Background: an optimization exercise with open tools, aiming at small area, a short achievable clock period and few clock cycles. Do not read the settings as production practice.
Where RTL was checked, it was by simulation tests only, not by an equivalence proof against the original.
The series may have gaps, and a smaller design here may also do less where the tests do not look.
No functional check of the RTL was part of runs 1 and 2.
Power and IR drop assume default switching activity.

<file path="config.mk">
export PLATFORM = sky130hd
export DESIGN_NAME = fullyconnect_4
export DESIGN_NICKNAME = fullyconnect_4
export VERILOG_FILES = /design/flow/design.v
export SDC_FILE = /design/flow/constraint.sdc
export NUM_CORES = 4
export LEC_CHECK = 0
export CAP_MARGIN = 20
export CORE_MARGIN = 2
export CORE_UTILIZATION = 40
export PLACE_DENSITY = 0.6
export SLEW_MARGIN = 20
</file>
<file path="constraint.sdc">
create_clock -name core_clock -period 10.0 [get_ports {Clk}]
set_input_delay 2.0000 -clock core_clock [delete_from_list [all_inputs] [get_ports {Clk}]]
set_output_delay 2.0000 -clock core_clock [all_outputs]
set_load 0.01 [all_outputs]
</file>
<file path="design.v">
module Mult (
    input  logic [31:0] d,
    input  logic [15:0] e_one, e_two, e_neg,
    output logic [170:0] rows
);
    logic pp0_0;
    logic pp0_1;
    logic pp0_2;
    logic pp0_3;
    logic pp0_4;
    logic pp0_5;
    logic pp0_6;
    logic pp0_7;
    logic pp0_8;
    logic pp0_9;
    logic pp0_10;
    logic pp0_11;
    logic pp0_12;
    logic pp0_13;
    logic pp0_14;
    logic pp0_15;
    logic pp0_16;
    logic pp0_17;
    logic pp0_18;
    logic pp0_19;
    logic pp0_20;
    logic pp0_21;
    logic pp0_22;
    logic pp0_23;
    logic pp0_24;
    logic pp0_25;
    logic pp0_26;
    logic pp0_27;
    logic pp0_28;
    logic pp0_29;
    logic pp0_30;
    logic pp0_31;
    logic pp0_32;
    logic pp1_0;
    logic pp1_1;
    logic pp1_2;
    logic pp1_3;
    logic pp1_4;
    logic pp1_5;
    logic pp1_6;
    logic pp1_7;
    logic pp1_8;
    logic pp1_9;
    logic pp1_10;
    logic pp1_11;
    logic pp1_12;
    logic pp1_13;
    logic pp1_14;
    logic pp1_15;
    logic pp1_16;
    logic pp1_17;
    logic pp1_18;
    logic pp1_19;
    logic pp1_20;
    logic pp1_21;
    logic pp1_22;
    logic pp1_23;
    logic pp1_24;
    logic pp1_25;
    logic pp1_26;
    logic pp1_27;
    logic pp1_28;
    logic pp1_29;
    logic pp1_30;
    logic pp1_31;
    logic pp1_32;
    logic pp2_0;
    logic pp2_1;
    logic pp2_2;
    logic pp2_3;
    logic pp2_4;
    logic pp2_5;
    logic pp2_6;
    logic pp2_7;
    logic pp2_8;
    logic pp2_9;
    logic pp2_10;
    logic pp2_11;
    logic pp2_12;
    logic pp2_13;
    logic pp2_14;
    logic pp2_15;
    logic pp2_16;
    logic pp2_17;
    logic pp2_18;
    logic pp2_19;
    logic pp2_20;
    logic pp2_21;
    logic pp2_22;
    logic pp2_23;
    logic pp2_24;
    logic pp2_25;
    logic pp2_26;
    logic pp2_27;
    logic pp2_28;
    logic pp2_29;
    logic pp2_30;
    logic pp2_31;
    logic pp2_32;
    logic pp3_0;
    logic pp3_1;
    logic pp3_2;
    logic pp3_3;
    logic pp3_4;
    logic pp3_5;
    logic pp3_6;
    logic pp3_7;
    logic pp3_8;
    logic pp3_9;
    logic pp3_10;
    logic pp3_11;
    logic pp3_12;
    logic pp3_13;
    logic pp3_14;
    logic pp3_15;
    logic pp3_16;
    logic pp3_17;
    logic pp3_18;
    logic pp3_19;
    logic pp3_20;
    logic pp3_21;
    logic pp3_22;
    logic pp3_23;
    logic pp3_24;
    logic pp3_25;
    logic pp3_26;
    logic pp3_27;
    logic pp3_28;
    logic pp3_29;
    logic pp3_30;
    logic pp3_31;
    logic pp3_32;
    logic pp4_0;
    logic pp4_1;
    logic pp4_2;
    logic pp4_3;
    logic pp4_4;
    logic pp4_5;
    logic pp4_6;
    logic pp4_7;
    logic pp4_8;
    logic pp4_9;
    logic pp4_10;
    logic pp4_11;
    logic pp4_12;
    logic pp4_13;
    logic pp4_14;
    logic pp4_15;
    logic pp4_16;
    logic pp4_17;
    logic pp4_18;
    logic pp4_19;
    logic pp4_20;
    logic pp4_21;
    logic pp4_22;
    logic pp4_23;
    logic pp4_24;
    logic pp4_25;
    logic pp4_26;
    logic pp4_27;
    logic pp4_28;
    logic pp4_29;
    logic pp4_30;
    logic pp4_31;
    logic pp4_32;
    logic pp5_0;
    logic pp5_1;
    logic pp5_2;
    logic pp5_3;
    logic pp5_4;
    logic pp5_5;
    logic pp5_6;
    logic pp5_7;
    logic pp5_8;
    logic pp5_9;
    logic pp5_10;
    logic pp5_11;
    logic pp5_12;
    logic pp5_13;
    logic pp5_14;
    logic pp5_15;
    logic pp5_16;
    logic pp5_17;
    logic pp5_18;
    logic pp5_19;
    logic pp5_20;
    logic pp5_21;
    logic pp5_22;
    logic pp5_23;
    logic pp5_24;
    logic pp5_25;
    logic pp5_26;
    logic pp5_27;
    logic pp5_28;
    logic pp5_29;
    logic pp5_30;
    logic pp5_31;
    logic pp5_32;
    logic pp6_0;
    logic pp6_1;
    logic pp6_2;
    logic pp6_3;
    logic pp6_4;
    logic pp6_5;
    logic pp6_6;
    logic pp6_7;
    logic pp6_8;
    logic pp6_9;
    logic pp6_10;
    logic pp6_11;
    logic pp6_12;
    logic pp6_13;
    logic pp6_14;
    logic pp6_15;
    logic pp6_16;
    logic pp6_17;
    logic pp6_18;
    logic pp6_19;
    logic pp6_20;
    logic pp6_21;
    logic pp6_22;
    logic pp6_23;
    logic pp6_24;
    logic pp6_25;
    logic pp6_26;
    logic pp6_27;
    logic pp6_28;
    logic pp6_29;
    logic pp6_30;
    logic pp6_31;
    logic pp6_32;
    logic pp7_0;
    logic pp7_1;
    logic pp7_2;
    logic pp7_3;
    logic pp7_4;
    logic pp7_5;
    logic pp7_6;
    logic pp7_7;
    logic pp7_8;
    logic pp7_9;
    logic pp7_10;
    logic pp7_11;
    logic pp7_12;
    logic pp7_13;
    logic pp7_14;
    logic pp7_15;
    logic pp7_16;
    logic pp7_17;
    logic pp7_18;
    logic pp7_19;
    logic pp7_20;
    logic pp7_21;
    logic pp7_22;
    logic pp7_23;
    logic pp7_24;
    logic pp7_25;
    logic pp7_26;
    logic pp7_27;
    logic pp7_28;
    logic pp7_29;
    logic pp7_30;
    logic pp7_31;
    logic pp7_32;
    logic pp8_0;
    logic pp8_1;
    logic pp8_2;
    logic pp8_3;
    logic pp8_4;
    logic pp8_5;
    logic pp8_6;
    logic pp8_7;
    logic pp8_8;
    logic pp8_9;
    logic pp8_10;
    logic pp8_11;
    logic pp8_12;
    logic pp8_13;
    logic pp8_14;
    logic pp8_15;
    logic pp8_16;
    logic pp8_17;
    logic pp8_18;
    logic pp8_19;
    logic pp8_20;
    logic pp8_21;
    logic pp8_22;
    logic pp8_23;
    logic pp8_24;
    logic pp8_25;
    logic pp8_26;
    logic pp8_27;
    logic pp8_28;
    logic pp8_29;
    logic pp8_30;
    logic pp8_31;
    logic pp8_32;
    logic pp9_0;
    logic pp9_1;
    logic pp9_2;
    logic pp9_3;
    logic pp9_4;
    logic pp9_5;
    logic pp9_6;
    logic pp9_7;
    logic pp9_8;
    logic pp9_9;
    logic pp9_10;
    logic pp9_11;
    logic pp9_12;
    logic pp9_13;
    logic pp9_14;
    logic pp9_15;
    logic pp9_16;
    logic pp9_17;
    logic pp9_18;
    logic pp9_19;
    logic pp9_20;
    logic pp9_21;
    logic pp9_22;
    logic pp9_23;
    logic pp9_24;
    logic pp9_25;
    logic pp9_26;
    logic pp9_27;
    logic pp9_28;
    logic pp9_29;
    logic pp9_30;
    logic pp9_31;
    logic pp9_32;
    logic pp10_0;
    logic pp10_1;
    logic pp10_2;
    logic pp10_3;
    logic pp10_4;
    logic pp10_5;
    logic pp10_6;
    logic pp10_7;
    logic pp10_8;
    logic pp10_9;
    logic pp10_10;
    logic pp10_11;
    logic pp10_12;
    logic pp10_13;
    logic pp10_14;
    logic pp10_15;
    logic pp10_16;
    logic pp10_17;
    logic pp10_18;
    logic pp10_19;
    logic pp10_20;
    logic pp10_21;
    logic pp10_22;
    logic pp10_23;
    logic pp10_24;
    logic pp10_25;
    logic pp10_26;
    logic pp10_27;
    logic pp10_28;
    logic pp10_29;
    logic pp10_30;
    logic pp10_31;
    logic pp10_32;
    logic pp11_0;
    logic pp11_1;
    logic pp11_2;
    logic pp11_3;
    logic pp11_4;
    logic pp11_5;
    logic pp11_6;
    logic pp11_7;
    logic pp11_8;
    logic pp11_9;
    logic pp11_10;
    logic pp11_11;
    logic pp11_12;
    logic pp11_13;
    logic pp11_14;
    logic pp11_15;
    logic pp11_16;
    logic pp11_17;
    logic pp11_18;
    logic pp11_19;
    logic pp11_20;
    logic pp11_21;
    logic pp11_22;
    logic pp11_23;
    logic pp11_24;
    logic pp11_25;
    logic pp11_26;
    logic pp11_27;
    logic pp11_28;
    logic pp11_29;
    logic pp11_30;
    logic pp11_31;
    logic pp11_32;
    logic pp12_0;
    logic pp12_1;
    logic pp12_2;
    logic pp12_3;
    logic pp12_4;
    logic pp12_5;
    logic pp12_6;
    logic pp12_7;
    logic pp12_8;
    logic pp12_9;
    logic pp12_10;
    logic pp12_11;
    logic pp12_12;
    logic pp12_13;
    logic pp12_14;
    logic pp12_15;
    logic pp12_16;
    logic pp12_17;
    logic pp12_18;
    logic pp12_19;
    logic pp12_20;
    logic pp12_21;
    logic pp12_22;
    logic pp12_23;
    logic pp12_24;
    logic pp12_25;
    logic pp12_26;
    logic pp12_27;
    logic pp12_28;
    logic pp12_29;
    logic pp12_30;
    logic pp12_31;
    logic pp13_0;
    logic pp13_1;
    logic pp13_2;
    logic pp13_3;
    logic pp13_4;
    logic pp13_5;
    logic pp13_6;
    logic pp13_7;
    logic pp13_8;
    logic pp13_9;
    logic pp13_10;
    logic pp13_11;
    logic pp13_12;
    logic pp13_13;
    logic pp13_14;
    logic pp13_15;
    logic pp13_16;
    logic pp13_17;
    logic pp13_18;
    logic pp13_19;
    logic pp13_20;
    logic pp13_21;
    logic pp13_22;
    logic pp13_23;
    logic pp13_24;
    logic pp13_25;
    logic pp13_26;
    logic pp13_27;
    logic pp13_28;
    logic pp13_29;
    logic pp14_0;
    logic pp14_1;
    logic pp14_2;
    logic pp14_3;
    logic pp14_4;
    logic pp14_5;
    logic pp14_6;
    logic pp14_7;
    logic pp14_8;
    logic pp14_9;
    logic pp14_10;
    logic pp14_11;
    logic pp14_12;
    logic pp14_13;
    logic pp14_14;
    logic pp14_15;
    logic pp14_16;
    logic pp14_17;
    logic pp14_18;
    logic pp14_19;
    logic pp14_20;
    logic pp14_21;
    logic pp14_22;
    logic pp14_23;
    logic pp14_24;
    logic pp14_25;
    logic pp14_26;
    logic pp14_27;
    logic pp15_0;
    logic pp15_1;
    logic pp15_2;
    logic pp15_3;
    logic pp15_4;
    logic pp15_5;
    logic pp15_6;
    logic pp15_7;
    logic pp15_8;
    logic pp15_9;
    logic pp15_10;
    logic pp15_11;
    logic pp15_12;
    logic pp15_13;
    logic pp15_14;
    logic pp15_15;
    logic pp15_16;
    logic pp15_17;
    logic pp15_18;
    logic pp15_19;
    logic pp15_20;
    logic pp15_21;
    logic pp15_22;
    logic pp15_23;
    logic pp15_24;
    logic pp15_25;
    logic s1;
    logic c2;
    logic s3;
    logic c4;
    logic s5;
    logic c6;
    logic s7;
    logic c8;
    logic s9;
    logic c10;
    logic s11;
    logic c12;
    logic s13;
    logic c14;
    logic s15;
    logic c16;
    logic s17;
    logic c18;
    logic s19;
    logic c20;
    logic s21;
    logic c22;
    logic s23;
    logic c24;
    logic s25;
    logic c26;
    logic s27;
    logic c28;
    logic s29;
    logic c30;
    logic s31;
    logic c32;
    logic s33;
    logic c34;
    logic s35;
    logic c36;
    logic s37;
    logic c38;
    logic s39;
    logic c40;
    logic s41;
    logic c42;
    logic s43;
    logic c44;
    logic s45;
    logic c46;
    logic s47;
    logic c48;
    logic s49;
    logic c50;
    logic s51;
    logic c52;
    logic s53;
    logic c54;
    logic s55;
    logic c56;
    logic s57;
    logic c58;
    logic s59;
    logic c60;
    logic s61;
    logic c62;
    logic s63;
    logic c64;
    logic s65;
    logic c66;
    logic s67;
    logic c68;
    logic s69;
    logic c70;
    logic s71;
    logic c72;
    logic s73;
    logic c74;
    logic s75;
    logic c76;
    logic s77;
    logic c78;
    logic s79;
    logic c80;
    logic s81;
    logic c82;
    logic s83;
    logic c84;
    logic s85;
    logic c86;
    logic s87;
    logic c88;
    logic s89;
    logic c90;
    logic s91;
    logic c92;
    logic s93;
    logic c94;
    logic s95;
    logic c96;
    logic s97;
    logic c98;
    logic s99;
    logic c100;
    logic s101;
    logic c102;
    logic s103;
    logic c104;
    logic s105;
    logic c106;
    logic s107;
    logic c108;
    logic s109;
    logic c110;
    logic s111;
    logic c112;
    logic s113;
    logic c114;
    logic s115;
    logic c116;
    logic s117;
    logic c118;
    logic s119;
    logic c120;
    logic s121;
    logic c122;
    logic s123;
    logic c124;
    logic s125;
    logic c126;
    logic s127;
    logic c128;
    logic s129;
    logic c130;
    logic s131;
    logic c132;
    logic s133;
    logic c134;
    logic s135;
    logic c136;
    logic s137;
    logic c138;
    logic s139;
    logic c140;
    logic s141;
    logic c142;
    logic s143;
    logic c144;
    logic s145;
    logic c146;
    logic s147;
    logic c148;
    logic s149;
    logic c150;
    logic s151;
    logic c152;
    logic s153;
    logic c154;
    logic s155;
    logic c156;
    logic s157;
    logic c158;
    logic s159;
    logic c160;
    logic s161;
    logic c162;
    logic s163;
    logic c164;
    logic s165;
    logic c166;
    logic s167;
    logic c168;
    logic s169;
    logic c170;
    logic s171;
    logic c172;
    logic s173;
    logic c174;
    logic s175;
    logic c176;
    logic s177;
    logic c178;
    logic s179;
    logic c180;
    logic s181;
    logic c182;
    logic s183;
    logic c184;
    logic s185;
    logic c186;
    logic s187;
    logic c188;
    logic s189;
    logic c190;
    logic s191;
    logic c192;
    logic s193;
    logic c194;
    logic s195;
    logic c196;
    logic s197;
    logic c198;
    logic s199;
    logic c200;
    logic s201;
    logic c202;
    logic s203;
    logic c204;
    logic s205;
    logic c206;
    logic s207;
    logic c208;
    logic s209;
    logic c210;
    logic s211;
    logic c212;
    logic s213;
    logic c214;
    logic s215;
    logic c216;
    logic s217;
    logic c218;
    logic s219;
    logic c220;
    logic s221;
    logic c222;
    logic s223;
    logic c224;
    logic s225;
    logic c226;
    logic s227;
    logic c228;
    logic s229;
    logic c230;
    logic s231;
    logic c232;
    logic s233;
    logic c234;
    logic s235;
    logic c236;
    logic s237;
    logic c238;
    logic s239;
    logic c240;
    logic s241;
    logic c242;
    logic s243;
    logic c244;
    logic s245;
    logic c246;
    logic s247;
    logic c248;
    logic s249;
    logic c250;
    logic s251;
    logic c252;
    logic s253;
    logic c254;
    logic s255;
    logic c256;
    logic s257;
    logic c258;
    logic s259;
    logic c260;
    logic s261;
    logic c262;
    logic s263;
    logic c264;
    logic s265;
    logic c266;
    logic s267;
    logic c268;
    logic s269;
    logic c270;
    logic s271;
    logic c272;
    logic s273;
    logic c274;
    logic s275;
    logic c276;
    logic s277;
    logic c278;
    logic s279;
    logic c280;
    logic s281;
    logic c282;
    logic s283;
    logic c284;
    logic s285;
    logic c286;
    logic s287;
    logic c288;
    logic s289;
    logic c290;
    logic s291;
    logic c292;
    logic s293;
    logic c294;
    logic s295;
    logic c296;
    logic s297;
    logic c298;
    logic s299;
    logic c300;
    logic s301;
    logic c302;
    logic s303;
    logic c304;
    logic s305;
    logic c306;
    logic s307;
    logic c308;
    logic s309;
    logic c310;
    logic s311;
    logic c312;
    logic s313;
    logic c314;
    logic s315;
    logic c316;
    logic s317;
    logic c318;
    logic s319;
    logic c320;
    logic s321;
    logic c322;
    logic s323;
    logic c324;
    logic s325;
    logic c326;
    logic s327;
    logic c328;
    logic s329;
    logic c330;
    logic s331;
    logic c332;
    logic s333;
    logic c334;
    logic s335;
    logic c336;
    logic s337;
    logic c338;
    logic s339;
    logic c340;
    logic s341;
    logic c342;
    logic s343;
    logic c344;
    logic s345;
    logic c346;
    logic s347;
    logic c348;
    logic s349;
    logic c350;
    logic s351;
    logic c352;
    logic s353;
    logic c354;
    logic s355;
    logic c356;
    logic s357;
    logic c358;
    logic s359;
    logic c360;
    logic s361;
    logic c362;
    logic s363;
    logic c364;
    logic s365;
    logic c366;
    logic s367;
    logic c368;
    logic s369;
    logic c370;
    logic s371;
    logic c372;
    logic s373;
    logic c374;
    logic s375;
    logic c376;
    logic s377;
    logic c378;
    logic s379;
    logic c380;
    logic s381;
    logic c382;
    logic s383;
    logic c384;
    logic s385;
    logic c386;
    logic s387;
    logic c388;
    logic s389;
    logic c390;
    logic s391;
    logic c392;
    logic s393;
    logic c394;
    logic s395;
    logic c396;
    logic s397;
    logic c398;
    logic s399;
    logic c400;
    logic s401;
    logic c402;
    logic s403;
    logic c404;
    logic s405;
    logic c406;
    logic s407;
    logic c408;
    logic s409;
    logic c410;
    logic s411;
    logic c412;
    logic s413;
    logic c414;
    logic s415;
    logic c416;
    logic s417;
    logic c418;
    logic s419;
    logic c420;
    logic s421;
    logic c422;
    logic s423;
    logic c424;
    logic s425;
    logic c426;
    logic s427;
    logic c428;
    logic s429;
    logic c430;
    logic s431;
    logic c432;
    logic s433;
    logic c434;
    logic s435;
    logic c436;
    logic s437;
    logic c438;
    logic s439;
    logic c440;
    logic s441;
    logic c442;
    logic s443;
    logic c444;
    logic s445;
    logic c446;
    logic s447;
    logic c448;
    logic s449;
    logic c450;
    logic s451;
    logic c452;
    logic s453;
    logic c454;
    logic s455;
    logic c456;
    logic s457;
    logic c458;
    logic s459;
    logic c460;
    logic s461;
    logic c462;
    logic s463;
    logic c464;
    logic s465;
    logic c466;
    logic s467;
    logic c468;
    logic s469;
    logic c470;
    logic s471;
    logic c472;
    logic s473;
    logic c474;
    logic s475;
    logic c476;
    logic s477;
    logic c478;
    logic s479;
    logic c480;
    logic s481;
    logic c482;
    logic s483;
    logic c484;
    logic s485;
    logic c486;
    logic s487;
    logic c488;
    logic s489;
    logic c490;
    logic s491;
    logic c492;
    logic s493;
    logic c494;
    logic s495;
    logic c496;
    logic s497;
    logic c498;
    logic s499;
    logic c500;
    logic s501;
    logic c502;
    logic s503;
    logic c504;
    logic s505;
    logic c506;
    logic s507;
    logic c508;
    logic s509;
    logic c510;
    logic s511;
    logic c512;
    logic s513;
    logic c514;
    logic s515;
    logic c516;
    logic s517;
    logic c518;
    logic s519;
    logic c520;
    logic s521;
    logic c522;
    logic s523;
    logic c524;
    logic s525;
    logic c526;
    logic s527;
    logic c528;
    logic s529;
    logic c530;
    logic s531;
    logic c532;
    logic s533;
    logic c534;
    logic s535;
    logic c536;
    logic s537;
    logic c538;
    logic s539;
    logic c540;
    logic s541;
    logic c542;
    logic s543;
    logic c544;
    logic s545;
    logic c546;
    logic s547;
    logic c548;
    logic s549;
    logic c550;
    logic s551;
    logic c552;
    logic s553;
    logic c554;
    logic s555;
    logic c556;
    logic s557;
    logic c558;
    logic s559;
    logic c560;
    logic s561;
    logic c562;
    logic s563;
    logic c564;
    logic s565;
    logic c566;
    logic s567;
    logic c568;
    logic s569;
    logic c570;
    logic s571;
    logic c572;
    logic s573;
    logic c574;
    logic s575;
    logic c576;
    logic s577;
    logic c578;
    logic s579;
    logic c580;
    logic s581;
    logic c582;
    logic s583;
    logic c584;
    logic s585;
    logic c586;
    logic s587;
    logic c588;
    logic s589;
    logic c590;
    logic s591;
    logic c592;
    logic s593;
    logic c594;
    logic s595;
    logic c596;
    logic s597;
    logic c598;
    logic s599;
    logic c600;
    logic s601;
    logic c602;
    logic s603;
    logic c604;
    logic s605;
    logic c606;
    logic s607;
    logic c608;
    logic s609;
    logic c610;
    logic s611;
    logic c612;
    logic s613;
    logic c614;
    logic s615;
    logic c616;
    logic s617;
    logic c618;
    logic s619;
    logic c620;
    logic s621;
    logic c622;
    logic s623;
    logic c624;
    logic s625;
    logic c626;
    logic s627;
    logic c628;
    logic s629;
    logic c630;
    logic s631;
    logic c632;
    logic s633;
    logic c634;
    logic s635;
    logic c636;
    logic s637;
    logic c638;
    logic s639;
    logic c640;
    logic s641;
    logic c642;
    logic s643;
    logic c644;
    logic s645;
    logic c646;
    logic s647;
    logic c648;
    logic s649;
    logic c650;
    logic s651;
    logic c652;
    logic s653;
    logic c654;
    logic s655;
    logic c656;
    logic s657;
    logic c658;
    logic s659;
    logic c660;
    logic s661;
    logic c662;
    logic s663;
    logic c664;
    logic s665;
    logic c666;
    logic s667;
    logic c668;
    logic s669;
    logic c670;
    logic s671;
    logic c672;
    logic s673;
    logic c674;
    logic s675;
    logic c676;
    logic s677;
    logic c678;
    logic s679;
    logic c680;
    logic s681;
    logic c682;
    logic s683;
    logic c684;
    logic s685;
    logic c686;
    logic s687;
    logic c688;
    logic s689;
    logic c690;
    logic s691;
    logic c692;
    logic s693;
    logic c694;
    logic s695;
    logic c696;
    logic s697;
    logic c698;
    logic s699;
    logic c700;
    logic s701;
    logic c702;
    logic s703;
    logic c704;
    logic s705;
    logic c706;
    logic s707;
    logic c708;
    assign pp0_0 = (e_one[0] & d[0]) ^ e_neg[0];
    assign pp0_1 = ((e_one[0] & d[1]) | (e_two[0] & d[0])) ^ e_neg[0];
    assign pp0_2 = ((e_one[0] & d[2]) | (e_two[0] & d[1])) ^ e_neg[0];
    assign pp0_3 = ((e_one[0] & d[3]) | (e_two[0] & d[2])) ^ e_neg[0];
    assign pp0_4 = ((e_one[0] & d[4]) | (e_two[0] & d[3])) ^ e_neg[0];
    assign pp0_5 = ((e_one[0] & d[5]) | (e_two[0] & d[4])) ^ e_neg[0];
    assign pp0_6 = ((e_one[0] & d[6]) | (e_two[0] & d[5])) ^ e_neg[0];
    assign pp0_7 = ((e_one[0] & d[7]) | (e_two[0] & d[6])) ^ e_neg[0];
    assign pp0_8 = ((e_one[0] & d[8]) | (e_two[0] & d[7])) ^ e_neg[0];
    assign pp0_9 = ((e_one[0] & d[9]) | (e_two[0] & d[8])) ^ e_neg[0];
    assign pp0_10 = ((e_one[0] & d[10]) | (e_two[0] & d[9])) ^ e_neg[0];
    assign pp0_11 = ((e_one[0] & d[11]) | (e_two[0] & d[10])) ^ e_neg[0];
    assign pp0_12 = ((e_one[0] & d[12]) | (e_two[0] & d[11])) ^ e_neg[0];
    assign pp0_13 = ((e_one[0] & d[13]) | (e_two[0] & d[12])) ^ e_neg[0];
    assign pp0_14 = ((e_one[0] & d[14]) | (e_two[0] & d[13])) ^ e_neg[0];
    assign pp0_15 = ((e_one[0] & d[15]) | (e_two[0] & d[14])) ^ e_neg[0];
    assign pp0_16 = ((e_one[0] & d[16]) | (e_two[0] & d[15])) ^ e_neg[0];
    assign pp0_17 = ((e_one[0] & d[17]) | (e_two[0] & d[16])) ^ e_neg[0];
    assign pp0_18 = ((e_one[0] & d[18]) | (e_two[0] & d[17])) ^ e_neg[0];
    assign pp0_19 = ((e_one[0] & d[19]) | (e_two[0] & d[18])) ^ e_neg[0];
    assign pp0_20 = ((e_one[0] & d[20]) | (e_two[0] & d[19])) ^ e_neg[0];
    assign pp0_21 = ((e_one[0] & d[21]) | (e_two[0] & d[20])) ^ e_neg[0];
    assign pp0_22 = ((e_one[0] & d[22]) | (e_two[0] & d[21])) ^ e_neg[0];
    assign pp0_23 = ((e_one[0] & d[23]) | (e_two[0] & d[22])) ^ e_neg[0];
    assign pp0_24 = ((e_one[0] & d[24]) | (e_two[0] & d[23])) ^ e_neg[0];
    assign pp0_25 = ((e_one[0] & d[25]) | (e_two[0] & d[24])) ^ e_neg[0];
    assign pp0_26 = ((e_one[0] & d[26]) | (e_two[0] & d[25])) ^ e_neg[0];
    assign pp0_27 = ((e_one[0] & d[27]) | (e_two[0] & d[26])) ^ e_neg[0];
    assign pp0_28 = ((e_one[0] & d[28]) | (e_two[0] & d[27])) ^ e_neg[0];
    assign pp0_29 = ((e_one[0] & d[29]) | (e_two[0] & d[28])) ^ e_neg[0];
    assign pp0_30 = ((e_one[0] & d[30]) | (e_two[0] & d[29])) ^ e_neg[0];
    assign pp0_31 = ((e_one[0] & d[31]) | (e_two[0] & d[30])) ^ e_neg[0];
    assign pp0_32 = ~(((e_one[0] | e_two[0]) & d[31]) ^ e_neg[0]);
    assign pp1_0 = (e_one[1] & d[0]) ^ e_neg[1];
    assign pp1_1 = ((e_one[1] & d[1]) | (e_two[1] & d[0])) ^ e_neg[1];
    assign pp1_2 = ((e_one[1] & d[2]) | (e_two[1] & d[1])) ^ e_neg[1];
    assign pp1_3 = ((e_one[1] & d[3]) | (e_two[1] & d[2])) ^ e_neg[1];
    assign pp1_4 = ((e_one[1] & d[4]) | (e_two[1] & d[3])) ^ e_neg[1];
    assign pp1_5 = ((e_one[1] & d[5]) | (e_two[1] & d[4])) ^ e_neg[1];
    assign pp1_6 = ((e_one[1] & d[6]) | (e_two[1] & d[5])) ^ e_neg[1];
    assign pp1_7 = ((e_one[1] & d[7]) | (e_two[1] & d[6])) ^ e_neg[1];
    assign pp1_8 = ((e_one[1] & d[8]) | (e_two[1] & d[7])) ^ e_neg[1];
    assign pp1_9 = ((e_one[1] & d[9]) | (e_two[1] & d[8])) ^ e_neg[1];
    assign pp1_10 = ((e_one[1] & d[10]) | (e_two[1] & d[9])) ^ e_neg[1];
    assign pp1_11 = ((e_one[1] & d[11]) | (e_two[1] & d[10])) ^ e_neg[1];
    assign pp1_12 = ((e_one[1] & d[12]) | (e_two[1] & d[11])) ^ e_neg[1];
    assign pp1_13 = ((e_one[1] & d[13]) | (e_two[1] & d[12])) ^ e_neg[1];
    assign pp1_14 = ((e_one[1] & d[14]) | (e_two[1] & d[13])) ^ e_neg[1];
    assign pp1_15 = ((e_one[1] & d[15]) | (e_two[1] & d[14])) ^ e_neg[1];
    assign pp1_16 = ((e_one[1] & d[16]) | (e_two[1] & d[15])) ^ e_neg[1];
    assign pp1_17 = ((e_one[1] & d[17]) | (e_two[1] & d[16])) ^ e_neg[1];
    assign pp1_18 = ((e_one[1] & d[18]) | (e_two[1] & d[17])) ^ e_neg[1];
    assign pp1_19 = ((e_one[1] & d[19]) | (e_two[1] & d[18])) ^ e_neg[1];
    assign pp1_20 = ((e_one[1] & d[20]) | (e_two[1] & d[19])) ^ e_neg[1];
    assign pp1_21 = ((e_one[1] & d[21]) | (e_two[1] & d[20])) ^ e_neg[1];
    assign pp1_22 = ((e_one[1] & d[22]) | (e_two[1] & d[21])) ^ e_neg[1];
    assign pp1_23 = ((e_one[1] & d[23]) | (e_two[1] & d[22])) ^ e_neg[1];
    assign pp1_24 = ((e_one[1] & d[24]) | (e_two[1] & d[23])) ^ e_neg[1];
    assign pp1_25 = ((e_one[1] & d[25]) | (e_two[1] & d[24])) ^ e_neg[1];
    assign pp1_26 = ((e_one[1] & d[26]) | (e_two[1] & d[25])) ^ e_neg[1];
    assign pp1_27 = ((e_one[1] & d[27]) | (e_two[1] & d[26])) ^ e_neg[1];
    assign pp1_28 = ((e_one[1] & d[28]) | (e_two[1] & d[27])) ^ e_neg[1];
    assign pp1_29 = ((e_one[1] & d[29]) | (e_two[1] & d[28])) ^ e_neg[1];
    assign pp1_30 = ((e_one[1] & d[30]) | (e_two[1] & d[29])) ^ e_neg[1];
    assign pp1_31 = ((e_one[1] & d[31]) | (e_two[1] & d[30])) ^ e_neg[1];
    assign pp1_32 = ~(((e_one[1] | e_two[1]) & d[31]) ^ e_neg[1]);
    assign pp2_0 = (e_one[2] & d[0]) ^ e_neg[2];
    assign pp2_1 = ((e_one[2] & d[1]) | (e_two[2] & d[0])) ^ e_neg[2];
    assign pp2_2 = ((e_one[2] & d[2]) | (e_two[2] & d[1])) ^ e_neg[2];
    assign pp2_3 = ((e_one[2] & d[3]) | (e_two[2] & d[2])) ^ e_neg[2];
    assign pp2_4 = ((e_one[2] & d[4]) | (e_two[2] & d[3])) ^ e_neg[2];
    assign pp2_5 = ((e_one[2] & d[5]) | (e_two[2] & d[4])) ^ e_neg[2];
    assign pp2_6 = ((e_one[2] & d[6]) | (e_two[2] & d[5])) ^ e_neg[2];
    assign pp2_7 = ((e_one[2] & d[7]) | (e_two[2] & d[6])) ^ e_neg[2];
    assign pp2_8 = ((e_one[2] & d[8]) | (e_two[2] & d[7])) ^ e_neg[2];
    assign pp2_9 = ((e_one[2] & d[9]) | (e_two[2] & d[8])) ^ e_neg[2];
    assign pp2_10 = ((e_one[2] & d[10]) | (e_two[2] & d[9])) ^ e_neg[2];
    assign pp2_11 = ((e_one[2] & d[11]) | (e_two[2] & d[10])) ^ e_neg[2];
    assign pp2_12 = ((e_one[2] & d[12]) | (e_two[2] & d[11])) ^ e_neg[2];
    assign pp2_13 = ((e_one[2] & d[13]) | (e_two[2] & d[12])) ^ e_neg[2];
    assign pp2_14 = ((e_one[2] & d[14]) | (e_two[2] & d[13])) ^ e_neg[2];
    assign pp2_15 = ((e_one[2] & d[15]) | (e_two[2] & d[14])) ^ e_neg[2];
    assign pp2_16 = ((e_one[2] & d[16]) | (e_two[2] & d[15])) ^ e_neg[2];
    assign pp2_17 = ((e_one[2] & d[17]) | (e_two[2] & d[16])) ^ e_neg[2];
    assign pp2_18 = ((e_one[2] & d[18]) | (e_two[2] & d[17])) ^ e_neg[2];
    assign pp2_19 = ((e_one[2] & d[19]) | (e_two[2] & d[18])) ^ e_neg[2];
    assign pp2_20 = ((e_one[2] & d[20]) | (e_two[2] & d[19])) ^ e_neg[2];
    assign pp2_21 = ((e_one[2] & d[21]) | (e_two[2] & d[20])) ^ e_neg[2];
    assign pp2_22 = ((e_one[2] & d[22]) | (e_two[2] & d[21])) ^ e_neg[2];
    assign pp2_23 = ((e_one[2] & d[23]) | (e_two[2] & d[22])) ^ e_neg[2];
    assign pp2_24 = ((e_one[2] & d[24]) | (e_two[2] & d[23])) ^ e_neg[2];
    assign pp2_25 = ((e_one[2] & d[25]) | (e_two[2] & d[24])) ^ e_neg[2];
    assign pp2_26 = ((e_one[2] & d[26]) | (e_two[2] & d[25])) ^ e_neg[2];
    assign pp2_27 = ((e_one[2] & d[27]) | (e_two[2] & d[26])) ^ e_neg[2];
    assign pp2_28 = ((e_one[2] & d[28]) | (e_two[2] & d[27])) ^ e_neg[2];
    assign pp2_29 = ((e_one[2] & d[29]) | (e_two[2] & d[28])) ^ e_neg[2];
    assign pp2_30 = ((e_one[2] & d[30]) | (e_two[2] & d[29])) ^ e_neg[2];
    assign pp2_31 = ((e_one[2] & d[31]) | (e_two[2] & d[30])) ^ e_neg[2];
    assign pp2_32 = ~(((e_one[2] | e_two[2]) & d[31]) ^ e_neg[2]);
    assign pp3_0 = (e_one[3] & d[0]) ^ e_neg[3];
    assign pp3_1 = ((e_one[3] & d[1]) | (e_two[3] & d[0])) ^ e_neg[3];
    assign pp3_2 = ((e_one[3] & d[2]) | (e_two[3] & d[1])) ^ e_neg[3];
    assign pp3_3 = ((e_one[3] & d[3]) | (e_two[3] & d[2])) ^ e_neg[3];
    assign pp3_4 = ((e_one[3] & d[4]) | (e_two[3] & d[3])) ^ e_neg[3];
    assign pp3_5 = ((e_one[3] & d[5]) | (e_two[3] & d[4])) ^ e_neg[3];
    assign pp3_6 = ((e_one[3] & d[6]) | (e_two[3] & d[5])) ^ e_neg[3];
    assign pp3_7 = ((e_one[3] & d[7]) | (e_two[3] & d[6])) ^ e_neg[3];
    assign pp3_8 = ((e_one[3] & d[8]) | (e_two[3] & d[7])) ^ e_neg[3];
    assign pp3_9 = ((e_one[3] & d[9]) | (e_two[3] & d[8])) ^ e_neg[3];
    assign pp3_10 = ((e_one[3] & d[10]) | (e_two[3] & d[9])) ^ e_neg[3];
    assign pp3_11 = ((e_one[3] & d[11]) | (e_two[3] & d[10])) ^ e_neg[3];
    assign pp3_12 = ((e_one[3] & d[12]) | (e_two[3] & d[11])) ^ e_neg[3];
    assign pp3_13 = ((e_one[3] & d[13]) | (e_two[3] & d[12])) ^ e_neg[3];
    assign pp3_14 = ((e_one[3] & d[14]) | (e_two[3] & d[13])) ^ e_neg[3];
    assign pp3_15 = ((e_one[3] & d[15]) | (e_two[3] & d[14])) ^ e_neg[3];
    assign pp3_16 = ((e_one[3] & d[16]) | (e_two[3] & d[15])) ^ e_neg[3];
    assign pp3_17 = ((e_one[3] & d[17]) | (e_two[3] & d[16])) ^ e_neg[3];
    assign pp3_18 = ((e_one[3] & d[18]) | (e_two[3] & d[17])) ^ e_neg[3];
    assign pp3_19 = ((e_one[3] & d[19]) | (e_two[3] & d[18])) ^ e_neg[3];
    assign pp3_20 = ((e_one[3] & d[20]) | (e_two[3] & d[19])) ^ e_neg[3];
    assign pp3_21 = ((e_one[3] & d[21]) | (e_two[3] & d[20])) ^ e_neg[3];
    assign pp3_22 = ((e_one[3] & d[22]) | (e_two[3] & d[21])) ^ e_neg[3];
    assign pp3_23 = ((e_one[3] & d[23]) | (e_two[3] & d[22])) ^ e_neg[3];
    assign pp3_24 = ((e_one[3] & d[24]) | (e_two[3] & d[23])) ^ e_neg[3];
    assign pp3_25 = ((e_one[3] & d[25]) | (e_two[3] & d[24])) ^ e_neg[3];
    assign pp3_26 = ((e_one[3] & d[26]) | (e_two[3] & d[25])) ^ e_neg[3];
    assign pp3_27 = ((e_one[3] & d[27]) | (e_two[3] & d[26])) ^ e_neg[3];
    assign pp3_28 = ((e_one[3] & d[28]) | (e_two[3] & d[27])) ^ e_neg[3];
    assign pp3_29 = ((e_one[3] & d[29]) | (e_two[3] & d[28])) ^ e_neg[3];
    assign pp3_30 = ((e_one[3] & d[30]) | (e_two[3] & d[29])) ^ e_neg[3];
    assign pp3_31 = ((e_one[3] & d[31]) | (e_two[3] & d[30])) ^ e_neg[3];
    assign pp3_32 = ~(((e_one[3] | e_two[3]) & d[31]) ^ e_neg[3]);
    assign pp4_0 = (e_one[4] & d[0]) ^ e_neg[4];
    assign pp4_1 = ((e_one[4] & d[1]) | (e_two[4] & d[0])) ^ e_neg[4];
    assign pp4_2 = ((e_one[4] & d[2]) | (e_two[4] & d[1])) ^ e_neg[4];
    assign pp4_3 = ((e_one[4] & d[3]) | (e_two[4] & d[2])) ^ e_neg[4];
    assign pp4_4 = ((e_one[4] & d[4]) | (e_two[4] & d[3])) ^ e_neg[4];
    assign pp4_5 = ((e_one[4] & d[5]) | (e_two[4] & d[4])) ^ e_neg[4];
    assign pp4_6 = ((e_one[4] & d[6]) | (e_two[4] & d[5])) ^ e_neg[4];
    assign pp4_7 = ((e_one[4] & d[7]) | (e_two[4] & d[6])) ^ e_neg[4];
    assign pp4_8 = ((e_one[4] & d[8]) | (e_two[4] & d[7])) ^ e_neg[4];
    assign pp4_9 = ((e_one[4] & d[9]) | (e_two[4] & d[8])) ^ e_neg[4];
    assign pp4_10 = ((e_one[4] & d[10]) | (e_two[4] & d[9])) ^ e_neg[4];
    assign pp4_11 = ((e_one[4] & d[11]) | (e_two[4] & d[10])) ^ e_neg[4];
    assign pp4_12 = ((e_one[4] & d[12]) | (e_two[4] & d[11])) ^ e_neg[4];
    assign pp4_13 = ((e_one[4] & d[13]) | (e_two[4] & d[12])) ^ e_neg[4];
    assign pp4_14 = ((e_one[4] & d[14]) | (e_two[4] & d[13])) ^ e_neg[4];
    assign pp4_15 = ((e_one[4] & d[15]) | (e_two[4] & d[14])) ^ e_neg[4];
    assign pp4_16 = ((e_one[4] & d[16]) | (e_two[4] & d[15])) ^ e_neg[4];
    assign pp4_17 = ((e_one[4] & d[17]) | (e_two[4] & d[16])) ^ e_neg[4];
    assign pp4_18 = ((e_one[4] & d[18]) | (e_two[4] & d[17])) ^ e_neg[4];
    assign pp4_19 = ((e_one[4] & d[19]) | (e_two[4] & d[18])) ^ e_neg[4];
    assign pp4_20 = ((e_one[4] & d[20]) | (e_two[4] & d[19])) ^ e_neg[4];
    assign pp4_21 = ((e_one[4] & d[21]) | (e_two[4] & d[20])) ^ e_neg[4];
    assign pp4_22 = ((e_one[4] & d[22]) | (e_two[4] & d[21])) ^ e_neg[4];
    assign pp4_23 = ((e_one[4] & d[23]) | (e_two[4] & d[22])) ^ e_neg[4];
    assign pp4_24 = ((e_one[4] & d[24]) | (e_two[4] & d[23])) ^ e_neg[4];
    assign pp4_25 = ((e_one[4] & d[25]) | (e_two[4] & d[24])) ^ e_neg[4];
    assign pp4_26 = ((e_one[4] & d[26]) | (e_two[4] & d[25])) ^ e_neg[4];
    assign pp4_27 = ((e_one[4] & d[27]) | (e_two[4] & d[26])) ^ e_neg[4];
    assign pp4_28 = ((e_one[4] & d[28]) | (e_two[4] & d[27])) ^ e_neg[4];
    assign pp4_29 = ((e_one[4] & d[29]) | (e_two[4] & d[28])) ^ e_neg[4];
    assign pp4_30 = ((e_one[4] & d[30]) | (e_two[4] & d[29])) ^ e_neg[4];
    assign pp4_31 = ((e_one[4] & d[31]) | (e_two[4] & d[30])) ^ e_neg[4];
    assign pp4_32 = ~(((e_one[4] | e_two[4]) & d[31]) ^ e_neg[4]);
    assign pp5_0 = (e_one[5] & d[0]) ^ e_neg[5];
    assign pp5_1 = ((e_one[5] & d[1]) | (e_two[5] & d[0])) ^ e_neg[5];
    assign pp5_2 = ((e_one[5] & d[2]) | (e_two[5] & d[1])) ^ e_neg[5];
    assign pp5_3 = ((e_one[5] & d[3]) | (e_two[5] & d[2])) ^ e_neg[5];
    assign pp5_4 = ((e_one[5] & d[4]) | (e_two[5] & d[3])) ^ e_neg[5];
    assign pp5_5 = ((e_one[5] & d[5]) | (e_two[5] & d[4])) ^ e_neg[5];
    assign pp5_6 = ((e_one[5] & d[6]) | (e_two[5] & d[5])) ^ e_neg[5];
    assign pp5_7 = ((e_one[5] & d[7]) | (e_two[5] & d[6])) ^ e_neg[5];
    assign pp5_8 = ((e_one[5] & d[8]) | (e_two[5] & d[7])) ^ e_neg[5];
    assign pp5_9 = ((e_one[5] & d[9]) | (e_two[5] & d[8])) ^ e_neg[5];
    assign pp5_10 = ((e_one[5] & d[10]) | (e_two[5] & d[9])) ^ e_neg[5];
    assign pp5_11 = ((e_one[5] & d[11]) | (e_two[5] & d[10])) ^ e_neg[5];
    assign pp5_12 = ((e_one[5] & d[12]) | (e_two[5] & d[11])) ^ e_neg[5];
    assign pp5_13 = ((e_one[5] & d[13]) | (e_two[5] & d[12])) ^ e_neg[5];
    assign pp5_14 = ((e_one[5] & d[14]) | (e_two[5] & d[13])) ^ e_neg[5];
    assign pp5_15 = ((e_one[5] & d[15]) | (e_two[5] & d[14])) ^ e_neg[5];
    assign pp5_16 = ((e_one[5] & d[16]) | (e_two[5] & d[15])) ^ e_neg[5];
    assign pp5_17 = ((e_one[5] & d[17]) | (e_two[5] & d[16])) ^ e_neg[5];
    assign pp5_18 = ((e_one[5] & d[18]) | (e_two[5] & d[17])) ^ e_neg[5];
    assign pp5_19 = ((e_one[5] & d[19]) | (e_two[5] & d[18])) ^ e_neg[5];
    assign pp5_20 = ((e_one[5] & d[20]) | (e_two[5] & d[19])) ^ e_neg[5];
    assign pp5_21 = ((e_one[5] & d[21]) | (e_two[5] & d[20])) ^ e_neg[5];
    assign pp5_22 = ((e_one[5] & d[22]) | (e_two[5] & d[21])) ^ e_neg[5];
    assign pp5_23 = ((e_one[5] & d[23]) | (e_two[5] & d[22])) ^ e_neg[5];
    assign pp5_24 = ((e_one[5] & d[24]) | (e_two[5] & d[23])) ^ e_neg[5];
    assign pp5_25 = ((e_one[5] & d[25]) | (e_two[5] & d[24])) ^ e_neg[5];
    assign pp5_26 = ((e_one[5] & d[26]) | (e_two[5] & d[25])) ^ e_neg[5];
    assign pp5_27 = ((e_one[5] & d[27]) | (e_two[5] & d[26])) ^ e_neg[5];
    assign pp5_28 = ((e_one[5] & d[28]) | (e_two[5] & d[27])) ^ e_neg[5];
    assign pp5_29 = ((e_one[5] & d[29]) | (e_two[5] & d[28])) ^ e_neg[5];
    assign pp5_30 = ((e_one[5] & d[30]) | (e_two[5] & d[29])) ^ e_neg[5];
    assign pp5_31 = ((e_one[5] & d[31]) | (e_two[5] & d[30])) ^ e_neg[5];
    assign pp5_32 = ~(((e_one[5] | e_two[5]) & d[31]) ^ e_neg[5]);
    assign pp6_0 = (e_one[6] & d[0]) ^ e_neg[6];
    assign pp6_1 = ((e_one[6] & d[1]) | (e_two[6] & d[0])) ^ e_neg[6];
    assign pp6_2 = ((e_one[6] & d[2]) | (e_two[6] & d[1])) ^ e_neg[6];
    assign pp6_3 = ((e_one[6] & d[3]) | (e_two[6] & d[2])) ^ e_neg[6];
    assign pp6_4 = ((e_one[6] & d[4]) | (e_two[6] & d[3])) ^ e_neg[6];
    assign pp6_5 = ((e_one[6] & d[5]) | (e_two[6] & d[4])) ^ e_neg[6];
    assign pp6_6 = ((e_one[6] & d[6]) | (e_two[6] & d[5])) ^ e_neg[6];
    assign pp6_7 = ((e_one[6] & d[7]) | (e_two[6] & d[6])) ^ e_neg[6];
    assign pp6_8 = ((e_one[6] & d[8]) | (e_two[6] & d[7])) ^ e_neg[6];
    assign pp6_9 = ((e_one[6] & d[9]) | (e_two[6] & d[8])) ^ e_neg[6];
    assign pp6_10 = ((e_one[6] & d[10]) | (e_two[6] & d[9])) ^ e_neg[6];
    assign pp6_11 = ((e_one[6] & d[11]) | (e_two[6] & d[10])) ^ e_neg[6];
    assign pp6_12 = ((e_one[6] & d[12]) | (e_two[6] & d[11])) ^ e_neg[6];
    assign pp6_13 = ((e_one[6] & d[13]) | (e_two[6] & d[12])) ^ e_neg[6];
    assign pp6_14 = ((e_one[6] & d[14]) | (e_two[6] & d[13])) ^ e_neg[6];
    assign pp6_15 = ((e_one[6] & d[15]) | (e_two[6] & d[14])) ^ e_neg[6];
    assign pp6_16 = ((e_one[6] & d[16]) | (e_two[6] & d[15])) ^ e_neg[6];
    assign pp6_17 = ((e_one[6] & d[17]) | (e_two[6] & d[16])) ^ e_neg[6];
    assign pp6_18 = ((e_one[6] & d[18]) | (e_two[6] & d[17])) ^ e_neg[6];
    assign pp6_19 = ((e_one[6] & d[19]) | (e_two[6] & d[18])) ^ e_neg[6];
    assign pp6_20 = ((e_one[6] & d[20]) | (e_two[6] & d[19])) ^ e_neg[6];
    assign pp6_21 = ((e_one[6] & d[21]) | (e_two[6] & d[20])) ^ e_neg[6];
    assign pp6_22 = ((e_one[6] & d[22]) | (e_two[6] & d[21])) ^ e_neg[6];
    assign pp6_23 = ((e_one[6] & d[23]) | (e_two[6] & d[22])) ^ e_neg[6];
    assign pp6_24 = ((e_one[6] & d[24]) | (e_two[6] & d[23])) ^ e_neg[6];
    assign pp6_25 = ((e_one[6] & d[25]) | (e_two[6] & d[24])) ^ e_neg[6];
    assign pp6_26 = ((e_one[6] & d[26]) | (e_two[6] & d[25])) ^ e_neg[6];
    assign pp6_27 = ((e_one[6] & d[27]) | (e_two[6] & d[26])) ^ e_neg[6];
    assign pp6_28 = ((e_one[6] & d[28]) | (e_two[6] & d[27])) ^ e_neg[6];
    assign pp6_29 = ((e_one[6] & d[29]) | (e_two[6] & d[28])) ^ e_neg[6];
    assign pp6_30 = ((e_one[6] & d[30]) | (e_two[6] & d[29])) ^ e_neg[6];
    assign pp6_31 = ((e_one[6] & d[31]) | (e_two[6] & d[30])) ^ e_neg[6];
    assign pp6_32 = ~(((e_one[6] | e_two[6]) & d[31]) ^ e_neg[6]);
    assign pp7_0 = (e_one[7] & d[0]) ^ e_neg[7];
    assign pp7_1 = ((e_one[7] & d[1]) | (e_two[7] & d[0])) ^ e_neg[7];
    assign pp7_2 = ((e_one[7] & d[2]) | (e_two[7] & d[1])) ^ e_neg[7];
    assign pp7_3 = ((e_one[7] & d[3]) | (e_two[7] & d[2])) ^ e_neg[7];
    assign pp7_4 = ((e_one[7] & d[4]) | (e_two[7] & d[3])) ^ e_neg[7];
    assign pp7_5 = ((e_one[7] & d[5]) | (e_two[7] & d[4])) ^ e_neg[7];
    assign pp7_6 = ((e_one[7] & d[6]) | (e_two[7] & d[5])) ^ e_neg[7];
    assign pp7_7 = ((e_one[7] & d[7]) | (e_two[7] & d[6])) ^ e_neg[7];
    assign pp7_8 = ((e_one[7] & d[8]) | (e_two[7] & d[7])) ^ e_neg[7];
    assign pp7_9 = ((e_one[7] & d[9]) | (e_two[7] & d[8])) ^ e_neg[7];
    assign pp7_10 = ((e_one[7] & d[10]) | (e_two[7] & d[9])) ^ e_neg[7];
    assign pp7_11 = ((e_one[7] & d[11]) | (e_two[7] & d[10])) ^ e_neg[7];
    assign pp7_12 = ((e_one[7] & d[12]) | (e_two[7] & d[11])) ^ e_neg[7];
    assign pp7_13 = ((e_one[7] & d[13]) | (e_two[7] & d[12])) ^ e_neg[7];
    assign pp7_14 = ((e_one[7] & d[14]) | (e_two[7] & d[13])) ^ e_neg[7];
    assign pp7_15 = ((e_one[7] & d[15]) | (e_two[7] & d[14])) ^ e_neg[7];
    assign pp7_16 = ((e_one[7] & d[16]) | (e_two[7] & d[15])) ^ e_neg[7];
    assign pp7_17 = ((e_one[7] & d[17]) | (e_two[7] & d[16])) ^ e_neg[7];
    assign pp7_18 = ((e_one[7] & d[18]) | (e_two[7] & d[17])) ^ e_neg[7];
    assign pp7_19 = ((e_one[7] & d[19]) | (e_two[7] & d[18])) ^ e_neg[7];
    assign pp7_20 = ((e_one[7] & d[20]) | (e_two[7] & d[19])) ^ e_neg[7];
    assign pp7_21 = ((e_one[7] & d[21]) | (e_two[7] & d[20])) ^ e_neg[7];
    assign pp7_22 = ((e_one[7] & d[22]) | (e_two[7] & d[21])) ^ e_neg[7];
    assign pp7_23 = ((e_one[7] & d[23]) | (e_two[7] & d[22])) ^ e_neg[7];
    assign pp7_24 = ((e_one[7] & d[24]) | (e_two[7] & d[23])) ^ e_neg[7];
    assign pp7_25 = ((e_one[7] & d[25]) | (e_two[7] & d[24])) ^ e_neg[7];
    assign pp7_26 = ((e_one[7] & d[26]) | (e_two[7] & d[25])) ^ e_neg[7];
    assign pp7_27 = ((e_one[7] & d[27]) | (e_two[7] & d[26])) ^ e_neg[7];
    assign pp7_28 = ((e_one[7] & d[28]) | (e_two[7] & d[27])) ^ e_neg[7];
    assign pp7_29 = ((e_one[7] & d[29]) | (e_two[7] & d[28])) ^ e_neg[7];
    assign pp7_30 = ((e_one[7] & d[30]) | (e_two[7] & d[29])) ^ e_neg[7];
    assign pp7_31 = ((e_one[7] & d[31]) | (e_two[7] & d[30])) ^ e_neg[7];
    assign pp7_32 = ~(((e_one[7] | e_two[7]) & d[31]) ^ e_neg[7]);
    assign pp8_0 = (e_one[8] & d[0]) ^ e_neg[8];
    assign pp8_1 = ((e_one[8] & d[1]) | (e_two[8] & d[0])) ^ e_neg[8];
    assign pp8_2 = ((e_one[8] & d[2]) | (e_two[8] & d[1])) ^ e_neg[8];
    assign pp8_3 = ((e_one[8] & d[3]) | (e_two[8] & d[2])) ^ e_neg[8];
    assign pp8_4 = ((e_one[8] & d[4]) | (e_two[8] & d[3])) ^ e_neg[8];
    assign pp8_5 = ((e_one[8] & d[5]) | (e_two[8] & d[4])) ^ e_neg[8];
    assign pp8_6 = ((e_one[8] & d[6]) | (e_two[8] & d[5])) ^ e_neg[8];
    assign pp8_7 = ((e_one[8] & d[7]) | (e_two[8] & d[6])) ^ e_neg[8];
    assign pp8_8 = ((e_one[8] & d[8]) | (e_two[8] & d[7])) ^ e_neg[8];
    assign pp8_9 = ((e_one[8] & d[9]) | (e_two[8] & d[8])) ^ e_neg[8];
    assign pp8_10 = ((e_one[8] & d[10]) | (e_two[8] & d[9])) ^ e_neg[8];
    assign pp8_11 = ((e_one[8] & d[11]) | (e_two[8] & d[10])) ^ e_neg[8];
    assign pp8_12 = ((e_one[8] & d[12]) | (e_two[8] & d[11])) ^ e_neg[8];
    assign pp8_13 = ((e_one[8] & d[13]) | (e_two[8] & d[12])) ^ e_neg[8];
    assign pp8_14 = ((e_one[8] & d[14]) | (e_two[8] & d[13])) ^ e_neg[8];
    assign pp8_15 = ((e_one[8] & d[15]) | (e_two[8] & d[14])) ^ e_neg[8];
    assign pp8_16 = ((e_one[8] & d[16]) | (e_two[8] & d[15])) ^ e_neg[8];
    assign pp8_17 = ((e_one[8] & d[17]) | (e_two[8] & d[16])) ^ e_neg[8];
    assign pp8_18 = ((e_one[8] & d[18]) | (e_two[8] & d[17])) ^ e_neg[8];
    assign pp8_19 = ((e_one[8] & d[19]) | (e_two[8] & d[18])) ^ e_neg[8];
    assign pp8_20 = ((e_one[8] & d[20]) | (e_two[8] & d[19])) ^ e_neg[8];
    assign pp8_21 = ((e_one[8] & d[21]) | (e_two[8] & d[20])) ^ e_neg[8];
    assign pp8_22 = ((e_one[8] & d[22]) | (e_two[8] & d[21])) ^ e_neg[8];
    assign pp8_23 = ((e_one[8] & d[23]) | (e_two[8] & d[22])) ^ e_neg[8];
    assign pp8_24 = ((e_one[8] & d[24]) | (e_two[8] & d[23])) ^ e_neg[8];
    assign pp8_25 = ((e_one[8] & d[25]) | (e_two[8] & d[24])) ^ e_neg[8];
    assign pp8_26 = ((e_one[8] & d[26]) | (e_two[8] & d[25])) ^ e_neg[8];
    assign pp8_27 = ((e_one[8] & d[27]) | (e_two[8] & d[26])) ^ e_neg[8];
    assign pp8_28 = ((e_one[8] & d[28]) | (e_two[8] & d[27])) ^ e_neg[8];
    assign pp8_29 = ((e_one[8] & d[29]) | (e_two[8] & d[28])) ^ e_neg[8];
    assign pp8_30 = ((e_one[8] & d[30]) | (e_two[8] & d[29])) ^ e_neg[8];
    assign pp8_31 = ((e_one[8] & d[31]) | (e_two[8] & d[30])) ^ e_neg[8];
    assign pp8_32 = ~(((e_one[8] | e_two[8]) & d[31]) ^ e_neg[8]);
    assign pp9_0 = (e_one[9] & d[0]) ^ e_neg[9];
    assign pp9_1 = ((e_one[9] & d[1]) | (e_two[9] & d[0])) ^ e_neg[9];
    assign pp9_2 = ((e_one[9] & d[2]) | (e_two[9] & d[1])) ^ e_neg[9];
    assign pp9_3 = ((e_one[9] & d[3]) | (e_two[9] & d[2])) ^ e_neg[9];
    assign pp9_4 = ((e_one[9] & d[4]) | (e_two[9] & d[3])) ^ e_neg[9];
    assign pp9_5 = ((e_one[9] & d[5]) | (e_two[9] & d[4])) ^ e_neg[9];
    assign pp9_6 = ((e_one[9] & d[6]) | (e_two[9] & d[5])) ^ e_neg[9];
    assign pp9_7 = ((e_one[9] & d[7]) | (e_two[9] & d[6])) ^ e_neg[9];
    assign pp9_8 = ((e_one[9] & d[8]) | (e_two[9] & d[7])) ^ e_neg[9];
    assign pp9_9 = ((e_one[9] & d[9]) | (e_two[9] & d[8])) ^ e_neg[9];
    assign pp9_10 = ((e_one[9] & d[10]) | (e_two[9] & d[9])) ^ e_neg[9];
    assign pp9_11 = ((e_one[9] & d[11]) | (e_two[9] & d[10])) ^ e_neg[9];
    assign pp9_12 = ((e_one[9] & d[12]) | (e_two[9] & d[11])) ^ e_neg[9];
    assign pp9_13 = ((e_one[9] & d[13]) | (e_two[9] & d[12])) ^ e_neg[9];
    assign pp9_14 = ((e_one[9] & d[14]) | (e_two[9] & d[13])) ^ e_neg[9];
    assign pp9_15 = ((e_one[9] & d[15]) | (e_two[9] & d[14])) ^ e_neg[9];
    assign pp9_16 = ((e_one[9] & d[16]) | (e_two[9] & d[15])) ^ e_neg[9];
    assign pp9_17 = ((e_one[9] & d[17]) | (e_two[9] & d[16])) ^ e_neg[9];
    assign pp9_18 = ((e_one[9] & d[18]) | (e_two[9] & d[17])) ^ e_neg[9];
    assign pp9_19 = ((e_one[9] & d[19]) | (e_two[9] & d[18])) ^ e_neg[9];
    assign pp9_20 = ((e_one[9] & d[20]) | (e_two[9] & d[19])) ^ e_neg[9];
    assign pp9_21 = ((e_one[9] & d[21]) | (e_two[9] & d[20])) ^ e_neg[9];
    assign pp9_22 = ((e_one[9] & d[22]) | (e_two[9] & d[21])) ^ e_neg[9];
    assign pp9_23 = ((e_one[9] & d[23]) | (e_two[9] & d[22])) ^ e_neg[9];
    assign pp9_24 = ((e_one[9] & d[24]) | (e_two[9] & d[23])) ^ e_neg[9];
    assign pp9_25 = ((e_one[9] & d[25]) | (e_two[9] & d[24])) ^ e_neg[9];
    assign pp9_26 = ((e_one[9] & d[26]) | (e_two[9] & d[25])) ^ e_neg[9];
    assign pp9_27 = ((e_one[9] & d[27]) | (e_two[9] & d[26])) ^ e_neg[9];
    assign pp9_28 = ((e_one[9] & d[28]) | (e_two[9] & d[27])) ^ e_neg[9];
    assign pp9_29 = ((e_one[9] & d[29]) | (e_two[9] & d[28])) ^ e_neg[9];
    assign pp9_30 = ((e_one[9] & d[30]) | (e_two[9] & d[29])) ^ e_neg[9];
    assign pp9_31 = ((e_one[9] & d[31]) | (e_two[9] & d[30])) ^ e_neg[9];
    assign pp9_32 = ~(((e_one[9] | e_two[9]) & d[31]) ^ e_neg[9]);
    assign pp10_0 = (e_one[10] & d[0]) ^ e_neg[10];
    assign pp10_1 = ((e_one[10] & d[1]) | (e_two[10] & d[0])) ^ e_neg[10];
    assign pp10_2 = ((e_one[10] & d[2]) | (e_two[10] & d[1])) ^ e_neg[10];
    assign pp10_3 = ((e_one[10] & d[3]) | (e_two[10] & d[2])) ^ e_neg[10];
    assign pp10_4 = ((e_one[10] & d[4]) | (e_two[10] & d[3])) ^ e_neg[10];
    assign pp10_5 = ((e_one[10] & d[5]) | (e_two[10] & d[4])) ^ e_neg[10];
    assign pp10_6 = ((e_one[10] & d[6]) | (e_two[10] & d[5])) ^ e_neg[10];
    assign pp10_7 = ((e_one[10] & d[7]) | (e_two[10] & d[6])) ^ e_neg[10];
    assign pp10_8 = ((e_one[10] & d[8]) | (e_two[10] & d[7])) ^ e_neg[10];
    assign pp10_9 = ((e_one[10] & d[9]) | (e_two[10] & d[8])) ^ e_neg[10];
    assign pp10_10 = ((e_one[10] & d[10]) | (e_two[10] & d[9])) ^ e_neg[10];
    assign pp10_11 = ((e_one[10] & d[11]) | (e_two[10] & d[10])) ^ e_neg[10];
    assign pp10_12 = ((e_one[10] & d[12]) | (e_two[10] & d[11])) ^ e_neg[10];
    assign pp10_13 = ((e_one[10] & d[13]) | (e_two[10] & d[12])) ^ e_neg[10];
    assign pp10_14 = ((e_one[10] & d[14]) | (e_two[10] & d[13])) ^ e_neg[10];
    assign pp10_15 = ((e_one[10] & d[15]) | (e_two[10] & d[14])) ^ e_neg[10];
    assign pp10_16 = ((e_one[10] & d[16]) | (e_two[10] & d[15])) ^ e_neg[10];
    assign pp10_17 = ((e_one[10] & d[17]) | (e_two[10] & d[16])) ^ e_neg[10];
    assign pp10_18 = ((e_one[10] & d[18]) | (e_two[10] & d[17])) ^ e_neg[10];
    assign pp10_19 = ((e_one[10] & d[19]) | (e_two[10] & d[18])) ^ e_neg[10];
    assign pp10_20 = ((e_one[10] & d[20]) | (e_two[10] & d[19])) ^ e_neg[10];
    assign pp10_21 = ((e_one[10] & d[21]) | (e_two[10] & d[20])) ^ e_neg[10];
    assign pp10_22 = ((e_one[10] & d[22]) | (e_two[10] & d[21])) ^ e_neg[10];
    assign pp10_23 = ((e_one[10] & d[23]) | (e_two[10] & d[22])) ^ e_neg[10];
    assign pp10_24 = ((e_one[10] & d[24]) | (e_two[10] & d[23])) ^ e_neg[10];
    assign pp10_25 = ((e_one[10] & d[25]) | (e_two[10] & d[24])) ^ e_neg[10];
    assign pp10_26 = ((e_one[10] & d[26]) | (e_two[10] & d[25])) ^ e_neg[10];
    assign pp10_27 = ((e_one[10] & d[27]) | (e_two[10] & d[26])) ^ e_neg[10];
    assign pp10_28 = ((e_one[10] & d[28]) | (e_two[10] & d[27])) ^ e_neg[10];
    assign pp10_29 = ((e_one[10] & d[29]) | (e_two[10] & d[28])) ^ e_neg[10];
    assign pp10_30 = ((e_one[10] & d[30]) | (e_two[10] & d[29])) ^ e_neg[10];
    assign pp10_31 = ((e_one[10] & d[31]) | (e_two[10] & d[30])) ^ e_neg[10];
    assign pp10_32 = ~(((e_one[10] | e_two[10]) & d[31]) ^ e_neg[10]);
    assign pp11_0 = (e_one[11] & d[0]) ^ e_neg[11];
    assign pp11_1 = ((e_one[11] & d[1]) | (e_two[11] & d[0])) ^ e_neg[11];
    assign pp11_2 = ((e_one[11] & d[2]) | (e_two[11] & d[1])) ^ e_neg[11];
    assign pp11_3 = ((e_one[11] & d[3]) | (e_two[11] & d[2])) ^ e_neg[11];
    assign pp11_4 = ((e_one[11] & d[4]) | (e_two[11] & d[3])) ^ e_neg[11];
    assign pp11_5 = ((e_one[11] & d[5]) | (e_two[11] & d[4])) ^ e_neg[11];
    assign pp11_6 = ((e_one[11] & d[6]) | (e_two[11] & d[5])) ^ e_neg[11];
    assign pp11_7 = ((e_one[11] & d[7]) | (e_two[11] & d[6])) ^ e_neg[11];
    assign pp11_8 = ((e_one[11] & d[8]) | (e_two[11] & d[7])) ^ e_neg[11];
    assign pp11_9 = ((e_one[11] & d[9]) | (e_two[11] & d[8])) ^ e_neg[11];
    assign pp11_10 = ((e_one[11] & d[10]) | (e_two[11] & d[9])) ^ e_neg[11];
    assign pp11_11 = ((e_one[11] & d[11]) | (e_two[11] & d[10])) ^ e_neg[11];
    assign pp11_12 = ((e_one[11] & d[12]) | (e_two[11] & d[11])) ^ e_neg[11];
    assign pp11_13 = ((e_one[11] & d[13]) | (e_two[11] & d[12])) ^ e_neg[11];
    assign pp11_14 = ((e_one[11] & d[14]) | (e_two[11] & d[13])) ^ e_neg[11];
    assign pp11_15 = ((e_one[11] & d[15]) | (e_two[11] & d[14])) ^ e_neg[11];
    assign pp11_16 = ((e_one[11] & d[16]) | (e_two[11] & d[15])) ^ e_neg[11];
    assign pp11_17 = ((e_one[11] & d[17]) | (e_two[11] & d[16])) ^ e_neg[11];
    assign pp11_18 = ((e_one[11] & d[18]) | (e_two[11] & d[17])) ^ e_neg[11];
    assign pp11_19 = ((e_one[11] & d[19]) | (e_two[11] & d[18])) ^ e_neg[11];
    assign pp11_20 = ((e_one[11] & d[20]) | (e_two[11] & d[19])) ^ e_neg[11];
    assign pp11_21 = ((e_one[11] & d[21]) | (e_two[11] & d[20])) ^ e_neg[11];
    assign pp11_22 = ((e_one[11] & d[22]) | (e_two[11] & d[21])) ^ e_neg[11];
    assign pp11_23 = ((e_one[11] & d[23]) | (e_two[11] & d[22])) ^ e_neg[11];
    assign pp11_24 = ((e_one[11] & d[24]) | (e_two[11] & d[23])) ^ e_neg[11];
    assign pp11_25 = ((e_one[11] & d[25]) | (e_two[11] & d[24])) ^ e_neg[11];
    assign pp11_26 = ((e_one[11] & d[26]) | (e_two[11] & d[25])) ^ e_neg[11];
    assign pp11_27 = ((e_one[11] & d[27]) | (e_two[11] & d[26])) ^ e_neg[11];
    assign pp11_28 = ((e_one[11] & d[28]) | (e_two[11] & d[27])) ^ e_neg[11];
    assign pp11_29 = ((e_one[11] & d[29]) | (e_two[11] & d[28])) ^ e_neg[11];
    assign pp11_30 = ((e_one[11] & d[30]) | (e_two[11] & d[29])) ^ e_neg[11];
    assign pp11_31 = ((e_one[11] & d[31]) | (e_two[11] & d[30])) ^ e_neg[11];
    assign pp11_32 = ~(((e_one[11] | e_two[11]) & d[31]) ^ e_neg[11]);
    assign pp12_0 = (e_one[12] & d[0]) ^ e_neg[12];
    assign pp12_1 = ((e_one[12] & d[1]) | (e_two[12] & d[0])) ^ e_neg[12];
    assign pp12_2 = ((e_one[12] & d[2]) | (e_two[12] & d[1])) ^ e_neg[12];
    assign pp12_3 = ((e_one[12] & d[3]) | (e_two[12] & d[2])) ^ e_neg[12];
    assign pp12_4 = ((e_one[12] & d[4]) | (e_two[12] & d[3])) ^ e_neg[12];
    assign pp12_5 = ((e_one[12] & d[5]) | (e_two[12] & d[4])) ^ e_neg[12];
    assign pp12_6 = ((e_one[12] & d[6]) | (e_two[12] & d[5])) ^ e_neg[12];
    assign pp12_7 = ((e_one[12] & d[7]) | (e_two[12] & d[6])) ^ e_neg[12];
    assign pp12_8 = ((e_one[12] & d[8]) | (e_two[12] & d[7])) ^ e_neg[12];
    assign pp12_9 = ((e_one[12] & d[9]) | (e_two[12] & d[8])) ^ e_neg[12];
    assign pp12_10 = ((e_one[12] & d[10]) | (e_two[12] & d[9])) ^ e_neg[12];
    assign pp12_11 = ((e_one[12] & d[11]) | (e_two[12] & d[10])) ^ e_neg[12];
    assign pp12_12 = ((e_one[12] & d[12]) | (e_two[12] & d[11])) ^ e_neg[12];
    assign pp12_13 = ((e_one[12] & d[13]) | (e_two[12] & d[12])) ^ e_neg[12];
    assign pp12_14 = ((e_one[12] & d[14]) | (e_two[12] & d[13])) ^ e_neg[12];
    assign pp12_15 = ((e_one[12] & d[15]) | (e_two[12] & d[14])) ^ e_neg[12];
    assign pp12_16 = ((e_one[12] & d[16]) | (e_two[12] & d[15])) ^ e_neg[12];
    assign pp12_17 = ((e_one[12] & d[17]) | (e_two[12] & d[16])) ^ e_neg[12];
    assign pp12_18 = ((e_one[12] & d[18]) | (e_two[12] & d[17])) ^ e_neg[12];
    assign pp12_19 = ((e_one[12] & d[19]) | (e_two[12] & d[18])) ^ e_neg[12];
    assign pp12_20 = ((e_one[12] & d[20]) | (e_two[12] & d[19])) ^ e_neg[12];
    assign pp12_21 = ((e_one[12] & d[21]) | (e_two[12] & d[20])) ^ e_neg[12];
    assign pp12_22 = ((e_one[12] & d[22]) | (e_two[12] & d[21])) ^ e_neg[12];
    assign pp12_23 = ((e_one[12] & d[23]) | (e_two[12] & d[22])) ^ e_neg[12];
    assign pp12_24 = ((e_one[12] & d[24]) | (e_two[12] & d[23])) ^ e_neg[12];
    assign pp12_25 = ((e_one[12] & d[25]) | (e_two[12] & d[24])) ^ e_neg[12];
    assign pp12_26 = ((e_one[12] & d[26]) | (e_two[12] & d[25])) ^ e_neg[12];
    assign pp12_27 = ((e_one[12] & d[27]) | (e_two[12] & d[26])) ^ e_neg[12];
    assign pp12_28 = ((e_one[12] & d[28]) | (e_two[12] & d[27])) ^ e_neg[12];
    assign pp12_29 = ((e_one[12] & d[29]) | (e_two[12] & d[28])) ^ e_neg[12];
    assign pp12_30 = ((e_one[12] & d[30]) | (e_two[12] & d[29])) ^ e_neg[12];
    assign pp12_31 = ((e_one[12] & d[31]) | (e_two[12] & d[30])) ^ e_neg[12];
    assign pp13_0 = (e_one[13] & d[0]) ^ e_neg[13];
    assign pp13_1 = ((e_one[13] & d[1]) | (e_two[13] & d[0])) ^ e_neg[13];
    assign pp13_2 = ((e_one[13] & d[2]) | (e_two[13] & d[1])) ^ e_neg[13];
    assign pp13_3 = ((e_one[13] & d[3]) | (e_two[13] & d[2])) ^ e_neg[13];
    assign pp13_4 = ((e_one[13] & d[4]) | (e_two[13] & d[3])) ^ e_neg[13];
    assign pp13_5 = ((e_one[13] & d[5]) | (e_two[13] & d[4])) ^ e_neg[13];
    assign pp13_6 = ((e_one[13] & d[6]) | (e_two[13] & d[5])) ^ e_neg[13];
    assign pp13_7 = ((e_one[13] & d[7]) | (e_two[13] & d[6])) ^ e_neg[13];
    assign pp13_8 = ((e_one[13] & d[8]) | (e_two[13] & d[7])) ^ e_neg[13];
    assign pp13_9 = ((e_one[13] & d[9]) | (e_two[13] & d[8])) ^ e_neg[13];
    assign pp13_10 = ((e_one[13] & d[10]) | (e_two[13] & d[9])) ^ e_neg[13];
    assign pp13_11 = ((e_one[13] & d[11]) | (e_two[13] & d[10])) ^ e_neg[13];
    assign pp13_12 = ((e_one[13] & d[12]) | (e_two[13] & d[11])) ^ e_neg[13];
    assign pp13_13 = ((e_one[13] & d[13]) | (e_two[13] & d[12])) ^ e_neg[13];
    assign pp13_14 = ((e_one[13] & d[14]) | (e_two[13] & d[13])) ^ e_neg[13];
    assign pp13_15 = ((e_one[13] & d[15]) | (e_two[13] & d[14])) ^ e_neg[13];
    assign pp13_16 = ((e_one[13] & d[16]) | (e_two[13] & d[15])) ^ e_neg[13];
    assign pp13_17 = ((e_one[13] & d[17]) | (e_two[13] & d[16])) ^ e_neg[13];
    assign pp13_18 = ((e_one[13] & d[18]) | (e_two[13] & d[17])) ^ e_neg[13];
    assign pp13_19 = ((e_one[13] & d[19]) | (e_two[13] & d[18])) ^ e_neg[13];
    assign pp13_20 = ((e_one[13] & d[20]) | (e_two[13] & d[19])) ^ e_neg[13];
    assign pp13_21 = ((e_one[13] & d[21]) | (e_two[13] & d[20])) ^ e_neg[13];
    assign pp13_22 = ((e_one[13] & d[22]) | (e_two[13] & d[21])) ^ e_neg[13];
    assign pp13_23 = ((e_one[13] & d[23]) | (e_two[13] & d[22])) ^ e_neg[13];
    assign pp13_24 = ((e_one[13] & d[24]) | (e_two[13] & d[23])) ^ e_neg[13];
    assign pp13_25 = ((e_one[13] & d[25]) | (e_two[13] & d[24])) ^ e_neg[13];
    assign pp13_26 = ((e_one[13] & d[26]) | (e_two[13] & d[25])) ^ e_neg[13];
    assign pp13_27 = ((e_one[13] & d[27]) | (e_two[13] & d[26])) ^ e_neg[13];
    assign pp13_28 = ((e_one[13] & d[28]) | (e_two[13] & d[27])) ^ e_neg[13];
    assign pp13_29 = ((e_one[13] & d[29]) | (e_two[13] & d[28])) ^ e_neg[13];
    assign pp14_0 = (e_one[14] & d[0]) ^ e_neg[14];
    assign pp14_1 = ((e_one[14] & d[1]) | (e_two[14] & d[0])) ^ e_neg[14];
    assign pp14_2 = ((e_one[14] & d[2]) | (e_two[14] & d[1])) ^ e_neg[14];
    assign pp14_3 = ((e_one[14] & d[3]) | (e_two[14] & d[2])) ^ e_neg[14];
    assign pp14_4 = ((e_one[14] & d[4]) | (e_two[14] & d[3])) ^ e_neg[14];
    assign pp14_5 = ((e_one[14] & d[5]) | (e_two[14] & d[4])) ^ e_neg[14];
    assign pp14_6 = ((e_one[14] & d[6]) | (e_two[14] & d[5])) ^ e_neg[14];
    assign pp14_7 = ((e_one[14] & d[7]) | (e_two[14] & d[6])) ^ e_neg[14];
    assign pp14_8 = ((e_one[14] & d[8]) | (e_two[14] & d[7])) ^ e_neg[14];
    assign pp14_9 = ((e_one[14] & d[9]) | (e_two[14] & d[8])) ^ e_neg[14];
    assign pp14_10 = ((e_one[14] & d[10]) | (e_two[14] & d[9])) ^ e_neg[14];
    assign pp14_11 = ((e_one[14] & d[11]) | (e_two[14] & d[10])) ^ e_neg[14];
    assign pp14_12 = ((e_one[14] & d[12]) | (e_two[14] & d[11])) ^ e_neg[14];
    assign pp14_13 = ((e_one[14] & d[13]) | (e_two[14] & d[12])) ^ e_neg[14];
    assign pp14_14 = ((e_one[14] & d[14]) | (e_two[14] & d[13])) ^ e_neg[14];
    assign pp14_15 = ((e_one[14] & d[15]) | (e_two[14] & d[14])) ^ e_neg[14];
    assign pp14_16 = ((e_one[14] & d[16]) | (e_two[14] & d[15])) ^ e_neg[14];
    assign pp14_17 = ((e_one[14] & d[17]) | (e_two[14] & d[16])) ^ e_neg[14];
    assign pp14_18 = ((e_one[14] & d[18]) | (e_two[14] & d[17])) ^ e_neg[14];
    assign pp14_19 = ((e_one[14] & d[19]) | (e_two[14] & d[18])) ^ e_neg[14];
    assign pp14_20 = ((e_one[14] & d[20]) | (e_two[14] & d[19])) ^ e_neg[14];
    assign pp14_21 = ((e_one[14] & d[21]) | (e_two[14] & d[20])) ^ e_neg[14];
    assign pp14_22 = ((e_one[14] & d[22]) | (e_two[14] & d[21])) ^ e_neg[14];
    assign pp14_23 = ((e_one[14] & d[23]) | (e_two[14] & d[22])) ^ e_neg[14];
    assign pp14_24 = ((e_one[14] & d[24]) | (e_two[14] & d[23])) ^ e_neg[14];
    assign pp14_25 = ((e_one[14] & d[25]) | (e_two[14] & d[24])) ^ e_neg[14];
    assign pp14_26 = ((e_one[14] & d[26]) | (e_two[14] & d[25])) ^ e_neg[14];
    assign pp14_27 = ((e_one[14] & d[27]) | (e_two[14] & d[26])) ^ e_neg[14];
    assign pp15_0 = (e_one[15] & d[0]) ^ e_neg[15];
    assign pp15_1 = ((e_one[15] & d[1]) | (e_two[15] & d[0])) ^ e_neg[15];
    assign pp15_2 = ((e_one[15] & d[2]) | (e_two[15] & d[1])) ^ e_neg[15];
    assign pp15_3 = ((e_one[15] & d[3]) | (e_two[15] & d[2])) ^ e_neg[15];
    assign pp15_4 = ((e_one[15] & d[4]) | (e_two[15] & d[3])) ^ e_neg[15];
    assign pp15_5 = ((e_one[15] & d[5]) | (e_two[15] & d[4])) ^ e_neg[15];
    assign pp15_6 = ((e_one[15] & d[6]) | (e_two[15] & d[5])) ^ e_neg[15];
    assign pp15_7 = ((e_one[15] & d[7]) | (e_two[15] & d[6])) ^ e_neg[15];
    assign pp15_8 = ((e_one[15] & d[8]) | (e_two[15] & d[7])) ^ e_neg[15];
    assign pp15_9 = ((e_one[15] & d[9]) | (e_two[15] & d[8])) ^ e_neg[15];
    assign pp15_10 = ((e_one[15] & d[10]) | (e_two[15] & d[9])) ^ e_neg[15];
    assign pp15_11 = ((e_one[15] & d[11]) | (e_two[15] & d[10])) ^ e_neg[15];
    assign pp15_12 = ((e_one[15] & d[12]) | (e_two[15] & d[11])) ^ e_neg[15];
    assign pp15_13 = ((e_one[15] & d[13]) | (e_two[15] & d[12])) ^ e_neg[15];
    assign pp15_14 = ((e_one[15] & d[14]) | (e_two[15] & d[13])) ^ e_neg[15];
    assign pp15_15 = ((e_one[15] & d[15]) | (e_two[15] & d[14])) ^ e_neg[15];
    assign pp15_16 = ((e_one[15] & d[16]) | (e_two[15] & d[15])) ^ e_neg[15];
    assign pp15_17 = ((e_one[15] & d[17]) | (e_two[15] & d[16])) ^ e_neg[15];
    assign pp15_18 = ((e_one[15] & d[18]) | (e_two[15] & d[17])) ^ e_neg[15];
    assign pp15_19 = ((e_one[15] & d[19]) | (e_two[15] & d[18])) ^ e_neg[15];
    assign pp15_20 = ((e_one[15] & d[20]) | (e_two[15] & d[19])) ^ e_neg[15];
    assign pp15_21 = ((e_one[15] & d[21]) | (e_two[15] & d[20])) ^ e_neg[15];
    assign pp15_22 = ((e_one[15] & d[22]) | (e_two[15] & d[21])) ^ e_neg[15];
    assign pp15_23 = ((e_one[15] & d[23]) | (e_two[15] & d[22])) ^ e_neg[15];
    assign pp15_24 = ((e_one[15] & d[24]) | (e_two[15] & d[23])) ^ e_neg[15];
    assign pp15_25 = ((e_one[15] & d[25]) | (e_two[15] & d[24])) ^ e_neg[15];
    assign s1 = e_neg[1] ^ pp0_2 ^ pp1_0;
    assign c2 = (e_neg[1] & pp0_2) | (e_neg[1] & pp1_0) | (pp0_2 & pp1_0);
    assign s3 = pp0_3 ^ pp1_1 ^ c2;
    assign c4 = (pp0_3 & pp1_1) | (pp0_3 & c2) | (pp1_1 & c2);
    assign s5 = e_neg[2] ^ pp0_4 ^ pp1_2;
    assign c6 = (e_neg[2] & pp0_4) | (e_neg[2] & pp1_2) | (pp0_4 & pp1_2);
    assign s7 = pp2_0 ^ s5 ^ c4;
    assign c8 = (pp2_0 & s5) | (pp2_0 & c4) | (s5 & c4);
    assign s9 = pp0_5 ^ pp1_3 ^ pp2_1;
    assign c10 = (pp0_5 & pp1_3) | (pp0_5 & pp2_1) | (pp1_3 & pp2_1);
    assign s11 = c6 ^ s9 ^ c8;
    assign c12 = (c6 & s9) | (c6 & c8) | (s9 & c8);
    assign s13 = e_neg[3] ^ pp0_6 ^ pp1_4;
    assign c14 = (e_neg[3] & pp0_6) | (e_neg[3] & pp1_4) | (pp0_6 & pp1_4);
    assign s15 = pp2_2 ^ pp3_0 ^ c10;
    assign c16 = (pp2_2 & pp3_0) | (pp2_2 & c10) | (pp3_0 & c10);
    assign s17 = pp0_7 ^ pp1_5 ^ pp2_3;
    assign c18 = (pp0_7 & pp1_5) | (pp0_7 & pp2_3) | (pp1_5 & pp2_3);
    assign s19 = pp3_1 ^ c14 ^ s17;
    assign c20 = (pp3_1 & c14) | (pp3_1 & s17) | (c14 & s17);
    assign s21 = e_neg[4] ^ pp0_8 ^ pp1_6;
    assign c22 = (e_neg[4] & pp0_8) | (e_neg[4] & pp1_6) | (pp0_8 & pp1_6);
    assign s23 = pp2_4 ^ pp3_2 ^ pp4_0;
    assign c24 = (pp2_4 & pp3_2) | (pp2_4 & pp4_0) | (pp3_2 & pp4_0);
    assign s25 = c18 ^ s21 ^ s23;
    assign c26 = (c18 & s21) | (c18 & s23) | (s21 & s23);
    assign s27 = pp0_9 ^ pp1_7 ^ pp2_5;
    assign c28 = (pp0_9 & pp1_7) | (pp0_9 & pp2_5) | (pp1_7 & pp2_5);
    assign s29 = pp3_3 ^ pp4_1 ^ c22;
    assign c30 = (pp3_3 & pp4_1) | (pp3_3 & c22) | (pp4_1 & c22);
    assign s31 = c24 ^ s27 ^ c26;
    assign c32 = (c24 & s27) | (c24 & c26) | (s27 & c26);
    assign s33 = e_neg[5] ^ pp0_10 ^ pp1_8;
    assign c34 = (e_neg[5] & pp0_10) | (e_neg[5] & pp1_8) | (pp0_10 & pp1_8);
    assign s35 = pp2_6 ^ pp3_4 ^ pp4_2;
    assign c36 = (pp2_6 & pp3_4) | (pp2_6 & pp4_2) | (pp3_4 & pp4_2);
    assign s37 = pp5_0 ^ c28 ^ s33;
    assign c38 = (pp5_0 & c28) | (pp5_0 & s33) | (c28 & s33);
    assign s39 = s35 ^ c30 ^ s37;
    assign c40 = (s35 & c30) | (s35 & s37) | (c30 & s37);
    assign s41 = pp0_11 ^ pp1_9 ^ pp2_7;
    assign c42 = (pp0_11 & pp1_9) | (pp0_11 & pp2_7) | (pp1_9 & pp2_7);
    assign s43 = pp3_5 ^ pp4_3 ^ pp5_1;
    assign c44 = (pp3_5 & pp4_3) | (pp3_5 & pp5_1) | (pp4_3 & pp5_1);
    assign s45 = c34 ^ c36 ^ s41;
    assign c46 = (c34 & c36) | (c34 & s41) | (c36 & s41);
    assign s47 = s43 ^ c38 ^ s45;
    assign c48 = (s43 & c38) | (s43 & s45) | (c38 & s45);
    assign s49 = e_neg[6] ^ pp0_12 ^ pp1_10;
    assign c50 = (e_neg[6] & pp0_12) | (e_neg[6] & pp1_10) | (pp0_12 & pp1_10);
    assign s51 = pp2_8 ^ pp3_6 ^ pp4_4;
    assign c52 = (pp2_8 & pp3_6) | (pp2_8 & pp4_4) | (pp3_6 & pp4_4);
    assign s53 = pp5_2 ^ pp6_0 ^ c42;
    assign c54 = (pp5_2 & pp6_0) | (pp5_2 & c42) | (pp6_0 & c42);
    assign s55 = c44 ^ s49 ^ s51;
    assign c56 = (c44 & s49) | (c44 & s51) | (s49 & s51);
    assign s57 = c46 ^ s53 ^ s55;
    assign c58 = (c46 & s53) | (c46 & s55) | (s53 & s55);
    assign s59 = pp0_13 ^ pp1_11 ^ pp2_9;
    assign c60 = (pp0_13 & pp1_11) | (pp0_13 & pp2_9) | (pp1_11 & pp2_9);
    assign s61 = pp3_7 ^ pp4_5 ^ pp5_3;
    assign c62 = (pp3_7 & pp4_5) | (pp3_7 & pp5_3) | (pp4_5 & pp5_3);
    assign s63 = pp6_1 ^ c50 ^ c52;
    assign c64 = (pp6_1 & c50) | (pp6_1 & c52) | (c50 & c52);
    assign s65 = s59 ^ s61 ^ c54;
    assign c66 = (s59 & s61) | (s59 & c54) | (s61 & c54);
    assign s67 = c56 ^ s63 ^ s65;
    assign c68 = (c56 & s63) | (c56 & s65) | (s63 & s65);
    assign s69 = e_neg[7] ^ pp0_14 ^ pp1_12;
    assign c70 = (e_neg[7] & pp0_14) | (e_neg[7] & pp1_12) | (pp0_14 & pp1_12);
    assign s71 = pp2_10 ^ pp3_8 ^ pp4_6;
    assign c72 = (pp2_10 & pp3_8) | (pp2_10 & pp4_6) | (pp3_8 & pp4_6);
    assign s73 = pp5_4 ^ pp6_2 ^ pp7_0;
    assign c74 = (pp5_4 & pp6_2) | (pp5_4 & pp7_0) | (pp6_2 & pp7_0);
    assign s75 = c60 ^ c62 ^ s69;
    assign c76 = (c60 & c62) | (c60 & s69) | (c62 & s69);
    assign s77 = s71 ^ s73 ^ c64;
    assign c78 = (s71 & s73) | (s71 & c64) | (s73 & c64);
    assign s79 = s75 ^ c66 ^ s77;
    assign c80 = (s75 & c66) | (s75 & s77) | (c66 & s77);
    assign s81 = pp0_15 ^ pp1_13 ^ pp2_11;
    assign c82 = (pp0_15 & pp1_13) | (pp0_15 & pp2_11) | (pp1_13 & pp2_11);
    assign s83 = pp3_9 ^ pp4_7 ^ pp5_5;
    assign c84 = (pp3_9 & pp4_7) | (pp3_9 & pp5_5) | (pp4_7 & pp5_5);
    assign s85 = pp6_3 ^ pp7_1 ^ c70;
    assign c86 = (pp6_3 & pp7_1) | (pp6_3 & c70) | (pp7_1 & c70);
    assign s87 = c72 ^ c74 ^ s81;
    assign c88 = (c72 & c74) | (c72 & s81) | (c74 & s81);
    assign s89 = s83 ^ c76 ^ s85;
    assign c90 = (s83 & c76) | (s83 & s85) | (c76 & s85);
    assign s91 = e_neg[8] ^ pp0_16 ^ pp1_14;
    assign c92 = (e_neg[8] & pp0_16) | (e_neg[8] & pp1_14) | (pp0_16 & pp1_14);
    assign s93 = pp2_12 ^ pp3_10 ^ pp4_8;
    assign c94 = (pp2_12 & pp3_10) | (pp2_12 & pp4_8) | (pp3_10 & pp4_8);
    assign s95 = pp5_6 ^ pp6_4 ^ pp7_2;
    assign c96 = (pp5_6 & pp6_4) | (pp5_6 & pp7_2) | (pp6_4 & pp7_2);
    assign s97 = pp8_0 ^ c82 ^ c84;
    assign c98 = (pp8_0 & c82) | (pp8_0 & c84) | (c82 & c84);
    assign s99 = s91 ^ s93 ^ s95;
    assign c100 = (s91 & s93) | (s91 & s95) | (s93 & s95);
    assign s101 = c86 ^ c88 ^ s97;
    assign c102 = (c86 & c88) | (c86 & s97) | (c88 & s97);
    assign s103 = pp0_17 ^ pp1_15 ^ pp2_13;
    assign c104 = (pp0_17 & pp1_15) | (pp0_17 & pp2_13) | (pp1_15 & pp2_13);
    assign s105 = pp3_11 ^ pp4_9 ^ pp5_7;
    assign c106 = (pp3_11 & pp4_9) | (pp3_11 & pp5_7) | (pp4_9 & pp5_7);
    assign s107 = pp6_5 ^ pp7_3 ^ pp8_1;
    assign c108 = (pp6_5 & pp7_3) | (pp6_5 & pp8_1) | (pp7_3 & pp8_1);
    assign s109 = c92 ^ c94 ^ c96;
    assign c110 = (c92 & c94) | (c92 & c96) | (c94 & c96);
    assign s111 = s103 ^ s105 ^ s107;
    assign c112 = (s103 & s105) | (s103 & s107) | (s105 & s107);
    assign s113 = c98 ^ c100 ^ s109;
    assign c114 = (c98 & c100) | (c98 & s109) | (c100 & s109);
    assign s115 = e_neg[9] ^ pp0_18 ^ pp1_16;
    assign c116 = (e_neg[9] & pp0_18) | (e_neg[9] & pp1_16) | (pp0_18 & pp1_16);
    assign s117 = pp2_14 ^ pp3_12 ^ pp4_10;
    assign c118 = (pp2_14 & pp3_12) | (pp2_14 & pp4_10) | (pp3_12 & pp4_10);
    assign s119 = pp5_8 ^ pp6_6 ^ pp7_4;
    assign c120 = (pp5_8 & pp6_6) | (pp5_8 & pp7_4) | (pp6_6 & pp7_4);
    assign s121 = pp8_2 ^ pp9_0 ^ c104;
    assign c122 = (pp8_2 & pp9_0) | (pp8_2 & c104) | (pp9_0 & c104);
    assign s123 = c106 ^ c108 ^ s115;
    assign c124 = (c106 & c108) | (c106 & s115) | (c108 & s115);
    assign s125 = s117 ^ s119 ^ c110;
    assign c126 = (s117 & s119) | (s117 & c110) | (s119 & c110);
    assign s127 = c112 ^ s121 ^ s123;
    assign c128 = (c112 & s121) | (c112 & s123) | (s121 & s123);
    assign s129 = pp0_19 ^ pp1_17 ^ pp2_15;
    assign c130 = (pp0_19 & pp1_17) | (pp0_19 & pp2_15) | (pp1_17 & pp2_15);
    assign s131 = pp3_13 ^ pp4_11 ^ pp5_9;
    assign c132 = (pp3_13 & pp4_11) | (pp3_13 & pp5_9) | (pp4_11 & pp5_9);
    assign s133 = pp6_7 ^ pp7_5 ^ pp8_3;
    assign c134 = (pp6_7 & pp7_5) | (pp6_7 & pp8_3) | (pp7_5 & pp8_3);
    assign s135 = pp9_1 ^ c116 ^ c118;
    assign c136 = (pp9_1 & c116) | (pp9_1 & c118) | (c116 & c118);
    assign s137 = c120 ^ s129 ^ s131;
    assign c138 = (c120 & s129) | (c120 & s131) | (s129 & s131);
    assign s139 = s133 ^ c122 ^ c124;
    assign c140 = (s133 & c122) | (s133 & c124) | (c122 & c124);
    assign s141 = s135 ^ s137 ^ c126;
    assign c142 = (s135 & s137) | (s135 & c126) | (s137 & c126);
    assign s143 = e_neg[10] ^ pp0_20 ^ pp1_18;
    assign c144 = (e_neg[10] & pp0_20) | (e_neg[10] & pp1_18) | (pp0_20 & pp1_18);
    assign s145 = pp2_16 ^ pp3_14 ^ pp4_12;
    assign c146 = (pp2_16 & pp3_14) | (pp2_16 & pp4_12) | (pp3_14 & pp4_12);
    assign s147 = pp5_10 ^ pp6_8 ^ pp7_6;
    assign c148 = (pp5_10 & pp6_8) | (pp5_10 & pp7_6) | (pp6_8 & pp7_6);
    assign s149 = pp8_4 ^ pp9_2 ^ pp10_0;
    assign c150 = (pp8_4 & pp9_2) | (pp8_4 & pp10_0) | (pp9_2 & pp10_0);
    assign s151 = c130 ^ c132 ^ c134;
    assign c152 = (c130 & c132) | (c130 & c134) | (c132 & c134);
    assign s153 = s143 ^ s145 ^ s147;
    assign c154 = (s143 & s145) | (s143 & s147) | (s145 & s147);
    assign s155 = s149 ^ c136 ^ c138;
    assign c156 = (s149 & c136) | (s149 & c138) | (c136 & c138);
    assign s157 = s151 ^ s153 ^ c140;
    assign c158 = (s151 & s153) | (s151 & c140) | (s153 & c140);
    assign s159 = pp0_21 ^ pp1_19 ^ pp2_17;
    assign c160 = (pp0_21 & pp1_19) | (pp0_21 & pp2_17) | (pp1_19 & pp2_17);
    assign s161 = pp3_15 ^ pp4_13 ^ pp5_11;
    assign c162 = (pp3_15 & pp4_13) | (pp3_15 & pp5_11) | (pp4_13 & pp5_11);
    assign s163 = pp6_9 ^ pp7_7 ^ pp8_5;
    assign c164 = (pp6_9 & pp7_7) | (pp6_9 & pp8_5) | (pp7_7 & pp8_5);
    assign s165 = pp9_3 ^ pp10_1 ^ c144;
    assign c166 = (pp9_3 & pp10_1) | (pp9_3 & c144) | (pp10_1 & c144);
    assign s167 = c146 ^ c148 ^ c150;
    assign c168 = (c146 & c148) | (c146 & c150) | (c148 & c150);
    assign s169 = s159 ^ s161 ^ s163;
    assign c170 = (s159 & s161) | (s159 & s163) | (s161 & s163);
    assign s171 = c152 ^ c154 ^ s165;
    assign c172 = (c152 & c154) | (c152 & s165) | (c154 & s165);
    assign s173 = s167 ^ s169 ^ c156;
    assign c174 = (s167 & s169) | (s167 & c156) | (s169 & c156);
    assign s175 = e_neg[11] ^ pp0_22 ^ pp1_20;
    assign c176 = (e_neg[11] & pp0_22) | (e_neg[11] & pp1_20) | (pp0_22 & pp1_20);
    assign s177 = pp2_18 ^ pp3_16 ^ pp4_14;
    assign c178 = (pp2_18 & pp3_16) | (pp2_18 & pp4_14) | (pp3_16 & pp4_14);
    assign s179 = pp5_12 ^ pp6_10 ^ pp7_8;
    assign c180 = (pp5_12 & pp6_10) | (pp5_12 & pp7_8) | (pp6_10 & pp7_8);
    assign s181 = pp8_6 ^ pp9_4 ^ pp10_2;
    assign c182 = (pp8_6 & pp9_4) | (pp8_6 & pp10_2) | (pp9_4 & pp10_2);
    assign s183 = pp11_0 ^ c160 ^ c162;
    assign c184 = (pp11_0 & c160) | (pp11_0 & c162) | (c160 & c162);
    assign s185 = c164 ^ s175 ^ s177;
    assign c186 = (c164 & s175) | (c164 & s177) | (s175 & s177);
    assign s187 = s179 ^ s181 ^ c166;
    assign c188 = (s179 & s181) | (s179 & c166) | (s181 & c166);
    assign s189 = c168 ^ c170 ^ s183;
    assign c190 = (c168 & c170) | (c168 & s183) | (c170 & s183);
    assign s191 = s185 ^ c172 ^ s187;
    assign c192 = (s185 & c172) | (s185 & s187) | (c172 & s187);
    assign s193 = pp0_23 ^ pp1_21 ^ pp2_19;
    assign c194 = (pp0_23 & pp1_21) | (pp0_23 & pp2_19) | (pp1_21 & pp2_19);
    assign s195 = pp3_17 ^ pp4_15 ^ pp5_13;
    assign c196 = (pp3_17 & pp4_15) | (pp3_17 & pp5_13) | (pp4_15 & pp5_13);
    assign s197 = pp6_11 ^ pp7_9 ^ pp8_7;
    assign c198 = (pp6_11 & pp7_9) | (pp6_11 & pp8_7) | (pp7_9 & pp8_7);
    assign s199 = pp9_5 ^ pp10_3 ^ pp11_1;
    assign c200 = (pp9_5 & pp10_3) | (pp9_5 & pp11_1) | (pp10_3 & pp11_1);
    assign s201 = c176 ^ c178 ^ c180;
    assign c202 = (c176 & c178) | (c176 & c180) | (c178 & c180);
    assign s203 = c182 ^ s193 ^ s195;
    assign c204 = (c182 & s193) | (c182 & s195) | (s193 & s195);
    assign s205 = s197 ^ s199 ^ c184;
    assign c206 = (s197 & s199) | (s197 & c184) | (s199 & c184);
    assign s207 = c186 ^ s201 ^ s203;
    assign c208 = (c186 & s201) | (c186 & s203) | (s201 & s203);
    assign s209 = c188 ^ c190 ^ s205;
    assign c210 = (c188 & c190) | (c188 & s205) | (c190 & s205);
    assign s211 = e_neg[12] ^ pp0_24 ^ pp1_22;
    assign c212 = (e_neg[12] & pp0_24) | (e_neg[12] & pp1_22) | (pp0_24 & pp1_22);
    assign s213 = pp2_20 ^ pp3_18 ^ pp4_16;
    assign c214 = (pp2_20 & pp3_18) | (pp2_20 & pp4_16) | (pp3_18 & pp4_16);
    assign s215 = pp5_14 ^ pp6_12 ^ pp7_10;
    assign c216 = (pp5_14 & pp6_12) | (pp5_14 & pp7_10) | (pp6_12 & pp7_10);
    assign s217 = pp8_8 ^ pp9_6 ^ pp10_4;
    assign c218 = (pp8_8 & pp9_6) | (pp8_8 & pp10_4) | (pp9_6 & pp10_4);
    assign s219 = pp11_2 ^ pp12_0 ^ c194;
    assign c220 = (pp11_2 & pp12_0) | (pp11_2 & c194) | (pp12_0 & c194);
    assign s221 = c196 ^ c198 ^ c200;
    assign c222 = (c196 & c198) | (c196 & c200) | (c198 & c200);
    assign s223 = s211 ^ s213 ^ s215;
    assign c224 = (s211 & s213) | (s211 & s215) | (s213 & s215);
    assign s225 = s217 ^ c202 ^ c204;
    assign c226 = (s217 & c202) | (s217 & c204) | (c202 & c204);
    assign s227 = s219 ^ s221 ^ s223;
    assign c228 = (s219 & s221) | (s219 & s223) | (s221 & s223);
    assign s229 = pp0_25 ^ pp1_23 ^ pp2_21;
    assign c230 = (pp0_25 & pp1_23) | (pp0_25 & pp2_21) | (pp1_23 & pp2_21);
    assign s231 = pp3_19 ^ pp4_17 ^ pp5_15;
    assign c232 = (pp3_19 & pp4_17) | (pp3_19 & pp5_15) | (pp4_17 & pp5_15);
    assign s233 = pp6_13 ^ pp7_11 ^ pp8_9;
    assign c234 = (pp6_13 & pp7_11) | (pp6_13 & pp8_9) | (pp7_11 & pp8_9);
    assign s235 = pp9_7 ^ pp10_5 ^ pp11_3;
    assign c236 = (pp9_7 & pp10_5) | (pp9_7 & pp11_3) | (pp10_5 & pp11_3);
    assign s237 = pp12_1 ^ c212 ^ c214;
    assign c238 = (pp12_1 & c212) | (pp12_1 & c214) | (c212 & c214);
    assign s239 = c216 ^ c218 ^ s229;
    assign c240 = (c216 & c218) | (c216 & s229) | (c218 & s229);
    assign s241 = s231 ^ s233 ^ s235;
    assign c242 = (s231 & s233) | (s231 & s235) | (s233 & s235);
    assign s243 = c220 ^ c222 ^ c224;
    assign c244 = (c220 & c222) | (c220 & c224) | (c222 & c224);
    assign s245 = s237 ^ s239 ^ s241;
    assign c246 = (s237 & s239) | (s237 & s241) | (s239 & s241);
    assign s247 = e_neg[13] ^ pp0_26 ^ pp1_24;
    assign c248 = (e_neg[13] & pp0_26) | (e_neg[13] & pp1_24) | (pp0_26 & pp1_24);
    assign s249 = pp2_22 ^ pp3_20 ^ pp4_18;
    assign c250 = (pp2_22 & pp3_20) | (pp2_22 & pp4_18) | (pp3_20 & pp4_18);
    assign s251 = pp5_16 ^ pp6_14 ^ pp7_12;
    assign c252 = (pp5_16 & pp6_14) | (pp5_16 & pp7_12) | (pp6_14 & pp7_12);
    assign s253 = pp8_10 ^ pp9_8 ^ pp10_6;
    assign c254 = (pp8_10 & pp9_8) | (pp8_10 & pp10_6) | (pp9_8 & pp10_6);
    assign s255 = pp11_4 ^ pp12_2 ^ pp13_0;
    assign c256 = (pp11_4 & pp12_2) | (pp11_4 & pp13_0) | (pp12_2 & pp13_0);
    assign s257 = c230 ^ c232 ^ c234;
    assign c258 = (c230 & c232) | (c230 & c234) | (c232 & c234);
    assign s259 = c236 ^ s247 ^ s249;
    assign c260 = (c236 & s247) | (c236 & s249) | (s247 & s249);
    assign s261 = s251 ^ s253 ^ s255;
    assign c262 = (s251 & s253) | (s251 & s255) | (s253 & s255);
    assign s263 = c238 ^ c240 ^ c242;
    assign c264 = (c238 & c240) | (c238 & c242) | (c240 & c242);
    assign s265 = s257 ^ s259 ^ s261;
    assign c266 = (s257 & s259) | (s257 & s261) | (s259 & s261);
    assign s267 = pp0_27 ^ pp1_25 ^ pp2_23;
    assign c268 = (pp0_27 & pp1_25) | (pp0_27 & pp2_23) | (pp1_25 & pp2_23);
    assign s269 = pp3_21 ^ pp4_19 ^ pp5_17;
    assign c270 = (pp3_21 & pp4_19) | (pp3_21 & pp5_17) | (pp4_19 & pp5_17);
    assign s271 = pp6_15 ^ pp7_13 ^ pp8_11;
    assign c272 = (pp6_15 & pp7_13) | (pp6_15 & pp8_11) | (pp7_13 & pp8_11);
    assign s273 = pp9_9 ^ pp10_7 ^ pp11_5;
    assign c274 = (pp9_9 & pp10_7) | (pp9_9 & pp11_5) | (pp10_7 & pp11_5);
    assign s275 = pp12_3 ^ pp13_1 ^ c248;
    assign c276 = (pp12_3 & pp13_1) | (pp12_3 & c248) | (pp13_1 & c248);
    assign s277 = c250 ^ c252 ^ c254;
    assign c278 = (c250 & c252) | (c250 & c254) | (c252 & c254);
    assign s279 = c256 ^ s267 ^ s269;
    assign c280 = (c256 & s267) | (c256 & s269) | (s267 & s269);
    assign s281 = s271 ^ s273 ^ c258;
    assign c282 = (s271 & s273) | (s271 & c258) | (s273 & c258);
    assign s283 = c260 ^ c262 ^ s275;
    assign c284 = (c260 & c262) | (c260 & s275) | (c262 & s275);
    assign s285 = s277 ^ s279 ^ c264;
    assign c286 = (s277 & s279) | (s277 & c264) | (s279 & c264);
    assign s287 = e_neg[14] ^ pp0_28 ^ pp1_26;
    assign c288 = (e_neg[14] & pp0_28) | (e_neg[14] & pp1_26) | (pp0_28 & pp1_26);
    assign s289 = pp2_24 ^ pp3_22 ^ pp4_20;
    assign c290 = (pp2_24 & pp3_22) | (pp2_24 & pp4_20) | (pp3_22 & pp4_20);
    assign s291 = pp5_18 ^ pp6_16 ^ pp7_14;
    assign c292 = (pp5_18 & pp6_16) | (pp5_18 & pp7_14) | (pp6_16 & pp7_14);
    assign s293 = pp8_12 ^ pp9_10 ^ pp10_8;
    assign c294 = (pp8_12 & pp9_10) | (pp8_12 & pp10_8) | (pp9_10 & pp10_8);
    assign s295 = pp11_6 ^ pp12_4 ^ pp13_2;
    assign c296 = (pp11_6 & pp12_4) | (pp11_6 & pp13_2) | (pp12_4 & pp13_2);
    assign s297 = pp14_0 ^ c268 ^ c270;
    assign c298 = (pp14_0 & c268) | (pp14_0 & c270) | (c268 & c270);
    assign s299 = c272 ^ c274 ^ s287;
    assign c300 = (c272 & c274) | (c272 & s287) | (c274 & s287);
    assign s301 = s289 ^ s291 ^ s293;
    assign c302 = (s289 & s291) | (s289 & s293) | (s291 & s293);
    assign s303 = s295 ^ c276 ^ c278;
    assign c304 = (s295 & c276) | (s295 & c278) | (c276 & c278);
    assign s305 = c280 ^ s297 ^ s299;
    assign c306 = (c280 & s297) | (c280 & s299) | (s297 & s299);
    assign s307 = s301 ^ c282 ^ c284;
    assign c308 = (s301 & c282) | (s301 & c284) | (c282 & c284);
    assign s309 = pp0_29 ^ pp1_27 ^ pp2_25;
    assign c310 = (pp0_29 & pp1_27) | (pp0_29 & pp2_25) | (pp1_27 & pp2_25);
    assign s311 = pp3_23 ^ pp4_21 ^ pp5_19;
    assign c312 = (pp3_23 & pp4_21) | (pp3_23 & pp5_19) | (pp4_21 & pp5_19);
    assign s313 = pp6_17 ^ pp7_15 ^ pp8_13;
    assign c314 = (pp6_17 & pp7_15) | (pp6_17 & pp8_13) | (pp7_15 & pp8_13);
    assign s315 = pp9_11 ^ pp10_9 ^ pp11_7;
    assign c316 = (pp9_11 & pp10_9) | (pp9_11 & pp11_7) | (pp10_9 & pp11_7);
    assign s317 = pp12_5 ^ pp13_3 ^ pp14_1;
    assign c318 = (pp12_5 & pp13_3) | (pp12_5 & pp14_1) | (pp13_3 & pp14_1);
    assign s319 = c288 ^ c290 ^ c292;
    assign c320 = (c288 & c290) | (c288 & c292) | (c290 & c292);
    assign s321 = c294 ^ c296 ^ s309;
    assign c322 = (c294 & c296) | (c294 & s309) | (c296 & s309);
    assign s323 = s311 ^ s313 ^ s315;
    assign c324 = (s311 & s313) | (s311 & s315) | (s313 & s315);
    assign s325 = s317 ^ c298 ^ c300;
    assign c326 = (s317 & c298) | (s317 & c300) | (c298 & c300);
    assign s327 = c302 ^ s319 ^ s321;
    assign c328 = (c302 & s319) | (c302 & s321) | (s319 & s321);
    assign s329 = e_neg[15] ^ pp0_30 ^ pp1_28;
    assign c330 = (e_neg[15] & pp0_30) | (e_neg[15] & pp1_28) | (pp0_30 & pp1_28);
    assign s331 = pp2_26 ^ pp3_24 ^ pp4_22;
    assign c332 = (pp2_26 & pp3_24) | (pp2_26 & pp4_22) | (pp3_24 & pp4_22);
    assign s333 = pp5_20 ^ pp6_18 ^ pp7_16;
    assign c334 = (pp5_20 & pp6_18) | (pp5_20 & pp7_16) | (pp6_18 & pp7_16);
    assign s335 = pp8_14 ^ pp9_12 ^ pp10_10;
    assign c336 = (pp8_14 & pp9_12) | (pp8_14 & pp10_10) | (pp9_12 & pp10_10);
    assign s337 = pp11_8 ^ pp12_6 ^ pp13_4;
    assign c338 = (pp11_8 & pp12_6) | (pp11_8 & pp13_4) | (pp12_6 & pp13_4);
    assign s339 = pp14_2 ^ pp15_0 ^ c310;
    assign c340 = (pp14_2 & pp15_0) | (pp14_2 & c310) | (pp15_0 & c310);
    assign s341 = c312 ^ c314 ^ c316;
    assign c342 = (c312 & c314) | (c312 & c316) | (c314 & c316);
    assign s343 = c318 ^ s329 ^ s331;
    assign c344 = (c318 & s329) | (c318 & s331) | (s329 & s331);
    assign s345 = s333 ^ s335 ^ s337;
    assign c346 = (s333 & s335) | (s333 & s337) | (s335 & s337);
    assign s347 = c320 ^ c322 ^ c324;
    assign c348 = (c320 & c322) | (c320 & c324) | (c322 & c324);
    assign s349 = s339 ^ s341 ^ s343;
    assign c350 = (s339 & s341) | (s339 & s343) | (s341 & s343);
    assign s351 = pp0_31 ^ pp1_29 ^ pp2_27;
    assign c352 = (pp0_31 & pp1_29) | (pp0_31 & pp2_27) | (pp1_29 & pp2_27);
    assign s353 = pp3_25 ^ pp4_23 ^ pp5_21;
    assign c354 = (pp3_25 & pp4_23) | (pp3_25 & pp5_21) | (pp4_23 & pp5_21);
    assign s355 = pp6_19 ^ pp7_17 ^ pp8_15;
    assign c356 = (pp6_19 & pp7_17) | (pp6_19 & pp8_15) | (pp7_17 & pp8_15);
    assign s357 = pp9_13 ^ pp10_11 ^ pp11_9;
    assign c358 = (pp9_13 & pp10_11) | (pp9_13 & pp11_9) | (pp10_11 & pp11_9);
    assign s359 = pp12_7 ^ pp13_5 ^ pp14_3;
    assign c360 = (pp12_7 & pp13_5) | (pp12_7 & pp14_3) | (pp13_5 & pp14_3);
    assign s361 = pp15_1 ^ c330 ^ c332;
    assign c362 = (pp15_1 & c330) | (pp15_1 & c332) | (c330 & c332);
    assign s363 = c334 ^ c336 ^ c338;
    assign c364 = (c334 & c336) | (c334 & c338) | (c336 & c338);
    assign s365 = s351 ^ s353 ^ s355;
    assign c366 = (s351 & s353) | (s351 & s355) | (s353 & s355);
    assign s367 = s357 ^ s359 ^ c340;
    assign c368 = (s357 & s359) | (s357 & c340) | (s359 & c340);
    assign s369 = c342 ^ c344 ^ c346;
    assign c370 = (c342 & c344) | (c342 & c346) | (c344 & c346);
    assign s371 = s361 ^ s363 ^ s365;
    assign c372 = (s361 & s363) | (s361 & s365) | (s363 & s365);
    assign s373 = pp0_32 ^ pp1_30 ^ pp2_28;
    assign c374 = (pp0_32 & pp1_30) | (pp0_32 & pp2_28) | (pp1_30 & pp2_28);
    assign s375 = pp3_26 ^ pp4_24 ^ pp5_22;
    assign c376 = (pp3_26 & pp4_24) | (pp3_26 & pp5_22) | (pp4_24 & pp5_22);
    assign s377 = pp6_20 ^ pp7_18 ^ pp8_16;
    assign c378 = (pp6_20 & pp7_18) | (pp6_20 & pp8_16) | (pp7_18 & pp8_16);
    assign s379 = pp9_14 ^ pp10_12 ^ pp11_10;
    assign c380 = (pp9_14 & pp10_12) | (pp9_14 & pp11_10) | (pp10_12 & pp11_10);
    assign s381 = pp12_8 ^ pp13_6 ^ pp14_4;
    assign c382 = (pp12_8 & pp13_6) | (pp12_8 & pp14_4) | (pp13_6 & pp14_4);
    assign s383 = pp15_2 ^ c352 ^ c354;
    assign c384 = (pp15_2 & c352) | (pp15_2 & c354) | (c352 & c354);
    assign s385 = c356 ^ c358 ^ c360;
    assign c386 = (c356 & c358) | (c356 & c360) | (c358 & c360);
    assign s387 = s373 ^ s375 ^ s377;
    assign c388 = (s373 & s375) | (s373 & s377) | (s375 & s377);
    assign s389 = s379 ^ s381 ^ c362;
    assign c390 = (s379 & s381) | (s379 & c362) | (s381 & c362);
    assign s391 = c364 ^ c366 ^ s383;
    assign c392 = (c364 & c366) | (c364 & s383) | (c366 & s383);
    assign s393 = s385 ^ s387 ^ c368;
    assign c394 = (s385 & s387) | (s385 & c368) | (s387 & c368);
    assign s395 = pp1_31 ^ pp2_29 ^ pp3_27;
    assign c396 = (pp1_31 & pp2_29) | (pp1_31 & pp3_27) | (pp2_29 & pp3_27);
    assign s397 = pp4_25 ^ pp5_23 ^ pp6_21;
    assign c398 = (pp4_25 & pp5_23) | (pp4_25 & pp6_21) | (pp5_23 & pp6_21);
    assign s399 = pp7_19 ^ pp8_17 ^ pp9_15;
    assign c400 = (pp7_19 & pp8_17) | (pp7_19 & pp9_15) | (pp8_17 & pp9_15);
    assign s401 = pp10_13 ^ pp11_11 ^ pp12_9;
    assign c402 = (pp10_13 & pp11_11) | (pp10_13 & pp12_9) | (pp11_11 & pp12_9);
    assign s403 = pp13_7 ^ pp14_5 ^ pp15_3;
    assign c404 = (pp13_7 & pp14_5) | (pp13_7 & pp15_3) | (pp14_5 & pp15_3);
    assign s405 = c374 ^ c376 ^ c378;
    assign c406 = (c374 & c376) | (c374 & c378) | (c376 & c378);
    assign s407 = c380 ^ c382 ^ s395;
    assign c408 = (c380 & c382) | (c380 & s395) | (c382 & s395);
    assign s409 = s397 ^ s399 ^ s401;
    assign c410 = (s397 & s399) | (s397 & s401) | (s399 & s401);
    assign s411 = s403 ^ c384 ^ c386;
    assign c412 = (s403 & c384) | (s403 & c386) | (c384 & c386);
    assign s413 = c388 ^ s405 ^ s407;
    assign c414 = (c388 & s405) | (c388 & s407) | (s405 & s407);
    assign s415 = s409 ^ c390 ^ c392;
    assign c416 = (s409 & c390) | (s409 & c392) | (c390 & c392);
    assign s417 = pp1_32 ^ pp2_30 ^ pp3_28;
    assign c418 = (pp1_32 & pp2_30) | (pp1_32 & pp3_28) | (pp2_30 & pp3_28);
    assign s419 = pp4_26 ^ pp5_24 ^ pp6_22;
    assign c420 = (pp4_26 & pp5_24) | (pp4_26 & pp6_22) | (pp5_24 & pp6_22);
    assign s421 = pp7_20 ^ pp8_18 ^ pp9_16;
    assign c422 = (pp7_20 & pp8_18) | (pp7_20 & pp9_16) | (pp8_18 & pp9_16);
    assign s423 = pp10_14 ^ pp11_12 ^ pp12_10;
    assign c424 = (pp10_14 & pp11_12) | (pp10_14 & pp12_10) | (pp11_12 & pp12_10);
    assign s425 = pp13_8 ^ pp14_6 ^ pp15_4;
    assign c426 = (pp13_8 & pp14_6) | (pp13_8 & pp15_4) | (pp14_6 & pp15_4);
    assign s427 = c396 ^ c398 ^ c400;
    assign c428 = (c396 & c398) | (c396 & c400) | (c398 & c400);
    assign s429 = c402 ^ c404 ^ s417;
    assign c430 = (c402 & c404) | (c402 & s417) | (c404 & s417);
    assign s431 = s419 ^ s421 ^ s423;
    assign c432 = (s419 & s421) | (s419 & s423) | (s421 & s423);
    assign s433 = s425 ^ c406 ^ c408;
    assign c434 = (s425 & c406) | (s425 & c408) | (c406 & c408);
    assign s435 = c410 ^ s427 ^ s429;
    assign c436 = (c410 & s427) | (c410 & s429) | (s427 & s429);
    assign s437 = pp2_31 ^ pp3_29 ^ pp4_27;
    assign c438 = (pp2_31 & pp3_29) | (pp2_31 & pp4_27) | (pp3_29 & pp4_27);
    assign s439 = pp5_25 ^ pp6_23 ^ pp7_21;
    assign c440 = (pp5_25 & pp6_23) | (pp5_25 & pp7_21) | (pp6_23 & pp7_21);
    assign s441 = pp8_19 ^ pp9_17 ^ pp10_15;
    assign c442 = (pp8_19 & pp9_17) | (pp8_19 & pp10_15) | (pp9_17 & pp10_15);
    assign s443 = pp11_13 ^ pp12_11 ^ pp13_9;
    assign c444 = (pp11_13 & pp12_11) | (pp11_13 & pp13_9) | (pp12_11 & pp13_9);
    assign s445 = pp14_7 ^ pp15_5 ^ c418;
    assign c446 = (pp14_7 & pp15_5) | (pp14_7 & c418) | (pp15_5 & c418);
    assign s447 = c420 ^ c422 ^ c424;
    assign c448 = (c420 & c422) | (c420 & c424) | (c422 & c424);
    assign s449 = c426 ^ s437 ^ s439;
    assign c450 = (c426 & s437) | (c426 & s439) | (s437 & s439);
    assign s451 = s441 ^ s443 ^ c428;
    assign c452 = (s441 & s443) | (s441 & c428) | (s443 & c428);
    assign s453 = c430 ^ c432 ^ s445;
    assign c454 = (c430 & c432) | (c430 & s445) | (c432 & s445);
    assign s455 = s447 ^ s449 ^ c434;
    assign c456 = (s447 & s449) | (s447 & c434) | (s449 & c434);
    assign s457 = pp2_32 ^ pp3_30 ^ pp4_28;
    assign c458 = (pp2_32 & pp3_30) | (pp2_32 & pp4_28) | (pp3_30 & pp4_28);
    assign s459 = pp5_26 ^ pp6_24 ^ pp7_22;
    assign c460 = (pp5_26 & pp6_24) | (pp5_26 & pp7_22) | (pp6_24 & pp7_22);
    assign s461 = pp8_20 ^ pp9_18 ^ pp10_16;
    assign c462 = (pp8_20 & pp9_18) | (pp8_20 & pp10_16) | (pp9_18 & pp10_16);
    assign s463 = pp11_14 ^ pp12_12 ^ pp13_10;
    assign c464 = (pp11_14 & pp12_12) | (pp11_14 & pp13_10) | (pp12_12 & pp13_10);
    assign s465 = pp14_8 ^ pp15_6 ^ c438;
    assign c466 = (pp14_8 & pp15_6) | (pp14_8 & c438) | (pp15_6 & c438);
    assign s467 = c440 ^ c442 ^ c444;
    assign c468 = (c440 & c442) | (c440 & c444) | (c442 & c444);
    assign s469 = s457 ^ s459 ^ s461;
    assign c470 = (s457 & s459) | (s457 & s461) | (s459 & s461);
    assign s471 = s463 ^ c446 ^ c448;
    assign c472 = (s463 & c446) | (s463 & c448) | (c446 & c448);
    assign s473 = c450 ^ s465 ^ s467;
    assign c474 = (c450 & s465) | (c450 & s467) | (s465 & s467);
    assign s475 = s469 ^ c452 ^ c454;
    assign c476 = (s469 & c452) | (s469 & c454) | (c452 & c454);
    assign s477 = pp3_31 ^ pp4_29 ^ pp5_27;
    assign c478 = (pp3_31 & pp4_29) | (pp3_31 & pp5_27) | (pp4_29 & pp5_27);
    assign s479 = pp6_25 ^ pp7_23 ^ pp8_21;
    assign c480 = (pp6_25 & pp7_23) | (pp6_25 & pp8_21) | (pp7_23 & pp8_21);
    assign s481 = pp9_19 ^ pp10_17 ^ pp11_15;
    assign c482 = (pp9_19 & pp10_17) | (pp9_19 & pp11_15) | (pp10_17 & pp11_15);
    assign s483 = pp12_13 ^ pp13_11 ^ pp14_9;
    assign c484 = (pp12_13 & pp13_11) | (pp12_13 & pp14_9) | (pp13_11 & pp14_9);
    assign s485 = pp15_7 ^ c458 ^ c460;
    assign c486 = (pp15_7 & c458) | (pp15_7 & c460) | (c458 & c460);
    assign s487 = c462 ^ c464 ^ s477;
    assign c488 = (c462 & c464) | (c462 & s477) | (c464 & s477);
    assign s489 = s479 ^ s481 ^ s483;
    assign c490 = (s479 & s481) | (s479 & s483) | (s481 & s483);
    assign s491 = c466 ^ c468 ^ c470;
    assign c492 = (c466 & c468) | (c466 & c470) | (c468 & c470);
    assign s493 = s485 ^ s487 ^ s489;
    assign c494 = (s485 & s487) | (s485 & s489) | (s487 & s489);
    assign s495 = pp3_32 ^ pp4_30 ^ pp5_28;
    assign c496 = (pp3_32 & pp4_30) | (pp3_32 & pp5_28) | (pp4_30 & pp5_28);
    assign s497 = pp6_26 ^ pp7_24 ^ pp8_22;
    assign c498 = (pp6_26 & pp7_24) | (pp6_26 & pp8_22) | (pp7_24 & pp8_22);
    assign s499 = pp9_20 ^ pp10_18 ^ pp11_16;
    assign c500 = (pp9_20 & pp10_18) | (pp9_20 & pp11_16) | (pp10_18 & pp11_16);
    assign s501 = pp12_14 ^ pp13_12 ^ pp14_10;
    assign c502 = (pp12_14 & pp13_12) | (pp12_14 & pp14_10) | (pp13_12 & pp14_10);
    assign s503 = pp15_8 ^ c478 ^ c480;
    assign c504 = (pp15_8 & c478) | (pp15_8 & c480) | (c478 & c480);
    assign s505 = c482 ^ c484 ^ s495;
    assign c506 = (c482 & c484) | (c482 & s495) | (c484 & s495);
    assign s507 = s497 ^ s499 ^ s501;
    assign c508 = (s497 & s499) | (s497 & s501) | (s499 & s501);
    assign s509 = c486 ^ c488 ^ c490;
    assign c510 = (c486 & c488) | (c486 & c490) | (c488 & c490);
    assign s511 = s503 ^ s505 ^ s507;
    assign c512 = (s503 & s505) | (s503 & s507) | (s505 & s507);
    assign s513 = pp4_31 ^ pp5_29 ^ pp6_27;
    assign c514 = (pp4_31 & pp5_29) | (pp4_31 & pp6_27) | (pp5_29 & pp6_27);
    assign s515 = pp7_25 ^ pp8_23 ^ pp9_21;
    assign c516 = (pp7_25 & pp8_23) | (pp7_25 & pp9_21) | (pp8_23 & pp9_21);
    assign s517 = pp10_19 ^ pp11_17 ^ pp12_15;
    assign c518 = (pp10_19 & pp11_17) | (pp10_19 & pp12_15) | (pp11_17 & pp12_15);
    assign s519 = pp13_13 ^ pp14_11 ^ pp15_9;
    assign c520 = (pp13_13 & pp14_11) | (pp13_13 & pp15_9) | (pp14_11 & pp15_9);
    assign s521 = c496 ^ c498 ^ c500;
    assign c522 = (c496 & c498) | (c496 & c500) | (c498 & c500);
    assign s523 = c502 ^ s513 ^ s515;
    assign c524 = (c502 & s513) | (c502 & s515) | (s513 & s515);
    assign s525 = s517 ^ s519 ^ c504;
    assign c526 = (s517 & s519) | (s517 & c504) | (s519 & c504);
    assign s527 = c506 ^ c508 ^ s521;
    assign c528 = (c506 & c508) | (c506 & s521) | (c508 & s521);
    assign s529 = s523 ^ c510 ^ s525;
    assign c530 = (s523 & c510) | (s523 & s525) | (c510 & s525);
    assign s531 = pp4_32 ^ pp5_30 ^ pp6_28;
    assign c532 = (pp4_32 & pp5_30) | (pp4_32 & pp6_28) | (pp5_30 & pp6_28);
    assign s533 = pp7_26 ^ pp8_24 ^ pp9_22;
    assign c534 = (pp7_26 & pp8_24) | (pp7_26 & pp9_22) | (pp8_24 & pp9_22);
    assign s535 = pp10_20 ^ pp11_18 ^ pp12_16;
    assign c536 = (pp10_20 & pp11_18) | (pp10_20 & pp12_16) | (pp11_18 & pp12_16);
    assign s537 = pp13_14 ^ pp14_12 ^ pp15_10;
    assign c538 = (pp13_14 & pp14_12) | (pp13_14 & pp15_10) | (pp14_12 & pp15_10);
    assign s539 = c514 ^ c516 ^ c518;
    assign c540 = (c514 & c516) | (c514 & c518) | (c516 & c518);
    assign s541 = c520 ^ s531 ^ s533;
    assign c542 = (c520 & s531) | (c520 & s533) | (s531 & s533);
    assign s543 = s535 ^ s537 ^ c522;
    assign c544 = (s535 & s537) | (s535 & c522) | (s537 & c522);
    assign s545 = c524 ^ s539 ^ s541;
    assign c546 = (c524 & s539) | (c524 & s541) | (s539 & s541);
    assign s547 = c526 ^ c528 ^ s543;
    assign c548 = (c526 & c528) | (c526 & s543) | (c528 & s543);
    assign s549 = pp5_31 ^ pp6_29 ^ pp7_27;
    assign c550 = (pp5_31 & pp6_29) | (pp5_31 & pp7_27) | (pp6_29 & pp7_27);
    assign s551 = pp8_25 ^ pp9_23 ^ pp10_21;
    assign c552 = (pp8_25 & pp9_23) | (pp8_25 & pp10_21) | (pp9_23 & pp10_21);
    assign s553 = pp11_19 ^ pp12_17 ^ pp13_15;
    assign c554 = (pp11_19 & pp12_17) | (pp11_19 & pp13_15) | (pp12_17 & pp13_15);
    assign s555 = pp14_13 ^ pp15_11 ^ c532;
    assign c556 = (pp14_13 & pp15_11) | (pp14_13 & c532) | (pp15_11 & c532);
    assign s557 = c534 ^ c536 ^ c538;
    assign c558 = (c534 & c536) | (c534 & c538) | (c536 & c538);
    assign s559 = s549 ^ s551 ^ s553;
    assign c560 = (s549 & s551) | (s549 & s553) | (s551 & s553);
    assign s561 = c540 ^ c542 ^ s555;
    assign c562 = (c540 & c542) | (c540 & s555) | (c542 & s555);
    assign s563 = s557 ^ s559 ^ c544;
    assign c564 = (s557 & s559) | (s557 & c544) | (s559 & c544);
    assign s565 = pp5_32 ^ pp6_30 ^ pp7_28;
    assign c566 = (pp5_32 & pp6_30) | (pp5_32 & pp7_28) | (pp6_30 & pp7_28);
    assign s567 = pp8_26 ^ pp9_24 ^ pp10_22;
    assign c568 = (pp8_26 & pp9_24) | (pp8_26 & pp10_22) | (pp9_24 & pp10_22);
    assign s569 = pp11_20 ^ pp12_18 ^ pp13_16;
    assign c570 = (pp11_20 & pp12_18) | (pp11_20 & pp13_16) | (pp12_18 & pp13_16);
    assign s571 = pp14_14 ^ pp15_12 ^ c550;
    assign c572 = (pp14_14 & pp15_12) | (pp14_14 & c550) | (pp15_12 & c550);
    assign s573 = c552 ^ c554 ^ s565;
    assign c574 = (c552 & c554) | (c552 & s565) | (c554 & s565);
    assign s575 = s567 ^ s569 ^ c556;
    assign c576 = (s567 & s569) | (s567 & c556) | (s569 & c556);
    assign s577 = c558 ^ c560 ^ s571;
    assign c578 = (c558 & c560) | (c558 & s571) | (c560 & s571);
    assign s579 = s573 ^ c562 ^ s575;
    assign c580 = (s573 & c562) | (s573 & s575) | (c562 & s575);
    assign s581 = pp6_31 ^ pp7_29 ^ pp8_27;
    assign c582 = (pp6_31 & pp7_29) | (pp6_31 & pp8_27) | (pp7_29 & pp8_27);
    assign s583 = pp9_25 ^ pp10_23 ^ pp11_21;
    assign c584 = (pp9_25 & pp10_23) | (pp9_25 & pp11_21) | (pp10_23 & pp11_21);
    assign s585 = pp12_19 ^ pp13_17 ^ pp14_15;
    assign c586 = (pp12_19 & pp13_17) | (pp12_19 & pp14_15) | (pp13_17 & pp14_15);
    assign s587 = pp15_13 ^ c566 ^ c568;
    assign c588 = (pp15_13 & c566) | (pp15_13 & c568) | (c566 & c568);
    assign s589 = c570 ^ s581 ^ s583;
    assign c590 = (c570 & s581) | (c570 & s583) | (s581 & s583);
    assign s591 = s585 ^ c572 ^ c574;
    assign c592 = (s585 & c572) | (s585 & c574) | (c572 & c574);
    assign s593 = s587 ^ s589 ^ c576;
    assign c594 = (s587 & s589) | (s587 & c576) | (s589 & c576);
    assign s595 = pp6_32 ^ pp7_30 ^ pp8_28;
    assign c596 = (pp6_32 & pp7_30) | (pp6_32 & pp8_28) | (pp7_30 & pp8_28);
    assign s597 = pp9_26 ^ pp10_24 ^ pp11_22;
    assign c598 = (pp9_26 & pp10_24) | (pp9_26 & pp11_22) | (pp10_24 & pp11_22);
    assign s599 = pp12_20 ^ pp13_18 ^ pp14_16;
    assign c600 = (pp12_20 & pp13_18) | (pp12_20 & pp14_16) | (pp13_18 & pp14_16);
    assign s601 = pp15_14 ^ c582 ^ c584;
    assign c602 = (pp15_14 & c582) | (pp15_14 & c584) | (c582 & c584);
    assign s603 = c586 ^ s595 ^ s597;
    assign c604 = (c586 & s595) | (c586 & s597) | (s595 & s597);
    assign s605 = s599 ^ c588 ^ c590;
    assign c606 = (s599 & c588) | (s599 & c590) | (c588 & c590);
    assign s607 = s601 ^ s603 ^ c592;
    assign c608 = (s601 & s603) | (s601 & c592) | (s603 & c592);
    assign s609 = pp7_31 ^ pp8_29 ^ pp9_27;
    assign c610 = (pp7_31 & pp8_29) | (pp7_31 & pp9_27) | (pp8_29 & pp9_27);
    assign s611 = pp10_25 ^ pp11_23 ^ pp12_21;
    assign c612 = (pp10_25 & pp11_23) | (pp10_25 & pp12_21) | (pp11_23 & pp12_21);
    assign s613 = pp13_19 ^ pp14_17 ^ pp15_15;
    assign c614 = (pp13_19 & pp14_17) | (pp13_19 & pp15_15) | (pp14_17 & pp15_15);
    assign s615 = c596 ^ c598 ^ c600;
    assign c616 = (c596 & c598) | (c596 & c600) | (c598 & c600);
    assign s617 = s609 ^ s611 ^ s613;
    assign c618 = (s609 & s611) | (s609 & s613) | (s611 & s613);
    assign s619 = c602 ^ c604 ^ s615;
    assign c620 = (c602 & c604) | (c602 & s615) | (c604 & s615);
    assign s621 = pp7_32 ^ pp8_30 ^ pp9_28;
    assign c622 = (pp7_32 & pp8_30) | (pp7_32 & pp9_28) | (pp8_30 & pp9_28);
    assign s623 = pp10_26 ^ pp11_24 ^ pp12_22;
    assign c624 = (pp10_26 & pp11_24) | (pp10_26 & pp12_22) | (pp11_24 & pp12_22);
    assign s625 = pp13_20 ^ pp14_18 ^ pp15_16;
    assign c626 = (pp13_20 & pp14_18) | (pp13_20 & pp15_16) | (pp14_18 & pp15_16);
    assign s627 = c610 ^ c612 ^ c614;
    assign c628 = (c610 & c612) | (c610 & c614) | (c612 & c614);
    assign s629 = s621 ^ s623 ^ s625;
    assign c630 = (s621 & s623) | (s621 & s625) | (s623 & s625);
    assign s631 = c616 ^ c618 ^ s627;
    assign c632 = (c616 & c618) | (c616 & s627) | (c618 & s627);
    assign s633 = pp8_31 ^ pp9_29 ^ pp10_27;
    assign c634 = (pp8_31 & pp9_29) | (pp8_31 & pp10_27) | (pp9_29 & pp10_27);
    assign s635 = pp11_25 ^ pp12_23 ^ pp13_21;
    assign c636 = (pp11_25 & pp12_23) | (pp11_25 & pp13_21) | (pp12_23 & pp13_21);
    assign s637 = pp14_19 ^ pp15_17 ^ c622;
    assign c638 = (pp14_19 & pp15_17) | (pp14_19 & c622) | (pp15_17 & c622);
    assign s639 = c624 ^ c626 ^ s633;
    assign c640 = (c624 & c626) | (c624 & s633) | (c626 & s633);
    assign s641 = s635 ^ c628 ^ c630;
    assign c642 = (s635 & c628) | (s635 & c630) | (c628 & c630);
    assign s643 = s637 ^ s639 ^ c632;
    assign c644 = (s637 & s639) | (s637 & c632) | (s639 & c632);
    assign s645 = pp8_32 ^ pp9_30 ^ pp10_28;
    assign c646 = (pp8_32 & pp9_30) | (pp8_32 & pp10_28) | (pp9_30 & pp10_28);
    assign s647 = pp11_26 ^ pp12_24 ^ pp13_22;
    assign c648 = (pp11_26 & pp12_24) | (pp11_26 & pp13_22) | (pp12_24 & pp13_22);
    assign s649 = pp14_20 ^ pp15_18 ^ c634;
    assign c650 = (pp14_20 & pp15_18) | (pp14_20 & c634) | (pp15_18 & c634);
    assign s651 = c636 ^ s645 ^ s647;
    assign c652 = (c636 & s645) | (c636 & s647) | (s645 & s647);
    assign s653 = c638 ^ c640 ^ s649;
    assign c654 = (c638 & c640) | (c638 & s649) | (c640 & s649);
    assign s655 = pp9_31 ^ pp10_29 ^ pp11_27;
    assign c656 = (pp9_31 & pp10_29) | (pp9_31 & pp11_27) | (pp10_29 & pp11_27);
    assign s657 = pp12_25 ^ pp13_23 ^ pp14_21;
    assign c658 = (pp12_25 & pp13_23) | (pp12_25 & pp14_21) | (pp13_23 & pp14_21);
    assign s659 = pp15_19 ^ c646 ^ c648;
    assign c660 = (pp15_19 & c646) | (pp15_19 & c648) | (c646 & c648);
    assign s661 = s655 ^ s657 ^ c650;
    assign c662 = (s655 & s657) | (s655 & c650) | (s657 & c650);
    assign s663 = c652 ^ s659 ^ c654;
    assign c664 = (c652 & s659) | (c652 & c654) | (s659 & c654);
    assign s665 = pp9_32 ^ pp10_30 ^ pp11_28;
    assign c666 = (pp9_32 & pp10_30) | (pp9_32 & pp11_28) | (pp10_30 & pp11_28);
    assign s667 = pp12_26 ^ pp13_24 ^ pp14_22;
    assign c668 = (pp12_26 & pp13_24) | (pp12_26 & pp14_22) | (pp13_24 & pp14_22);
    assign s669 = pp15_20 ^ c656 ^ c658;
    assign c670 = (pp15_20 & c656) | (pp15_20 & c658) | (c656 & c658);
    assign s671 = s665 ^ s667 ^ c660;
    assign c672 = (s665 & s667) | (s665 & c660) | (s667 & c660);
    assign s673 = s669 ^ c662 ^ s671;
    assign c674 = (s669 & c662) | (s669 & s671) | (c662 & s671);
    assign s675 = pp10_31 ^ pp11_29 ^ pp12_27;
    assign c676 = (pp10_31 & pp11_29) | (pp10_31 & pp12_27) | (pp11_29 & pp12_27);
    assign s677 = pp13_25 ^ pp14_23 ^ pp15_21;
    assign c678 = (pp13_25 & pp14_23) | (pp13_25 & pp15_21) | (pp14_23 & pp15_21);
    assign s679 = c666 ^ c668 ^ s675;
    assign c680 = (c666 & c668) | (c666 & s675) | (c668 & s675);
    assign s681 = s677 ^ c670 ^ s679;
    assign c682 = (s677 & c670) | (s677 & s679) | (c670 & s679);
    assign s683 = pp10_32 ^ pp11_30 ^ pp12_28;
    assign c684 = (pp10_32 & pp11_30) | (pp10_32 & pp12_28) | (pp11_30 & pp12_28);
    assign s685 = pp13_26 ^ pp14_24 ^ pp15_22;
    assign c686 = (pp13_26 & pp14_24) | (pp13_26 & pp15_22) | (pp14_24 & pp15_22);
    assign s687 = c676 ^ c678 ^ s683;
    assign c688 = (c676 & c678) | (c676 & s683) | (c678 & s683);
    assign s689 = s685 ^ c680 ^ s687;
    assign c690 = (s685 & c680) | (s685 & s687) | (c680 & s687);
    assign s691 = pp11_31 ^ pp12_29 ^ pp13_27;
    assign c692 = (pp11_31 & pp12_29) | (pp11_31 & pp13_27) | (pp12_29 & pp13_27);
    assign s693 = pp14_25 ^ pp15_23 ^ c684;
    assign c694 = (pp14_25 & pp15_23) | (pp14_25 & c684) | (pp15_23 & c684);
    assign s695 = c686 ^ s691 ^ c688;
    assign c696 = (c686 & s691) | (c686 & c688) | (s691 & c688);
    assign s697 = pp11_32 ^ pp12_30 ^ pp13_28;
    assign c698 = (pp11_32 & pp12_30) | (pp11_32 & pp13_28) | (pp12_30 & pp13_28);
    assign s699 = pp14_26 ^ pp15_24 ^ c692;
    assign c700 = (pp14_26 & pp15_24) | (pp14_26 & c692) | (pp15_24 & c692);
    assign s701 = s697 ^ c694 ^ s699;
    assign c702 = (s697 & c694) | (s697 & s699) | (c694 & s699);
    assign s703 = pp12_31 ^ pp13_29 ^ pp14_27;
    assign c704 = (pp12_31 & pp13_29) | (pp12_31 & pp14_27) | (pp13_29 & pp14_27);
    assign s705 = pp15_25 ^ c698 ^ s703;
    assign c706 = (pp15_25 & c698) | (pp15_25 & s703) | (c698 & s703);
    assign s707 = c700 ^ s705 ^ c702;
    assign c708 = (c700 & s705) | (c700 & c702) | (s705 & c702);
    assign rows = {s707, s701, c696, s695, c690, s693, s689, c682, s681, c674, c672, s673, c664, s663, s661, s653, c644, c642, s651, s643, s641, s631, c620, s629, s619, c608, c606, s617, s607, c594, s605, s593, c580, s591, c578, s579, c564, s577, s563, c548, s561, c546, s547, c530, s545, s529, s527, c512, s511, s509, c494, c492, s493, c476, s491, c474, c472, s475, c456, s473, s471, s455, s453, c436, s451, s435, c416, s433, c414, c412, s431, s415, c394, s413, s411, s393, s391, c372, s389, c370, s371, s369, c350, s367, c348, s349, s347, c328, c326, s345, s327, c308, s325, c306, c304, s323, s307, c286, s305, s303, s285, s283, c266, s281, s265, s263, c246, c244, s245, s243, c228, c226, s227, c210, s225, c208, c206, s209, c192, s207, s191, c174, s189, s173, c158, s171, s157, c142, s155, s141, s139, c128, s127, s125, c114, s113, c102, s111, s101, c90, s99, s89, c80, c78, s87, s79, c68, s67, c58, s57, c48, s47, c40, s39, c32, s31, s29, s25, c20, s19, c16, s15, c12, s13, s11, s7, s3, s1, pp0_1, e_neg[0], pp0_0};
endmodule
module fullyconnect_4(
	input logic 				  Clk, Reset, start,
	input logic signed [31:0] curdata,
	input logic signed [31:0] curweight,
	input logic signed [31:0] curbias,
	output logic 		 [13:0] data_addr,
	output logic 		 [13:0] weight_addr,
	output logic 		 [9:0]  bias_addr,
	output logic 		 [13:0] temp_addr,
	output logic signed[31:0] temp_data,
	output logic     			  temp_wren,
	output logic 				  ready
);
	logic        running;    
	logic [5:0]  step;       
	logic [5:0]  neuron;     
	logic [11:0] waddr;      
	logic        go, step_last, layer_last;
	assign data_addr   = {8'd0, step};
	assign weight_addr = {2'd0, waddr};
	assign bias_addr   = {4'd0, neuron};
	assign go = running;
	assign step_last  = (step == 6'd59);
	assign layer_last = step_last & (neuron == 6'd47);
	always_ff @(posedge Clk) begin
		if (Reset) begin
			running <= 1'b0;
			step    <= 6'd0;
			neuron  <= 6'd0;
			waddr   <= 12'd0;
		end else if (go) begin
			if (layer_last) begin
				running <= 1'b0;
				step    <= 6'd0;
				neuron  <= 6'd0;
				waddr   <= 12'd0;
			end else begin
				running <= 1'b1;
				step    <= step_last ? 6'd0 : step + 6'd1;
				neuron  <= neuron + {5'd0, step_last};
				waddr   <= waddr + 12'd1;
			end
		end else if (start) begin
			running <= 1'b1;
		end
	end
	logic v0, f0, l0, e0, v1, f1, l1, e1, wr, rdy, wr2, rdy2;
	always_ff @(posedge Clk) begin
		if (Reset) begin
			v0   <= 1'b0;
			v1   <= 1'b0;
			wr   <= 1'b0;
			rdy  <= 1'b0;
			wr2  <= 1'b0;
			rdy2 <= 1'b0;
		end else begin
			v0   <= go;
			v1   <= v0;
			wr   <= v1 & l1;
			rdy  <= v1 & l1 & e1;
			wr2  <= wr;
			rdy2 <= rdy;
		end
		f0 <= (step == 6'd0);
		l0 <= step_last;
		e0 <= layer_last;
		f1 <= f0;
		l1 <= l0;
		e1 <= e0;
	end
	logic [31:0] d;
	logic [15:0] e_one, e_two, e_neg;
	logic [32:0] wx;
	assign wx = {curweight, 1'b0};
	always_ff @(posedge Clk) begin
		d <= curdata;
		for (int i = 0; i < 16; i++) begin
			e_one[i] <= wx[2*i+1] ^ wx[2*i];
			e_two[i] <= (wx[2*i+2] & ~wx[2*i+1] & ~wx[2*i]) | (~wx[2*i+2] & wx[2*i+1] & wx[2*i]);
			e_neg[i] <= wx[2*i+2] & ~(wx[2*i+1] & wx[2*i]);
		end
	end
	logic [170:0] rows, r1;
	logic [31:0] bias;
	Mult kernel(.d(d), .e_one(e_one), .e_two(e_two), .e_neg(e_neg), .rows(rows));
	always_ff @(posedge Clk) begin
		r1   <= rows;
		bias <= curbias;    
	end
	logic [31:0] acc_s, acc_c, xs, xc;    
	logic        dc, cin;
	assign xs  = f1 ? bias : acc_s;
	assign xc  = f1 ? 32'h00001400 : acc_c;
	assign cin = dc & ~f1;
	logic s1;
	logic c2;
	logic s3;
	logic c4;
	logic s5;
	logic c6;
	logic s7;
	logic c8;
	logic s9;
	logic c10;
	logic s11;
	logic c12;
	logic s13;
	logic c14;
	logic s15;
	logic c16;
	logic s17;
	logic c18;
	logic s19;
	logic c20;
	logic s21;
	logic c22;
	logic s23;
	logic c24;
	logic s25;
	logic c26;
	logic s27;
	logic c28;
	logic s29;
	logic c30;
	logic s31;
	logic c32;
	logic s33;
	logic c34;
	logic s35;
	logic c36;
	logic s37;
	logic c38;
	logic s39;
	logic c40;
	logic s41;
	logic c42;
	logic s43;
	logic c44;
	logic s45;
	logic c46;
	logic s47;
	logic c48;
	logic s49;
	logic c50;
	logic s51;
	logic c52;
	logic s53;
	logic c54;
	logic s55;
	logic c56;
	logic s57;
	logic c58;
	logic s59;
	logic c60;
	logic s61;
	logic c62;
	logic s63;
	logic c64;
	logic s65;
	logic c66;
	logic s67;
	logic c68;
	logic s69;
	logic c70;
	logic s71;
	logic c72;
	logic s73;
	logic c74;
	logic s75;
	logic c76;
	logic s77;
	logic c78;
	logic s79;
	logic c80;
	logic s81;
	logic c82;
	logic s83;
	logic c84;
	logic s85;
	logic c86;
	logic s87;
	logic c88;
	logic s89;
	logic c90;
	logic s91;
	logic c92;
	logic s93;
	logic c94;
	logic s95;
	logic c96;
	logic s97;
	logic c98;
	logic s99;
	logic c100;
	logic s101;
	logic c102;
	logic s103;
	logic c104;
	logic s105;
	logic c106;
	logic s107;
	logic c108;
	logic s109;
	logic c110;
	logic s111;
	logic c112;
	logic s113;
	logic c114;
	logic s115;
	logic c116;
	logic s117;
	logic c118;
	logic s119;
	logic c120;
	logic s121;
	logic c122;
	logic s123;
	logic c124;
	logic s125;
	logic c126;
	logic s127;
	logic c128;
	logic s129;
	logic c130;
	logic s131;
	logic c132;
	logic s133;
	logic c134;
	logic s135;
	logic c136;
	logic s137;
	logic c138;
	logic s139;
	logic c140;
	logic s141;
	logic c142;
	logic s143;
	logic c144;
	logic s145;
	logic c146;
	logic s147;
	logic c148;
	logic s149;
	logic c150;
	logic s151;
	logic c152;
	logic s153;
	logic c154;
	logic s155;
	logic c156;
	logic s157;
	logic c158;
	logic s159;
	logic c160;
	logic s161;
	logic c162;
	logic s163;
	logic c164;
	logic s165;
	logic c166;
	logic s167;
	logic c168;
	logic s169;
	logic c170;
	logic s171;
	logic c172;
	logic s173;
	logic c174;
	logic s175;
	logic c176;
	logic s177;
	logic c178;
	logic s179;
	logic c180;
	logic s181;
	logic c182;
	logic s183;
	logic c184;
	logic s185;
	logic c186;
	logic s187;
	logic c188;
	logic s189;
	logic c190;
	logic s191;
	logic c192;
	logic s193;
	logic c194;
	logic s195;
	logic c196;
	logic s197;
	logic c198;
	logic s199;
	logic c200;
	logic s201;
	logic c202;
	logic s203;
	logic c204;
	logic s205;
	logic c206;
	logic s207;
	logic c208;
	logic s209;
	logic c210;
	logic s211;
	logic c212;
	logic s213;
	logic c214;
	logic s215;
	logic c216;
	logic s217;
	logic c218;
	logic s219;
	logic c220;
	logic s221;
	logic c222;
	logic s223;
	logic c224;
	logic s225;
	logic c226;
	logic s227;
	logic c228;
	logic s229;
	logic c230;
	logic s231;
	logic c232;
	logic s233;
	logic c234;
	logic s235;
	logic c236;
	logic s237;
	logic c238;
	logic s239;
	logic c240;
	logic s241;
	logic c242;
	logic s243;
	logic c244;
	logic s245;
	logic c246;
	logic s247;
	logic c248;
	logic s249;
	logic c250;
	logic s251;
	logic c252;
	logic s253;
	logic c254;
	logic s255;
	logic c256;
	logic s257;
	logic c258;
	logic s259;
	logic c260;
	logic s261;
	logic c262;
	logic s263;
	logic c264;
	logic s265;
	logic c266;
	logic s267;
	logic c268;
	logic s269;
	logic c270;
	logic s271;
	logic c272;
	logic s273;
	logic c274;
	logic s275;
	logic c276;
	logic s277;
	logic c278;
	logic s279;
	logic c280;
	logic s281;
	logic c282;
	logic s283;
	logic c284;
	logic s285;
	logic c286;
	logic s287;
	logic c288;
	logic s289;
	logic c290;
	logic s291;
	logic c292;
	logic s293;
	logic c294;
	logic s295;
	logic c296;
	logic s297;
	logic c298;
	logic s299;
	logic c300;
	logic s301;
	logic c302;
	logic s303;
	logic c304;
	logic s305;
	logic c306;
	logic s307;
	logic c308;
	logic s309;
	logic c310;
	logic s311;
	logic c312;
	logic s313;
	logic c314;
	logic s315;
	logic c316;
	logic s317;
	logic c318;
	logic s319;
	logic c320;
	logic s321;
	logic c322;
	logic s323;
	logic c324;
	logic s325;
	logic c326;
	logic s327;
	logic c328;
	logic s329;
	logic c330;
	logic s331;
	logic c332;
	logic s333;
	logic c334;
	logic s335;
	logic c336;
	assign s1 = r1[26] ^ r1[27];
	assign c2 = r1[26] & r1[27];
	assign s3 = r1[30] ^ r1[31];
	assign c4 = r1[30] & r1[31];
	assign s5 = r1[33] ^ r1[34];
	assign c6 = r1[33] & r1[34];
	assign s7 = r1[36] ^ r1[37];
	assign c8 = r1[36] & r1[37];
	assign s9 = r1[39] ^ r1[40];
	assign c10 = r1[39] & r1[40];
	assign s11 = r1[42] ^ r1[43];
	assign c12 = r1[42] & r1[43];
	assign s13 = r1[45] ^ r1[46];
	assign c14 = r1[45] & r1[46];
	assign s15 = r1[48] ^ r1[49];
	assign c16 = r1[48] & r1[49];
	assign s17 = r1[51] ^ r1[52];
	assign c18 = r1[51] & r1[52];
	assign s19 = r1[7] ^ r1[8];
	assign c20 = r1[7] & r1[8];
	assign s21 = r1[10] ^ r1[11];
	assign c22 = r1[10] & r1[11];
	assign s23 = r1[12] ^ r1[13];
	assign c24 = r1[12] & r1[13];
	assign s25 = r1[14] ^ r1[15];
	assign c26 = r1[14] & r1[15];
	assign s27 = r1[16] ^ r1[17];
	assign c28 = r1[16] & r1[17];
	assign s29 = r1[18] ^ r1[19];
	assign c30 = r1[18] & r1[19];
	assign s31 = r1[20] ^ r1[21];
	assign c32 = r1[20] & r1[21];
	assign s33 = r1[22] ^ r1[23];
	assign c34 = r1[22] & r1[23];
	assign s35 = r1[24] ^ r1[25];
	assign c36 = r1[24] & r1[25];
	assign s37 = r1[28] ^ r1[29] ^ s1;
	assign c38 = (r1[28] & r1[29]) | (r1[28] & s1) | (r1[29] & s1);
	assign s39 = r1[32] ^ s3 ^ c2;
	assign c40 = (r1[32] & s3) | (r1[32] & c2) | (s3 & c2);
	assign s41 = r1[35] ^ s5 ^ c4;
	assign c42 = (r1[35] & s5) | (r1[35] & c4) | (s5 & c4);
	assign s43 = r1[38] ^ s7 ^ c6;
	assign c44 = (r1[38] & s7) | (r1[38] & c6) | (s7 & c6);
	assign s45 = r1[41] ^ s9 ^ c8;
	assign c46 = (r1[41] & s9) | (r1[41] & c8) | (s9 & c8);
	assign s47 = r1[44] ^ s11 ^ c10;
	assign c48 = (r1[44] & s11) | (r1[44] & c10) | (s11 & c10);
	assign s49 = r1[47] ^ s13 ^ c12;
	assign c50 = (r1[47] & s13) | (r1[47] & c12) | (s13 & c12);
	assign s51 = r1[50] ^ s15 ^ c14;
	assign c52 = (r1[50] & s15) | (r1[50] & c14) | (s15 & c14);
	assign s53 = r1[53] ^ s17 ^ c16;
	assign c54 = (r1[53] & s17) | (r1[53] & c16) | (s17 & c16);
	assign s55 = r1[54] ^ r1[55];
	assign c56 = r1[54] & r1[55];
	assign s57 = r1[56] ^ r1[57] ^ r1[58];
	assign c58 = (r1[56] & r1[57]) | (r1[56] & r1[58]) | (r1[57] & r1[58]);
	assign s59 = cin ^ s55;
	assign c60 = cin & s55;
	assign s61 = r1[59] ^ r1[60] ^ r1[61];
	assign c62 = (r1[59] & r1[60]) | (r1[59] & r1[61]) | (r1[60] & r1[61]);
	assign s63 = r1[62] ^ xs[1];
	assign c64 = r1[62] & xs[1];
	assign s65 = r1[63] ^ r1[64] ^ r1[65];
	assign c66 = (r1[63] & r1[64]) | (r1[63] & r1[65]) | (r1[64] & r1[65]);
	assign s67 = r1[67] ^ r1[68];
	assign c68 = r1[67] & r1[68];
	assign s69 = r1[71] ^ r1[72];
	assign c70 = r1[71] & r1[72];
	assign s71 = r1[75] ^ r1[76] ^ r1[77];
	assign c72 = (r1[75] & r1[76]) | (r1[75] & r1[77]) | (r1[76] & r1[77]);
	assign s73 = r1[78] ^ r1[79];
	assign c74 = r1[78] & r1[79];
	assign s75 = r1[81] ^ r1[82] ^ r1[83];
	assign c76 = (r1[81] & r1[82]) | (r1[81] & r1[83]) | (r1[82] & r1[83]);
	assign s77 = r1[84] ^ r1[85];
	assign c78 = r1[84] & r1[85];
	assign s79 = r1[86] ^ r1[87] ^ r1[88];
	assign c80 = (r1[86] & r1[87]) | (r1[86] & r1[88]) | (r1[87] & r1[88]);
	assign s81 = r1[89] ^ r1[90];
	assign c82 = r1[89] & r1[90];
	assign s83 = r1[91] ^ r1[92] ^ r1[93];
	assign c84 = (r1[91] & r1[92]) | (r1[91] & r1[93]) | (r1[92] & r1[93]);
	assign s85 = r1[94] ^ r1[95];
	assign c86 = r1[94] & r1[95];
	assign s87 = r1[96] ^ r1[97] ^ r1[98];
	assign c88 = (r1[96] & r1[97]) | (r1[96] & r1[98]) | (r1[97] & r1[98]);
	assign s89 = r1[100] ^ r1[101] ^ r1[102];
	assign c90 = (r1[100] & r1[101]) | (r1[100] & r1[102]) | (r1[101] & r1[102]);
	assign s91 = r1[103] ^ r1[104];
	assign c92 = r1[103] & r1[104];
	assign s93 = r1[106] ^ r1[107] ^ r1[108];
	assign c94 = (r1[106] & r1[107]) | (r1[106] & r1[108]) | (r1[107] & r1[108]);
	assign s95 = r1[110] ^ r1[111];
	assign c96 = r1[110] & r1[111];
	assign s97 = r1[114] ^ r1[115] ^ r1[116];
	assign c98 = (r1[114] & r1[115]) | (r1[114] & r1[116]) | (r1[115] & r1[116]);
	assign s99 = r1[119] ^ r1[120];
	assign c100 = r1[119] & r1[120];
	assign s101 = xs[0] ^ xc[0] ^ c18;
	assign c102 = (xs[0] & xc[0]) | (xs[0] & c18) | (xc[0] & c18);
	assign s103 = xc[1] ^ c56 ^ c58;
	assign c104 = (xc[1] & c56) | (xc[1] & c58) | (c56 & c58);
	assign s105 = s61 ^ s63;
	assign c106 = s61 & s63;
	assign s107 = r1[66] ^ xs[2] ^ xc[2];
	assign c108 = (r1[66] & xs[2]) | (r1[66] & xc[2]) | (xs[2] & xc[2]);
	assign s109 = c62 ^ s65 ^ c64;
	assign c110 = (c62 & s65) | (c62 & c64) | (s65 & c64);
	assign s111 = r1[69] ^ r1[70] ^ s67;
	assign c112 = (r1[69] & r1[70]) | (r1[69] & s67) | (r1[70] & s67);
	assign s113 = xs[3] ^ xc[3] ^ c66;
	assign c114 = (xs[3] & xc[3]) | (xs[3] & c66) | (xc[3] & c66);
	assign s115 = r1[73] ^ r1[74] ^ s69;
	assign c116 = (r1[73] & r1[74]) | (r1[73] & s69) | (r1[74] & s69);
	assign s117 = xs[4] ^ xc[4] ^ c68;
	assign c118 = (xs[4] & xc[4]) | (xs[4] & c68) | (xc[4] & c68);
	assign s119 = r1[80] ^ s73 ^ xs[5];
	assign c120 = (r1[80] & s73) | (r1[80] & xs[5]) | (s73 & xs[5]);
	assign s121 = xc[5] ^ c70 ^ s71;
	assign c122 = (xc[5] & c70) | (xc[5] & s71) | (c70 & s71);
	assign s123 = s77 ^ xs[6] ^ xc[6];
	assign c124 = (s77 & xs[6]) | (s77 & xc[6]) | (xs[6] & xc[6]);
	assign s125 = c74 ^ c72 ^ s75;
	assign c126 = (c74 & c72) | (c74 & s75) | (c72 & s75);
	assign s127 = s81 ^ xs[7] ^ xc[7];
	assign c128 = (s81 & xs[7]) | (s81 & xc[7]) | (xs[7] & xc[7]);
	assign s129 = c78 ^ c76 ^ s79;
	assign c130 = (c78 & c76) | (c78 & s79) | (c76 & s79);
	assign s131 = s85 ^ xs[8] ^ xc[8];
	assign c132 = (s85 & xs[8]) | (s85 & xc[8]) | (xs[8] & xc[8]);
	assign s133 = c82 ^ c80 ^ s83;
	assign c134 = (c82 & c80) | (c82 & s83) | (c80 & s83);
	assign s135 = r1[99] ^ xs[9] ^ xc[9];
	assign c136 = (r1[99] & xs[9]) | (r1[99] & xc[9]) | (xs[9] & xc[9]);
	assign s137 = c86 ^ c84 ^ s87;
	assign c138 = (c86 & c84) | (c86 & s87) | (c84 & s87);
	assign s139 = r1[105] ^ s91 ^ xs[10];
	assign c140 = (r1[105] & s91) | (r1[105] & xs[10]) | (s91 & xs[10]);
	assign s141 = xc[10] ^ c88 ^ s89;
	assign c142 = (xc[10] & c88) | (xc[10] & s89) | (c88 & s89);
	assign s143 = r1[109] ^ xs[11] ^ xc[11];
	assign c144 = (r1[109] & xs[11]) | (r1[109] & xc[11]) | (xs[11] & xc[11]);
	assign s145 = c92 ^ c90 ^ s93;
	assign c146 = (c92 & c90) | (c92 & s93) | (c90 & s93);
	assign s147 = r1[112] ^ r1[113] ^ s95;
	assign c148 = (r1[112] & r1[113]) | (r1[112] & s95) | (r1[113] & s95);
	assign s149 = xs[12] ^ xc[12] ^ c94;
	assign c150 = (xs[12] & xc[12]) | (xs[12] & c94) | (xc[12] & c94);
	assign s151 = r1[117] ^ r1[118] ^ xs[13];
	assign c152 = (r1[117] & r1[118]) | (r1[117] & xs[13]) | (r1[118] & xs[13]);
	assign s153 = xc[13] ^ c96 ^ s97;
	assign c154 = (xc[13] & c96) | (xc[13] & s97) | (c96 & s97);
	assign s155 = r1[121] ^ r1[122] ^ s99;
	assign c156 = (r1[121] & r1[122]) | (r1[121] & s99) | (r1[122] & s99);
	assign s157 = xs[14] ^ xc[14] ^ c98;
	assign c158 = (xs[14] & xc[14]) | (xs[14] & c98) | (xc[14] & c98);
	assign s159 = r1[123] ^ r1[124] ^ r1[125];
	assign c160 = (r1[123] & r1[124]) | (r1[123] & r1[125]) | (r1[124] & r1[125]);
	assign s161 = xs[15] ^ xc[15] ^ c100;
	assign c162 = (xs[15] & xc[15]) | (xs[15] & c100) | (xc[15] & c100);
	assign s163 = r1[126] ^ r1[127] ^ r1[128];
	assign c164 = (r1[126] & r1[127]) | (r1[126] & r1[128]) | (r1[127] & r1[128]);
	assign s165 = xs[16] ^ xc[16];
	assign c166 = xs[16] & xc[16];
	assign s167 = r1[129] ^ r1[130] ^ r1[131];
	assign c168 = (r1[129] & r1[130]) | (r1[129] & r1[131]) | (r1[130] & r1[131]);
	assign s169 = r1[132] ^ xs[17] ^ xc[17];
	assign c170 = (r1[132] & xs[17]) | (r1[132] & xc[17]) | (xs[17] & xc[17]);
	assign s171 = r1[133] ^ r1[134] ^ r1[135];
	assign c172 = (r1[133] & r1[134]) | (r1[133] & r1[135]) | (r1[134] & r1[135]);
	assign s173 = xs[18] ^ xc[18];
	assign c174 = xs[18] & xc[18];
	assign s175 = r1[136] ^ r1[137] ^ r1[138];
	assign c176 = (r1[136] & r1[137]) | (r1[136] & r1[138]) | (r1[137] & r1[138]);
	assign s177 = r1[139] ^ xs[19] ^ xc[19];
	assign c178 = (r1[139] & xs[19]) | (r1[139] & xc[19]) | (xs[19] & xc[19]);
	assign s179 = r1[140] ^ r1[141] ^ r1[142];
	assign c180 = (r1[140] & r1[141]) | (r1[140] & r1[142]) | (r1[141] & r1[142]);
	assign s181 = xs[20] ^ xc[20];
	assign c182 = xs[20] & xc[20];
	assign s183 = r1[143] ^ r1[144] ^ r1[145];
	assign c184 = (r1[143] & r1[144]) | (r1[143] & r1[145]) | (r1[144] & r1[145]);
	assign s185 = r1[146] ^ xs[21] ^ xc[21];
	assign c186 = (r1[146] & xs[21]) | (r1[146] & xc[21]) | (xs[21] & xc[21]);
	assign s187 = r1[147] ^ r1[148] ^ r1[149];
	assign c188 = (r1[147] & r1[148]) | (r1[147] & r1[149]) | (r1[148] & r1[149]);
	assign s189 = xs[22] ^ xc[22];
	assign c190 = xs[22] & xc[22];
	assign s191 = r1[150] ^ r1[151] ^ xs[23];
	assign c192 = (r1[150] & r1[151]) | (r1[150] & xs[23]) | (r1[151] & xs[23]);
	assign s193 = r1[152] ^ r1[153] ^ r1[154];
	assign c194 = (r1[152] & r1[153]) | (r1[152] & r1[154]) | (r1[153] & r1[154]);
	assign s195 = r1[155] ^ xs[24];
	assign c196 = r1[155] & xs[24];
	assign s197 = r1[156] ^ r1[157] ^ xs[25];
	assign c198 = (r1[156] & r1[157]) | (r1[156] & xs[25]) | (r1[157] & xs[25]);
	assign s199 = r1[158] ^ r1[159];
	assign c200 = r1[158] & r1[159];
	assign s201 = r1[160] ^ r1[161] ^ r1[162];
	assign c202 = (r1[160] & r1[161]) | (r1[160] & r1[162]) | (r1[161] & r1[162]);
	assign s203 = r1[163] ^ r1[164];
	assign c204 = r1[163] & r1[164];
	assign s205 = r1[165] ^ r1[166] ^ r1[167];
	assign c206 = (r1[165] & r1[166]) | (r1[165] & r1[167]) | (r1[166] & r1[167]);
	assign s207 = r1[168] ^ r1[169];
	assign c208 = r1[168] & r1[169];
	assign s209 = s57 ^ s59;
	assign c210 = s57 & s59;
	assign s211 = c60 ^ c102 ^ s103;
	assign c212 = (c60 & c102) | (c60 & s103) | (c102 & s103);
	assign s213 = c104 ^ s107 ^ c106;
	assign c214 = (c104 & s107) | (c104 & c106) | (s107 & c106);
	assign s215 = c108 ^ s111 ^ s113;
	assign c216 = (c108 & s111) | (c108 & s113) | (s111 & s113);
	assign s217 = c112 ^ c114 ^ s115;
	assign c218 = (c112 & c114) | (c112 & s115) | (c114 & s115);
	assign s219 = c116 ^ c118 ^ s119;
	assign c220 = (c116 & c118) | (c116 & s119) | (c118 & s119);
	assign s221 = c120 ^ s123 ^ c122;
	assign c222 = (c120 & s123) | (c120 & c122) | (s123 & c122);
	assign s223 = c124 ^ s127 ^ c126;
	assign c224 = (c124 & s127) | (c124 & c126) | (s127 & c126);
	assign s225 = c128 ^ s131 ^ c130;
	assign c226 = (c128 & s131) | (c128 & c130) | (s131 & c130);
	assign s227 = c132 ^ s135 ^ c134;
	assign c228 = (c132 & s135) | (c132 & c134) | (s135 & c134);
	assign s229 = c136 ^ s139 ^ c138;
	assign c230 = (c136 & s139) | (c136 & c138) | (s139 & c138);
	assign s231 = c140 ^ s143 ^ c142;
	assign c232 = (c140 & s143) | (c140 & c142) | (s143 & c142);
	assign s233 = c144 ^ s147 ^ s149;
	assign c234 = (c144 & s147) | (c144 & s149) | (s147 & s149);
	assign s235 = c148 ^ c150 ^ s151;
	assign c236 = (c148 & c150) | (c148 & s151) | (c150 & s151);
	assign s237 = c152 ^ s155 ^ s157;
	assign c238 = (c152 & s155) | (c152 & s157) | (s155 & s157);
	assign s239 = s159 ^ c156 ^ c158;
	assign c240 = (s159 & c156) | (s159 & c158) | (c156 & c158);
	assign s241 = c160 ^ s163 ^ s165;
	assign c242 = (c160 & s163) | (c160 & s165) | (s163 & s165);
	assign s243 = c164 ^ s167 ^ c166;
	assign c244 = (c164 & s167) | (c164 & c166) | (s167 & c166);
	assign s245 = c168 ^ s171 ^ s173;
	assign c246 = (c168 & s171) | (c168 & s173) | (s171 & s173);
	assign s247 = c172 ^ s175 ^ c174;
	assign c248 = (c172 & s175) | (c172 & c174) | (s175 & c174);
	assign s249 = c176 ^ s179 ^ s181;
	assign c250 = (c176 & s179) | (c176 & s181) | (s179 & s181);
	assign s251 = c180 ^ s183 ^ c182;
	assign c252 = (c180 & s183) | (c180 & c182) | (s183 & c182);
	assign s253 = c184 ^ s187 ^ s189;
	assign c254 = (c184 & s187) | (c184 & s189) | (s187 & s189);
	assign s255 = xc[23] ^ c188 ^ c190;
	assign c256 = (xc[23] & c188) | (xc[23] & c190) | (c188 & c190);
	assign s257 = xc[24] ^ s193 ^ s195;
	assign c258 = (xc[24] & s193) | (xc[24] & s195) | (s193 & s195);
	assign s259 = xc[25] ^ c194 ^ c196;
	assign c260 = (xc[25] & c194) | (xc[25] & c196) | (c194 & c196);
	assign s261 = s199 ^ xs[26] ^ xc[26];
	assign c262 = (s199 & xs[26]) | (s199 & xc[26]) | (xs[26] & xc[26]);
	assign s263 = xs[27] ^ xc[27] ^ c200;
	assign c264 = (xs[27] & xc[27]) | (xs[27] & c200) | (xc[27] & c200);
	assign s265 = s203 ^ xs[28] ^ xc[28];
	assign c266 = (s203 & xs[28]) | (s203 & xc[28]) | (xs[28] & xc[28]);
	assign s267 = xs[29] ^ xc[29] ^ c204;
	assign c268 = (xs[29] & xc[29]) | (xs[29] & c204) | (xc[29] & c204);
	assign s269 = s207 ^ xs[30] ^ xc[30];
	assign c270 = (s207 & xs[30]) | (s207 & xc[30]) | (xs[30] & xc[30]);
	assign s271 = r1[170] ^ xs[31] ^ xc[31];
	assign c272 = (r1[170] & xs[31]) | (r1[170] & xc[31]) | (xs[31] & xc[31]);
	assign s273 = c54 ^ s101;
	assign c274 = c54 & s101;
	assign s275 = s105 ^ c210 ^ s211;
	assign c276 = (s105 & c210) | (s105 & s211) | (c210 & s211);
	assign s277 = s109 ^ c212 ^ s213;
	assign c278 = (s109 & c212) | (s109 & s213) | (c212 & s213);
	assign s279 = c110 ^ s215 ^ c214;
	assign c280 = (c110 & s215) | (c110 & c214) | (s215 & c214);
	assign s281 = s117 ^ c216 ^ s217;
	assign c282 = (s117 & c216) | (s117 & s217) | (c216 & s217);
	assign s283 = s121 ^ c218 ^ s219;
	assign c284 = (s121 & c218) | (s121 & s219) | (c218 & s219);
	assign s285 = s125 ^ c220 ^ s221;
	assign c286 = (s125 & c220) | (s125 & s221) | (c220 & s221);
	assign s287 = s129 ^ c222 ^ s223;
	assign c288 = (s129 & c222) | (s129 & s223) | (c222 & s223);
	assign s289 = s133 ^ c224 ^ s225;
	assign c290 = (s133 & c224) | (s133 & s225) | (c224 & s225);
	assign s291 = s137 ^ c226 ^ s227;
	assign c292 = (s137 & c226) | (s137 & s227) | (c226 & s227);
	assign s293 = s141 ^ c228 ^ s229;
	assign c294 = (s141 & c228) | (s141 & s229) | (c228 & s229);
	assign s295 = s145 ^ c230 ^ s231;
	assign c296 = (s145 & c230) | (s145 & s231) | (c230 & s231);
	assign s297 = c146 ^ c232 ^ s233;
	assign c298 = (c146 & c232) | (c146 & s233) | (c232 & s233);
	assign s299 = s153 ^ c234 ^ s235;
	assign c300 = (s153 & c234) | (s153 & s235) | (c234 & s235);
	assign s301 = c154 ^ c236 ^ s237;
	assign c302 = (c154 & c236) | (c154 & s237) | (c236 & s237);
	assign s303 = s161 ^ s239 ^ c238;
	assign c304 = (s161 & s239) | (s161 & c238) | (s239 & c238);
	assign s305 = c162 ^ s241 ^ c240;
	assign c306 = (c162 & s241) | (c162 & c240) | (s241 & c240);
	assign s307 = s169 ^ c242 ^ s243;
	assign c308 = (s169 & c242) | (s169 & s243) | (c242 & s243);
	assign s309 = c170 ^ c244 ^ s245;
	assign c310 = (c170 & c244) | (c170 & s245) | (c244 & s245);
	assign s311 = s177 ^ c246 ^ s247;
	assign c312 = (s177 & c246) | (s177 & s247) | (c246 & s247);
	assign s313 = c178 ^ c248 ^ s249;
	assign c314 = (c178 & c248) | (c178 & s249) | (c248 & s249);
	assign s315 = s185 ^ c250 ^ s251;
	assign c316 = (s185 & c250) | (s185 & s251) | (c250 & s251);
	assign s317 = c186 ^ c252 ^ s253;
	assign c318 = (c186 & c252) | (c186 & s253) | (c252 & s253);
	assign s319 = s191 ^ c254 ^ s255;
	assign c320 = (s191 & c254) | (s191 & s255) | (c254 & s255);
	assign s321 = c192 ^ c256 ^ s257;
	assign c322 = (c192 & c256) | (c192 & s257) | (c256 & s257);
	assign s323 = s197 ^ c258 ^ s259;
	assign c324 = (s197 & c258) | (s197 & s259) | (c258 & s259);
	assign s325 = c198 ^ s261 ^ c260;
	assign c326 = (c198 & s261) | (c198 & c260) | (s261 & c260);
	assign s327 = s201 ^ c262 ^ s263;
	assign c328 = (s201 & c262) | (s201 & s263) | (c262 & s263);
	assign s329 = c202 ^ c264 ^ s265;
	assign c330 = (c202 & c264) | (c202 & s265) | (c264 & s265);
	assign s331 = s205 ^ c266 ^ s267;
	assign c332 = (s205 & c266) | (s205 & s267) | (c266 & s267);
	assign s333 = c206 ^ c268 ^ s269;
	assign c334 = (c206 & c268) | (c206 & s269) | (c268 & s269);
	assign s335 = c208 ^ c270 ^ s271;
	assign c336 = (c208 & c270) | (c208 & s271) | (c270 & s271);
	logic [23:0] la, lb;
	logic [24:0] lsum;
	logic [31:0] ha, hb;
	assign la = {s53, s51, s49, s47, s45, s43, s41, s39, s37, s35, s33, s31, s29, s27, s25, s23, s21, s19, r1[6], r1[5], r1[4], r1[3], r1[2], r1[0]};
	assign lb = {c52, c50, c48, c46, c44, c42, c40, c38, c36, c34, c32, c30, c28, c26, c24, c22, c20, r1[9], 1'b0, 1'b0, 1'b0, 1'b0, 1'b0, r1[1]};
	assign ha = {s335, s333, s331, s329, s327, s325, s323, s321, s319, s317, s315, s313, s311, s309, s307, s305, s303, s301, s299, s297, s295, s293, s291, s289, s287, s285, s283, s281, s279, s277, s275, s273};
	assign hb = {c334, c332, c330, c328, c326, c324, c322, c320, c318, c316, c314, c312, c310, c308, c306, c304, c302, c300, c298, c296, c294, c292, c290, c288, c286, c284, c282, c280, c278, c276, c274, s209};
	assign lsum = {1'b0, la} + {1'b0, lb};
	logic [31:0] tdata, res;
	logic [5:0]  oaddr;
	assign res = acc_s + acc_c + {31'd0, dc};
	always_ff @(posedge Clk) begin
		acc_s <= ha;
		acc_c <= hb;
		dc  <= lsum[24];
		tdata <= res[31] ? 32'd0 : res;
		if (Reset)
			oaddr <= 6'd0;
		else if (wr2)
			oaddr <= rdy2 ? 6'd0 : oaddr + 6'd1;
	end
	assign temp_wren = wr2;
	assign ready     = rdy2;
	assign temp_addr = {8'd0, oaddr};
	assign temp_data = tdata;
endmodule
</file>
<file path="flow/run.sh">
#!/bin/bash
# Layout flow: the standard ORFS flow (standard.sh) with these changes:
#  - synthesis runs the standard script with yosys's early generic ABC pass
#    skipped (synth -noabc), so that extract_fa sees the adders as written;
#  - timing repair (floorplan, CTS, global route) aims for SETUP_MARGIN ns of
#    setup slack beyond the design's clock period;
#  - every port still gets a buffer, but a plain buffer cell (PORT_BUF) rather
#    than the delay cell buffer_ports picks by default; repair may upsize it;
#  - clock tree synthesis runs with ORFS's arguments plus CTS_EXTRA.
# Every tool's output stays in ORFS's logs under orfs/logs; make's output is
# in standard.log.
set -euo pipefail
SETUP_MARGIN=7.0
PORT_BUF=sky130_fd_sc_hd__buf_1
CTS_EXTRA="-dont_use_dummy_load"
sed 's/yosys synth -nofsm -noshare /yosys synth -nofsm -noshare -noabc /' synth_recipe.tcl > synth_recipe_noabc.tcl
grep -q -- '-noabc' synth_recipe_noabc.tcl
bash standard.sh SYNTH_SCRIPT=$PWD/synth_recipe_noabc.tcl SETUP_SLACK_MARGIN=$SETUP_MARGIN \
  "BUFFER_PORTS_ARGS=-buffer_cell $PORT_BUF" \
  "CTS_ARGS=-sink_clustering_enable -repair_clock_nets $CTS_EXTRA" \
  finish > standard.log 2>&1
</file>
<file path="standard.sh">
#!/bin/bash
# synth_recipe.tcl (not shown) runs the flow's synth.tcl, then flattens the netlist and writes it again
# the make line also repeats each setting of config.mk as NAME=value (left out here)
make -C /OpenROAD-flow-scripts/flow DESIGN_CONFIG=/design/flow/config.mk WORK_HOME=/design/flow/orfs CLKGATE_MAP_FILE= SYNTH_SCRIPT=/design/flow/synth_recipe.tcl "${@:-finish}"
</file>
### Wiring by layer, run 1

Scale bar: 100 um.
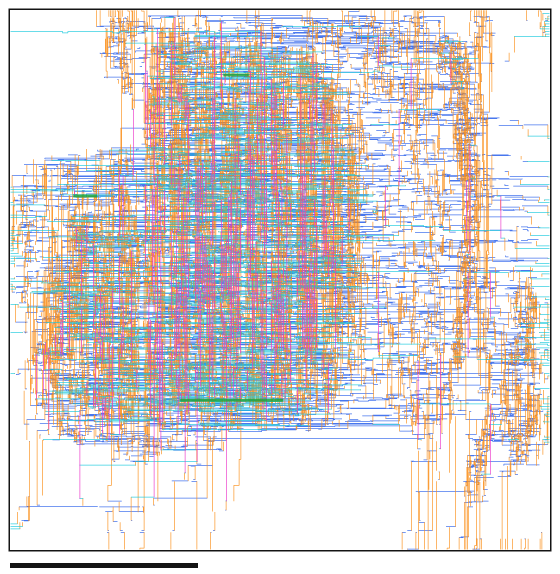
[cyan] M3 | wire length: 18300 um
[green] M5 | wire length: 76.4 um
[blue] M1 | wire length: 43.4 mm
[magenta] M4 | wire length: 8040 um
[orange] M2 | wire length: 49.1 mm

### Nets reached from selected ports, run 1

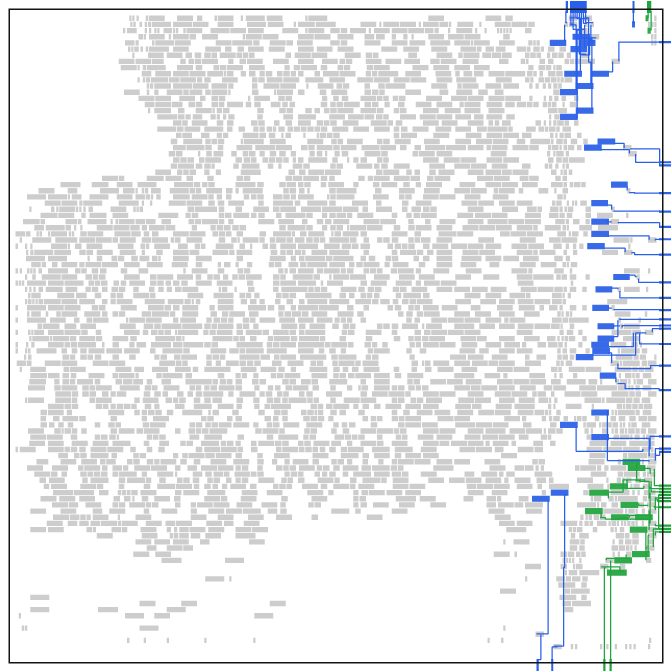
[blue] `temp_data` | bits: 32 | direction: output | end cells: 32 | buffers: 31 | wire: 1030 um
[green] `weight_addr` | bits: 14 | direction: output | end cells: 14 | buffers: 12 | wire: 348 um
I/O pins: 185
IO buf count: 161

==> flow_summary.json, run 1 <==
{
  "cellPowerDensity_nw_per_um2": 306,
  "mostFrequentLayoutCells": "505 x xnor2_1, 443 x a22oi_1, 438 x fa_1, 306 x dfxtp_1, 111 x ha_1",
  "pre_cts_slack_ns": 6.41,
  "wl_per_cell_um": 29.1,
  "grt_setup_unrepaired": "yes",
  "yosys_register_bits": 422,
  "status": "finished clean",
  "peakVddDrop_v": 0.000193,
  "r2r_end": "r1[125]",
  "synth-edff-count": 0,
  "synth_simple_gate_area_frac": 0.0454,
  "drt_wl_total_mm": 119,
  "core_sq_um": 80200,
  "final_hold_viol_count": 0,
  "ant_nets": 0,
  "grt_pass1_wl_mm": 159,
  "drive_gt1_frac": 0.193,
  "cts_buffers": 51,
  "finalSetupViolCount": 0,
  "drv_cap": 0,
  "worst_ep_required_time_ns": 10.48,
  "r2r-start": "d[20]",
  "grt_max_degree": 65,
  "dp.cells": 3894,
  "nets": 3726,
  "drt-pass1-iter-count": 10,
  "die_area_sq_um": 82900,
  "synth_compound_area_frac": 0.141,
  "synthDistinctLibCells": 53,
  "worstPathArrival_ns": 3.54,
  "synth_top_family_by_area": "adder cells",
  "endpoint": "r1[125]",
  "fp-row-count": 104,
  "period_share": 0.306,
  "drtIter0Drc": 3604,
  "grt_pass1_vias": 25700,
  "seq_area_frac_synth": 0.262,
  "area_growth_pct": 20.5,
  "htreeDepth": 2,
  "final.setup.tns_ns": 0,
  "layout_setup_ws_ns": 6.94,
  "synth_xor_area_frac": 0.155,
  "synthArstFlopShare": 0,
  "start_util": 0.402,
  "reg2reg_depth": 7,
  "setup.worst_path.start": "d[20]",
  "diodes": 0,
  "clock_latency_ns": 0.61,
  "grt_overflow": 0,
  "regToRegSetupSlack_ns": 6.94,
  "multi_input_area_sq_um": 22800,
  "antenna_found_initial": 3,
  "instances_no_fill": 4095,
  "die_w_um": 288,
  "cp-start-kind": "flop",
  "cts_tree": "yes",
  "p_leak_uw": 0.0148,
  "grt_use_total": 0.255,
  "timing.final.crit_period_ns": 3.06
}
### The clock network, run 1

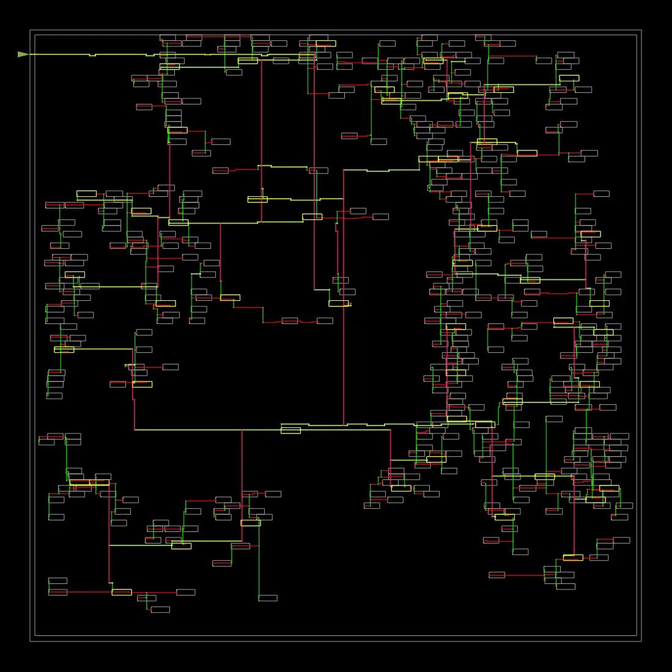
Final Skew: 0.0399 ns
clock buf count: 51
Sink Count: 422

==> run 1: report_power, final <==
group / internal, uW / total, uW / leakage (uW) / switching [uW]
clock: 885 / 1550 / 0.000628 / 669
combinational: 3420 / 7520 / 0.0106 / 4100
sequential: 2470 / 2820 / 0.00358 / 351
==> run 1: cell type report <==
| type | count | area share |
|---|---|---|
| Clock buffer | 51 | 0.0329 |
| Inverter | 32 | 0.00309 |
| Sequential cell | 422 | 0.225 |
| Multi-Input combinational cell | 2145 | 0.588 |
| Tap cell | 1060 | 0.0341 |
| Timing Repair Buffer | 385 | 0.117 |
==> run 1: worst min-delay path by stage <==
stage	start	end	slack, ns	depth (start not counted)
final	l0	l1	0.33	0
after global routing	l0	l1	0.33	0
after CTS	l0	l1	0.33	0
after detailed placement	f0	f1	0.31	0
after global placement	l0	l1	0.31	0
after floorplan	e0	e1	0.31	0
==> run 1: cell usage after synthesis (45+ instances only) <==
library cell | count | area [sq um]
a21oi_1 | 45 | 225
a22oi_1 | 484 | 3630
buf_1 | 51 | 191
clkbuf_1 | 235 | 882
dfxtp_1 | 422 | 8450
fa_1 | 478 | 9570
ha_1 | 112 | 1400
nand2_1 | 85 | 319
nor2_1 | 58 | 218
nor2b_1 | 52 | 325
o21ai_0 | 47 | 235
xnor2_1 | 510 | 4470
xor2_1 | 59 | 517
==> run 1: metrics by stage <==
| step | util | total power (uW) | hold WS [ns] | cell area, sq um |
|---|---|---|---|---|
| floorplan | - | 7620 | 0.310 | 32400 |
| finish | 0.485 | 11900 | 0.327 | 38800 |
| CTS | 0.461 | 11700 | 0.328 | 36900 |
| global route | 0.485 | 13000 | 0.334 | 38800 |
| detailed placement | 0.418 | 9890 | 0.315 | 33500 |
| global placement | 0.418 | 9660 | 0.311 | 33500 |
==> run 1: layer usage <==
layer	global-route usage	routed length [um]	vias up	share of wire
met4	0.118	8040	6	0.068
li1	-	-	10100	-
met2	0.383	49100	2104	0.41
met5	0	76	-	0.00064
met1	0.328	43400	12400	0.37
met3	0.0888	18300	591	0.15
==> run 1: registers in the layout (all words and copies together) (netlist names), 12 cells and up <==
signal,count
r1,171
waddr,12
bias,32
e_one,16
e_two,16
e_neg,16
acc_s,32
d,32
tdata,31
acc_c,32
==> run 1: cells by family after synthesis <==
logic type,count (synthesis)
AOI/OAI and AO/OA,636
DFF,422
and+or+nand+nor,292
muxes,35
other,1
adders and majority gates,590
xor gates and xnor gates,569
buffers and inverters,349
==> run 1: timing repair <==
item / 4_1_cts / 5_1_grt
cloned: 7 / 35
gates resized for setup: 365 / 215
pin swaps: 7 / 53
setup endpoints to repair: 198 / 125
setup buffers: 69 / 39
hold endpoints to repair: 0 / 0
==> run 1: worst max-delay path: stages (launching register included) <==
cell and delay, ns:
dfxtp_2 0.44, buf_12 0.23, a22oi_1 0.10, xnor2_1 0.17, fa_1 0.48, fa_1 0.46
fa_2 0.63, fa_1 0.42
### Placement density heat map, run 1

29 x 29 tiles, from white (low) to dark blue (high), 0 to 100% covered.
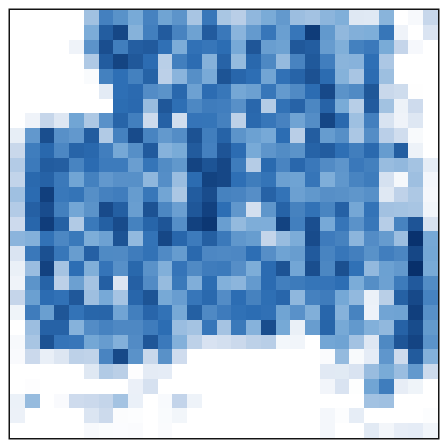

--- run 2: outline of the changes from run 1 ---
design.v: 3239 -> 3287 lines; modules unchanged: 0
  Mult: edited, 2447 -> 2391 lines
  fullyconnect_4: edited, 792 -> 896 lines
--- a/flow/run.sh
+++ b/flow/run.sh
@@ -13,5 +13,5 @@
 SETUP_MARGIN=7.0
 PORT_BUF=sky130_fd_sc_hd__buf_1
-CTS_EXTRA="-dont_use_dummy_load"
+CTS_EXTRA="-dont_use_dummy_load -sink_clustering_size 24 -sink_clustering_max_diameter 100"
 sed 's/yosys synth -nofsm -noshare /yosys synth -nofsm -noshare -noabc /' synth_recipe.tcl > synth_recipe_noabc.tcl
 grep -q -- '-noabc' synth_recipe_noabc.tcl
### Placement density heat map, run 2

29 x 29 tiles, from white (low) to dark blue (high), 0 to 100% covered.
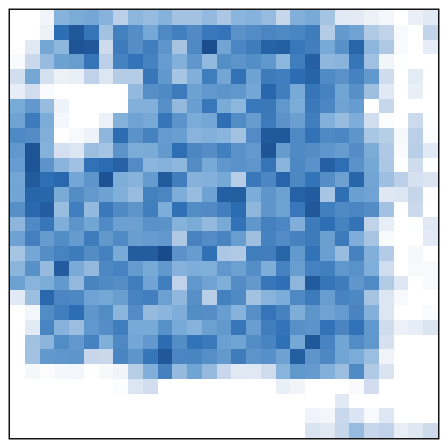
nearly empty tiles: 19%
mean over tiles: 41%
tiles over 75% full: 5.9%
fullest tile: 89%
initial core utilization: 0.404
Final Core Density: 0.442

==> run 2 against run 1 <==
Against the previous run: clock-buffer cell count is 25 lower; clock power is 32% lower; still clean; maximum frequency is 1.9% lower; largest power group unchanged; combinational power is 2.8% higher.
==> flow_summary.json, run 2 <==
{
  "min_to": "l1",
  "crit_family": "compound AO/OA/AOI/OAI gates",
  "synth_top_area_frac": 0.294,
  "drv_cap": 0,
  "p_leak_uw": 0.0148,
  "mostFrequentLayoutCells": "495 x xor2_1, 486 x o22ai_1, 475 x fa_1, 329 x dfxtp_1, 124 x ha_1",
  "cellPowerDensity_nw_per_um2": 335,
  "grt_use_total": 0.228,
  "core_sq_um": 80400,
  "slowest_delay_ns": 0.41,
  "setup.worst_path.start": "acc_s[0]",
  "wl_per_cell_um": 23.6,
  "drtIter0Drc": 2223,
  "r2r_end": "tdata[12]",
  "largest-register": "r1",
  "peakVddDrop_v": 0.000176,
  "synthTopCellsByArea": "fa_1 29%, dfxtp_1 28%, xor2_1 13%, o22ai_1 9.4%, ha_1 4.9%",
  "largest_reg_flops": 198,
  "reg2reg_depth": 13,
  "place_area_sq_um": 33600,
  "clock_latency_ns": 0.60,
  "drive_gt1_frac": 0.123,
  "ant_nets": 0,
  "finalSetupViolCount": 0,
  "nets": 3675,
  "io_pins": 185,
  "max_clock_freq_mhz": 321,
  "drt_wl_total_mm": 95.0,
  "final.setup.tns_ns": 0,
  "yosysMostFrequentCell": "xor2_1",
  "seq_area_frac_synth": 0.277,
  "status": "finished clean",
  "grt_overflow": 0,
  "critical_path.cell_chain": "fa_2 > a21o_1 > nand4_1 > a31oi_2 > o211a_1 > or2_1 > a41o_4 > a31oi_4 > nor4_2 > a311o_2 > buf_12 > clkbuf_16 > nor2_1",
  "grt_setup_unrepaired": "yes",
  "synthDistinctLibCells": 50,
  "r2r-start": "acc_s[0]",
  "power_uw": 11900,
  "fp-row-count": 104,
  "min-delay-start": "l0",
  "worstPathArrival_ns": 3.63,
  "antenna_found_initial": 9,
  "cts_buffers": 26,
  "postCtsHoldBufs": 0,
  "grt_max_degree": 66,
  "clock-sinks": 449,
  "worstHoldPathCells": 0,
  "worstPathBufferInverterCount": 2,
  "cp-start-kind": "flop",
  "synth-edff-count": 0,
  "cts_tree": "yes",
  "final_hold_viol_count": 0,
  "synthArstFlopShare": 0,
  "yosys.area.top_type": "fa_1",
  "finClkSkew_ns": 0.0530,
  "yosys_register_bits": 449
}
### Nets reached from selected ports, run 2

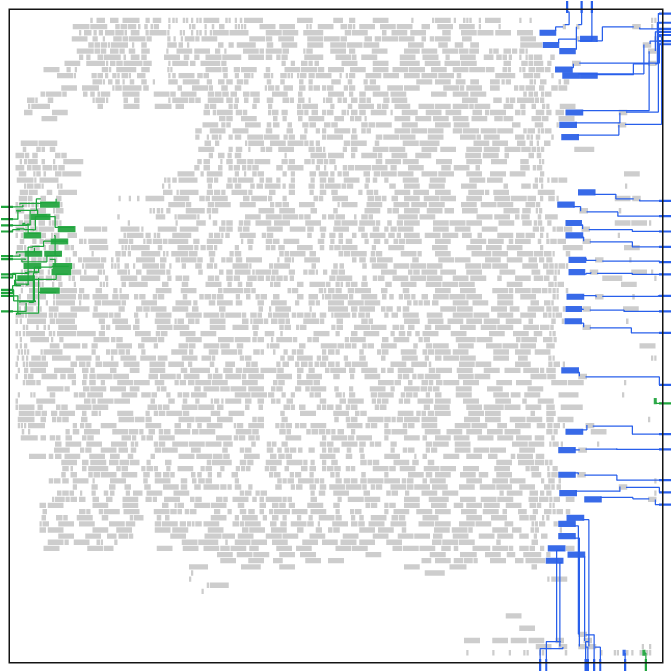
[blue] `temp_data` | bits: 32 | direction: output | end cells: 32 | buffers: 31 | wire: 1350 um
[green] `weight_addr` | bits: 14 | direction: output | end cells: 14 | buffers: 12 | wire: 421 um

## run 2: cell count changes after synthesis, sizes merged, moves of 75 or more
| cell | previous run | this run |
|---|---|---|
| inv | 32 | 107 |
| o22ai | 2 | 486 |
| xor2 | 59 | 495 |
| a22oi | 484 | 0 |
| xnor2 | 510 | 72 |
## run 2: logic make-up (layout without fill, tap and decap cells)
group,Yosys count,after routing,synth area share
flops,449,449,0.277
compound gates,622,622,0.119
fa+ha+maj,603,603,0.343
mux,35,35,0.0120
buf+inv,417,384,0.0511
simple gates,288,288,0.0446
other cells,1,25,0.000116
xor+xnor,567,567,0.153
## run 2: final cells by class
cell class                      instances  area, sq um  share of cell area
Multi-Input combinational cell       2138        22100               0.621
Clock buffer                           26          651              0.0183
Sequential cell                       449         9280               0.261
Tap cell                             1060         1330              0.0373
Inverter                              107          402              0.0113
Antenna cell                            2         5.00            0.000141
Timing Repair Buffer                  251         1820              0.0512
## run 2: how the worst max path moves through the flow
stage               slack (ns)            to
finish                    6.88     tdata[12]
global route              6.79     tdata[16]
CTS                       6.88  temp_data[5]
detailed placement        6.42     tdata[30]
global placement          6.51     tdata[30]
floorplan                 7.00       r1[137]
## run 2: what timing repair did
| action | in CTS | in global routing |
|---|---|---|
| cloned | 1 | 1 |
| endpoints found under the setup margin | 168 | 142 |
| gates resized for setup | 264 | 34 |
| buffers inserted | 41 | 6 |
| pin swaps | 17 | 9 |
## run 2: where the power goes
group | total (uW) | internal (uW) | switching [uW]
Clock | 1050 | 461 | 588
Combinational | 7730 | 3630 | 4100
Sequential | 3130 | 2640 | 493
Total | 11900 | 6730 | 5180
## run 2: metrics by stage
step | hold slack [ns] | setup WS (ns) | std cells | utilization
global placement | 0.310 | 6.51 | 3956 | 0.418
finish | 0.327 | 6.88 | 4033 | 0.442
global route | 0.339 | 6.79 | 4032 | 0.442
detailed placement | 0.315 | 6.42 | 3956 | 0.418
CTS | 0.330 | 6.88 | 4024 | 0.440
floorplan | 0.310 | 7.00 | 3004 | -
## run 2: routing by layer
metal	up-vias	global-route usage	share of wire
li1	9955	-	-
met1	11300	0.319	0.42
met2	1364	0.342	0.43
met3	261	0.0646	0.11
met4	14	0.0671	0.030
met5	-	0	0.00097
### Cells colored by class, run 2

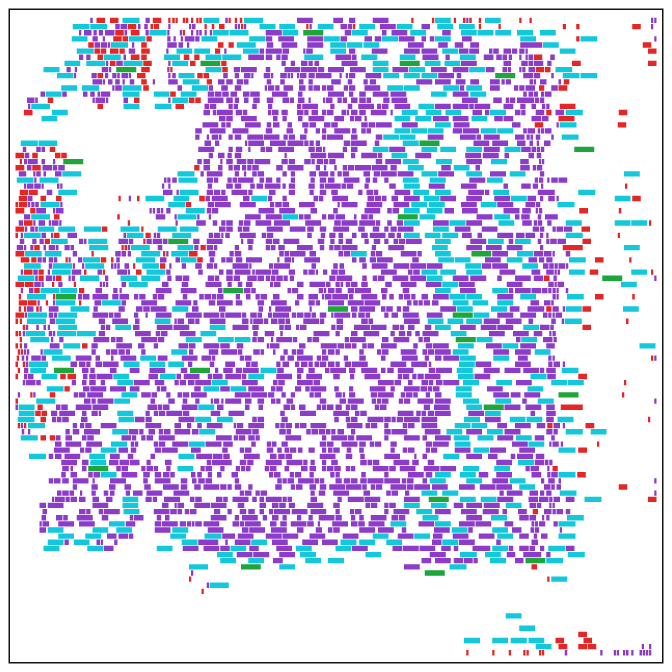

==> run 3: changes to the inputs <==
--- a/design.v
+++ b/design.v
@@ -3268,8 +3268,10 @@
 	assign hb = {c386, c384, c382, c380, c378, c376, c374, c372, c370, c368, c366, c364, c362, c360, c358, c356, c354, c352, c350, c348, c346, c344, c342, c340, c338, c336, c334, c332, c330, c328, c326, c70};
 	assign lsum = {1'b0, la} + {1'b0, lb};
 	logic [31:0] tdata, res;
+	logic [32:0] rsum;
 	logic [5:0]  oaddr;
-	assign res = acc_s + acc_c + {31'd0, dc};
+	assign rsum = {acc_s, 1'b1} + {acc_c, dc};
+	assign res  = rsum[32:1];
 	always_ff @(posedge Clk) begin
 		acc_s <= ha;
 		acc_c <= hb;
--- a/flow/run.sh
+++ b/flow/run.sh
@@ -10,7 +10,7 @@
 # Every tool's output stays in ORFS's logs under orfs/logs; make's output is
 # in standard.log.
 set -euo pipefail
-SETUP_MARGIN=7.0
+SETUP_MARGIN=7.1
 PORT_BUF=sky130_fd_sc_hd__buf_1
 CTS_EXTRA="-dont_use_dummy_load -sink_clustering_size 24 -sink_clustering_max_diameter 100"
 sed 's/yosys synth -nofsm -noshare /yosys synth -nofsm -noshare -noabc /' synth_recipe.tcl > synth_recipe_noabc.tcl
### Cells colored by class, run 3

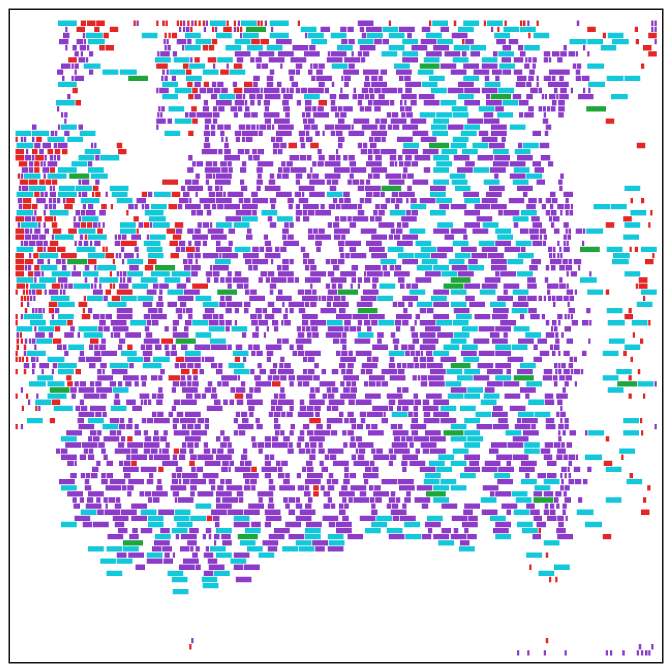
[green] clock-net drivers | cells: 26 | share of their area: 1.9%
[purple] remaining logic cells | cells: 2278 | share of their area: 66%
[red] remaining buffers and delay cells | cells: 275 | share of their area: 6.0%
[cyan] registers | cells: 449 | share of their area: 27%

### Wiring by layer, run 3

Scale bar: 100 um.
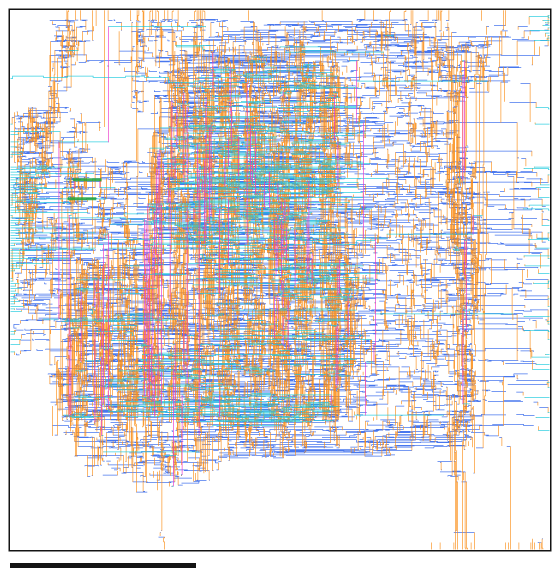
[blue] M1 | wire length: 42.5 mm
[green] M5 | wire length: 27.6 um
[magenta] M4 | wire length: 3800 um
[orange] M2 | wire length: 41.9 mm
[cyan] M3 | wire length: 11300 um
Tot GR Track Use: 0.232
Vias: 23300
routed len/inst: 24.4 um
drt total wl: 99.6 mm

==> run 3 against run 2 <==
Against the previous run: maximum frequency up 1.3%; power shrank 2.4%; clock-buffer cell count is the same; critical path type is now reg -> out; largest cell class unchanged.
==> flow_summary.json, run 3 <==
{
  "timing.final.crit_period_ns": 3.08,
  "fp-row-count": 104,
  "multi_input_area_sq_um": 22200,
  "seq_area_frac_synth": 0.274,
  "endpoint": "weight_addr[4]",
  "synthTopCellsByCount": "487 x xor2_1, 484 x o22ai_1, 476 x fa_1",
  "yosys_register_bits": 449,
  "clock-sinks": 449,
  "synthDistinctLibCells": 66,
  "synth_top_area_frac": 0.291,
  "synth-edff-count": 0,
  "die_w_um": 290,
  "drtIter0Drc": 2383,
  "final.setup.tns_ns": 0,
  "critical_path.cell_chain": "buf_6",
  "grt_setup_unrepaired": "yes",
  "yosys.area.top_type": "fa_1",
  "cts_tree": "yes",
  "finClkSkew_ns": 0.0679,
  "period_share": 0.308,
  "core_sq_um": 80800,
  "antenna_found_initial": 3,
  "peakVddDrop_v": 0.000236,
  "max_clock_freq_mhz": 325,
  "ant_nets": 0,
  "htreeDepth": 1,
  "slowest_delay_ns": 0.37,
  "area_growth_pct": 9.23,
  "cp.depth": 1,
  "yosysMostFrequentCell": "xor2_1",
  "largest_reg_flops": 198,
  "finalSetupViolCount": 0,
  "p_comb_frac": 0.645,
  "worstPathBufferInverterCount": 1,
  "status": "finished clean"
}
Testbench counts for the RTL of run 3, summed over its fixed seeds: cycles 69,240.
[run 3: cell count changes in the layout (fill, tap and decap cells not counted), moves of 13 or more]
cell     change
buf_6       +15
nand2_1     +17
buf_2       +13
dfxtp_2     -14
dfxtp_4     -23
dfxtp_1     +37
[run 3: area by class of cell]
class,count,share of cell area
repair buffers,275,0.0575
clock buffers,26,0.0182
flip-flops and latches,449,0.256
multi-input cells,2171,0.620
inverters,107,0.0112
well taps,1060,0.0371
[run 3: per-stage QoR]
stage	setup slack, ns	util	hold WS (ns)	instance area, sq um	std cells
after global routing	6.88	0.443	0.357	35800	4088
after CTS	6.88	0.437	0.332	35400	4067
after detailed placement	6.68	0.421	0.313	34000	4016
after global placement	6.53	0.421	0.311	34000	4016
final	6.92	0.443	0.331	35800	4088
after floorplan	7.10	-	0.310	32800	3041
[run 3: cell families (layout without fill, tap and decap cells)]
| logic type | Yosys count | after routing | synth area share |
|---|---|---|---|
| compound gates | 643 | 643 | 0.125 |
| simple gates | 300 | 300 | 0.0455 |
| buf+inv | 421 | 408 | 0.0522 |
| other cells | 1 | 23 | 0.000114 |
| xor+xnor | 568 | 568 | 0.152 |
| fa+ha+maj | 603 | 603 | 0.339 |
| mux | 34 | 34 | 0.0116 |
| flops | 449 | 449 | 0.274 |
[run 3: what timing repair did]
action / 4_1_cts / 5_1_grt
hold buffers: 0 / 0
setup endpoints to repair: 267 / 136
setup buffers: 25 / 21
gates resized for setup: 194 / 63
[run 3: worst min-delay path by stage]
stage          slack [ns]  from  cells after the start  end
3_3_place_gp         0.31    l0                      0   l1
4_1_cts              0.33    f0                      0   f1
6_report             0.33    f0                      0   f1
2_1_floorplan        0.31    e0                      0   e1
5_1_grt              0.36    f0                      0   f1
3_5_place_dp         0.31    f0                      0   f1
[run 3: layer usage]
metal	share of wire	track usage
met3	0.11	0.0650
met4	0.038	0.0799
met2	0.42	0.344
met5	0.00027	0
met1	0.43	0.326
[run 3: power groups by stage]
stage	clock network (uW)	logic, uW	registers [uW]
detailed placement	0	7410	3110
floorplan	0	5310	2950
CTS	1110	7530	3070
global route	1160	8640	3140
finish	1060	7490	3070
global placement	0	7250	3100
### Nets reached from selected ports, run 3

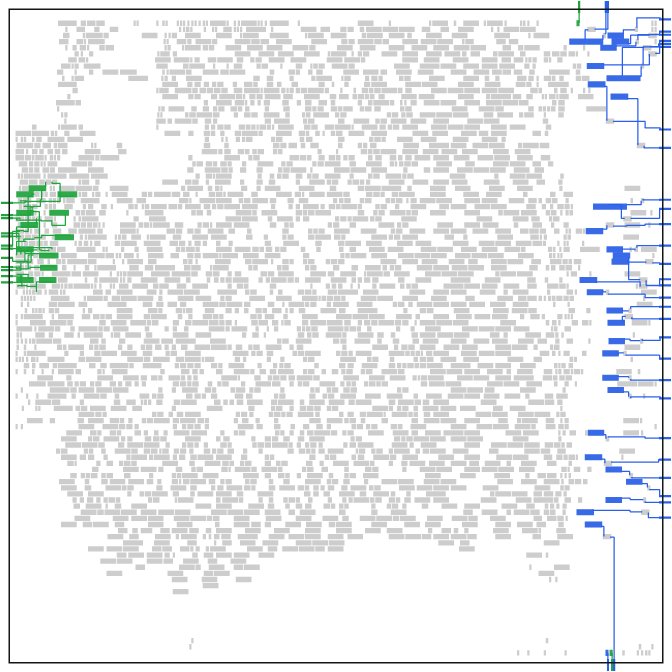

==> run 4: changes to the inputs <==
--- a/flow/run.sh
+++ b/flow/run.sh
@@ -10,7 +10,7 @@
 # Every tool's output stays in ORFS's logs under orfs/logs; make's output is
 # in standard.log.
 set -euo pipefail
-SETUP_MARGIN=7.1
+SETUP_MARGIN=7.0
 PORT_BUF=sky130_fd_sc_hd__buf_1
 CTS_EXTRA="-dont_use_dummy_load -sink_clustering_size 24 -sink_clustering_max_diameter 100"
 sed 's/yosys synth -nofsm -noshare /yosys synth -nofsm -noshare -noabc /' synth_recipe.tcl > synth_recipe_noabc.tcl
### Nets reached from selected ports, run 4

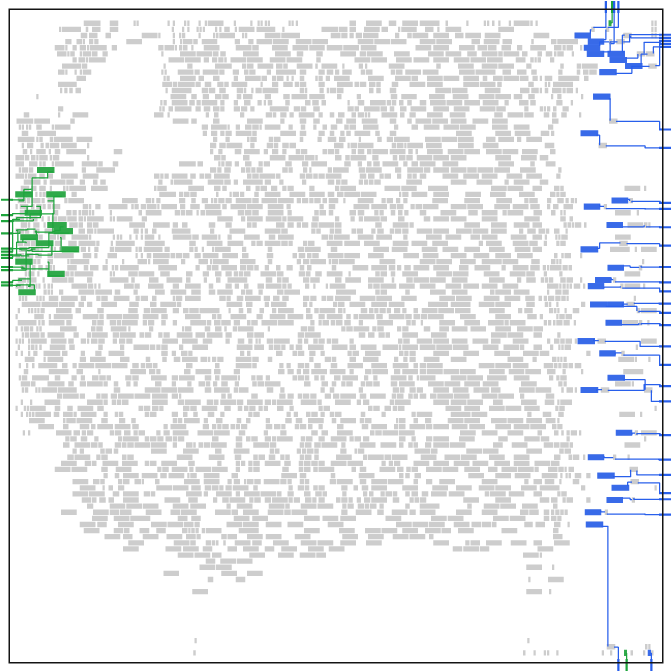
[green] `weight_addr` | bits: 14 | direction: output | end cells: 14 | buffers: 12 | wire: 392 um
[blue] `temp_data` | bits: 32 | direction: output | end cells: 32 | buffers: 31 | wire: 757 um

==> run 4 against run 3 <==
Against the previous run: still clean on timing, DRC and antenna; design area is 1.1% lower; global-route usage is 0.42 points lower; worst hold slack better by 0.0032 ns; critical endpoint is now bias_addr[0]; area after synthesis stayed put; core utilization is 0.47 points lower.
==> flow_summary.json, run 4 <==
{
  "status": "finished clean",
  "synthArstFlopShare": 0,
  "slowest_delay_ns": 0.37,
  "dp.cells": 4014,
  "num_vias": 23300,
  "peakVddDrop_v": 0.000222,
  "area_growth_pct": 8.08,
  "drtIter0Drc": 2258,
  "switching_share": 0.441,
  "synth_fa_ha_area_frac": 0.339,
  "synth_simple_gate_area_frac": 0.0455,
  "timing.final.crit_period_ns": 3.07,
  "cellPowerDensity_nw_per_um2": 325,
  "mostFrequentLayoutCells": "487 x xor2_1, 484 x o22ai_1, 476 x fa_1, 366 x dfxtp_1, 127 x ha_1",
  "fp-row-count": 104,
  "grt_overflow": 0,
  "largest_reg_flops": 198,
  "synthDistinctLibCells": 66,
  "numPortBuffers": 161,
  "synth_top_area_frac": 0.291,
  "synth_compound_area_frac": 0.125,
  "grt_use_total": 0.228,
  "nets": 3713,
  "final_hold_viol_count": 0,
  "cts_tree": "yes",
  "drive_gt1_frac": 0.108,
  "grt_setup_unrepaired": "yes",
  "grt_max_degree": 66,
  "cts_buffers": 25,
  "worstPathArrival_ns": 1.07,
  "cp-start-kind": "flop",
  "final.setup.tns_ns": 0,
  "die_area_sq_um": 84200,
  "critical_path.cell_chain": "buf_6",
  "synth-edff-count": 0,
  "grt_pass1_wl_mm": 151,
  "finalSetupViolCount": 0,
  "instances_no_fill": 4070,
  "period_share": 0.307,
  "drv_cap": 0,
  "synth_top_family_by_area": "adder cells",
  "drt_wl_total_mm": 97.6,
  "synth_xor_area_frac": 0.152
}
### Placement density heat map, run 4

29 x 29 tiles, from white (low) to dark blue (high), 0 to 100% covered.
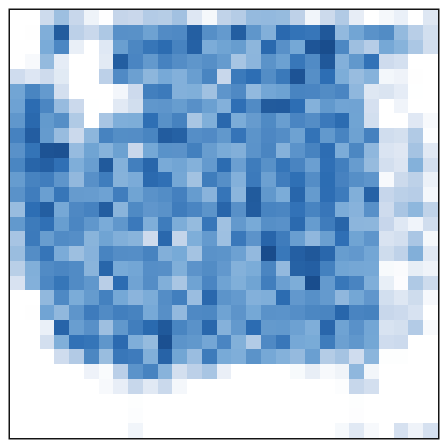
mean over tiles: 41%
tiles over 75% full: 8.1%
nearly empty tiles: 20%
initial core utilization: 0.405
core area: 80800 sq um
Final Core Density: 0.438

-- run 4: timing repair --
| item | in CTS | in global routing |
|---|---|---|
| gates resized for setup | 167 | 36 |
| endpoints found under the hold margin | 0 | 0 |
| setup buffers | 26 | 4 |
| endpoints found under the setup margin | 173 | 108 |
| cloned | 0 | 0 |
-- run 4: layout make-up --
class / instances / share of cell area
Antenna cell: 1 / 0.0000707
Clock buffer: 25 / 0.0177
Inverter: 107 / 0.0113
Multi-Input combinational cell: 2171 / 0.626
Sequential cell: 449 / 0.259
Tap cell: 1060 / 0.0375
Timing Repair Buffer: 257 / 0.0486
-- run 4: worst paths after layout --
| check | startpoint | end | slack, ns | cells past startpoint |
|---|---|---|---|---|
| max reg2reg | dn[18] | r1[174] | 7.06 | 6 |
| min reg2reg | l0 | l1 | 0.33 | 0 |
| min | l0 | l1 | 0.33 | 0 |
| max | neuron[0] | bias_addr[0] | 6.93 | 1 |
-- run 4: cells by family after synthesis --
family | Yosys count
AOI/OAI and AO/OA | 643
adders and majority gates | 603
xor gates and xnor gates | 568
buffers and inverters | 421
other | 1
muxes | 34
and+or+nand+nor | 300
DFF | 449
-- run 4: power by group through the flow --
| stage | sequential, uW | clock [uW] | combinational (uW) |
|---|---|---|---|
| after floorplan | 2950 | 0 | 5310 |
| after global placement | 3110 | 0 | 7210 |
| after detailed placement | 3110 | 0 | 7370 |
| after CTS | 3060 | 1080 | 7440 |
| after global routing | 3140 | 1130 | 8530 |
| final | 3070 | 1040 | 7410 |
-- run 4: worst register-to-register path: stages (launching register included) --
cell	delay, ns
dfxtp_4	0.51
buf_4	0.34
o22ai_1	0.18
xor2_1	0.20
fa_1	0.45
fa_1	0.58
fa_1	0.56
-- run 4: metrics by stage --
| stage | utilization | hold slack, ns | power, uW | cell area (sq um) | setup WS, ns |
|---|---|---|---|---|---|
| global route | 0.438 | 0.341 | 12800 | 35400 | 6.90 |
| finish | 0.438 | 0.334 | 11500 | 35400 | 6.93 |
| global placement | 0.421 | 0.312 | 10300 | 34000 | 6.48 |
| floorplan | - | 0.310 | 8260 | 32800 | 7.00 |
| detailed placement | 0.421 | 0.316 | 10500 | 34000 | 6.74 |
| CTS | 0.436 | 0.338 | 11600 | 35200 | 6.90 |
-- run 4: routing by layer --
metal	up-vias	share of wire
li1	10100	-
met1	11500	0.43
met2	1487	0.42
met3	285	0.11
met4	13	0.037
met5	-	0.0011
### The clock network, run 4

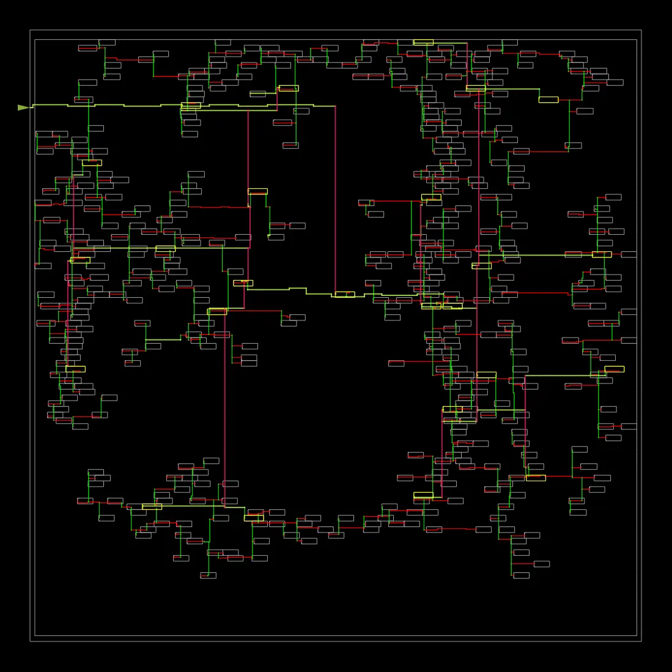

==> run 5: changes to the inputs <==
--- a/flow/run.sh
+++ b/flow/run.sh
@@ -12,7 +12,7 @@
 set -euo pipefail
 SETUP_MARGIN=7.0
 PORT_BUF=sky130_fd_sc_hd__buf_1
-CTS_EXTRA="-dont_use_dummy_load -sink_clustering_size 24 -sink_clustering_max_diameter 100"
+CTS_EXTRA="-dont_use_dummy_load -sink_clustering_size 32 -sink_clustering_max_diameter 80"
 sed 's/yosys synth -nofsm -noshare /yosys synth -nofsm -noshare -noabc /' synth_recipe.tcl > synth_recipe_noabc.tcl
 grep -q -- '-noabc' synth_recipe_noabc.tcl
 bash standard.sh SYNTH_SCRIPT=$PWD/synth_recipe_noabc.tcl SETUP_SLACK_MARGIN=$SETUP_MARGIN \
### The clock network, run 5

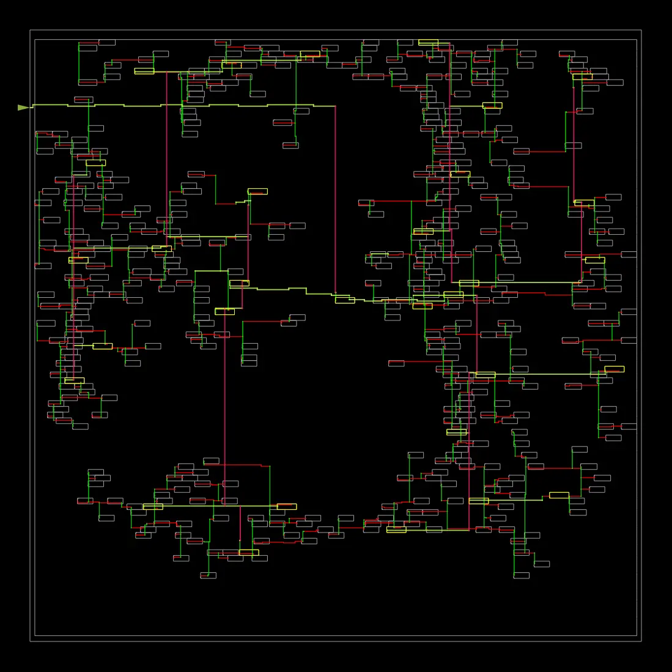
Clock net power: 1160 uW
FFs & Latches: 449
Sink Count: 449

==> run 5 against run 4 <==
Against the previous run: clock-buffer cell count rose by 6; largest cell class unchanged; maximum frequency fell by 1.3%; register-to-register slack got worse by 0.02 ns; area after synthesis did not move; combinational power barely moved; highest routed layer unchanged; worst setup slack got worse by 0.041 ns; core utilization rose by 0.19 points; critical path type unchanged.
==> flow_summary.json, run 5 <==
{
  "synth_top_area_frac": 0.291,
  "grt_max_degree": 66,
  "synth_top_family_by_area": "adder cells",
  "die_w_um": 290,
  "grt_pass1_wl_mm": 151,
  "p_leak_uw": 0.0150,
  "worstPathArrival_ns": 1.11,
  "htreeDepth": 1,
  "area_growth_pct": 8.54,
  "synthTopCellsByArea": "fa_1 29%, dfxtp_1 27%, xor2_1 13%, o22ai_1 9.2%, ha_1 4.9%",
  "reg2reg_depth": 6,
  "synth_compound_area_frac": 0.125,
  "clock_latency_ns": 0.64,
  "worst_ep_required_time_ns": 8.00,
  "num_vias": 23300,
  "cts_buffers": 31,
  "max_clock_freq_mhz": 321,
  "start_util": 0.405,
  "critical_path.cell_chain": "buf_6",
  "cp-start-kind": "flop",
  "synthDistinctLibCells": 66,
  "synthArstFlopShare": 0,
  "worstPathBufferInverterCount": 1,
  "drt-pass1-iter-count": 5,
  "yosys.area.top_type": "fa_1",
  "grt_use_total": 0.229,
  "synth_simple_gate_area_frac": 0.0455,
  "numPortBuffers": 161,
  "ant_nets": 0,
  "status": "finished clean",
  "mostFrequentLayoutCells": "487 x xor2_1, 484 x o22ai_1, 476 x fa_1, 366 x dfxtp_1, 127 x ha_1",
  "period_share": 0.311
}
### Cells colored by class, run 5

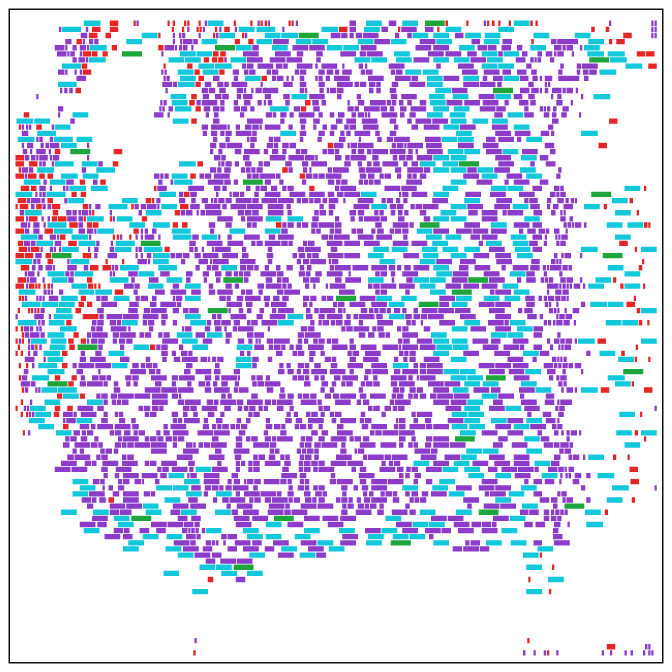
[purple] remaining logic cells | cells: 2278 | share of their area: 66%
[cyan] registers | cells: 449 | share of their area: 27%
[red] remaining buffers and delay cells | cells: 257 | share of their area: 5.0%
[green] clock-net drivers | cells: 31 | share of their area: 2.3%

==> run 5: kinds of logic after synthesis <==
logic type | count (synthesis)
AOI/OAI and AO/OA | 643
adders and majority gates | 603
xor gates and xnor gates | 568
DFF | 449
buffers and inverters | 421
and+or+nand+nor | 300
muxes | 34
other | 1
==> run 5: timing repair <==
action,CTS,global route
hold buffers,0,0
setup buffers,26,4
setup endpoints to repair,180,109
gates resized for setup,166,37
==> run 5: stage by stage <==
step	hold slack [ns]	utilization	std cells	power, uW	setup slack, ns
final	0.333	0.440	4076	11600	6.89
after global routing	0.337	0.440	4075	12900	6.84
after CTS	0.335	0.438	4071	11700	6.85
after detailed placement	0.316	0.421	4014	10500	6.74
after global placement	0.312	0.421	4013	10300	6.48
after floorplan	0.310	-	3041	8260	7.00
==> run 5: path summary, 6_finish.rpt <==
check,endpoint,from,slack (ns)
max,weight_addr[4],waddr[4],6.89
min reg2reg,l1,l0,0.33
max reg2reg,r1[174],dn[20],7.04
min,l1,l0,0.33
==> run 5: cell type report <==
type / count / area, sq um / area share
antenna: 1 / 2.50 / 0.0000704
clock buffer: 31 / 776 / 0.0218
inverter: 107 / 402 / 0.0113
multi-input combinational: 2171 / 22200 / 0.623
sequential: 449 / 9160 / 0.258
tap: 1060 / 1330 / 0.0373
timing repair buffer: 257 / 1730 / 0.0485
==> run 5: report_power, final <==
group | internal, uW | switching [uW]
logic | 3340 | 4060
registers | 2650 | 423
clock network | 544 | 621
==> run 5: routing by layer <==
layer / track usage / share of wire / vias up
li1: - / - / 10100
met1: 0.318 / 0.42 / 11400
met2: 0.339 / 0.43 / 1489
met3: 0.0678 / 0.11 / 282
met4: 0.0796 / 0.036 / 10
met5: 0 / 0.00071 / -
### Wiring by layer, run 5

Scale bar: 100 um.
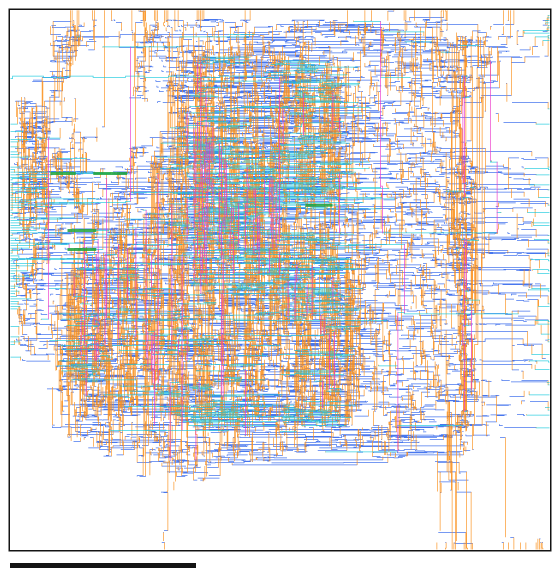

==> run 6: changes to the inputs <==
--- a/flow/run.sh
+++ b/flow/run.sh
@@ -12,7 +12,7 @@
 set -euo pipefail
 SETUP_MARGIN=7.0
 PORT_BUF=sky130_fd_sc_hd__buf_1
-CTS_EXTRA="-dont_use_dummy_load -sink_clustering_size 32 -sink_clustering_max_diameter 80"
+CTS_EXTRA="-dont_use_dummy_load -sink_clustering_size 24 -sink_clustering_max_diameter 100 -balance_levels"
 sed 's/yosys synth -nofsm -noshare /yosys synth -nofsm -noshare -noabc /' synth_recipe.tcl > synth_recipe_noabc.tcl
 grep -q -- '-noabc' synth_recipe_noabc.tcl
 bash standard.sh SYNTH_SCRIPT=$PWD/synth_recipe_noabc.tcl SETUP_SLACK_MARGIN=$SETUP_MARGIN \
### Wiring by layer, run 6

Scale bar: 100 um.
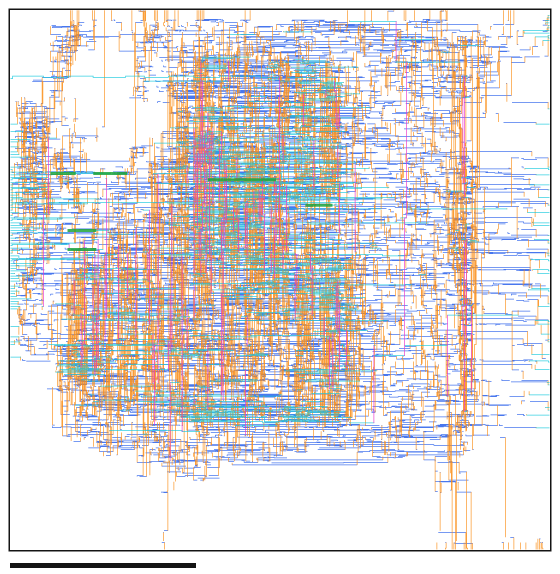
[green] M5 | wire length: 104 um
[blue] M1 | wire length: 41.6 mm
[cyan] M3 | wire length: 10900 um
[magenta] M4 | wire length: 3620 um
[orange] M2 | wire length: 41.3 mm

### Cells colored by class, run 6

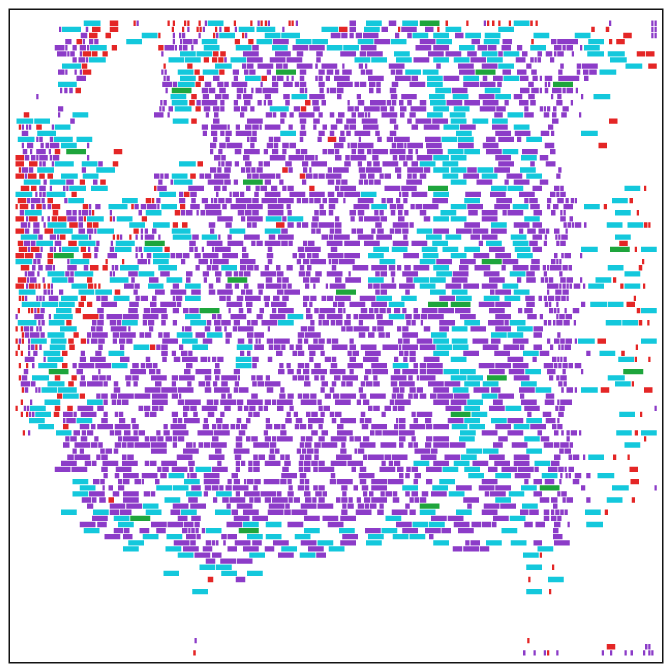
[cyan] registers | cells: 449 | share of their area: 27%
[purple] remaining logic cells | cells: 2278 | share of their area: 66%
[green] clock-net drivers | cells: 25 | share of their area: 1.8%
[red] remaining buffers and delay cells | cells: 257 | share of their area: 5.1%

==> run 6 against run 5 <==
Against the previous run: core utilization down 0.19 points; worst setup slack improved by 0.041 ns; register-to-register slack gained 0.02 ns; maximum frequency increased by 1.3%; worst hold slack better by 0.0018 ns; via count barely moved; sequential share of layout area up 0.12 points; global-route usage is 0.072 points lower; largest cell class unchanged; clock-buffer cell count fell by 6; die area did not move; first-iteration DRC count decreased by 0.44%; critical endpoint is now bias_addr[0].
==> flow_summary.json, run 6 <==
{
  "die_w_um": 290,
  "num_vias": 23300,
  "p_comb_frac": 0.643,
  "postCtsHoldBufs": 0,
  "p_sw_uw": 5080,
  "seq_power_share": 0.267,
  "largest_reg_flops": 198,
  "clock-sinks": 449,
  "grt_pass1_wl_mm": 151,
  "peakVddDrop_v": 0.000222,
  "final_hold_viol_count": 0,
  "final.setup.tns_ns": 0,
  "switching_share": 0.441,
  "cts_buffers": 25,
  "start_util": 0.405,
  "htreeDepth": 1,
  "finClkSkew_ns": 0.0511,
  "seq_area_frac_synth": 0.274,
  "fp-row-count": 104,
  "grt_pass1_vias": 24400,
  "cts_tree": "yes",
  "core_sq_um": 80800,
  "intPower_uw": 6440,
  "largest-register": "r1",
  "critical_path.cell_chain": "buf_6",
  "synth-edff-count": 0,
  "drv_cap": 0,
  "status": "finished clean",
  "cellPowerDensity_nw_per_um2": 325,
  "crit_family": "flip-flops",
  "clock_latency_ns": 0.59,
  "p_leak_uw": 0.0149,
  "cp-start-kind": "flop",
  "p_clk_frac": 0.090,
  "synthDistinctLibCells": 66,
  "synthTopCellsByCount": "487 x xor2_1, 484 x o22ai_1, 476 x fa_1",
  "synthArstFlopShare": 0,
  "drive_gt1_frac": 0.108,
  "slowest_stage": "dfxtp_4",
  "worstPathBufferInverterCount": 1,
  "synth_top_area_frac": 0.291,
  "grt_setup_unrepaired": "yes",
  "drt-pass1-iter-count": 6,
  "max_clock_freq_mhz": 325,
  "numPortBuffers": 161,
  "worst_ep_required_time_ns": 8.00
}
run 6: power groups by stage:
stage / Sequential, uW / Combinational, uW / Clock, uW
4_1_cts: 3060 / 7440 / 1080
2_1_floorplan: 2950 / 5310 / 0
5_1_grt: 3140 / 8530 / 1130
3_5_place_dp: 3110 / 7370 / 0
6_report: 3070 / 7410 / 1040
3_3_place_gp: 3110 / 7210 / 0
run 6: final timing paths:
path              startpoint      endpoint  slack (ns)  cells after the start
hold reg to reg           l0            l1        0.33                      0
setup reg to reg      dn[18]       r1[174]        7.06                      6
setup / recovery   neuron[0]  bias_addr[0]        6.93                      1
hold / removal            l0            l1        0.33                      0
run 6: area by class of cell:
class	count	area, sq um	share of cell area
clock buffers	25	626	0.0177
well taps	1060	1330	0.0375
inverters	107	402	0.0113
diodes	1	2.50	0.0000707
flip-flops and latches	449	9170	0.259
repair buffers	257	1720	0.0486
multi-input cells	2171	22200	0.626
run 6: metrics by stage:
stage	hold slack, ns	utilization	total power, uW	std cells	worst slack (ns)
finish	0.334	0.438	11500	4070	6.93
global route	0.341	0.438	12800	4069	6.90
CTS	0.338	0.436	11600	4065	6.90
detailed placement	0.316	0.421	10500	4014	6.74
global placement	0.312	0.421	10300	4013	6.48
floorplan	0.310	-	8260	3041	7.00
run 6: cell families after synthesis:
group	count (synthesis)	share of synthesized area
multiplexers	34	0.0116
other	1	0.000114
adder cells (fa/ha/maj)	603	0.339
XOR/XNOR	568	0.152
flip-flops	449	0.274
AND/OR/NAND/NOR	300	0.0455
buffers and inverters	421	0.0522
AO/OA/AOI/OAI	643	0.125
run 6: routing by layer:
metal	vias up	global-route usage	routed length, um
met5	-	0	103
met4	13	0.0775	3620
met3	285	0.0665	10900
met2	1487	0.339	41300
met1	11500	0.318	41600
li1	10100	-	-
run 6: timing repair:
action / CTS / global route
gates resized for setup: 167 / 36
setup endpoints to repair: 173 / 108
buffers inserted: 26 / 4
==> run 7: changes to the inputs <==
--- a/flow/run.sh
+++ b/flow/run.sh
@@ -6,16 +6,19 @@
 #    setup slack beyond the design's clock period;
 #  - every port still gets a buffer, but a plain buffer cell (PORT_BUF) rather
 #    than the delay cell buffer_ports picks by default; repair may upsize it;
-#  - clock tree synthesis runs with ORFS's arguments plus CTS_EXTRA.
+#  - clock tree synthesis runs with ORFS's arguments plus CTS_EXTRA;
+#  - the core is sized for CORE_UTIL percent utilisation, placed at PLACE_DENSITY.
 # Every tool's output stays in ORFS's logs under orfs/logs; make's output is
 # in standard.log.
 set -euo pipefail
 SETUP_MARGIN=7.0
 PORT_BUF=sky130_fd_sc_hd__buf_1
-CTS_EXTRA="-dont_use_dummy_load -sink_clustering_size 24 -sink_clustering_max_diameter 100 -balance_levels"
+CORE_UTIL=65
+PLACE_DENSITY=0.75
+CTS_EXTRA="-dont_use_dummy_load -sink_clustering_size 24 -sink_clustering_max_diameter 100"
 sed 's/yosys synth -nofsm -noshare /yosys synth -nofsm -noshare -noabc /' synth_recipe.tcl > synth_recipe_noabc.tcl
 grep -q -- '-noabc' synth_recipe_noabc.tcl
 bash standard.sh SYNTH_SCRIPT=$PWD/synth_recipe_noabc.tcl SETUP_SLACK_MARGIN=$SETUP_MARGIN \
   "BUFFER_PORTS_ARGS=-buffer_cell $PORT_BUF" \
   "CTS_ARGS=-sink_clustering_enable -repair_clock_nets $CTS_EXTRA" \
-  finish > standard.log 2>&1
+  CORE_UTILIZATION=$CORE_UTIL PLACE_DENSITY=$PLACE_DENSITY finish > standard.log 2>&1
### Wiring by layer, run 7

Scale bar: 50 um.
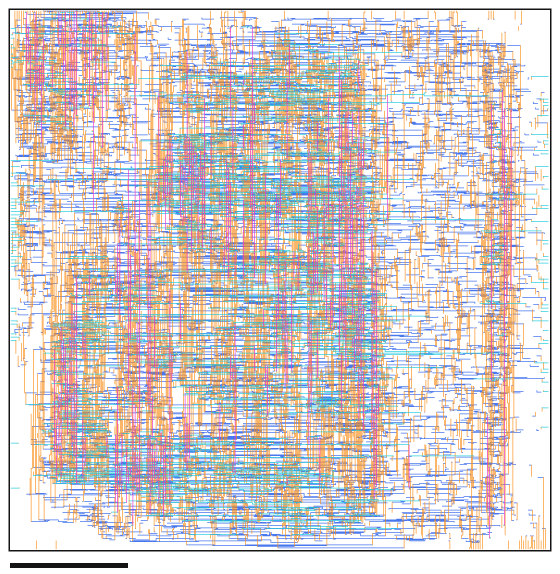
[orange] M2 | wire length: 43.5 mm
[magenta] M4 | wire length: 6250 um
[cyan] M3 | wire length: 13200 um
[blue] M1 | wire length: 37.2 mm

### Cells colored by class, run 7

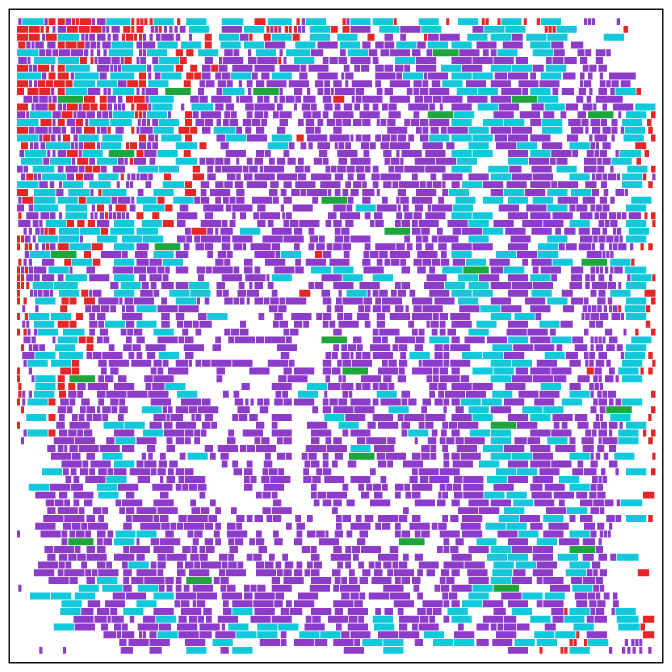
[red] remaining buffers and delay cells | cells: 272 | share of their area: 5.3%
[purple] remaining logic cells | cells: 2278 | share of their area: 66%
[cyan] registers | cells: 449 | share of their area: 27%
[green] clock-net drivers | cells: 25 | share of their area: 1.8%
num rows: 82
final instance area: 34900 sq um
core area: 50000 sq um
Final Core Density: 0.699

==> run 7 against run 6 <==
Against the previous run: critical path type unchanged; critical endpoint is now weight_addr[4]; sequential cell count did not move; non-clock buffer count up 15; via count increased by 6.2%; sequential power about the same; largest cell class unchanged.
==> flow_summary.json, run 7 <==
{
  "critical_path.cell_chain": "buf_6",
  "seq_power_share": 0.264,
  "die_area_sq_um": 52200,
  "worst_ep_required_time_ns": 8.00,
  "drive_gt1_frac": 0.104,
  "drt-pass1-iter-count": 6,
  "slowest_stage": "dfxtp_2",
  "synthTopCellsByCount": "487 x xor2_1, 484 x o22ai_1, 476 x fa_1",
  "synth_top_area_frac": 0.291,
  "numPortBuffers": 161,
  "yosysMostFrequentCell": "xor2_1",
  "grt_overflow": 0,
  "start_util": 0.656,
  "p_comb_frac": 0.646,
  "drv_cap": 0,
  "num_vias": 24800,
  "htreeDepth": 1,
  "synthArstFlopShare": 0,
  "p_leak_uw": 0.0150,
  "cp.depth": 1,
  "worstPathBufferInverterCount": 1,
  "period_share": 0.309,
  "status": "finished clean",
  "p_clk_frac": 0.090,
  "worstPathArrival_ns": 1.09,
  "cts_buffers": 25,
  "synthTopCellsByArea": "fa_1 29%, dfxtp_1 27%, xor2_1 13%, o22ai_1 9.2%, ha_1 4.9%",
  "slowest_delay_ns": 0.38,
  "regArea_sq_um": 9110,
  "grt_pass1_vias": 26800,
  "seq_area_frac_synth": 0.274,
  "grt_use_total": 0.382,
  "finalSetupViolCount": 0,
  "io_pins": 185
}
run 7: final cells by class:
cell class / count / share of cell area
multi-input cells: 2171 / 0.634
repair buffers: 272 / 0.0518
well taps: 672 / 0.0241
flip-flops and latches: 449 / 0.261
inverters: 107 / 0.0115
clock buffers: 25 / 0.0179
diodes: 2 / 0.000143
run 7: stage by stage:
step	hold slack, ns	power [uW]	worst slack [ns]	area (sq um)
after floorplan	0.310	8260	7.00	32800
after detailed placement	0.316	10400	6.67	33500
after global placement	0.313	10000	6.71	33500
after global routing	0.351	12700	6.88	34900
final	0.343	11500	6.91	34900
after CTS	0.338	11500	6.89	34800
run 7: worst paths after layout:
path,endpoint,startpoint
max,weight_addr[4],waddr[4]
min,f1,f0
max reg2reg,r1[141],dn[11]
min reg2reg,f1,f0
run 7: repair_timing:
item | CTS | global route
pin swaps | 0 | 1
setup endpoints to repair | 170 | 114
setup buffers | 30 | 9
gates resized for setup | 162 | 24
endpoints found under the hold margin | 0 | 0
hold buffers | 0 | 0
run 7: logic make-up (layout without fill, tap and decap cells):
logic type / Yosys count / in the layout / share of synthesized area
AO/OA/AOI/OAI: 643 / 643 / 0.125
XOR/XNOR: 568 / 568 / 0.152
adder cells (fa/ha/maj): 603 / 603 / 0.339
buffers and inverters: 421 / 404 / 0.0522
flip-flops: 449 / 449 / 0.274
multiplexers: 34 / 34 / 0.0116
other: 1 / 25 / 0.000114
AND/OR/NAND/NOR: 300 / 300 / 0.0455
run 7: power by group through the flow:
| stage | logic (uW) | clock network (uW) | registers (uW) |
|---|---|---|---|
| final | 7430 | 1040 | 3040 |
| after global routing | 8440 | 1120 | 3100 |
| after CTS | 7400 | 1050 | 3030 |
| after detailed placement | 7320 | 0 | 3080 |
| after global placement | 6960 | 0 | 3060 |
| after floorplan | 5310 | 0 | 2950 |
run 7: metal layers:
layer	GRT usage	routed length, um	vias to the layer above
li1	-	-	10100
met1	0.499	37200	12100
met2	0.579	43500	2036
met3	0.118	13200	545
met4	0.192	6250	0
met5	0	0	-

## afterwards: timing with drivers on the ports
No port has a modelled driver above. Below, the same layouts with a new extraction and two added sets of constraints.
Step 1 (the two cells are an assumption about what drives the block):
set clk [get_ports {Clk}]
set_driving_cell -lib_cell sky130_fd_sc_hd__clkbuf_16 $clk
set_driving_cell -lib_cell sky130_fd_sc_hd__buf_2 [delete_from_list [all_inputs] $clk]
Step 2, shift: input delay + t, output delay - t, t = (earliest + latest rising clock arrival at the registers) / 2. This alone moves slack from input paths to output paths.
a / b / c = ideal / step 1 / step 2; a / b = the first two.
| run | t, ns | setup WS [ns] | worst data-port slew with drivers (ns) |
|---|---|---|---|
| run 1 | 0.655 | 6.944 / 6.887 / 6.759 | 0.08 |
| run 2 | 0.639 | 6.884 / 6.858 / 6.763 | 0.08 |
| run 3 | 0.628 | 6.924 / 6.861 / 6.936 | 0.07 |
| run 4 | 0.633 | 6.927 / 6.863 / 6.901 | 0.10 |
| run 5 | 0.670 | 6.887 / 6.824 / 6.884 | 0.09 |
| run 6 | 0.633 | 6.927 / 6.863 / 6.901 | 0.10 |
| run 7 | 0.635 | 6.908 / 6.845 / 6.757 | 0.08 |
After both steps setup and hold are still met in every run listed. For run 1, which loses most, drivers alone change the setup slack by -0.057 ns; drivers and shift together by -0.185 ns.
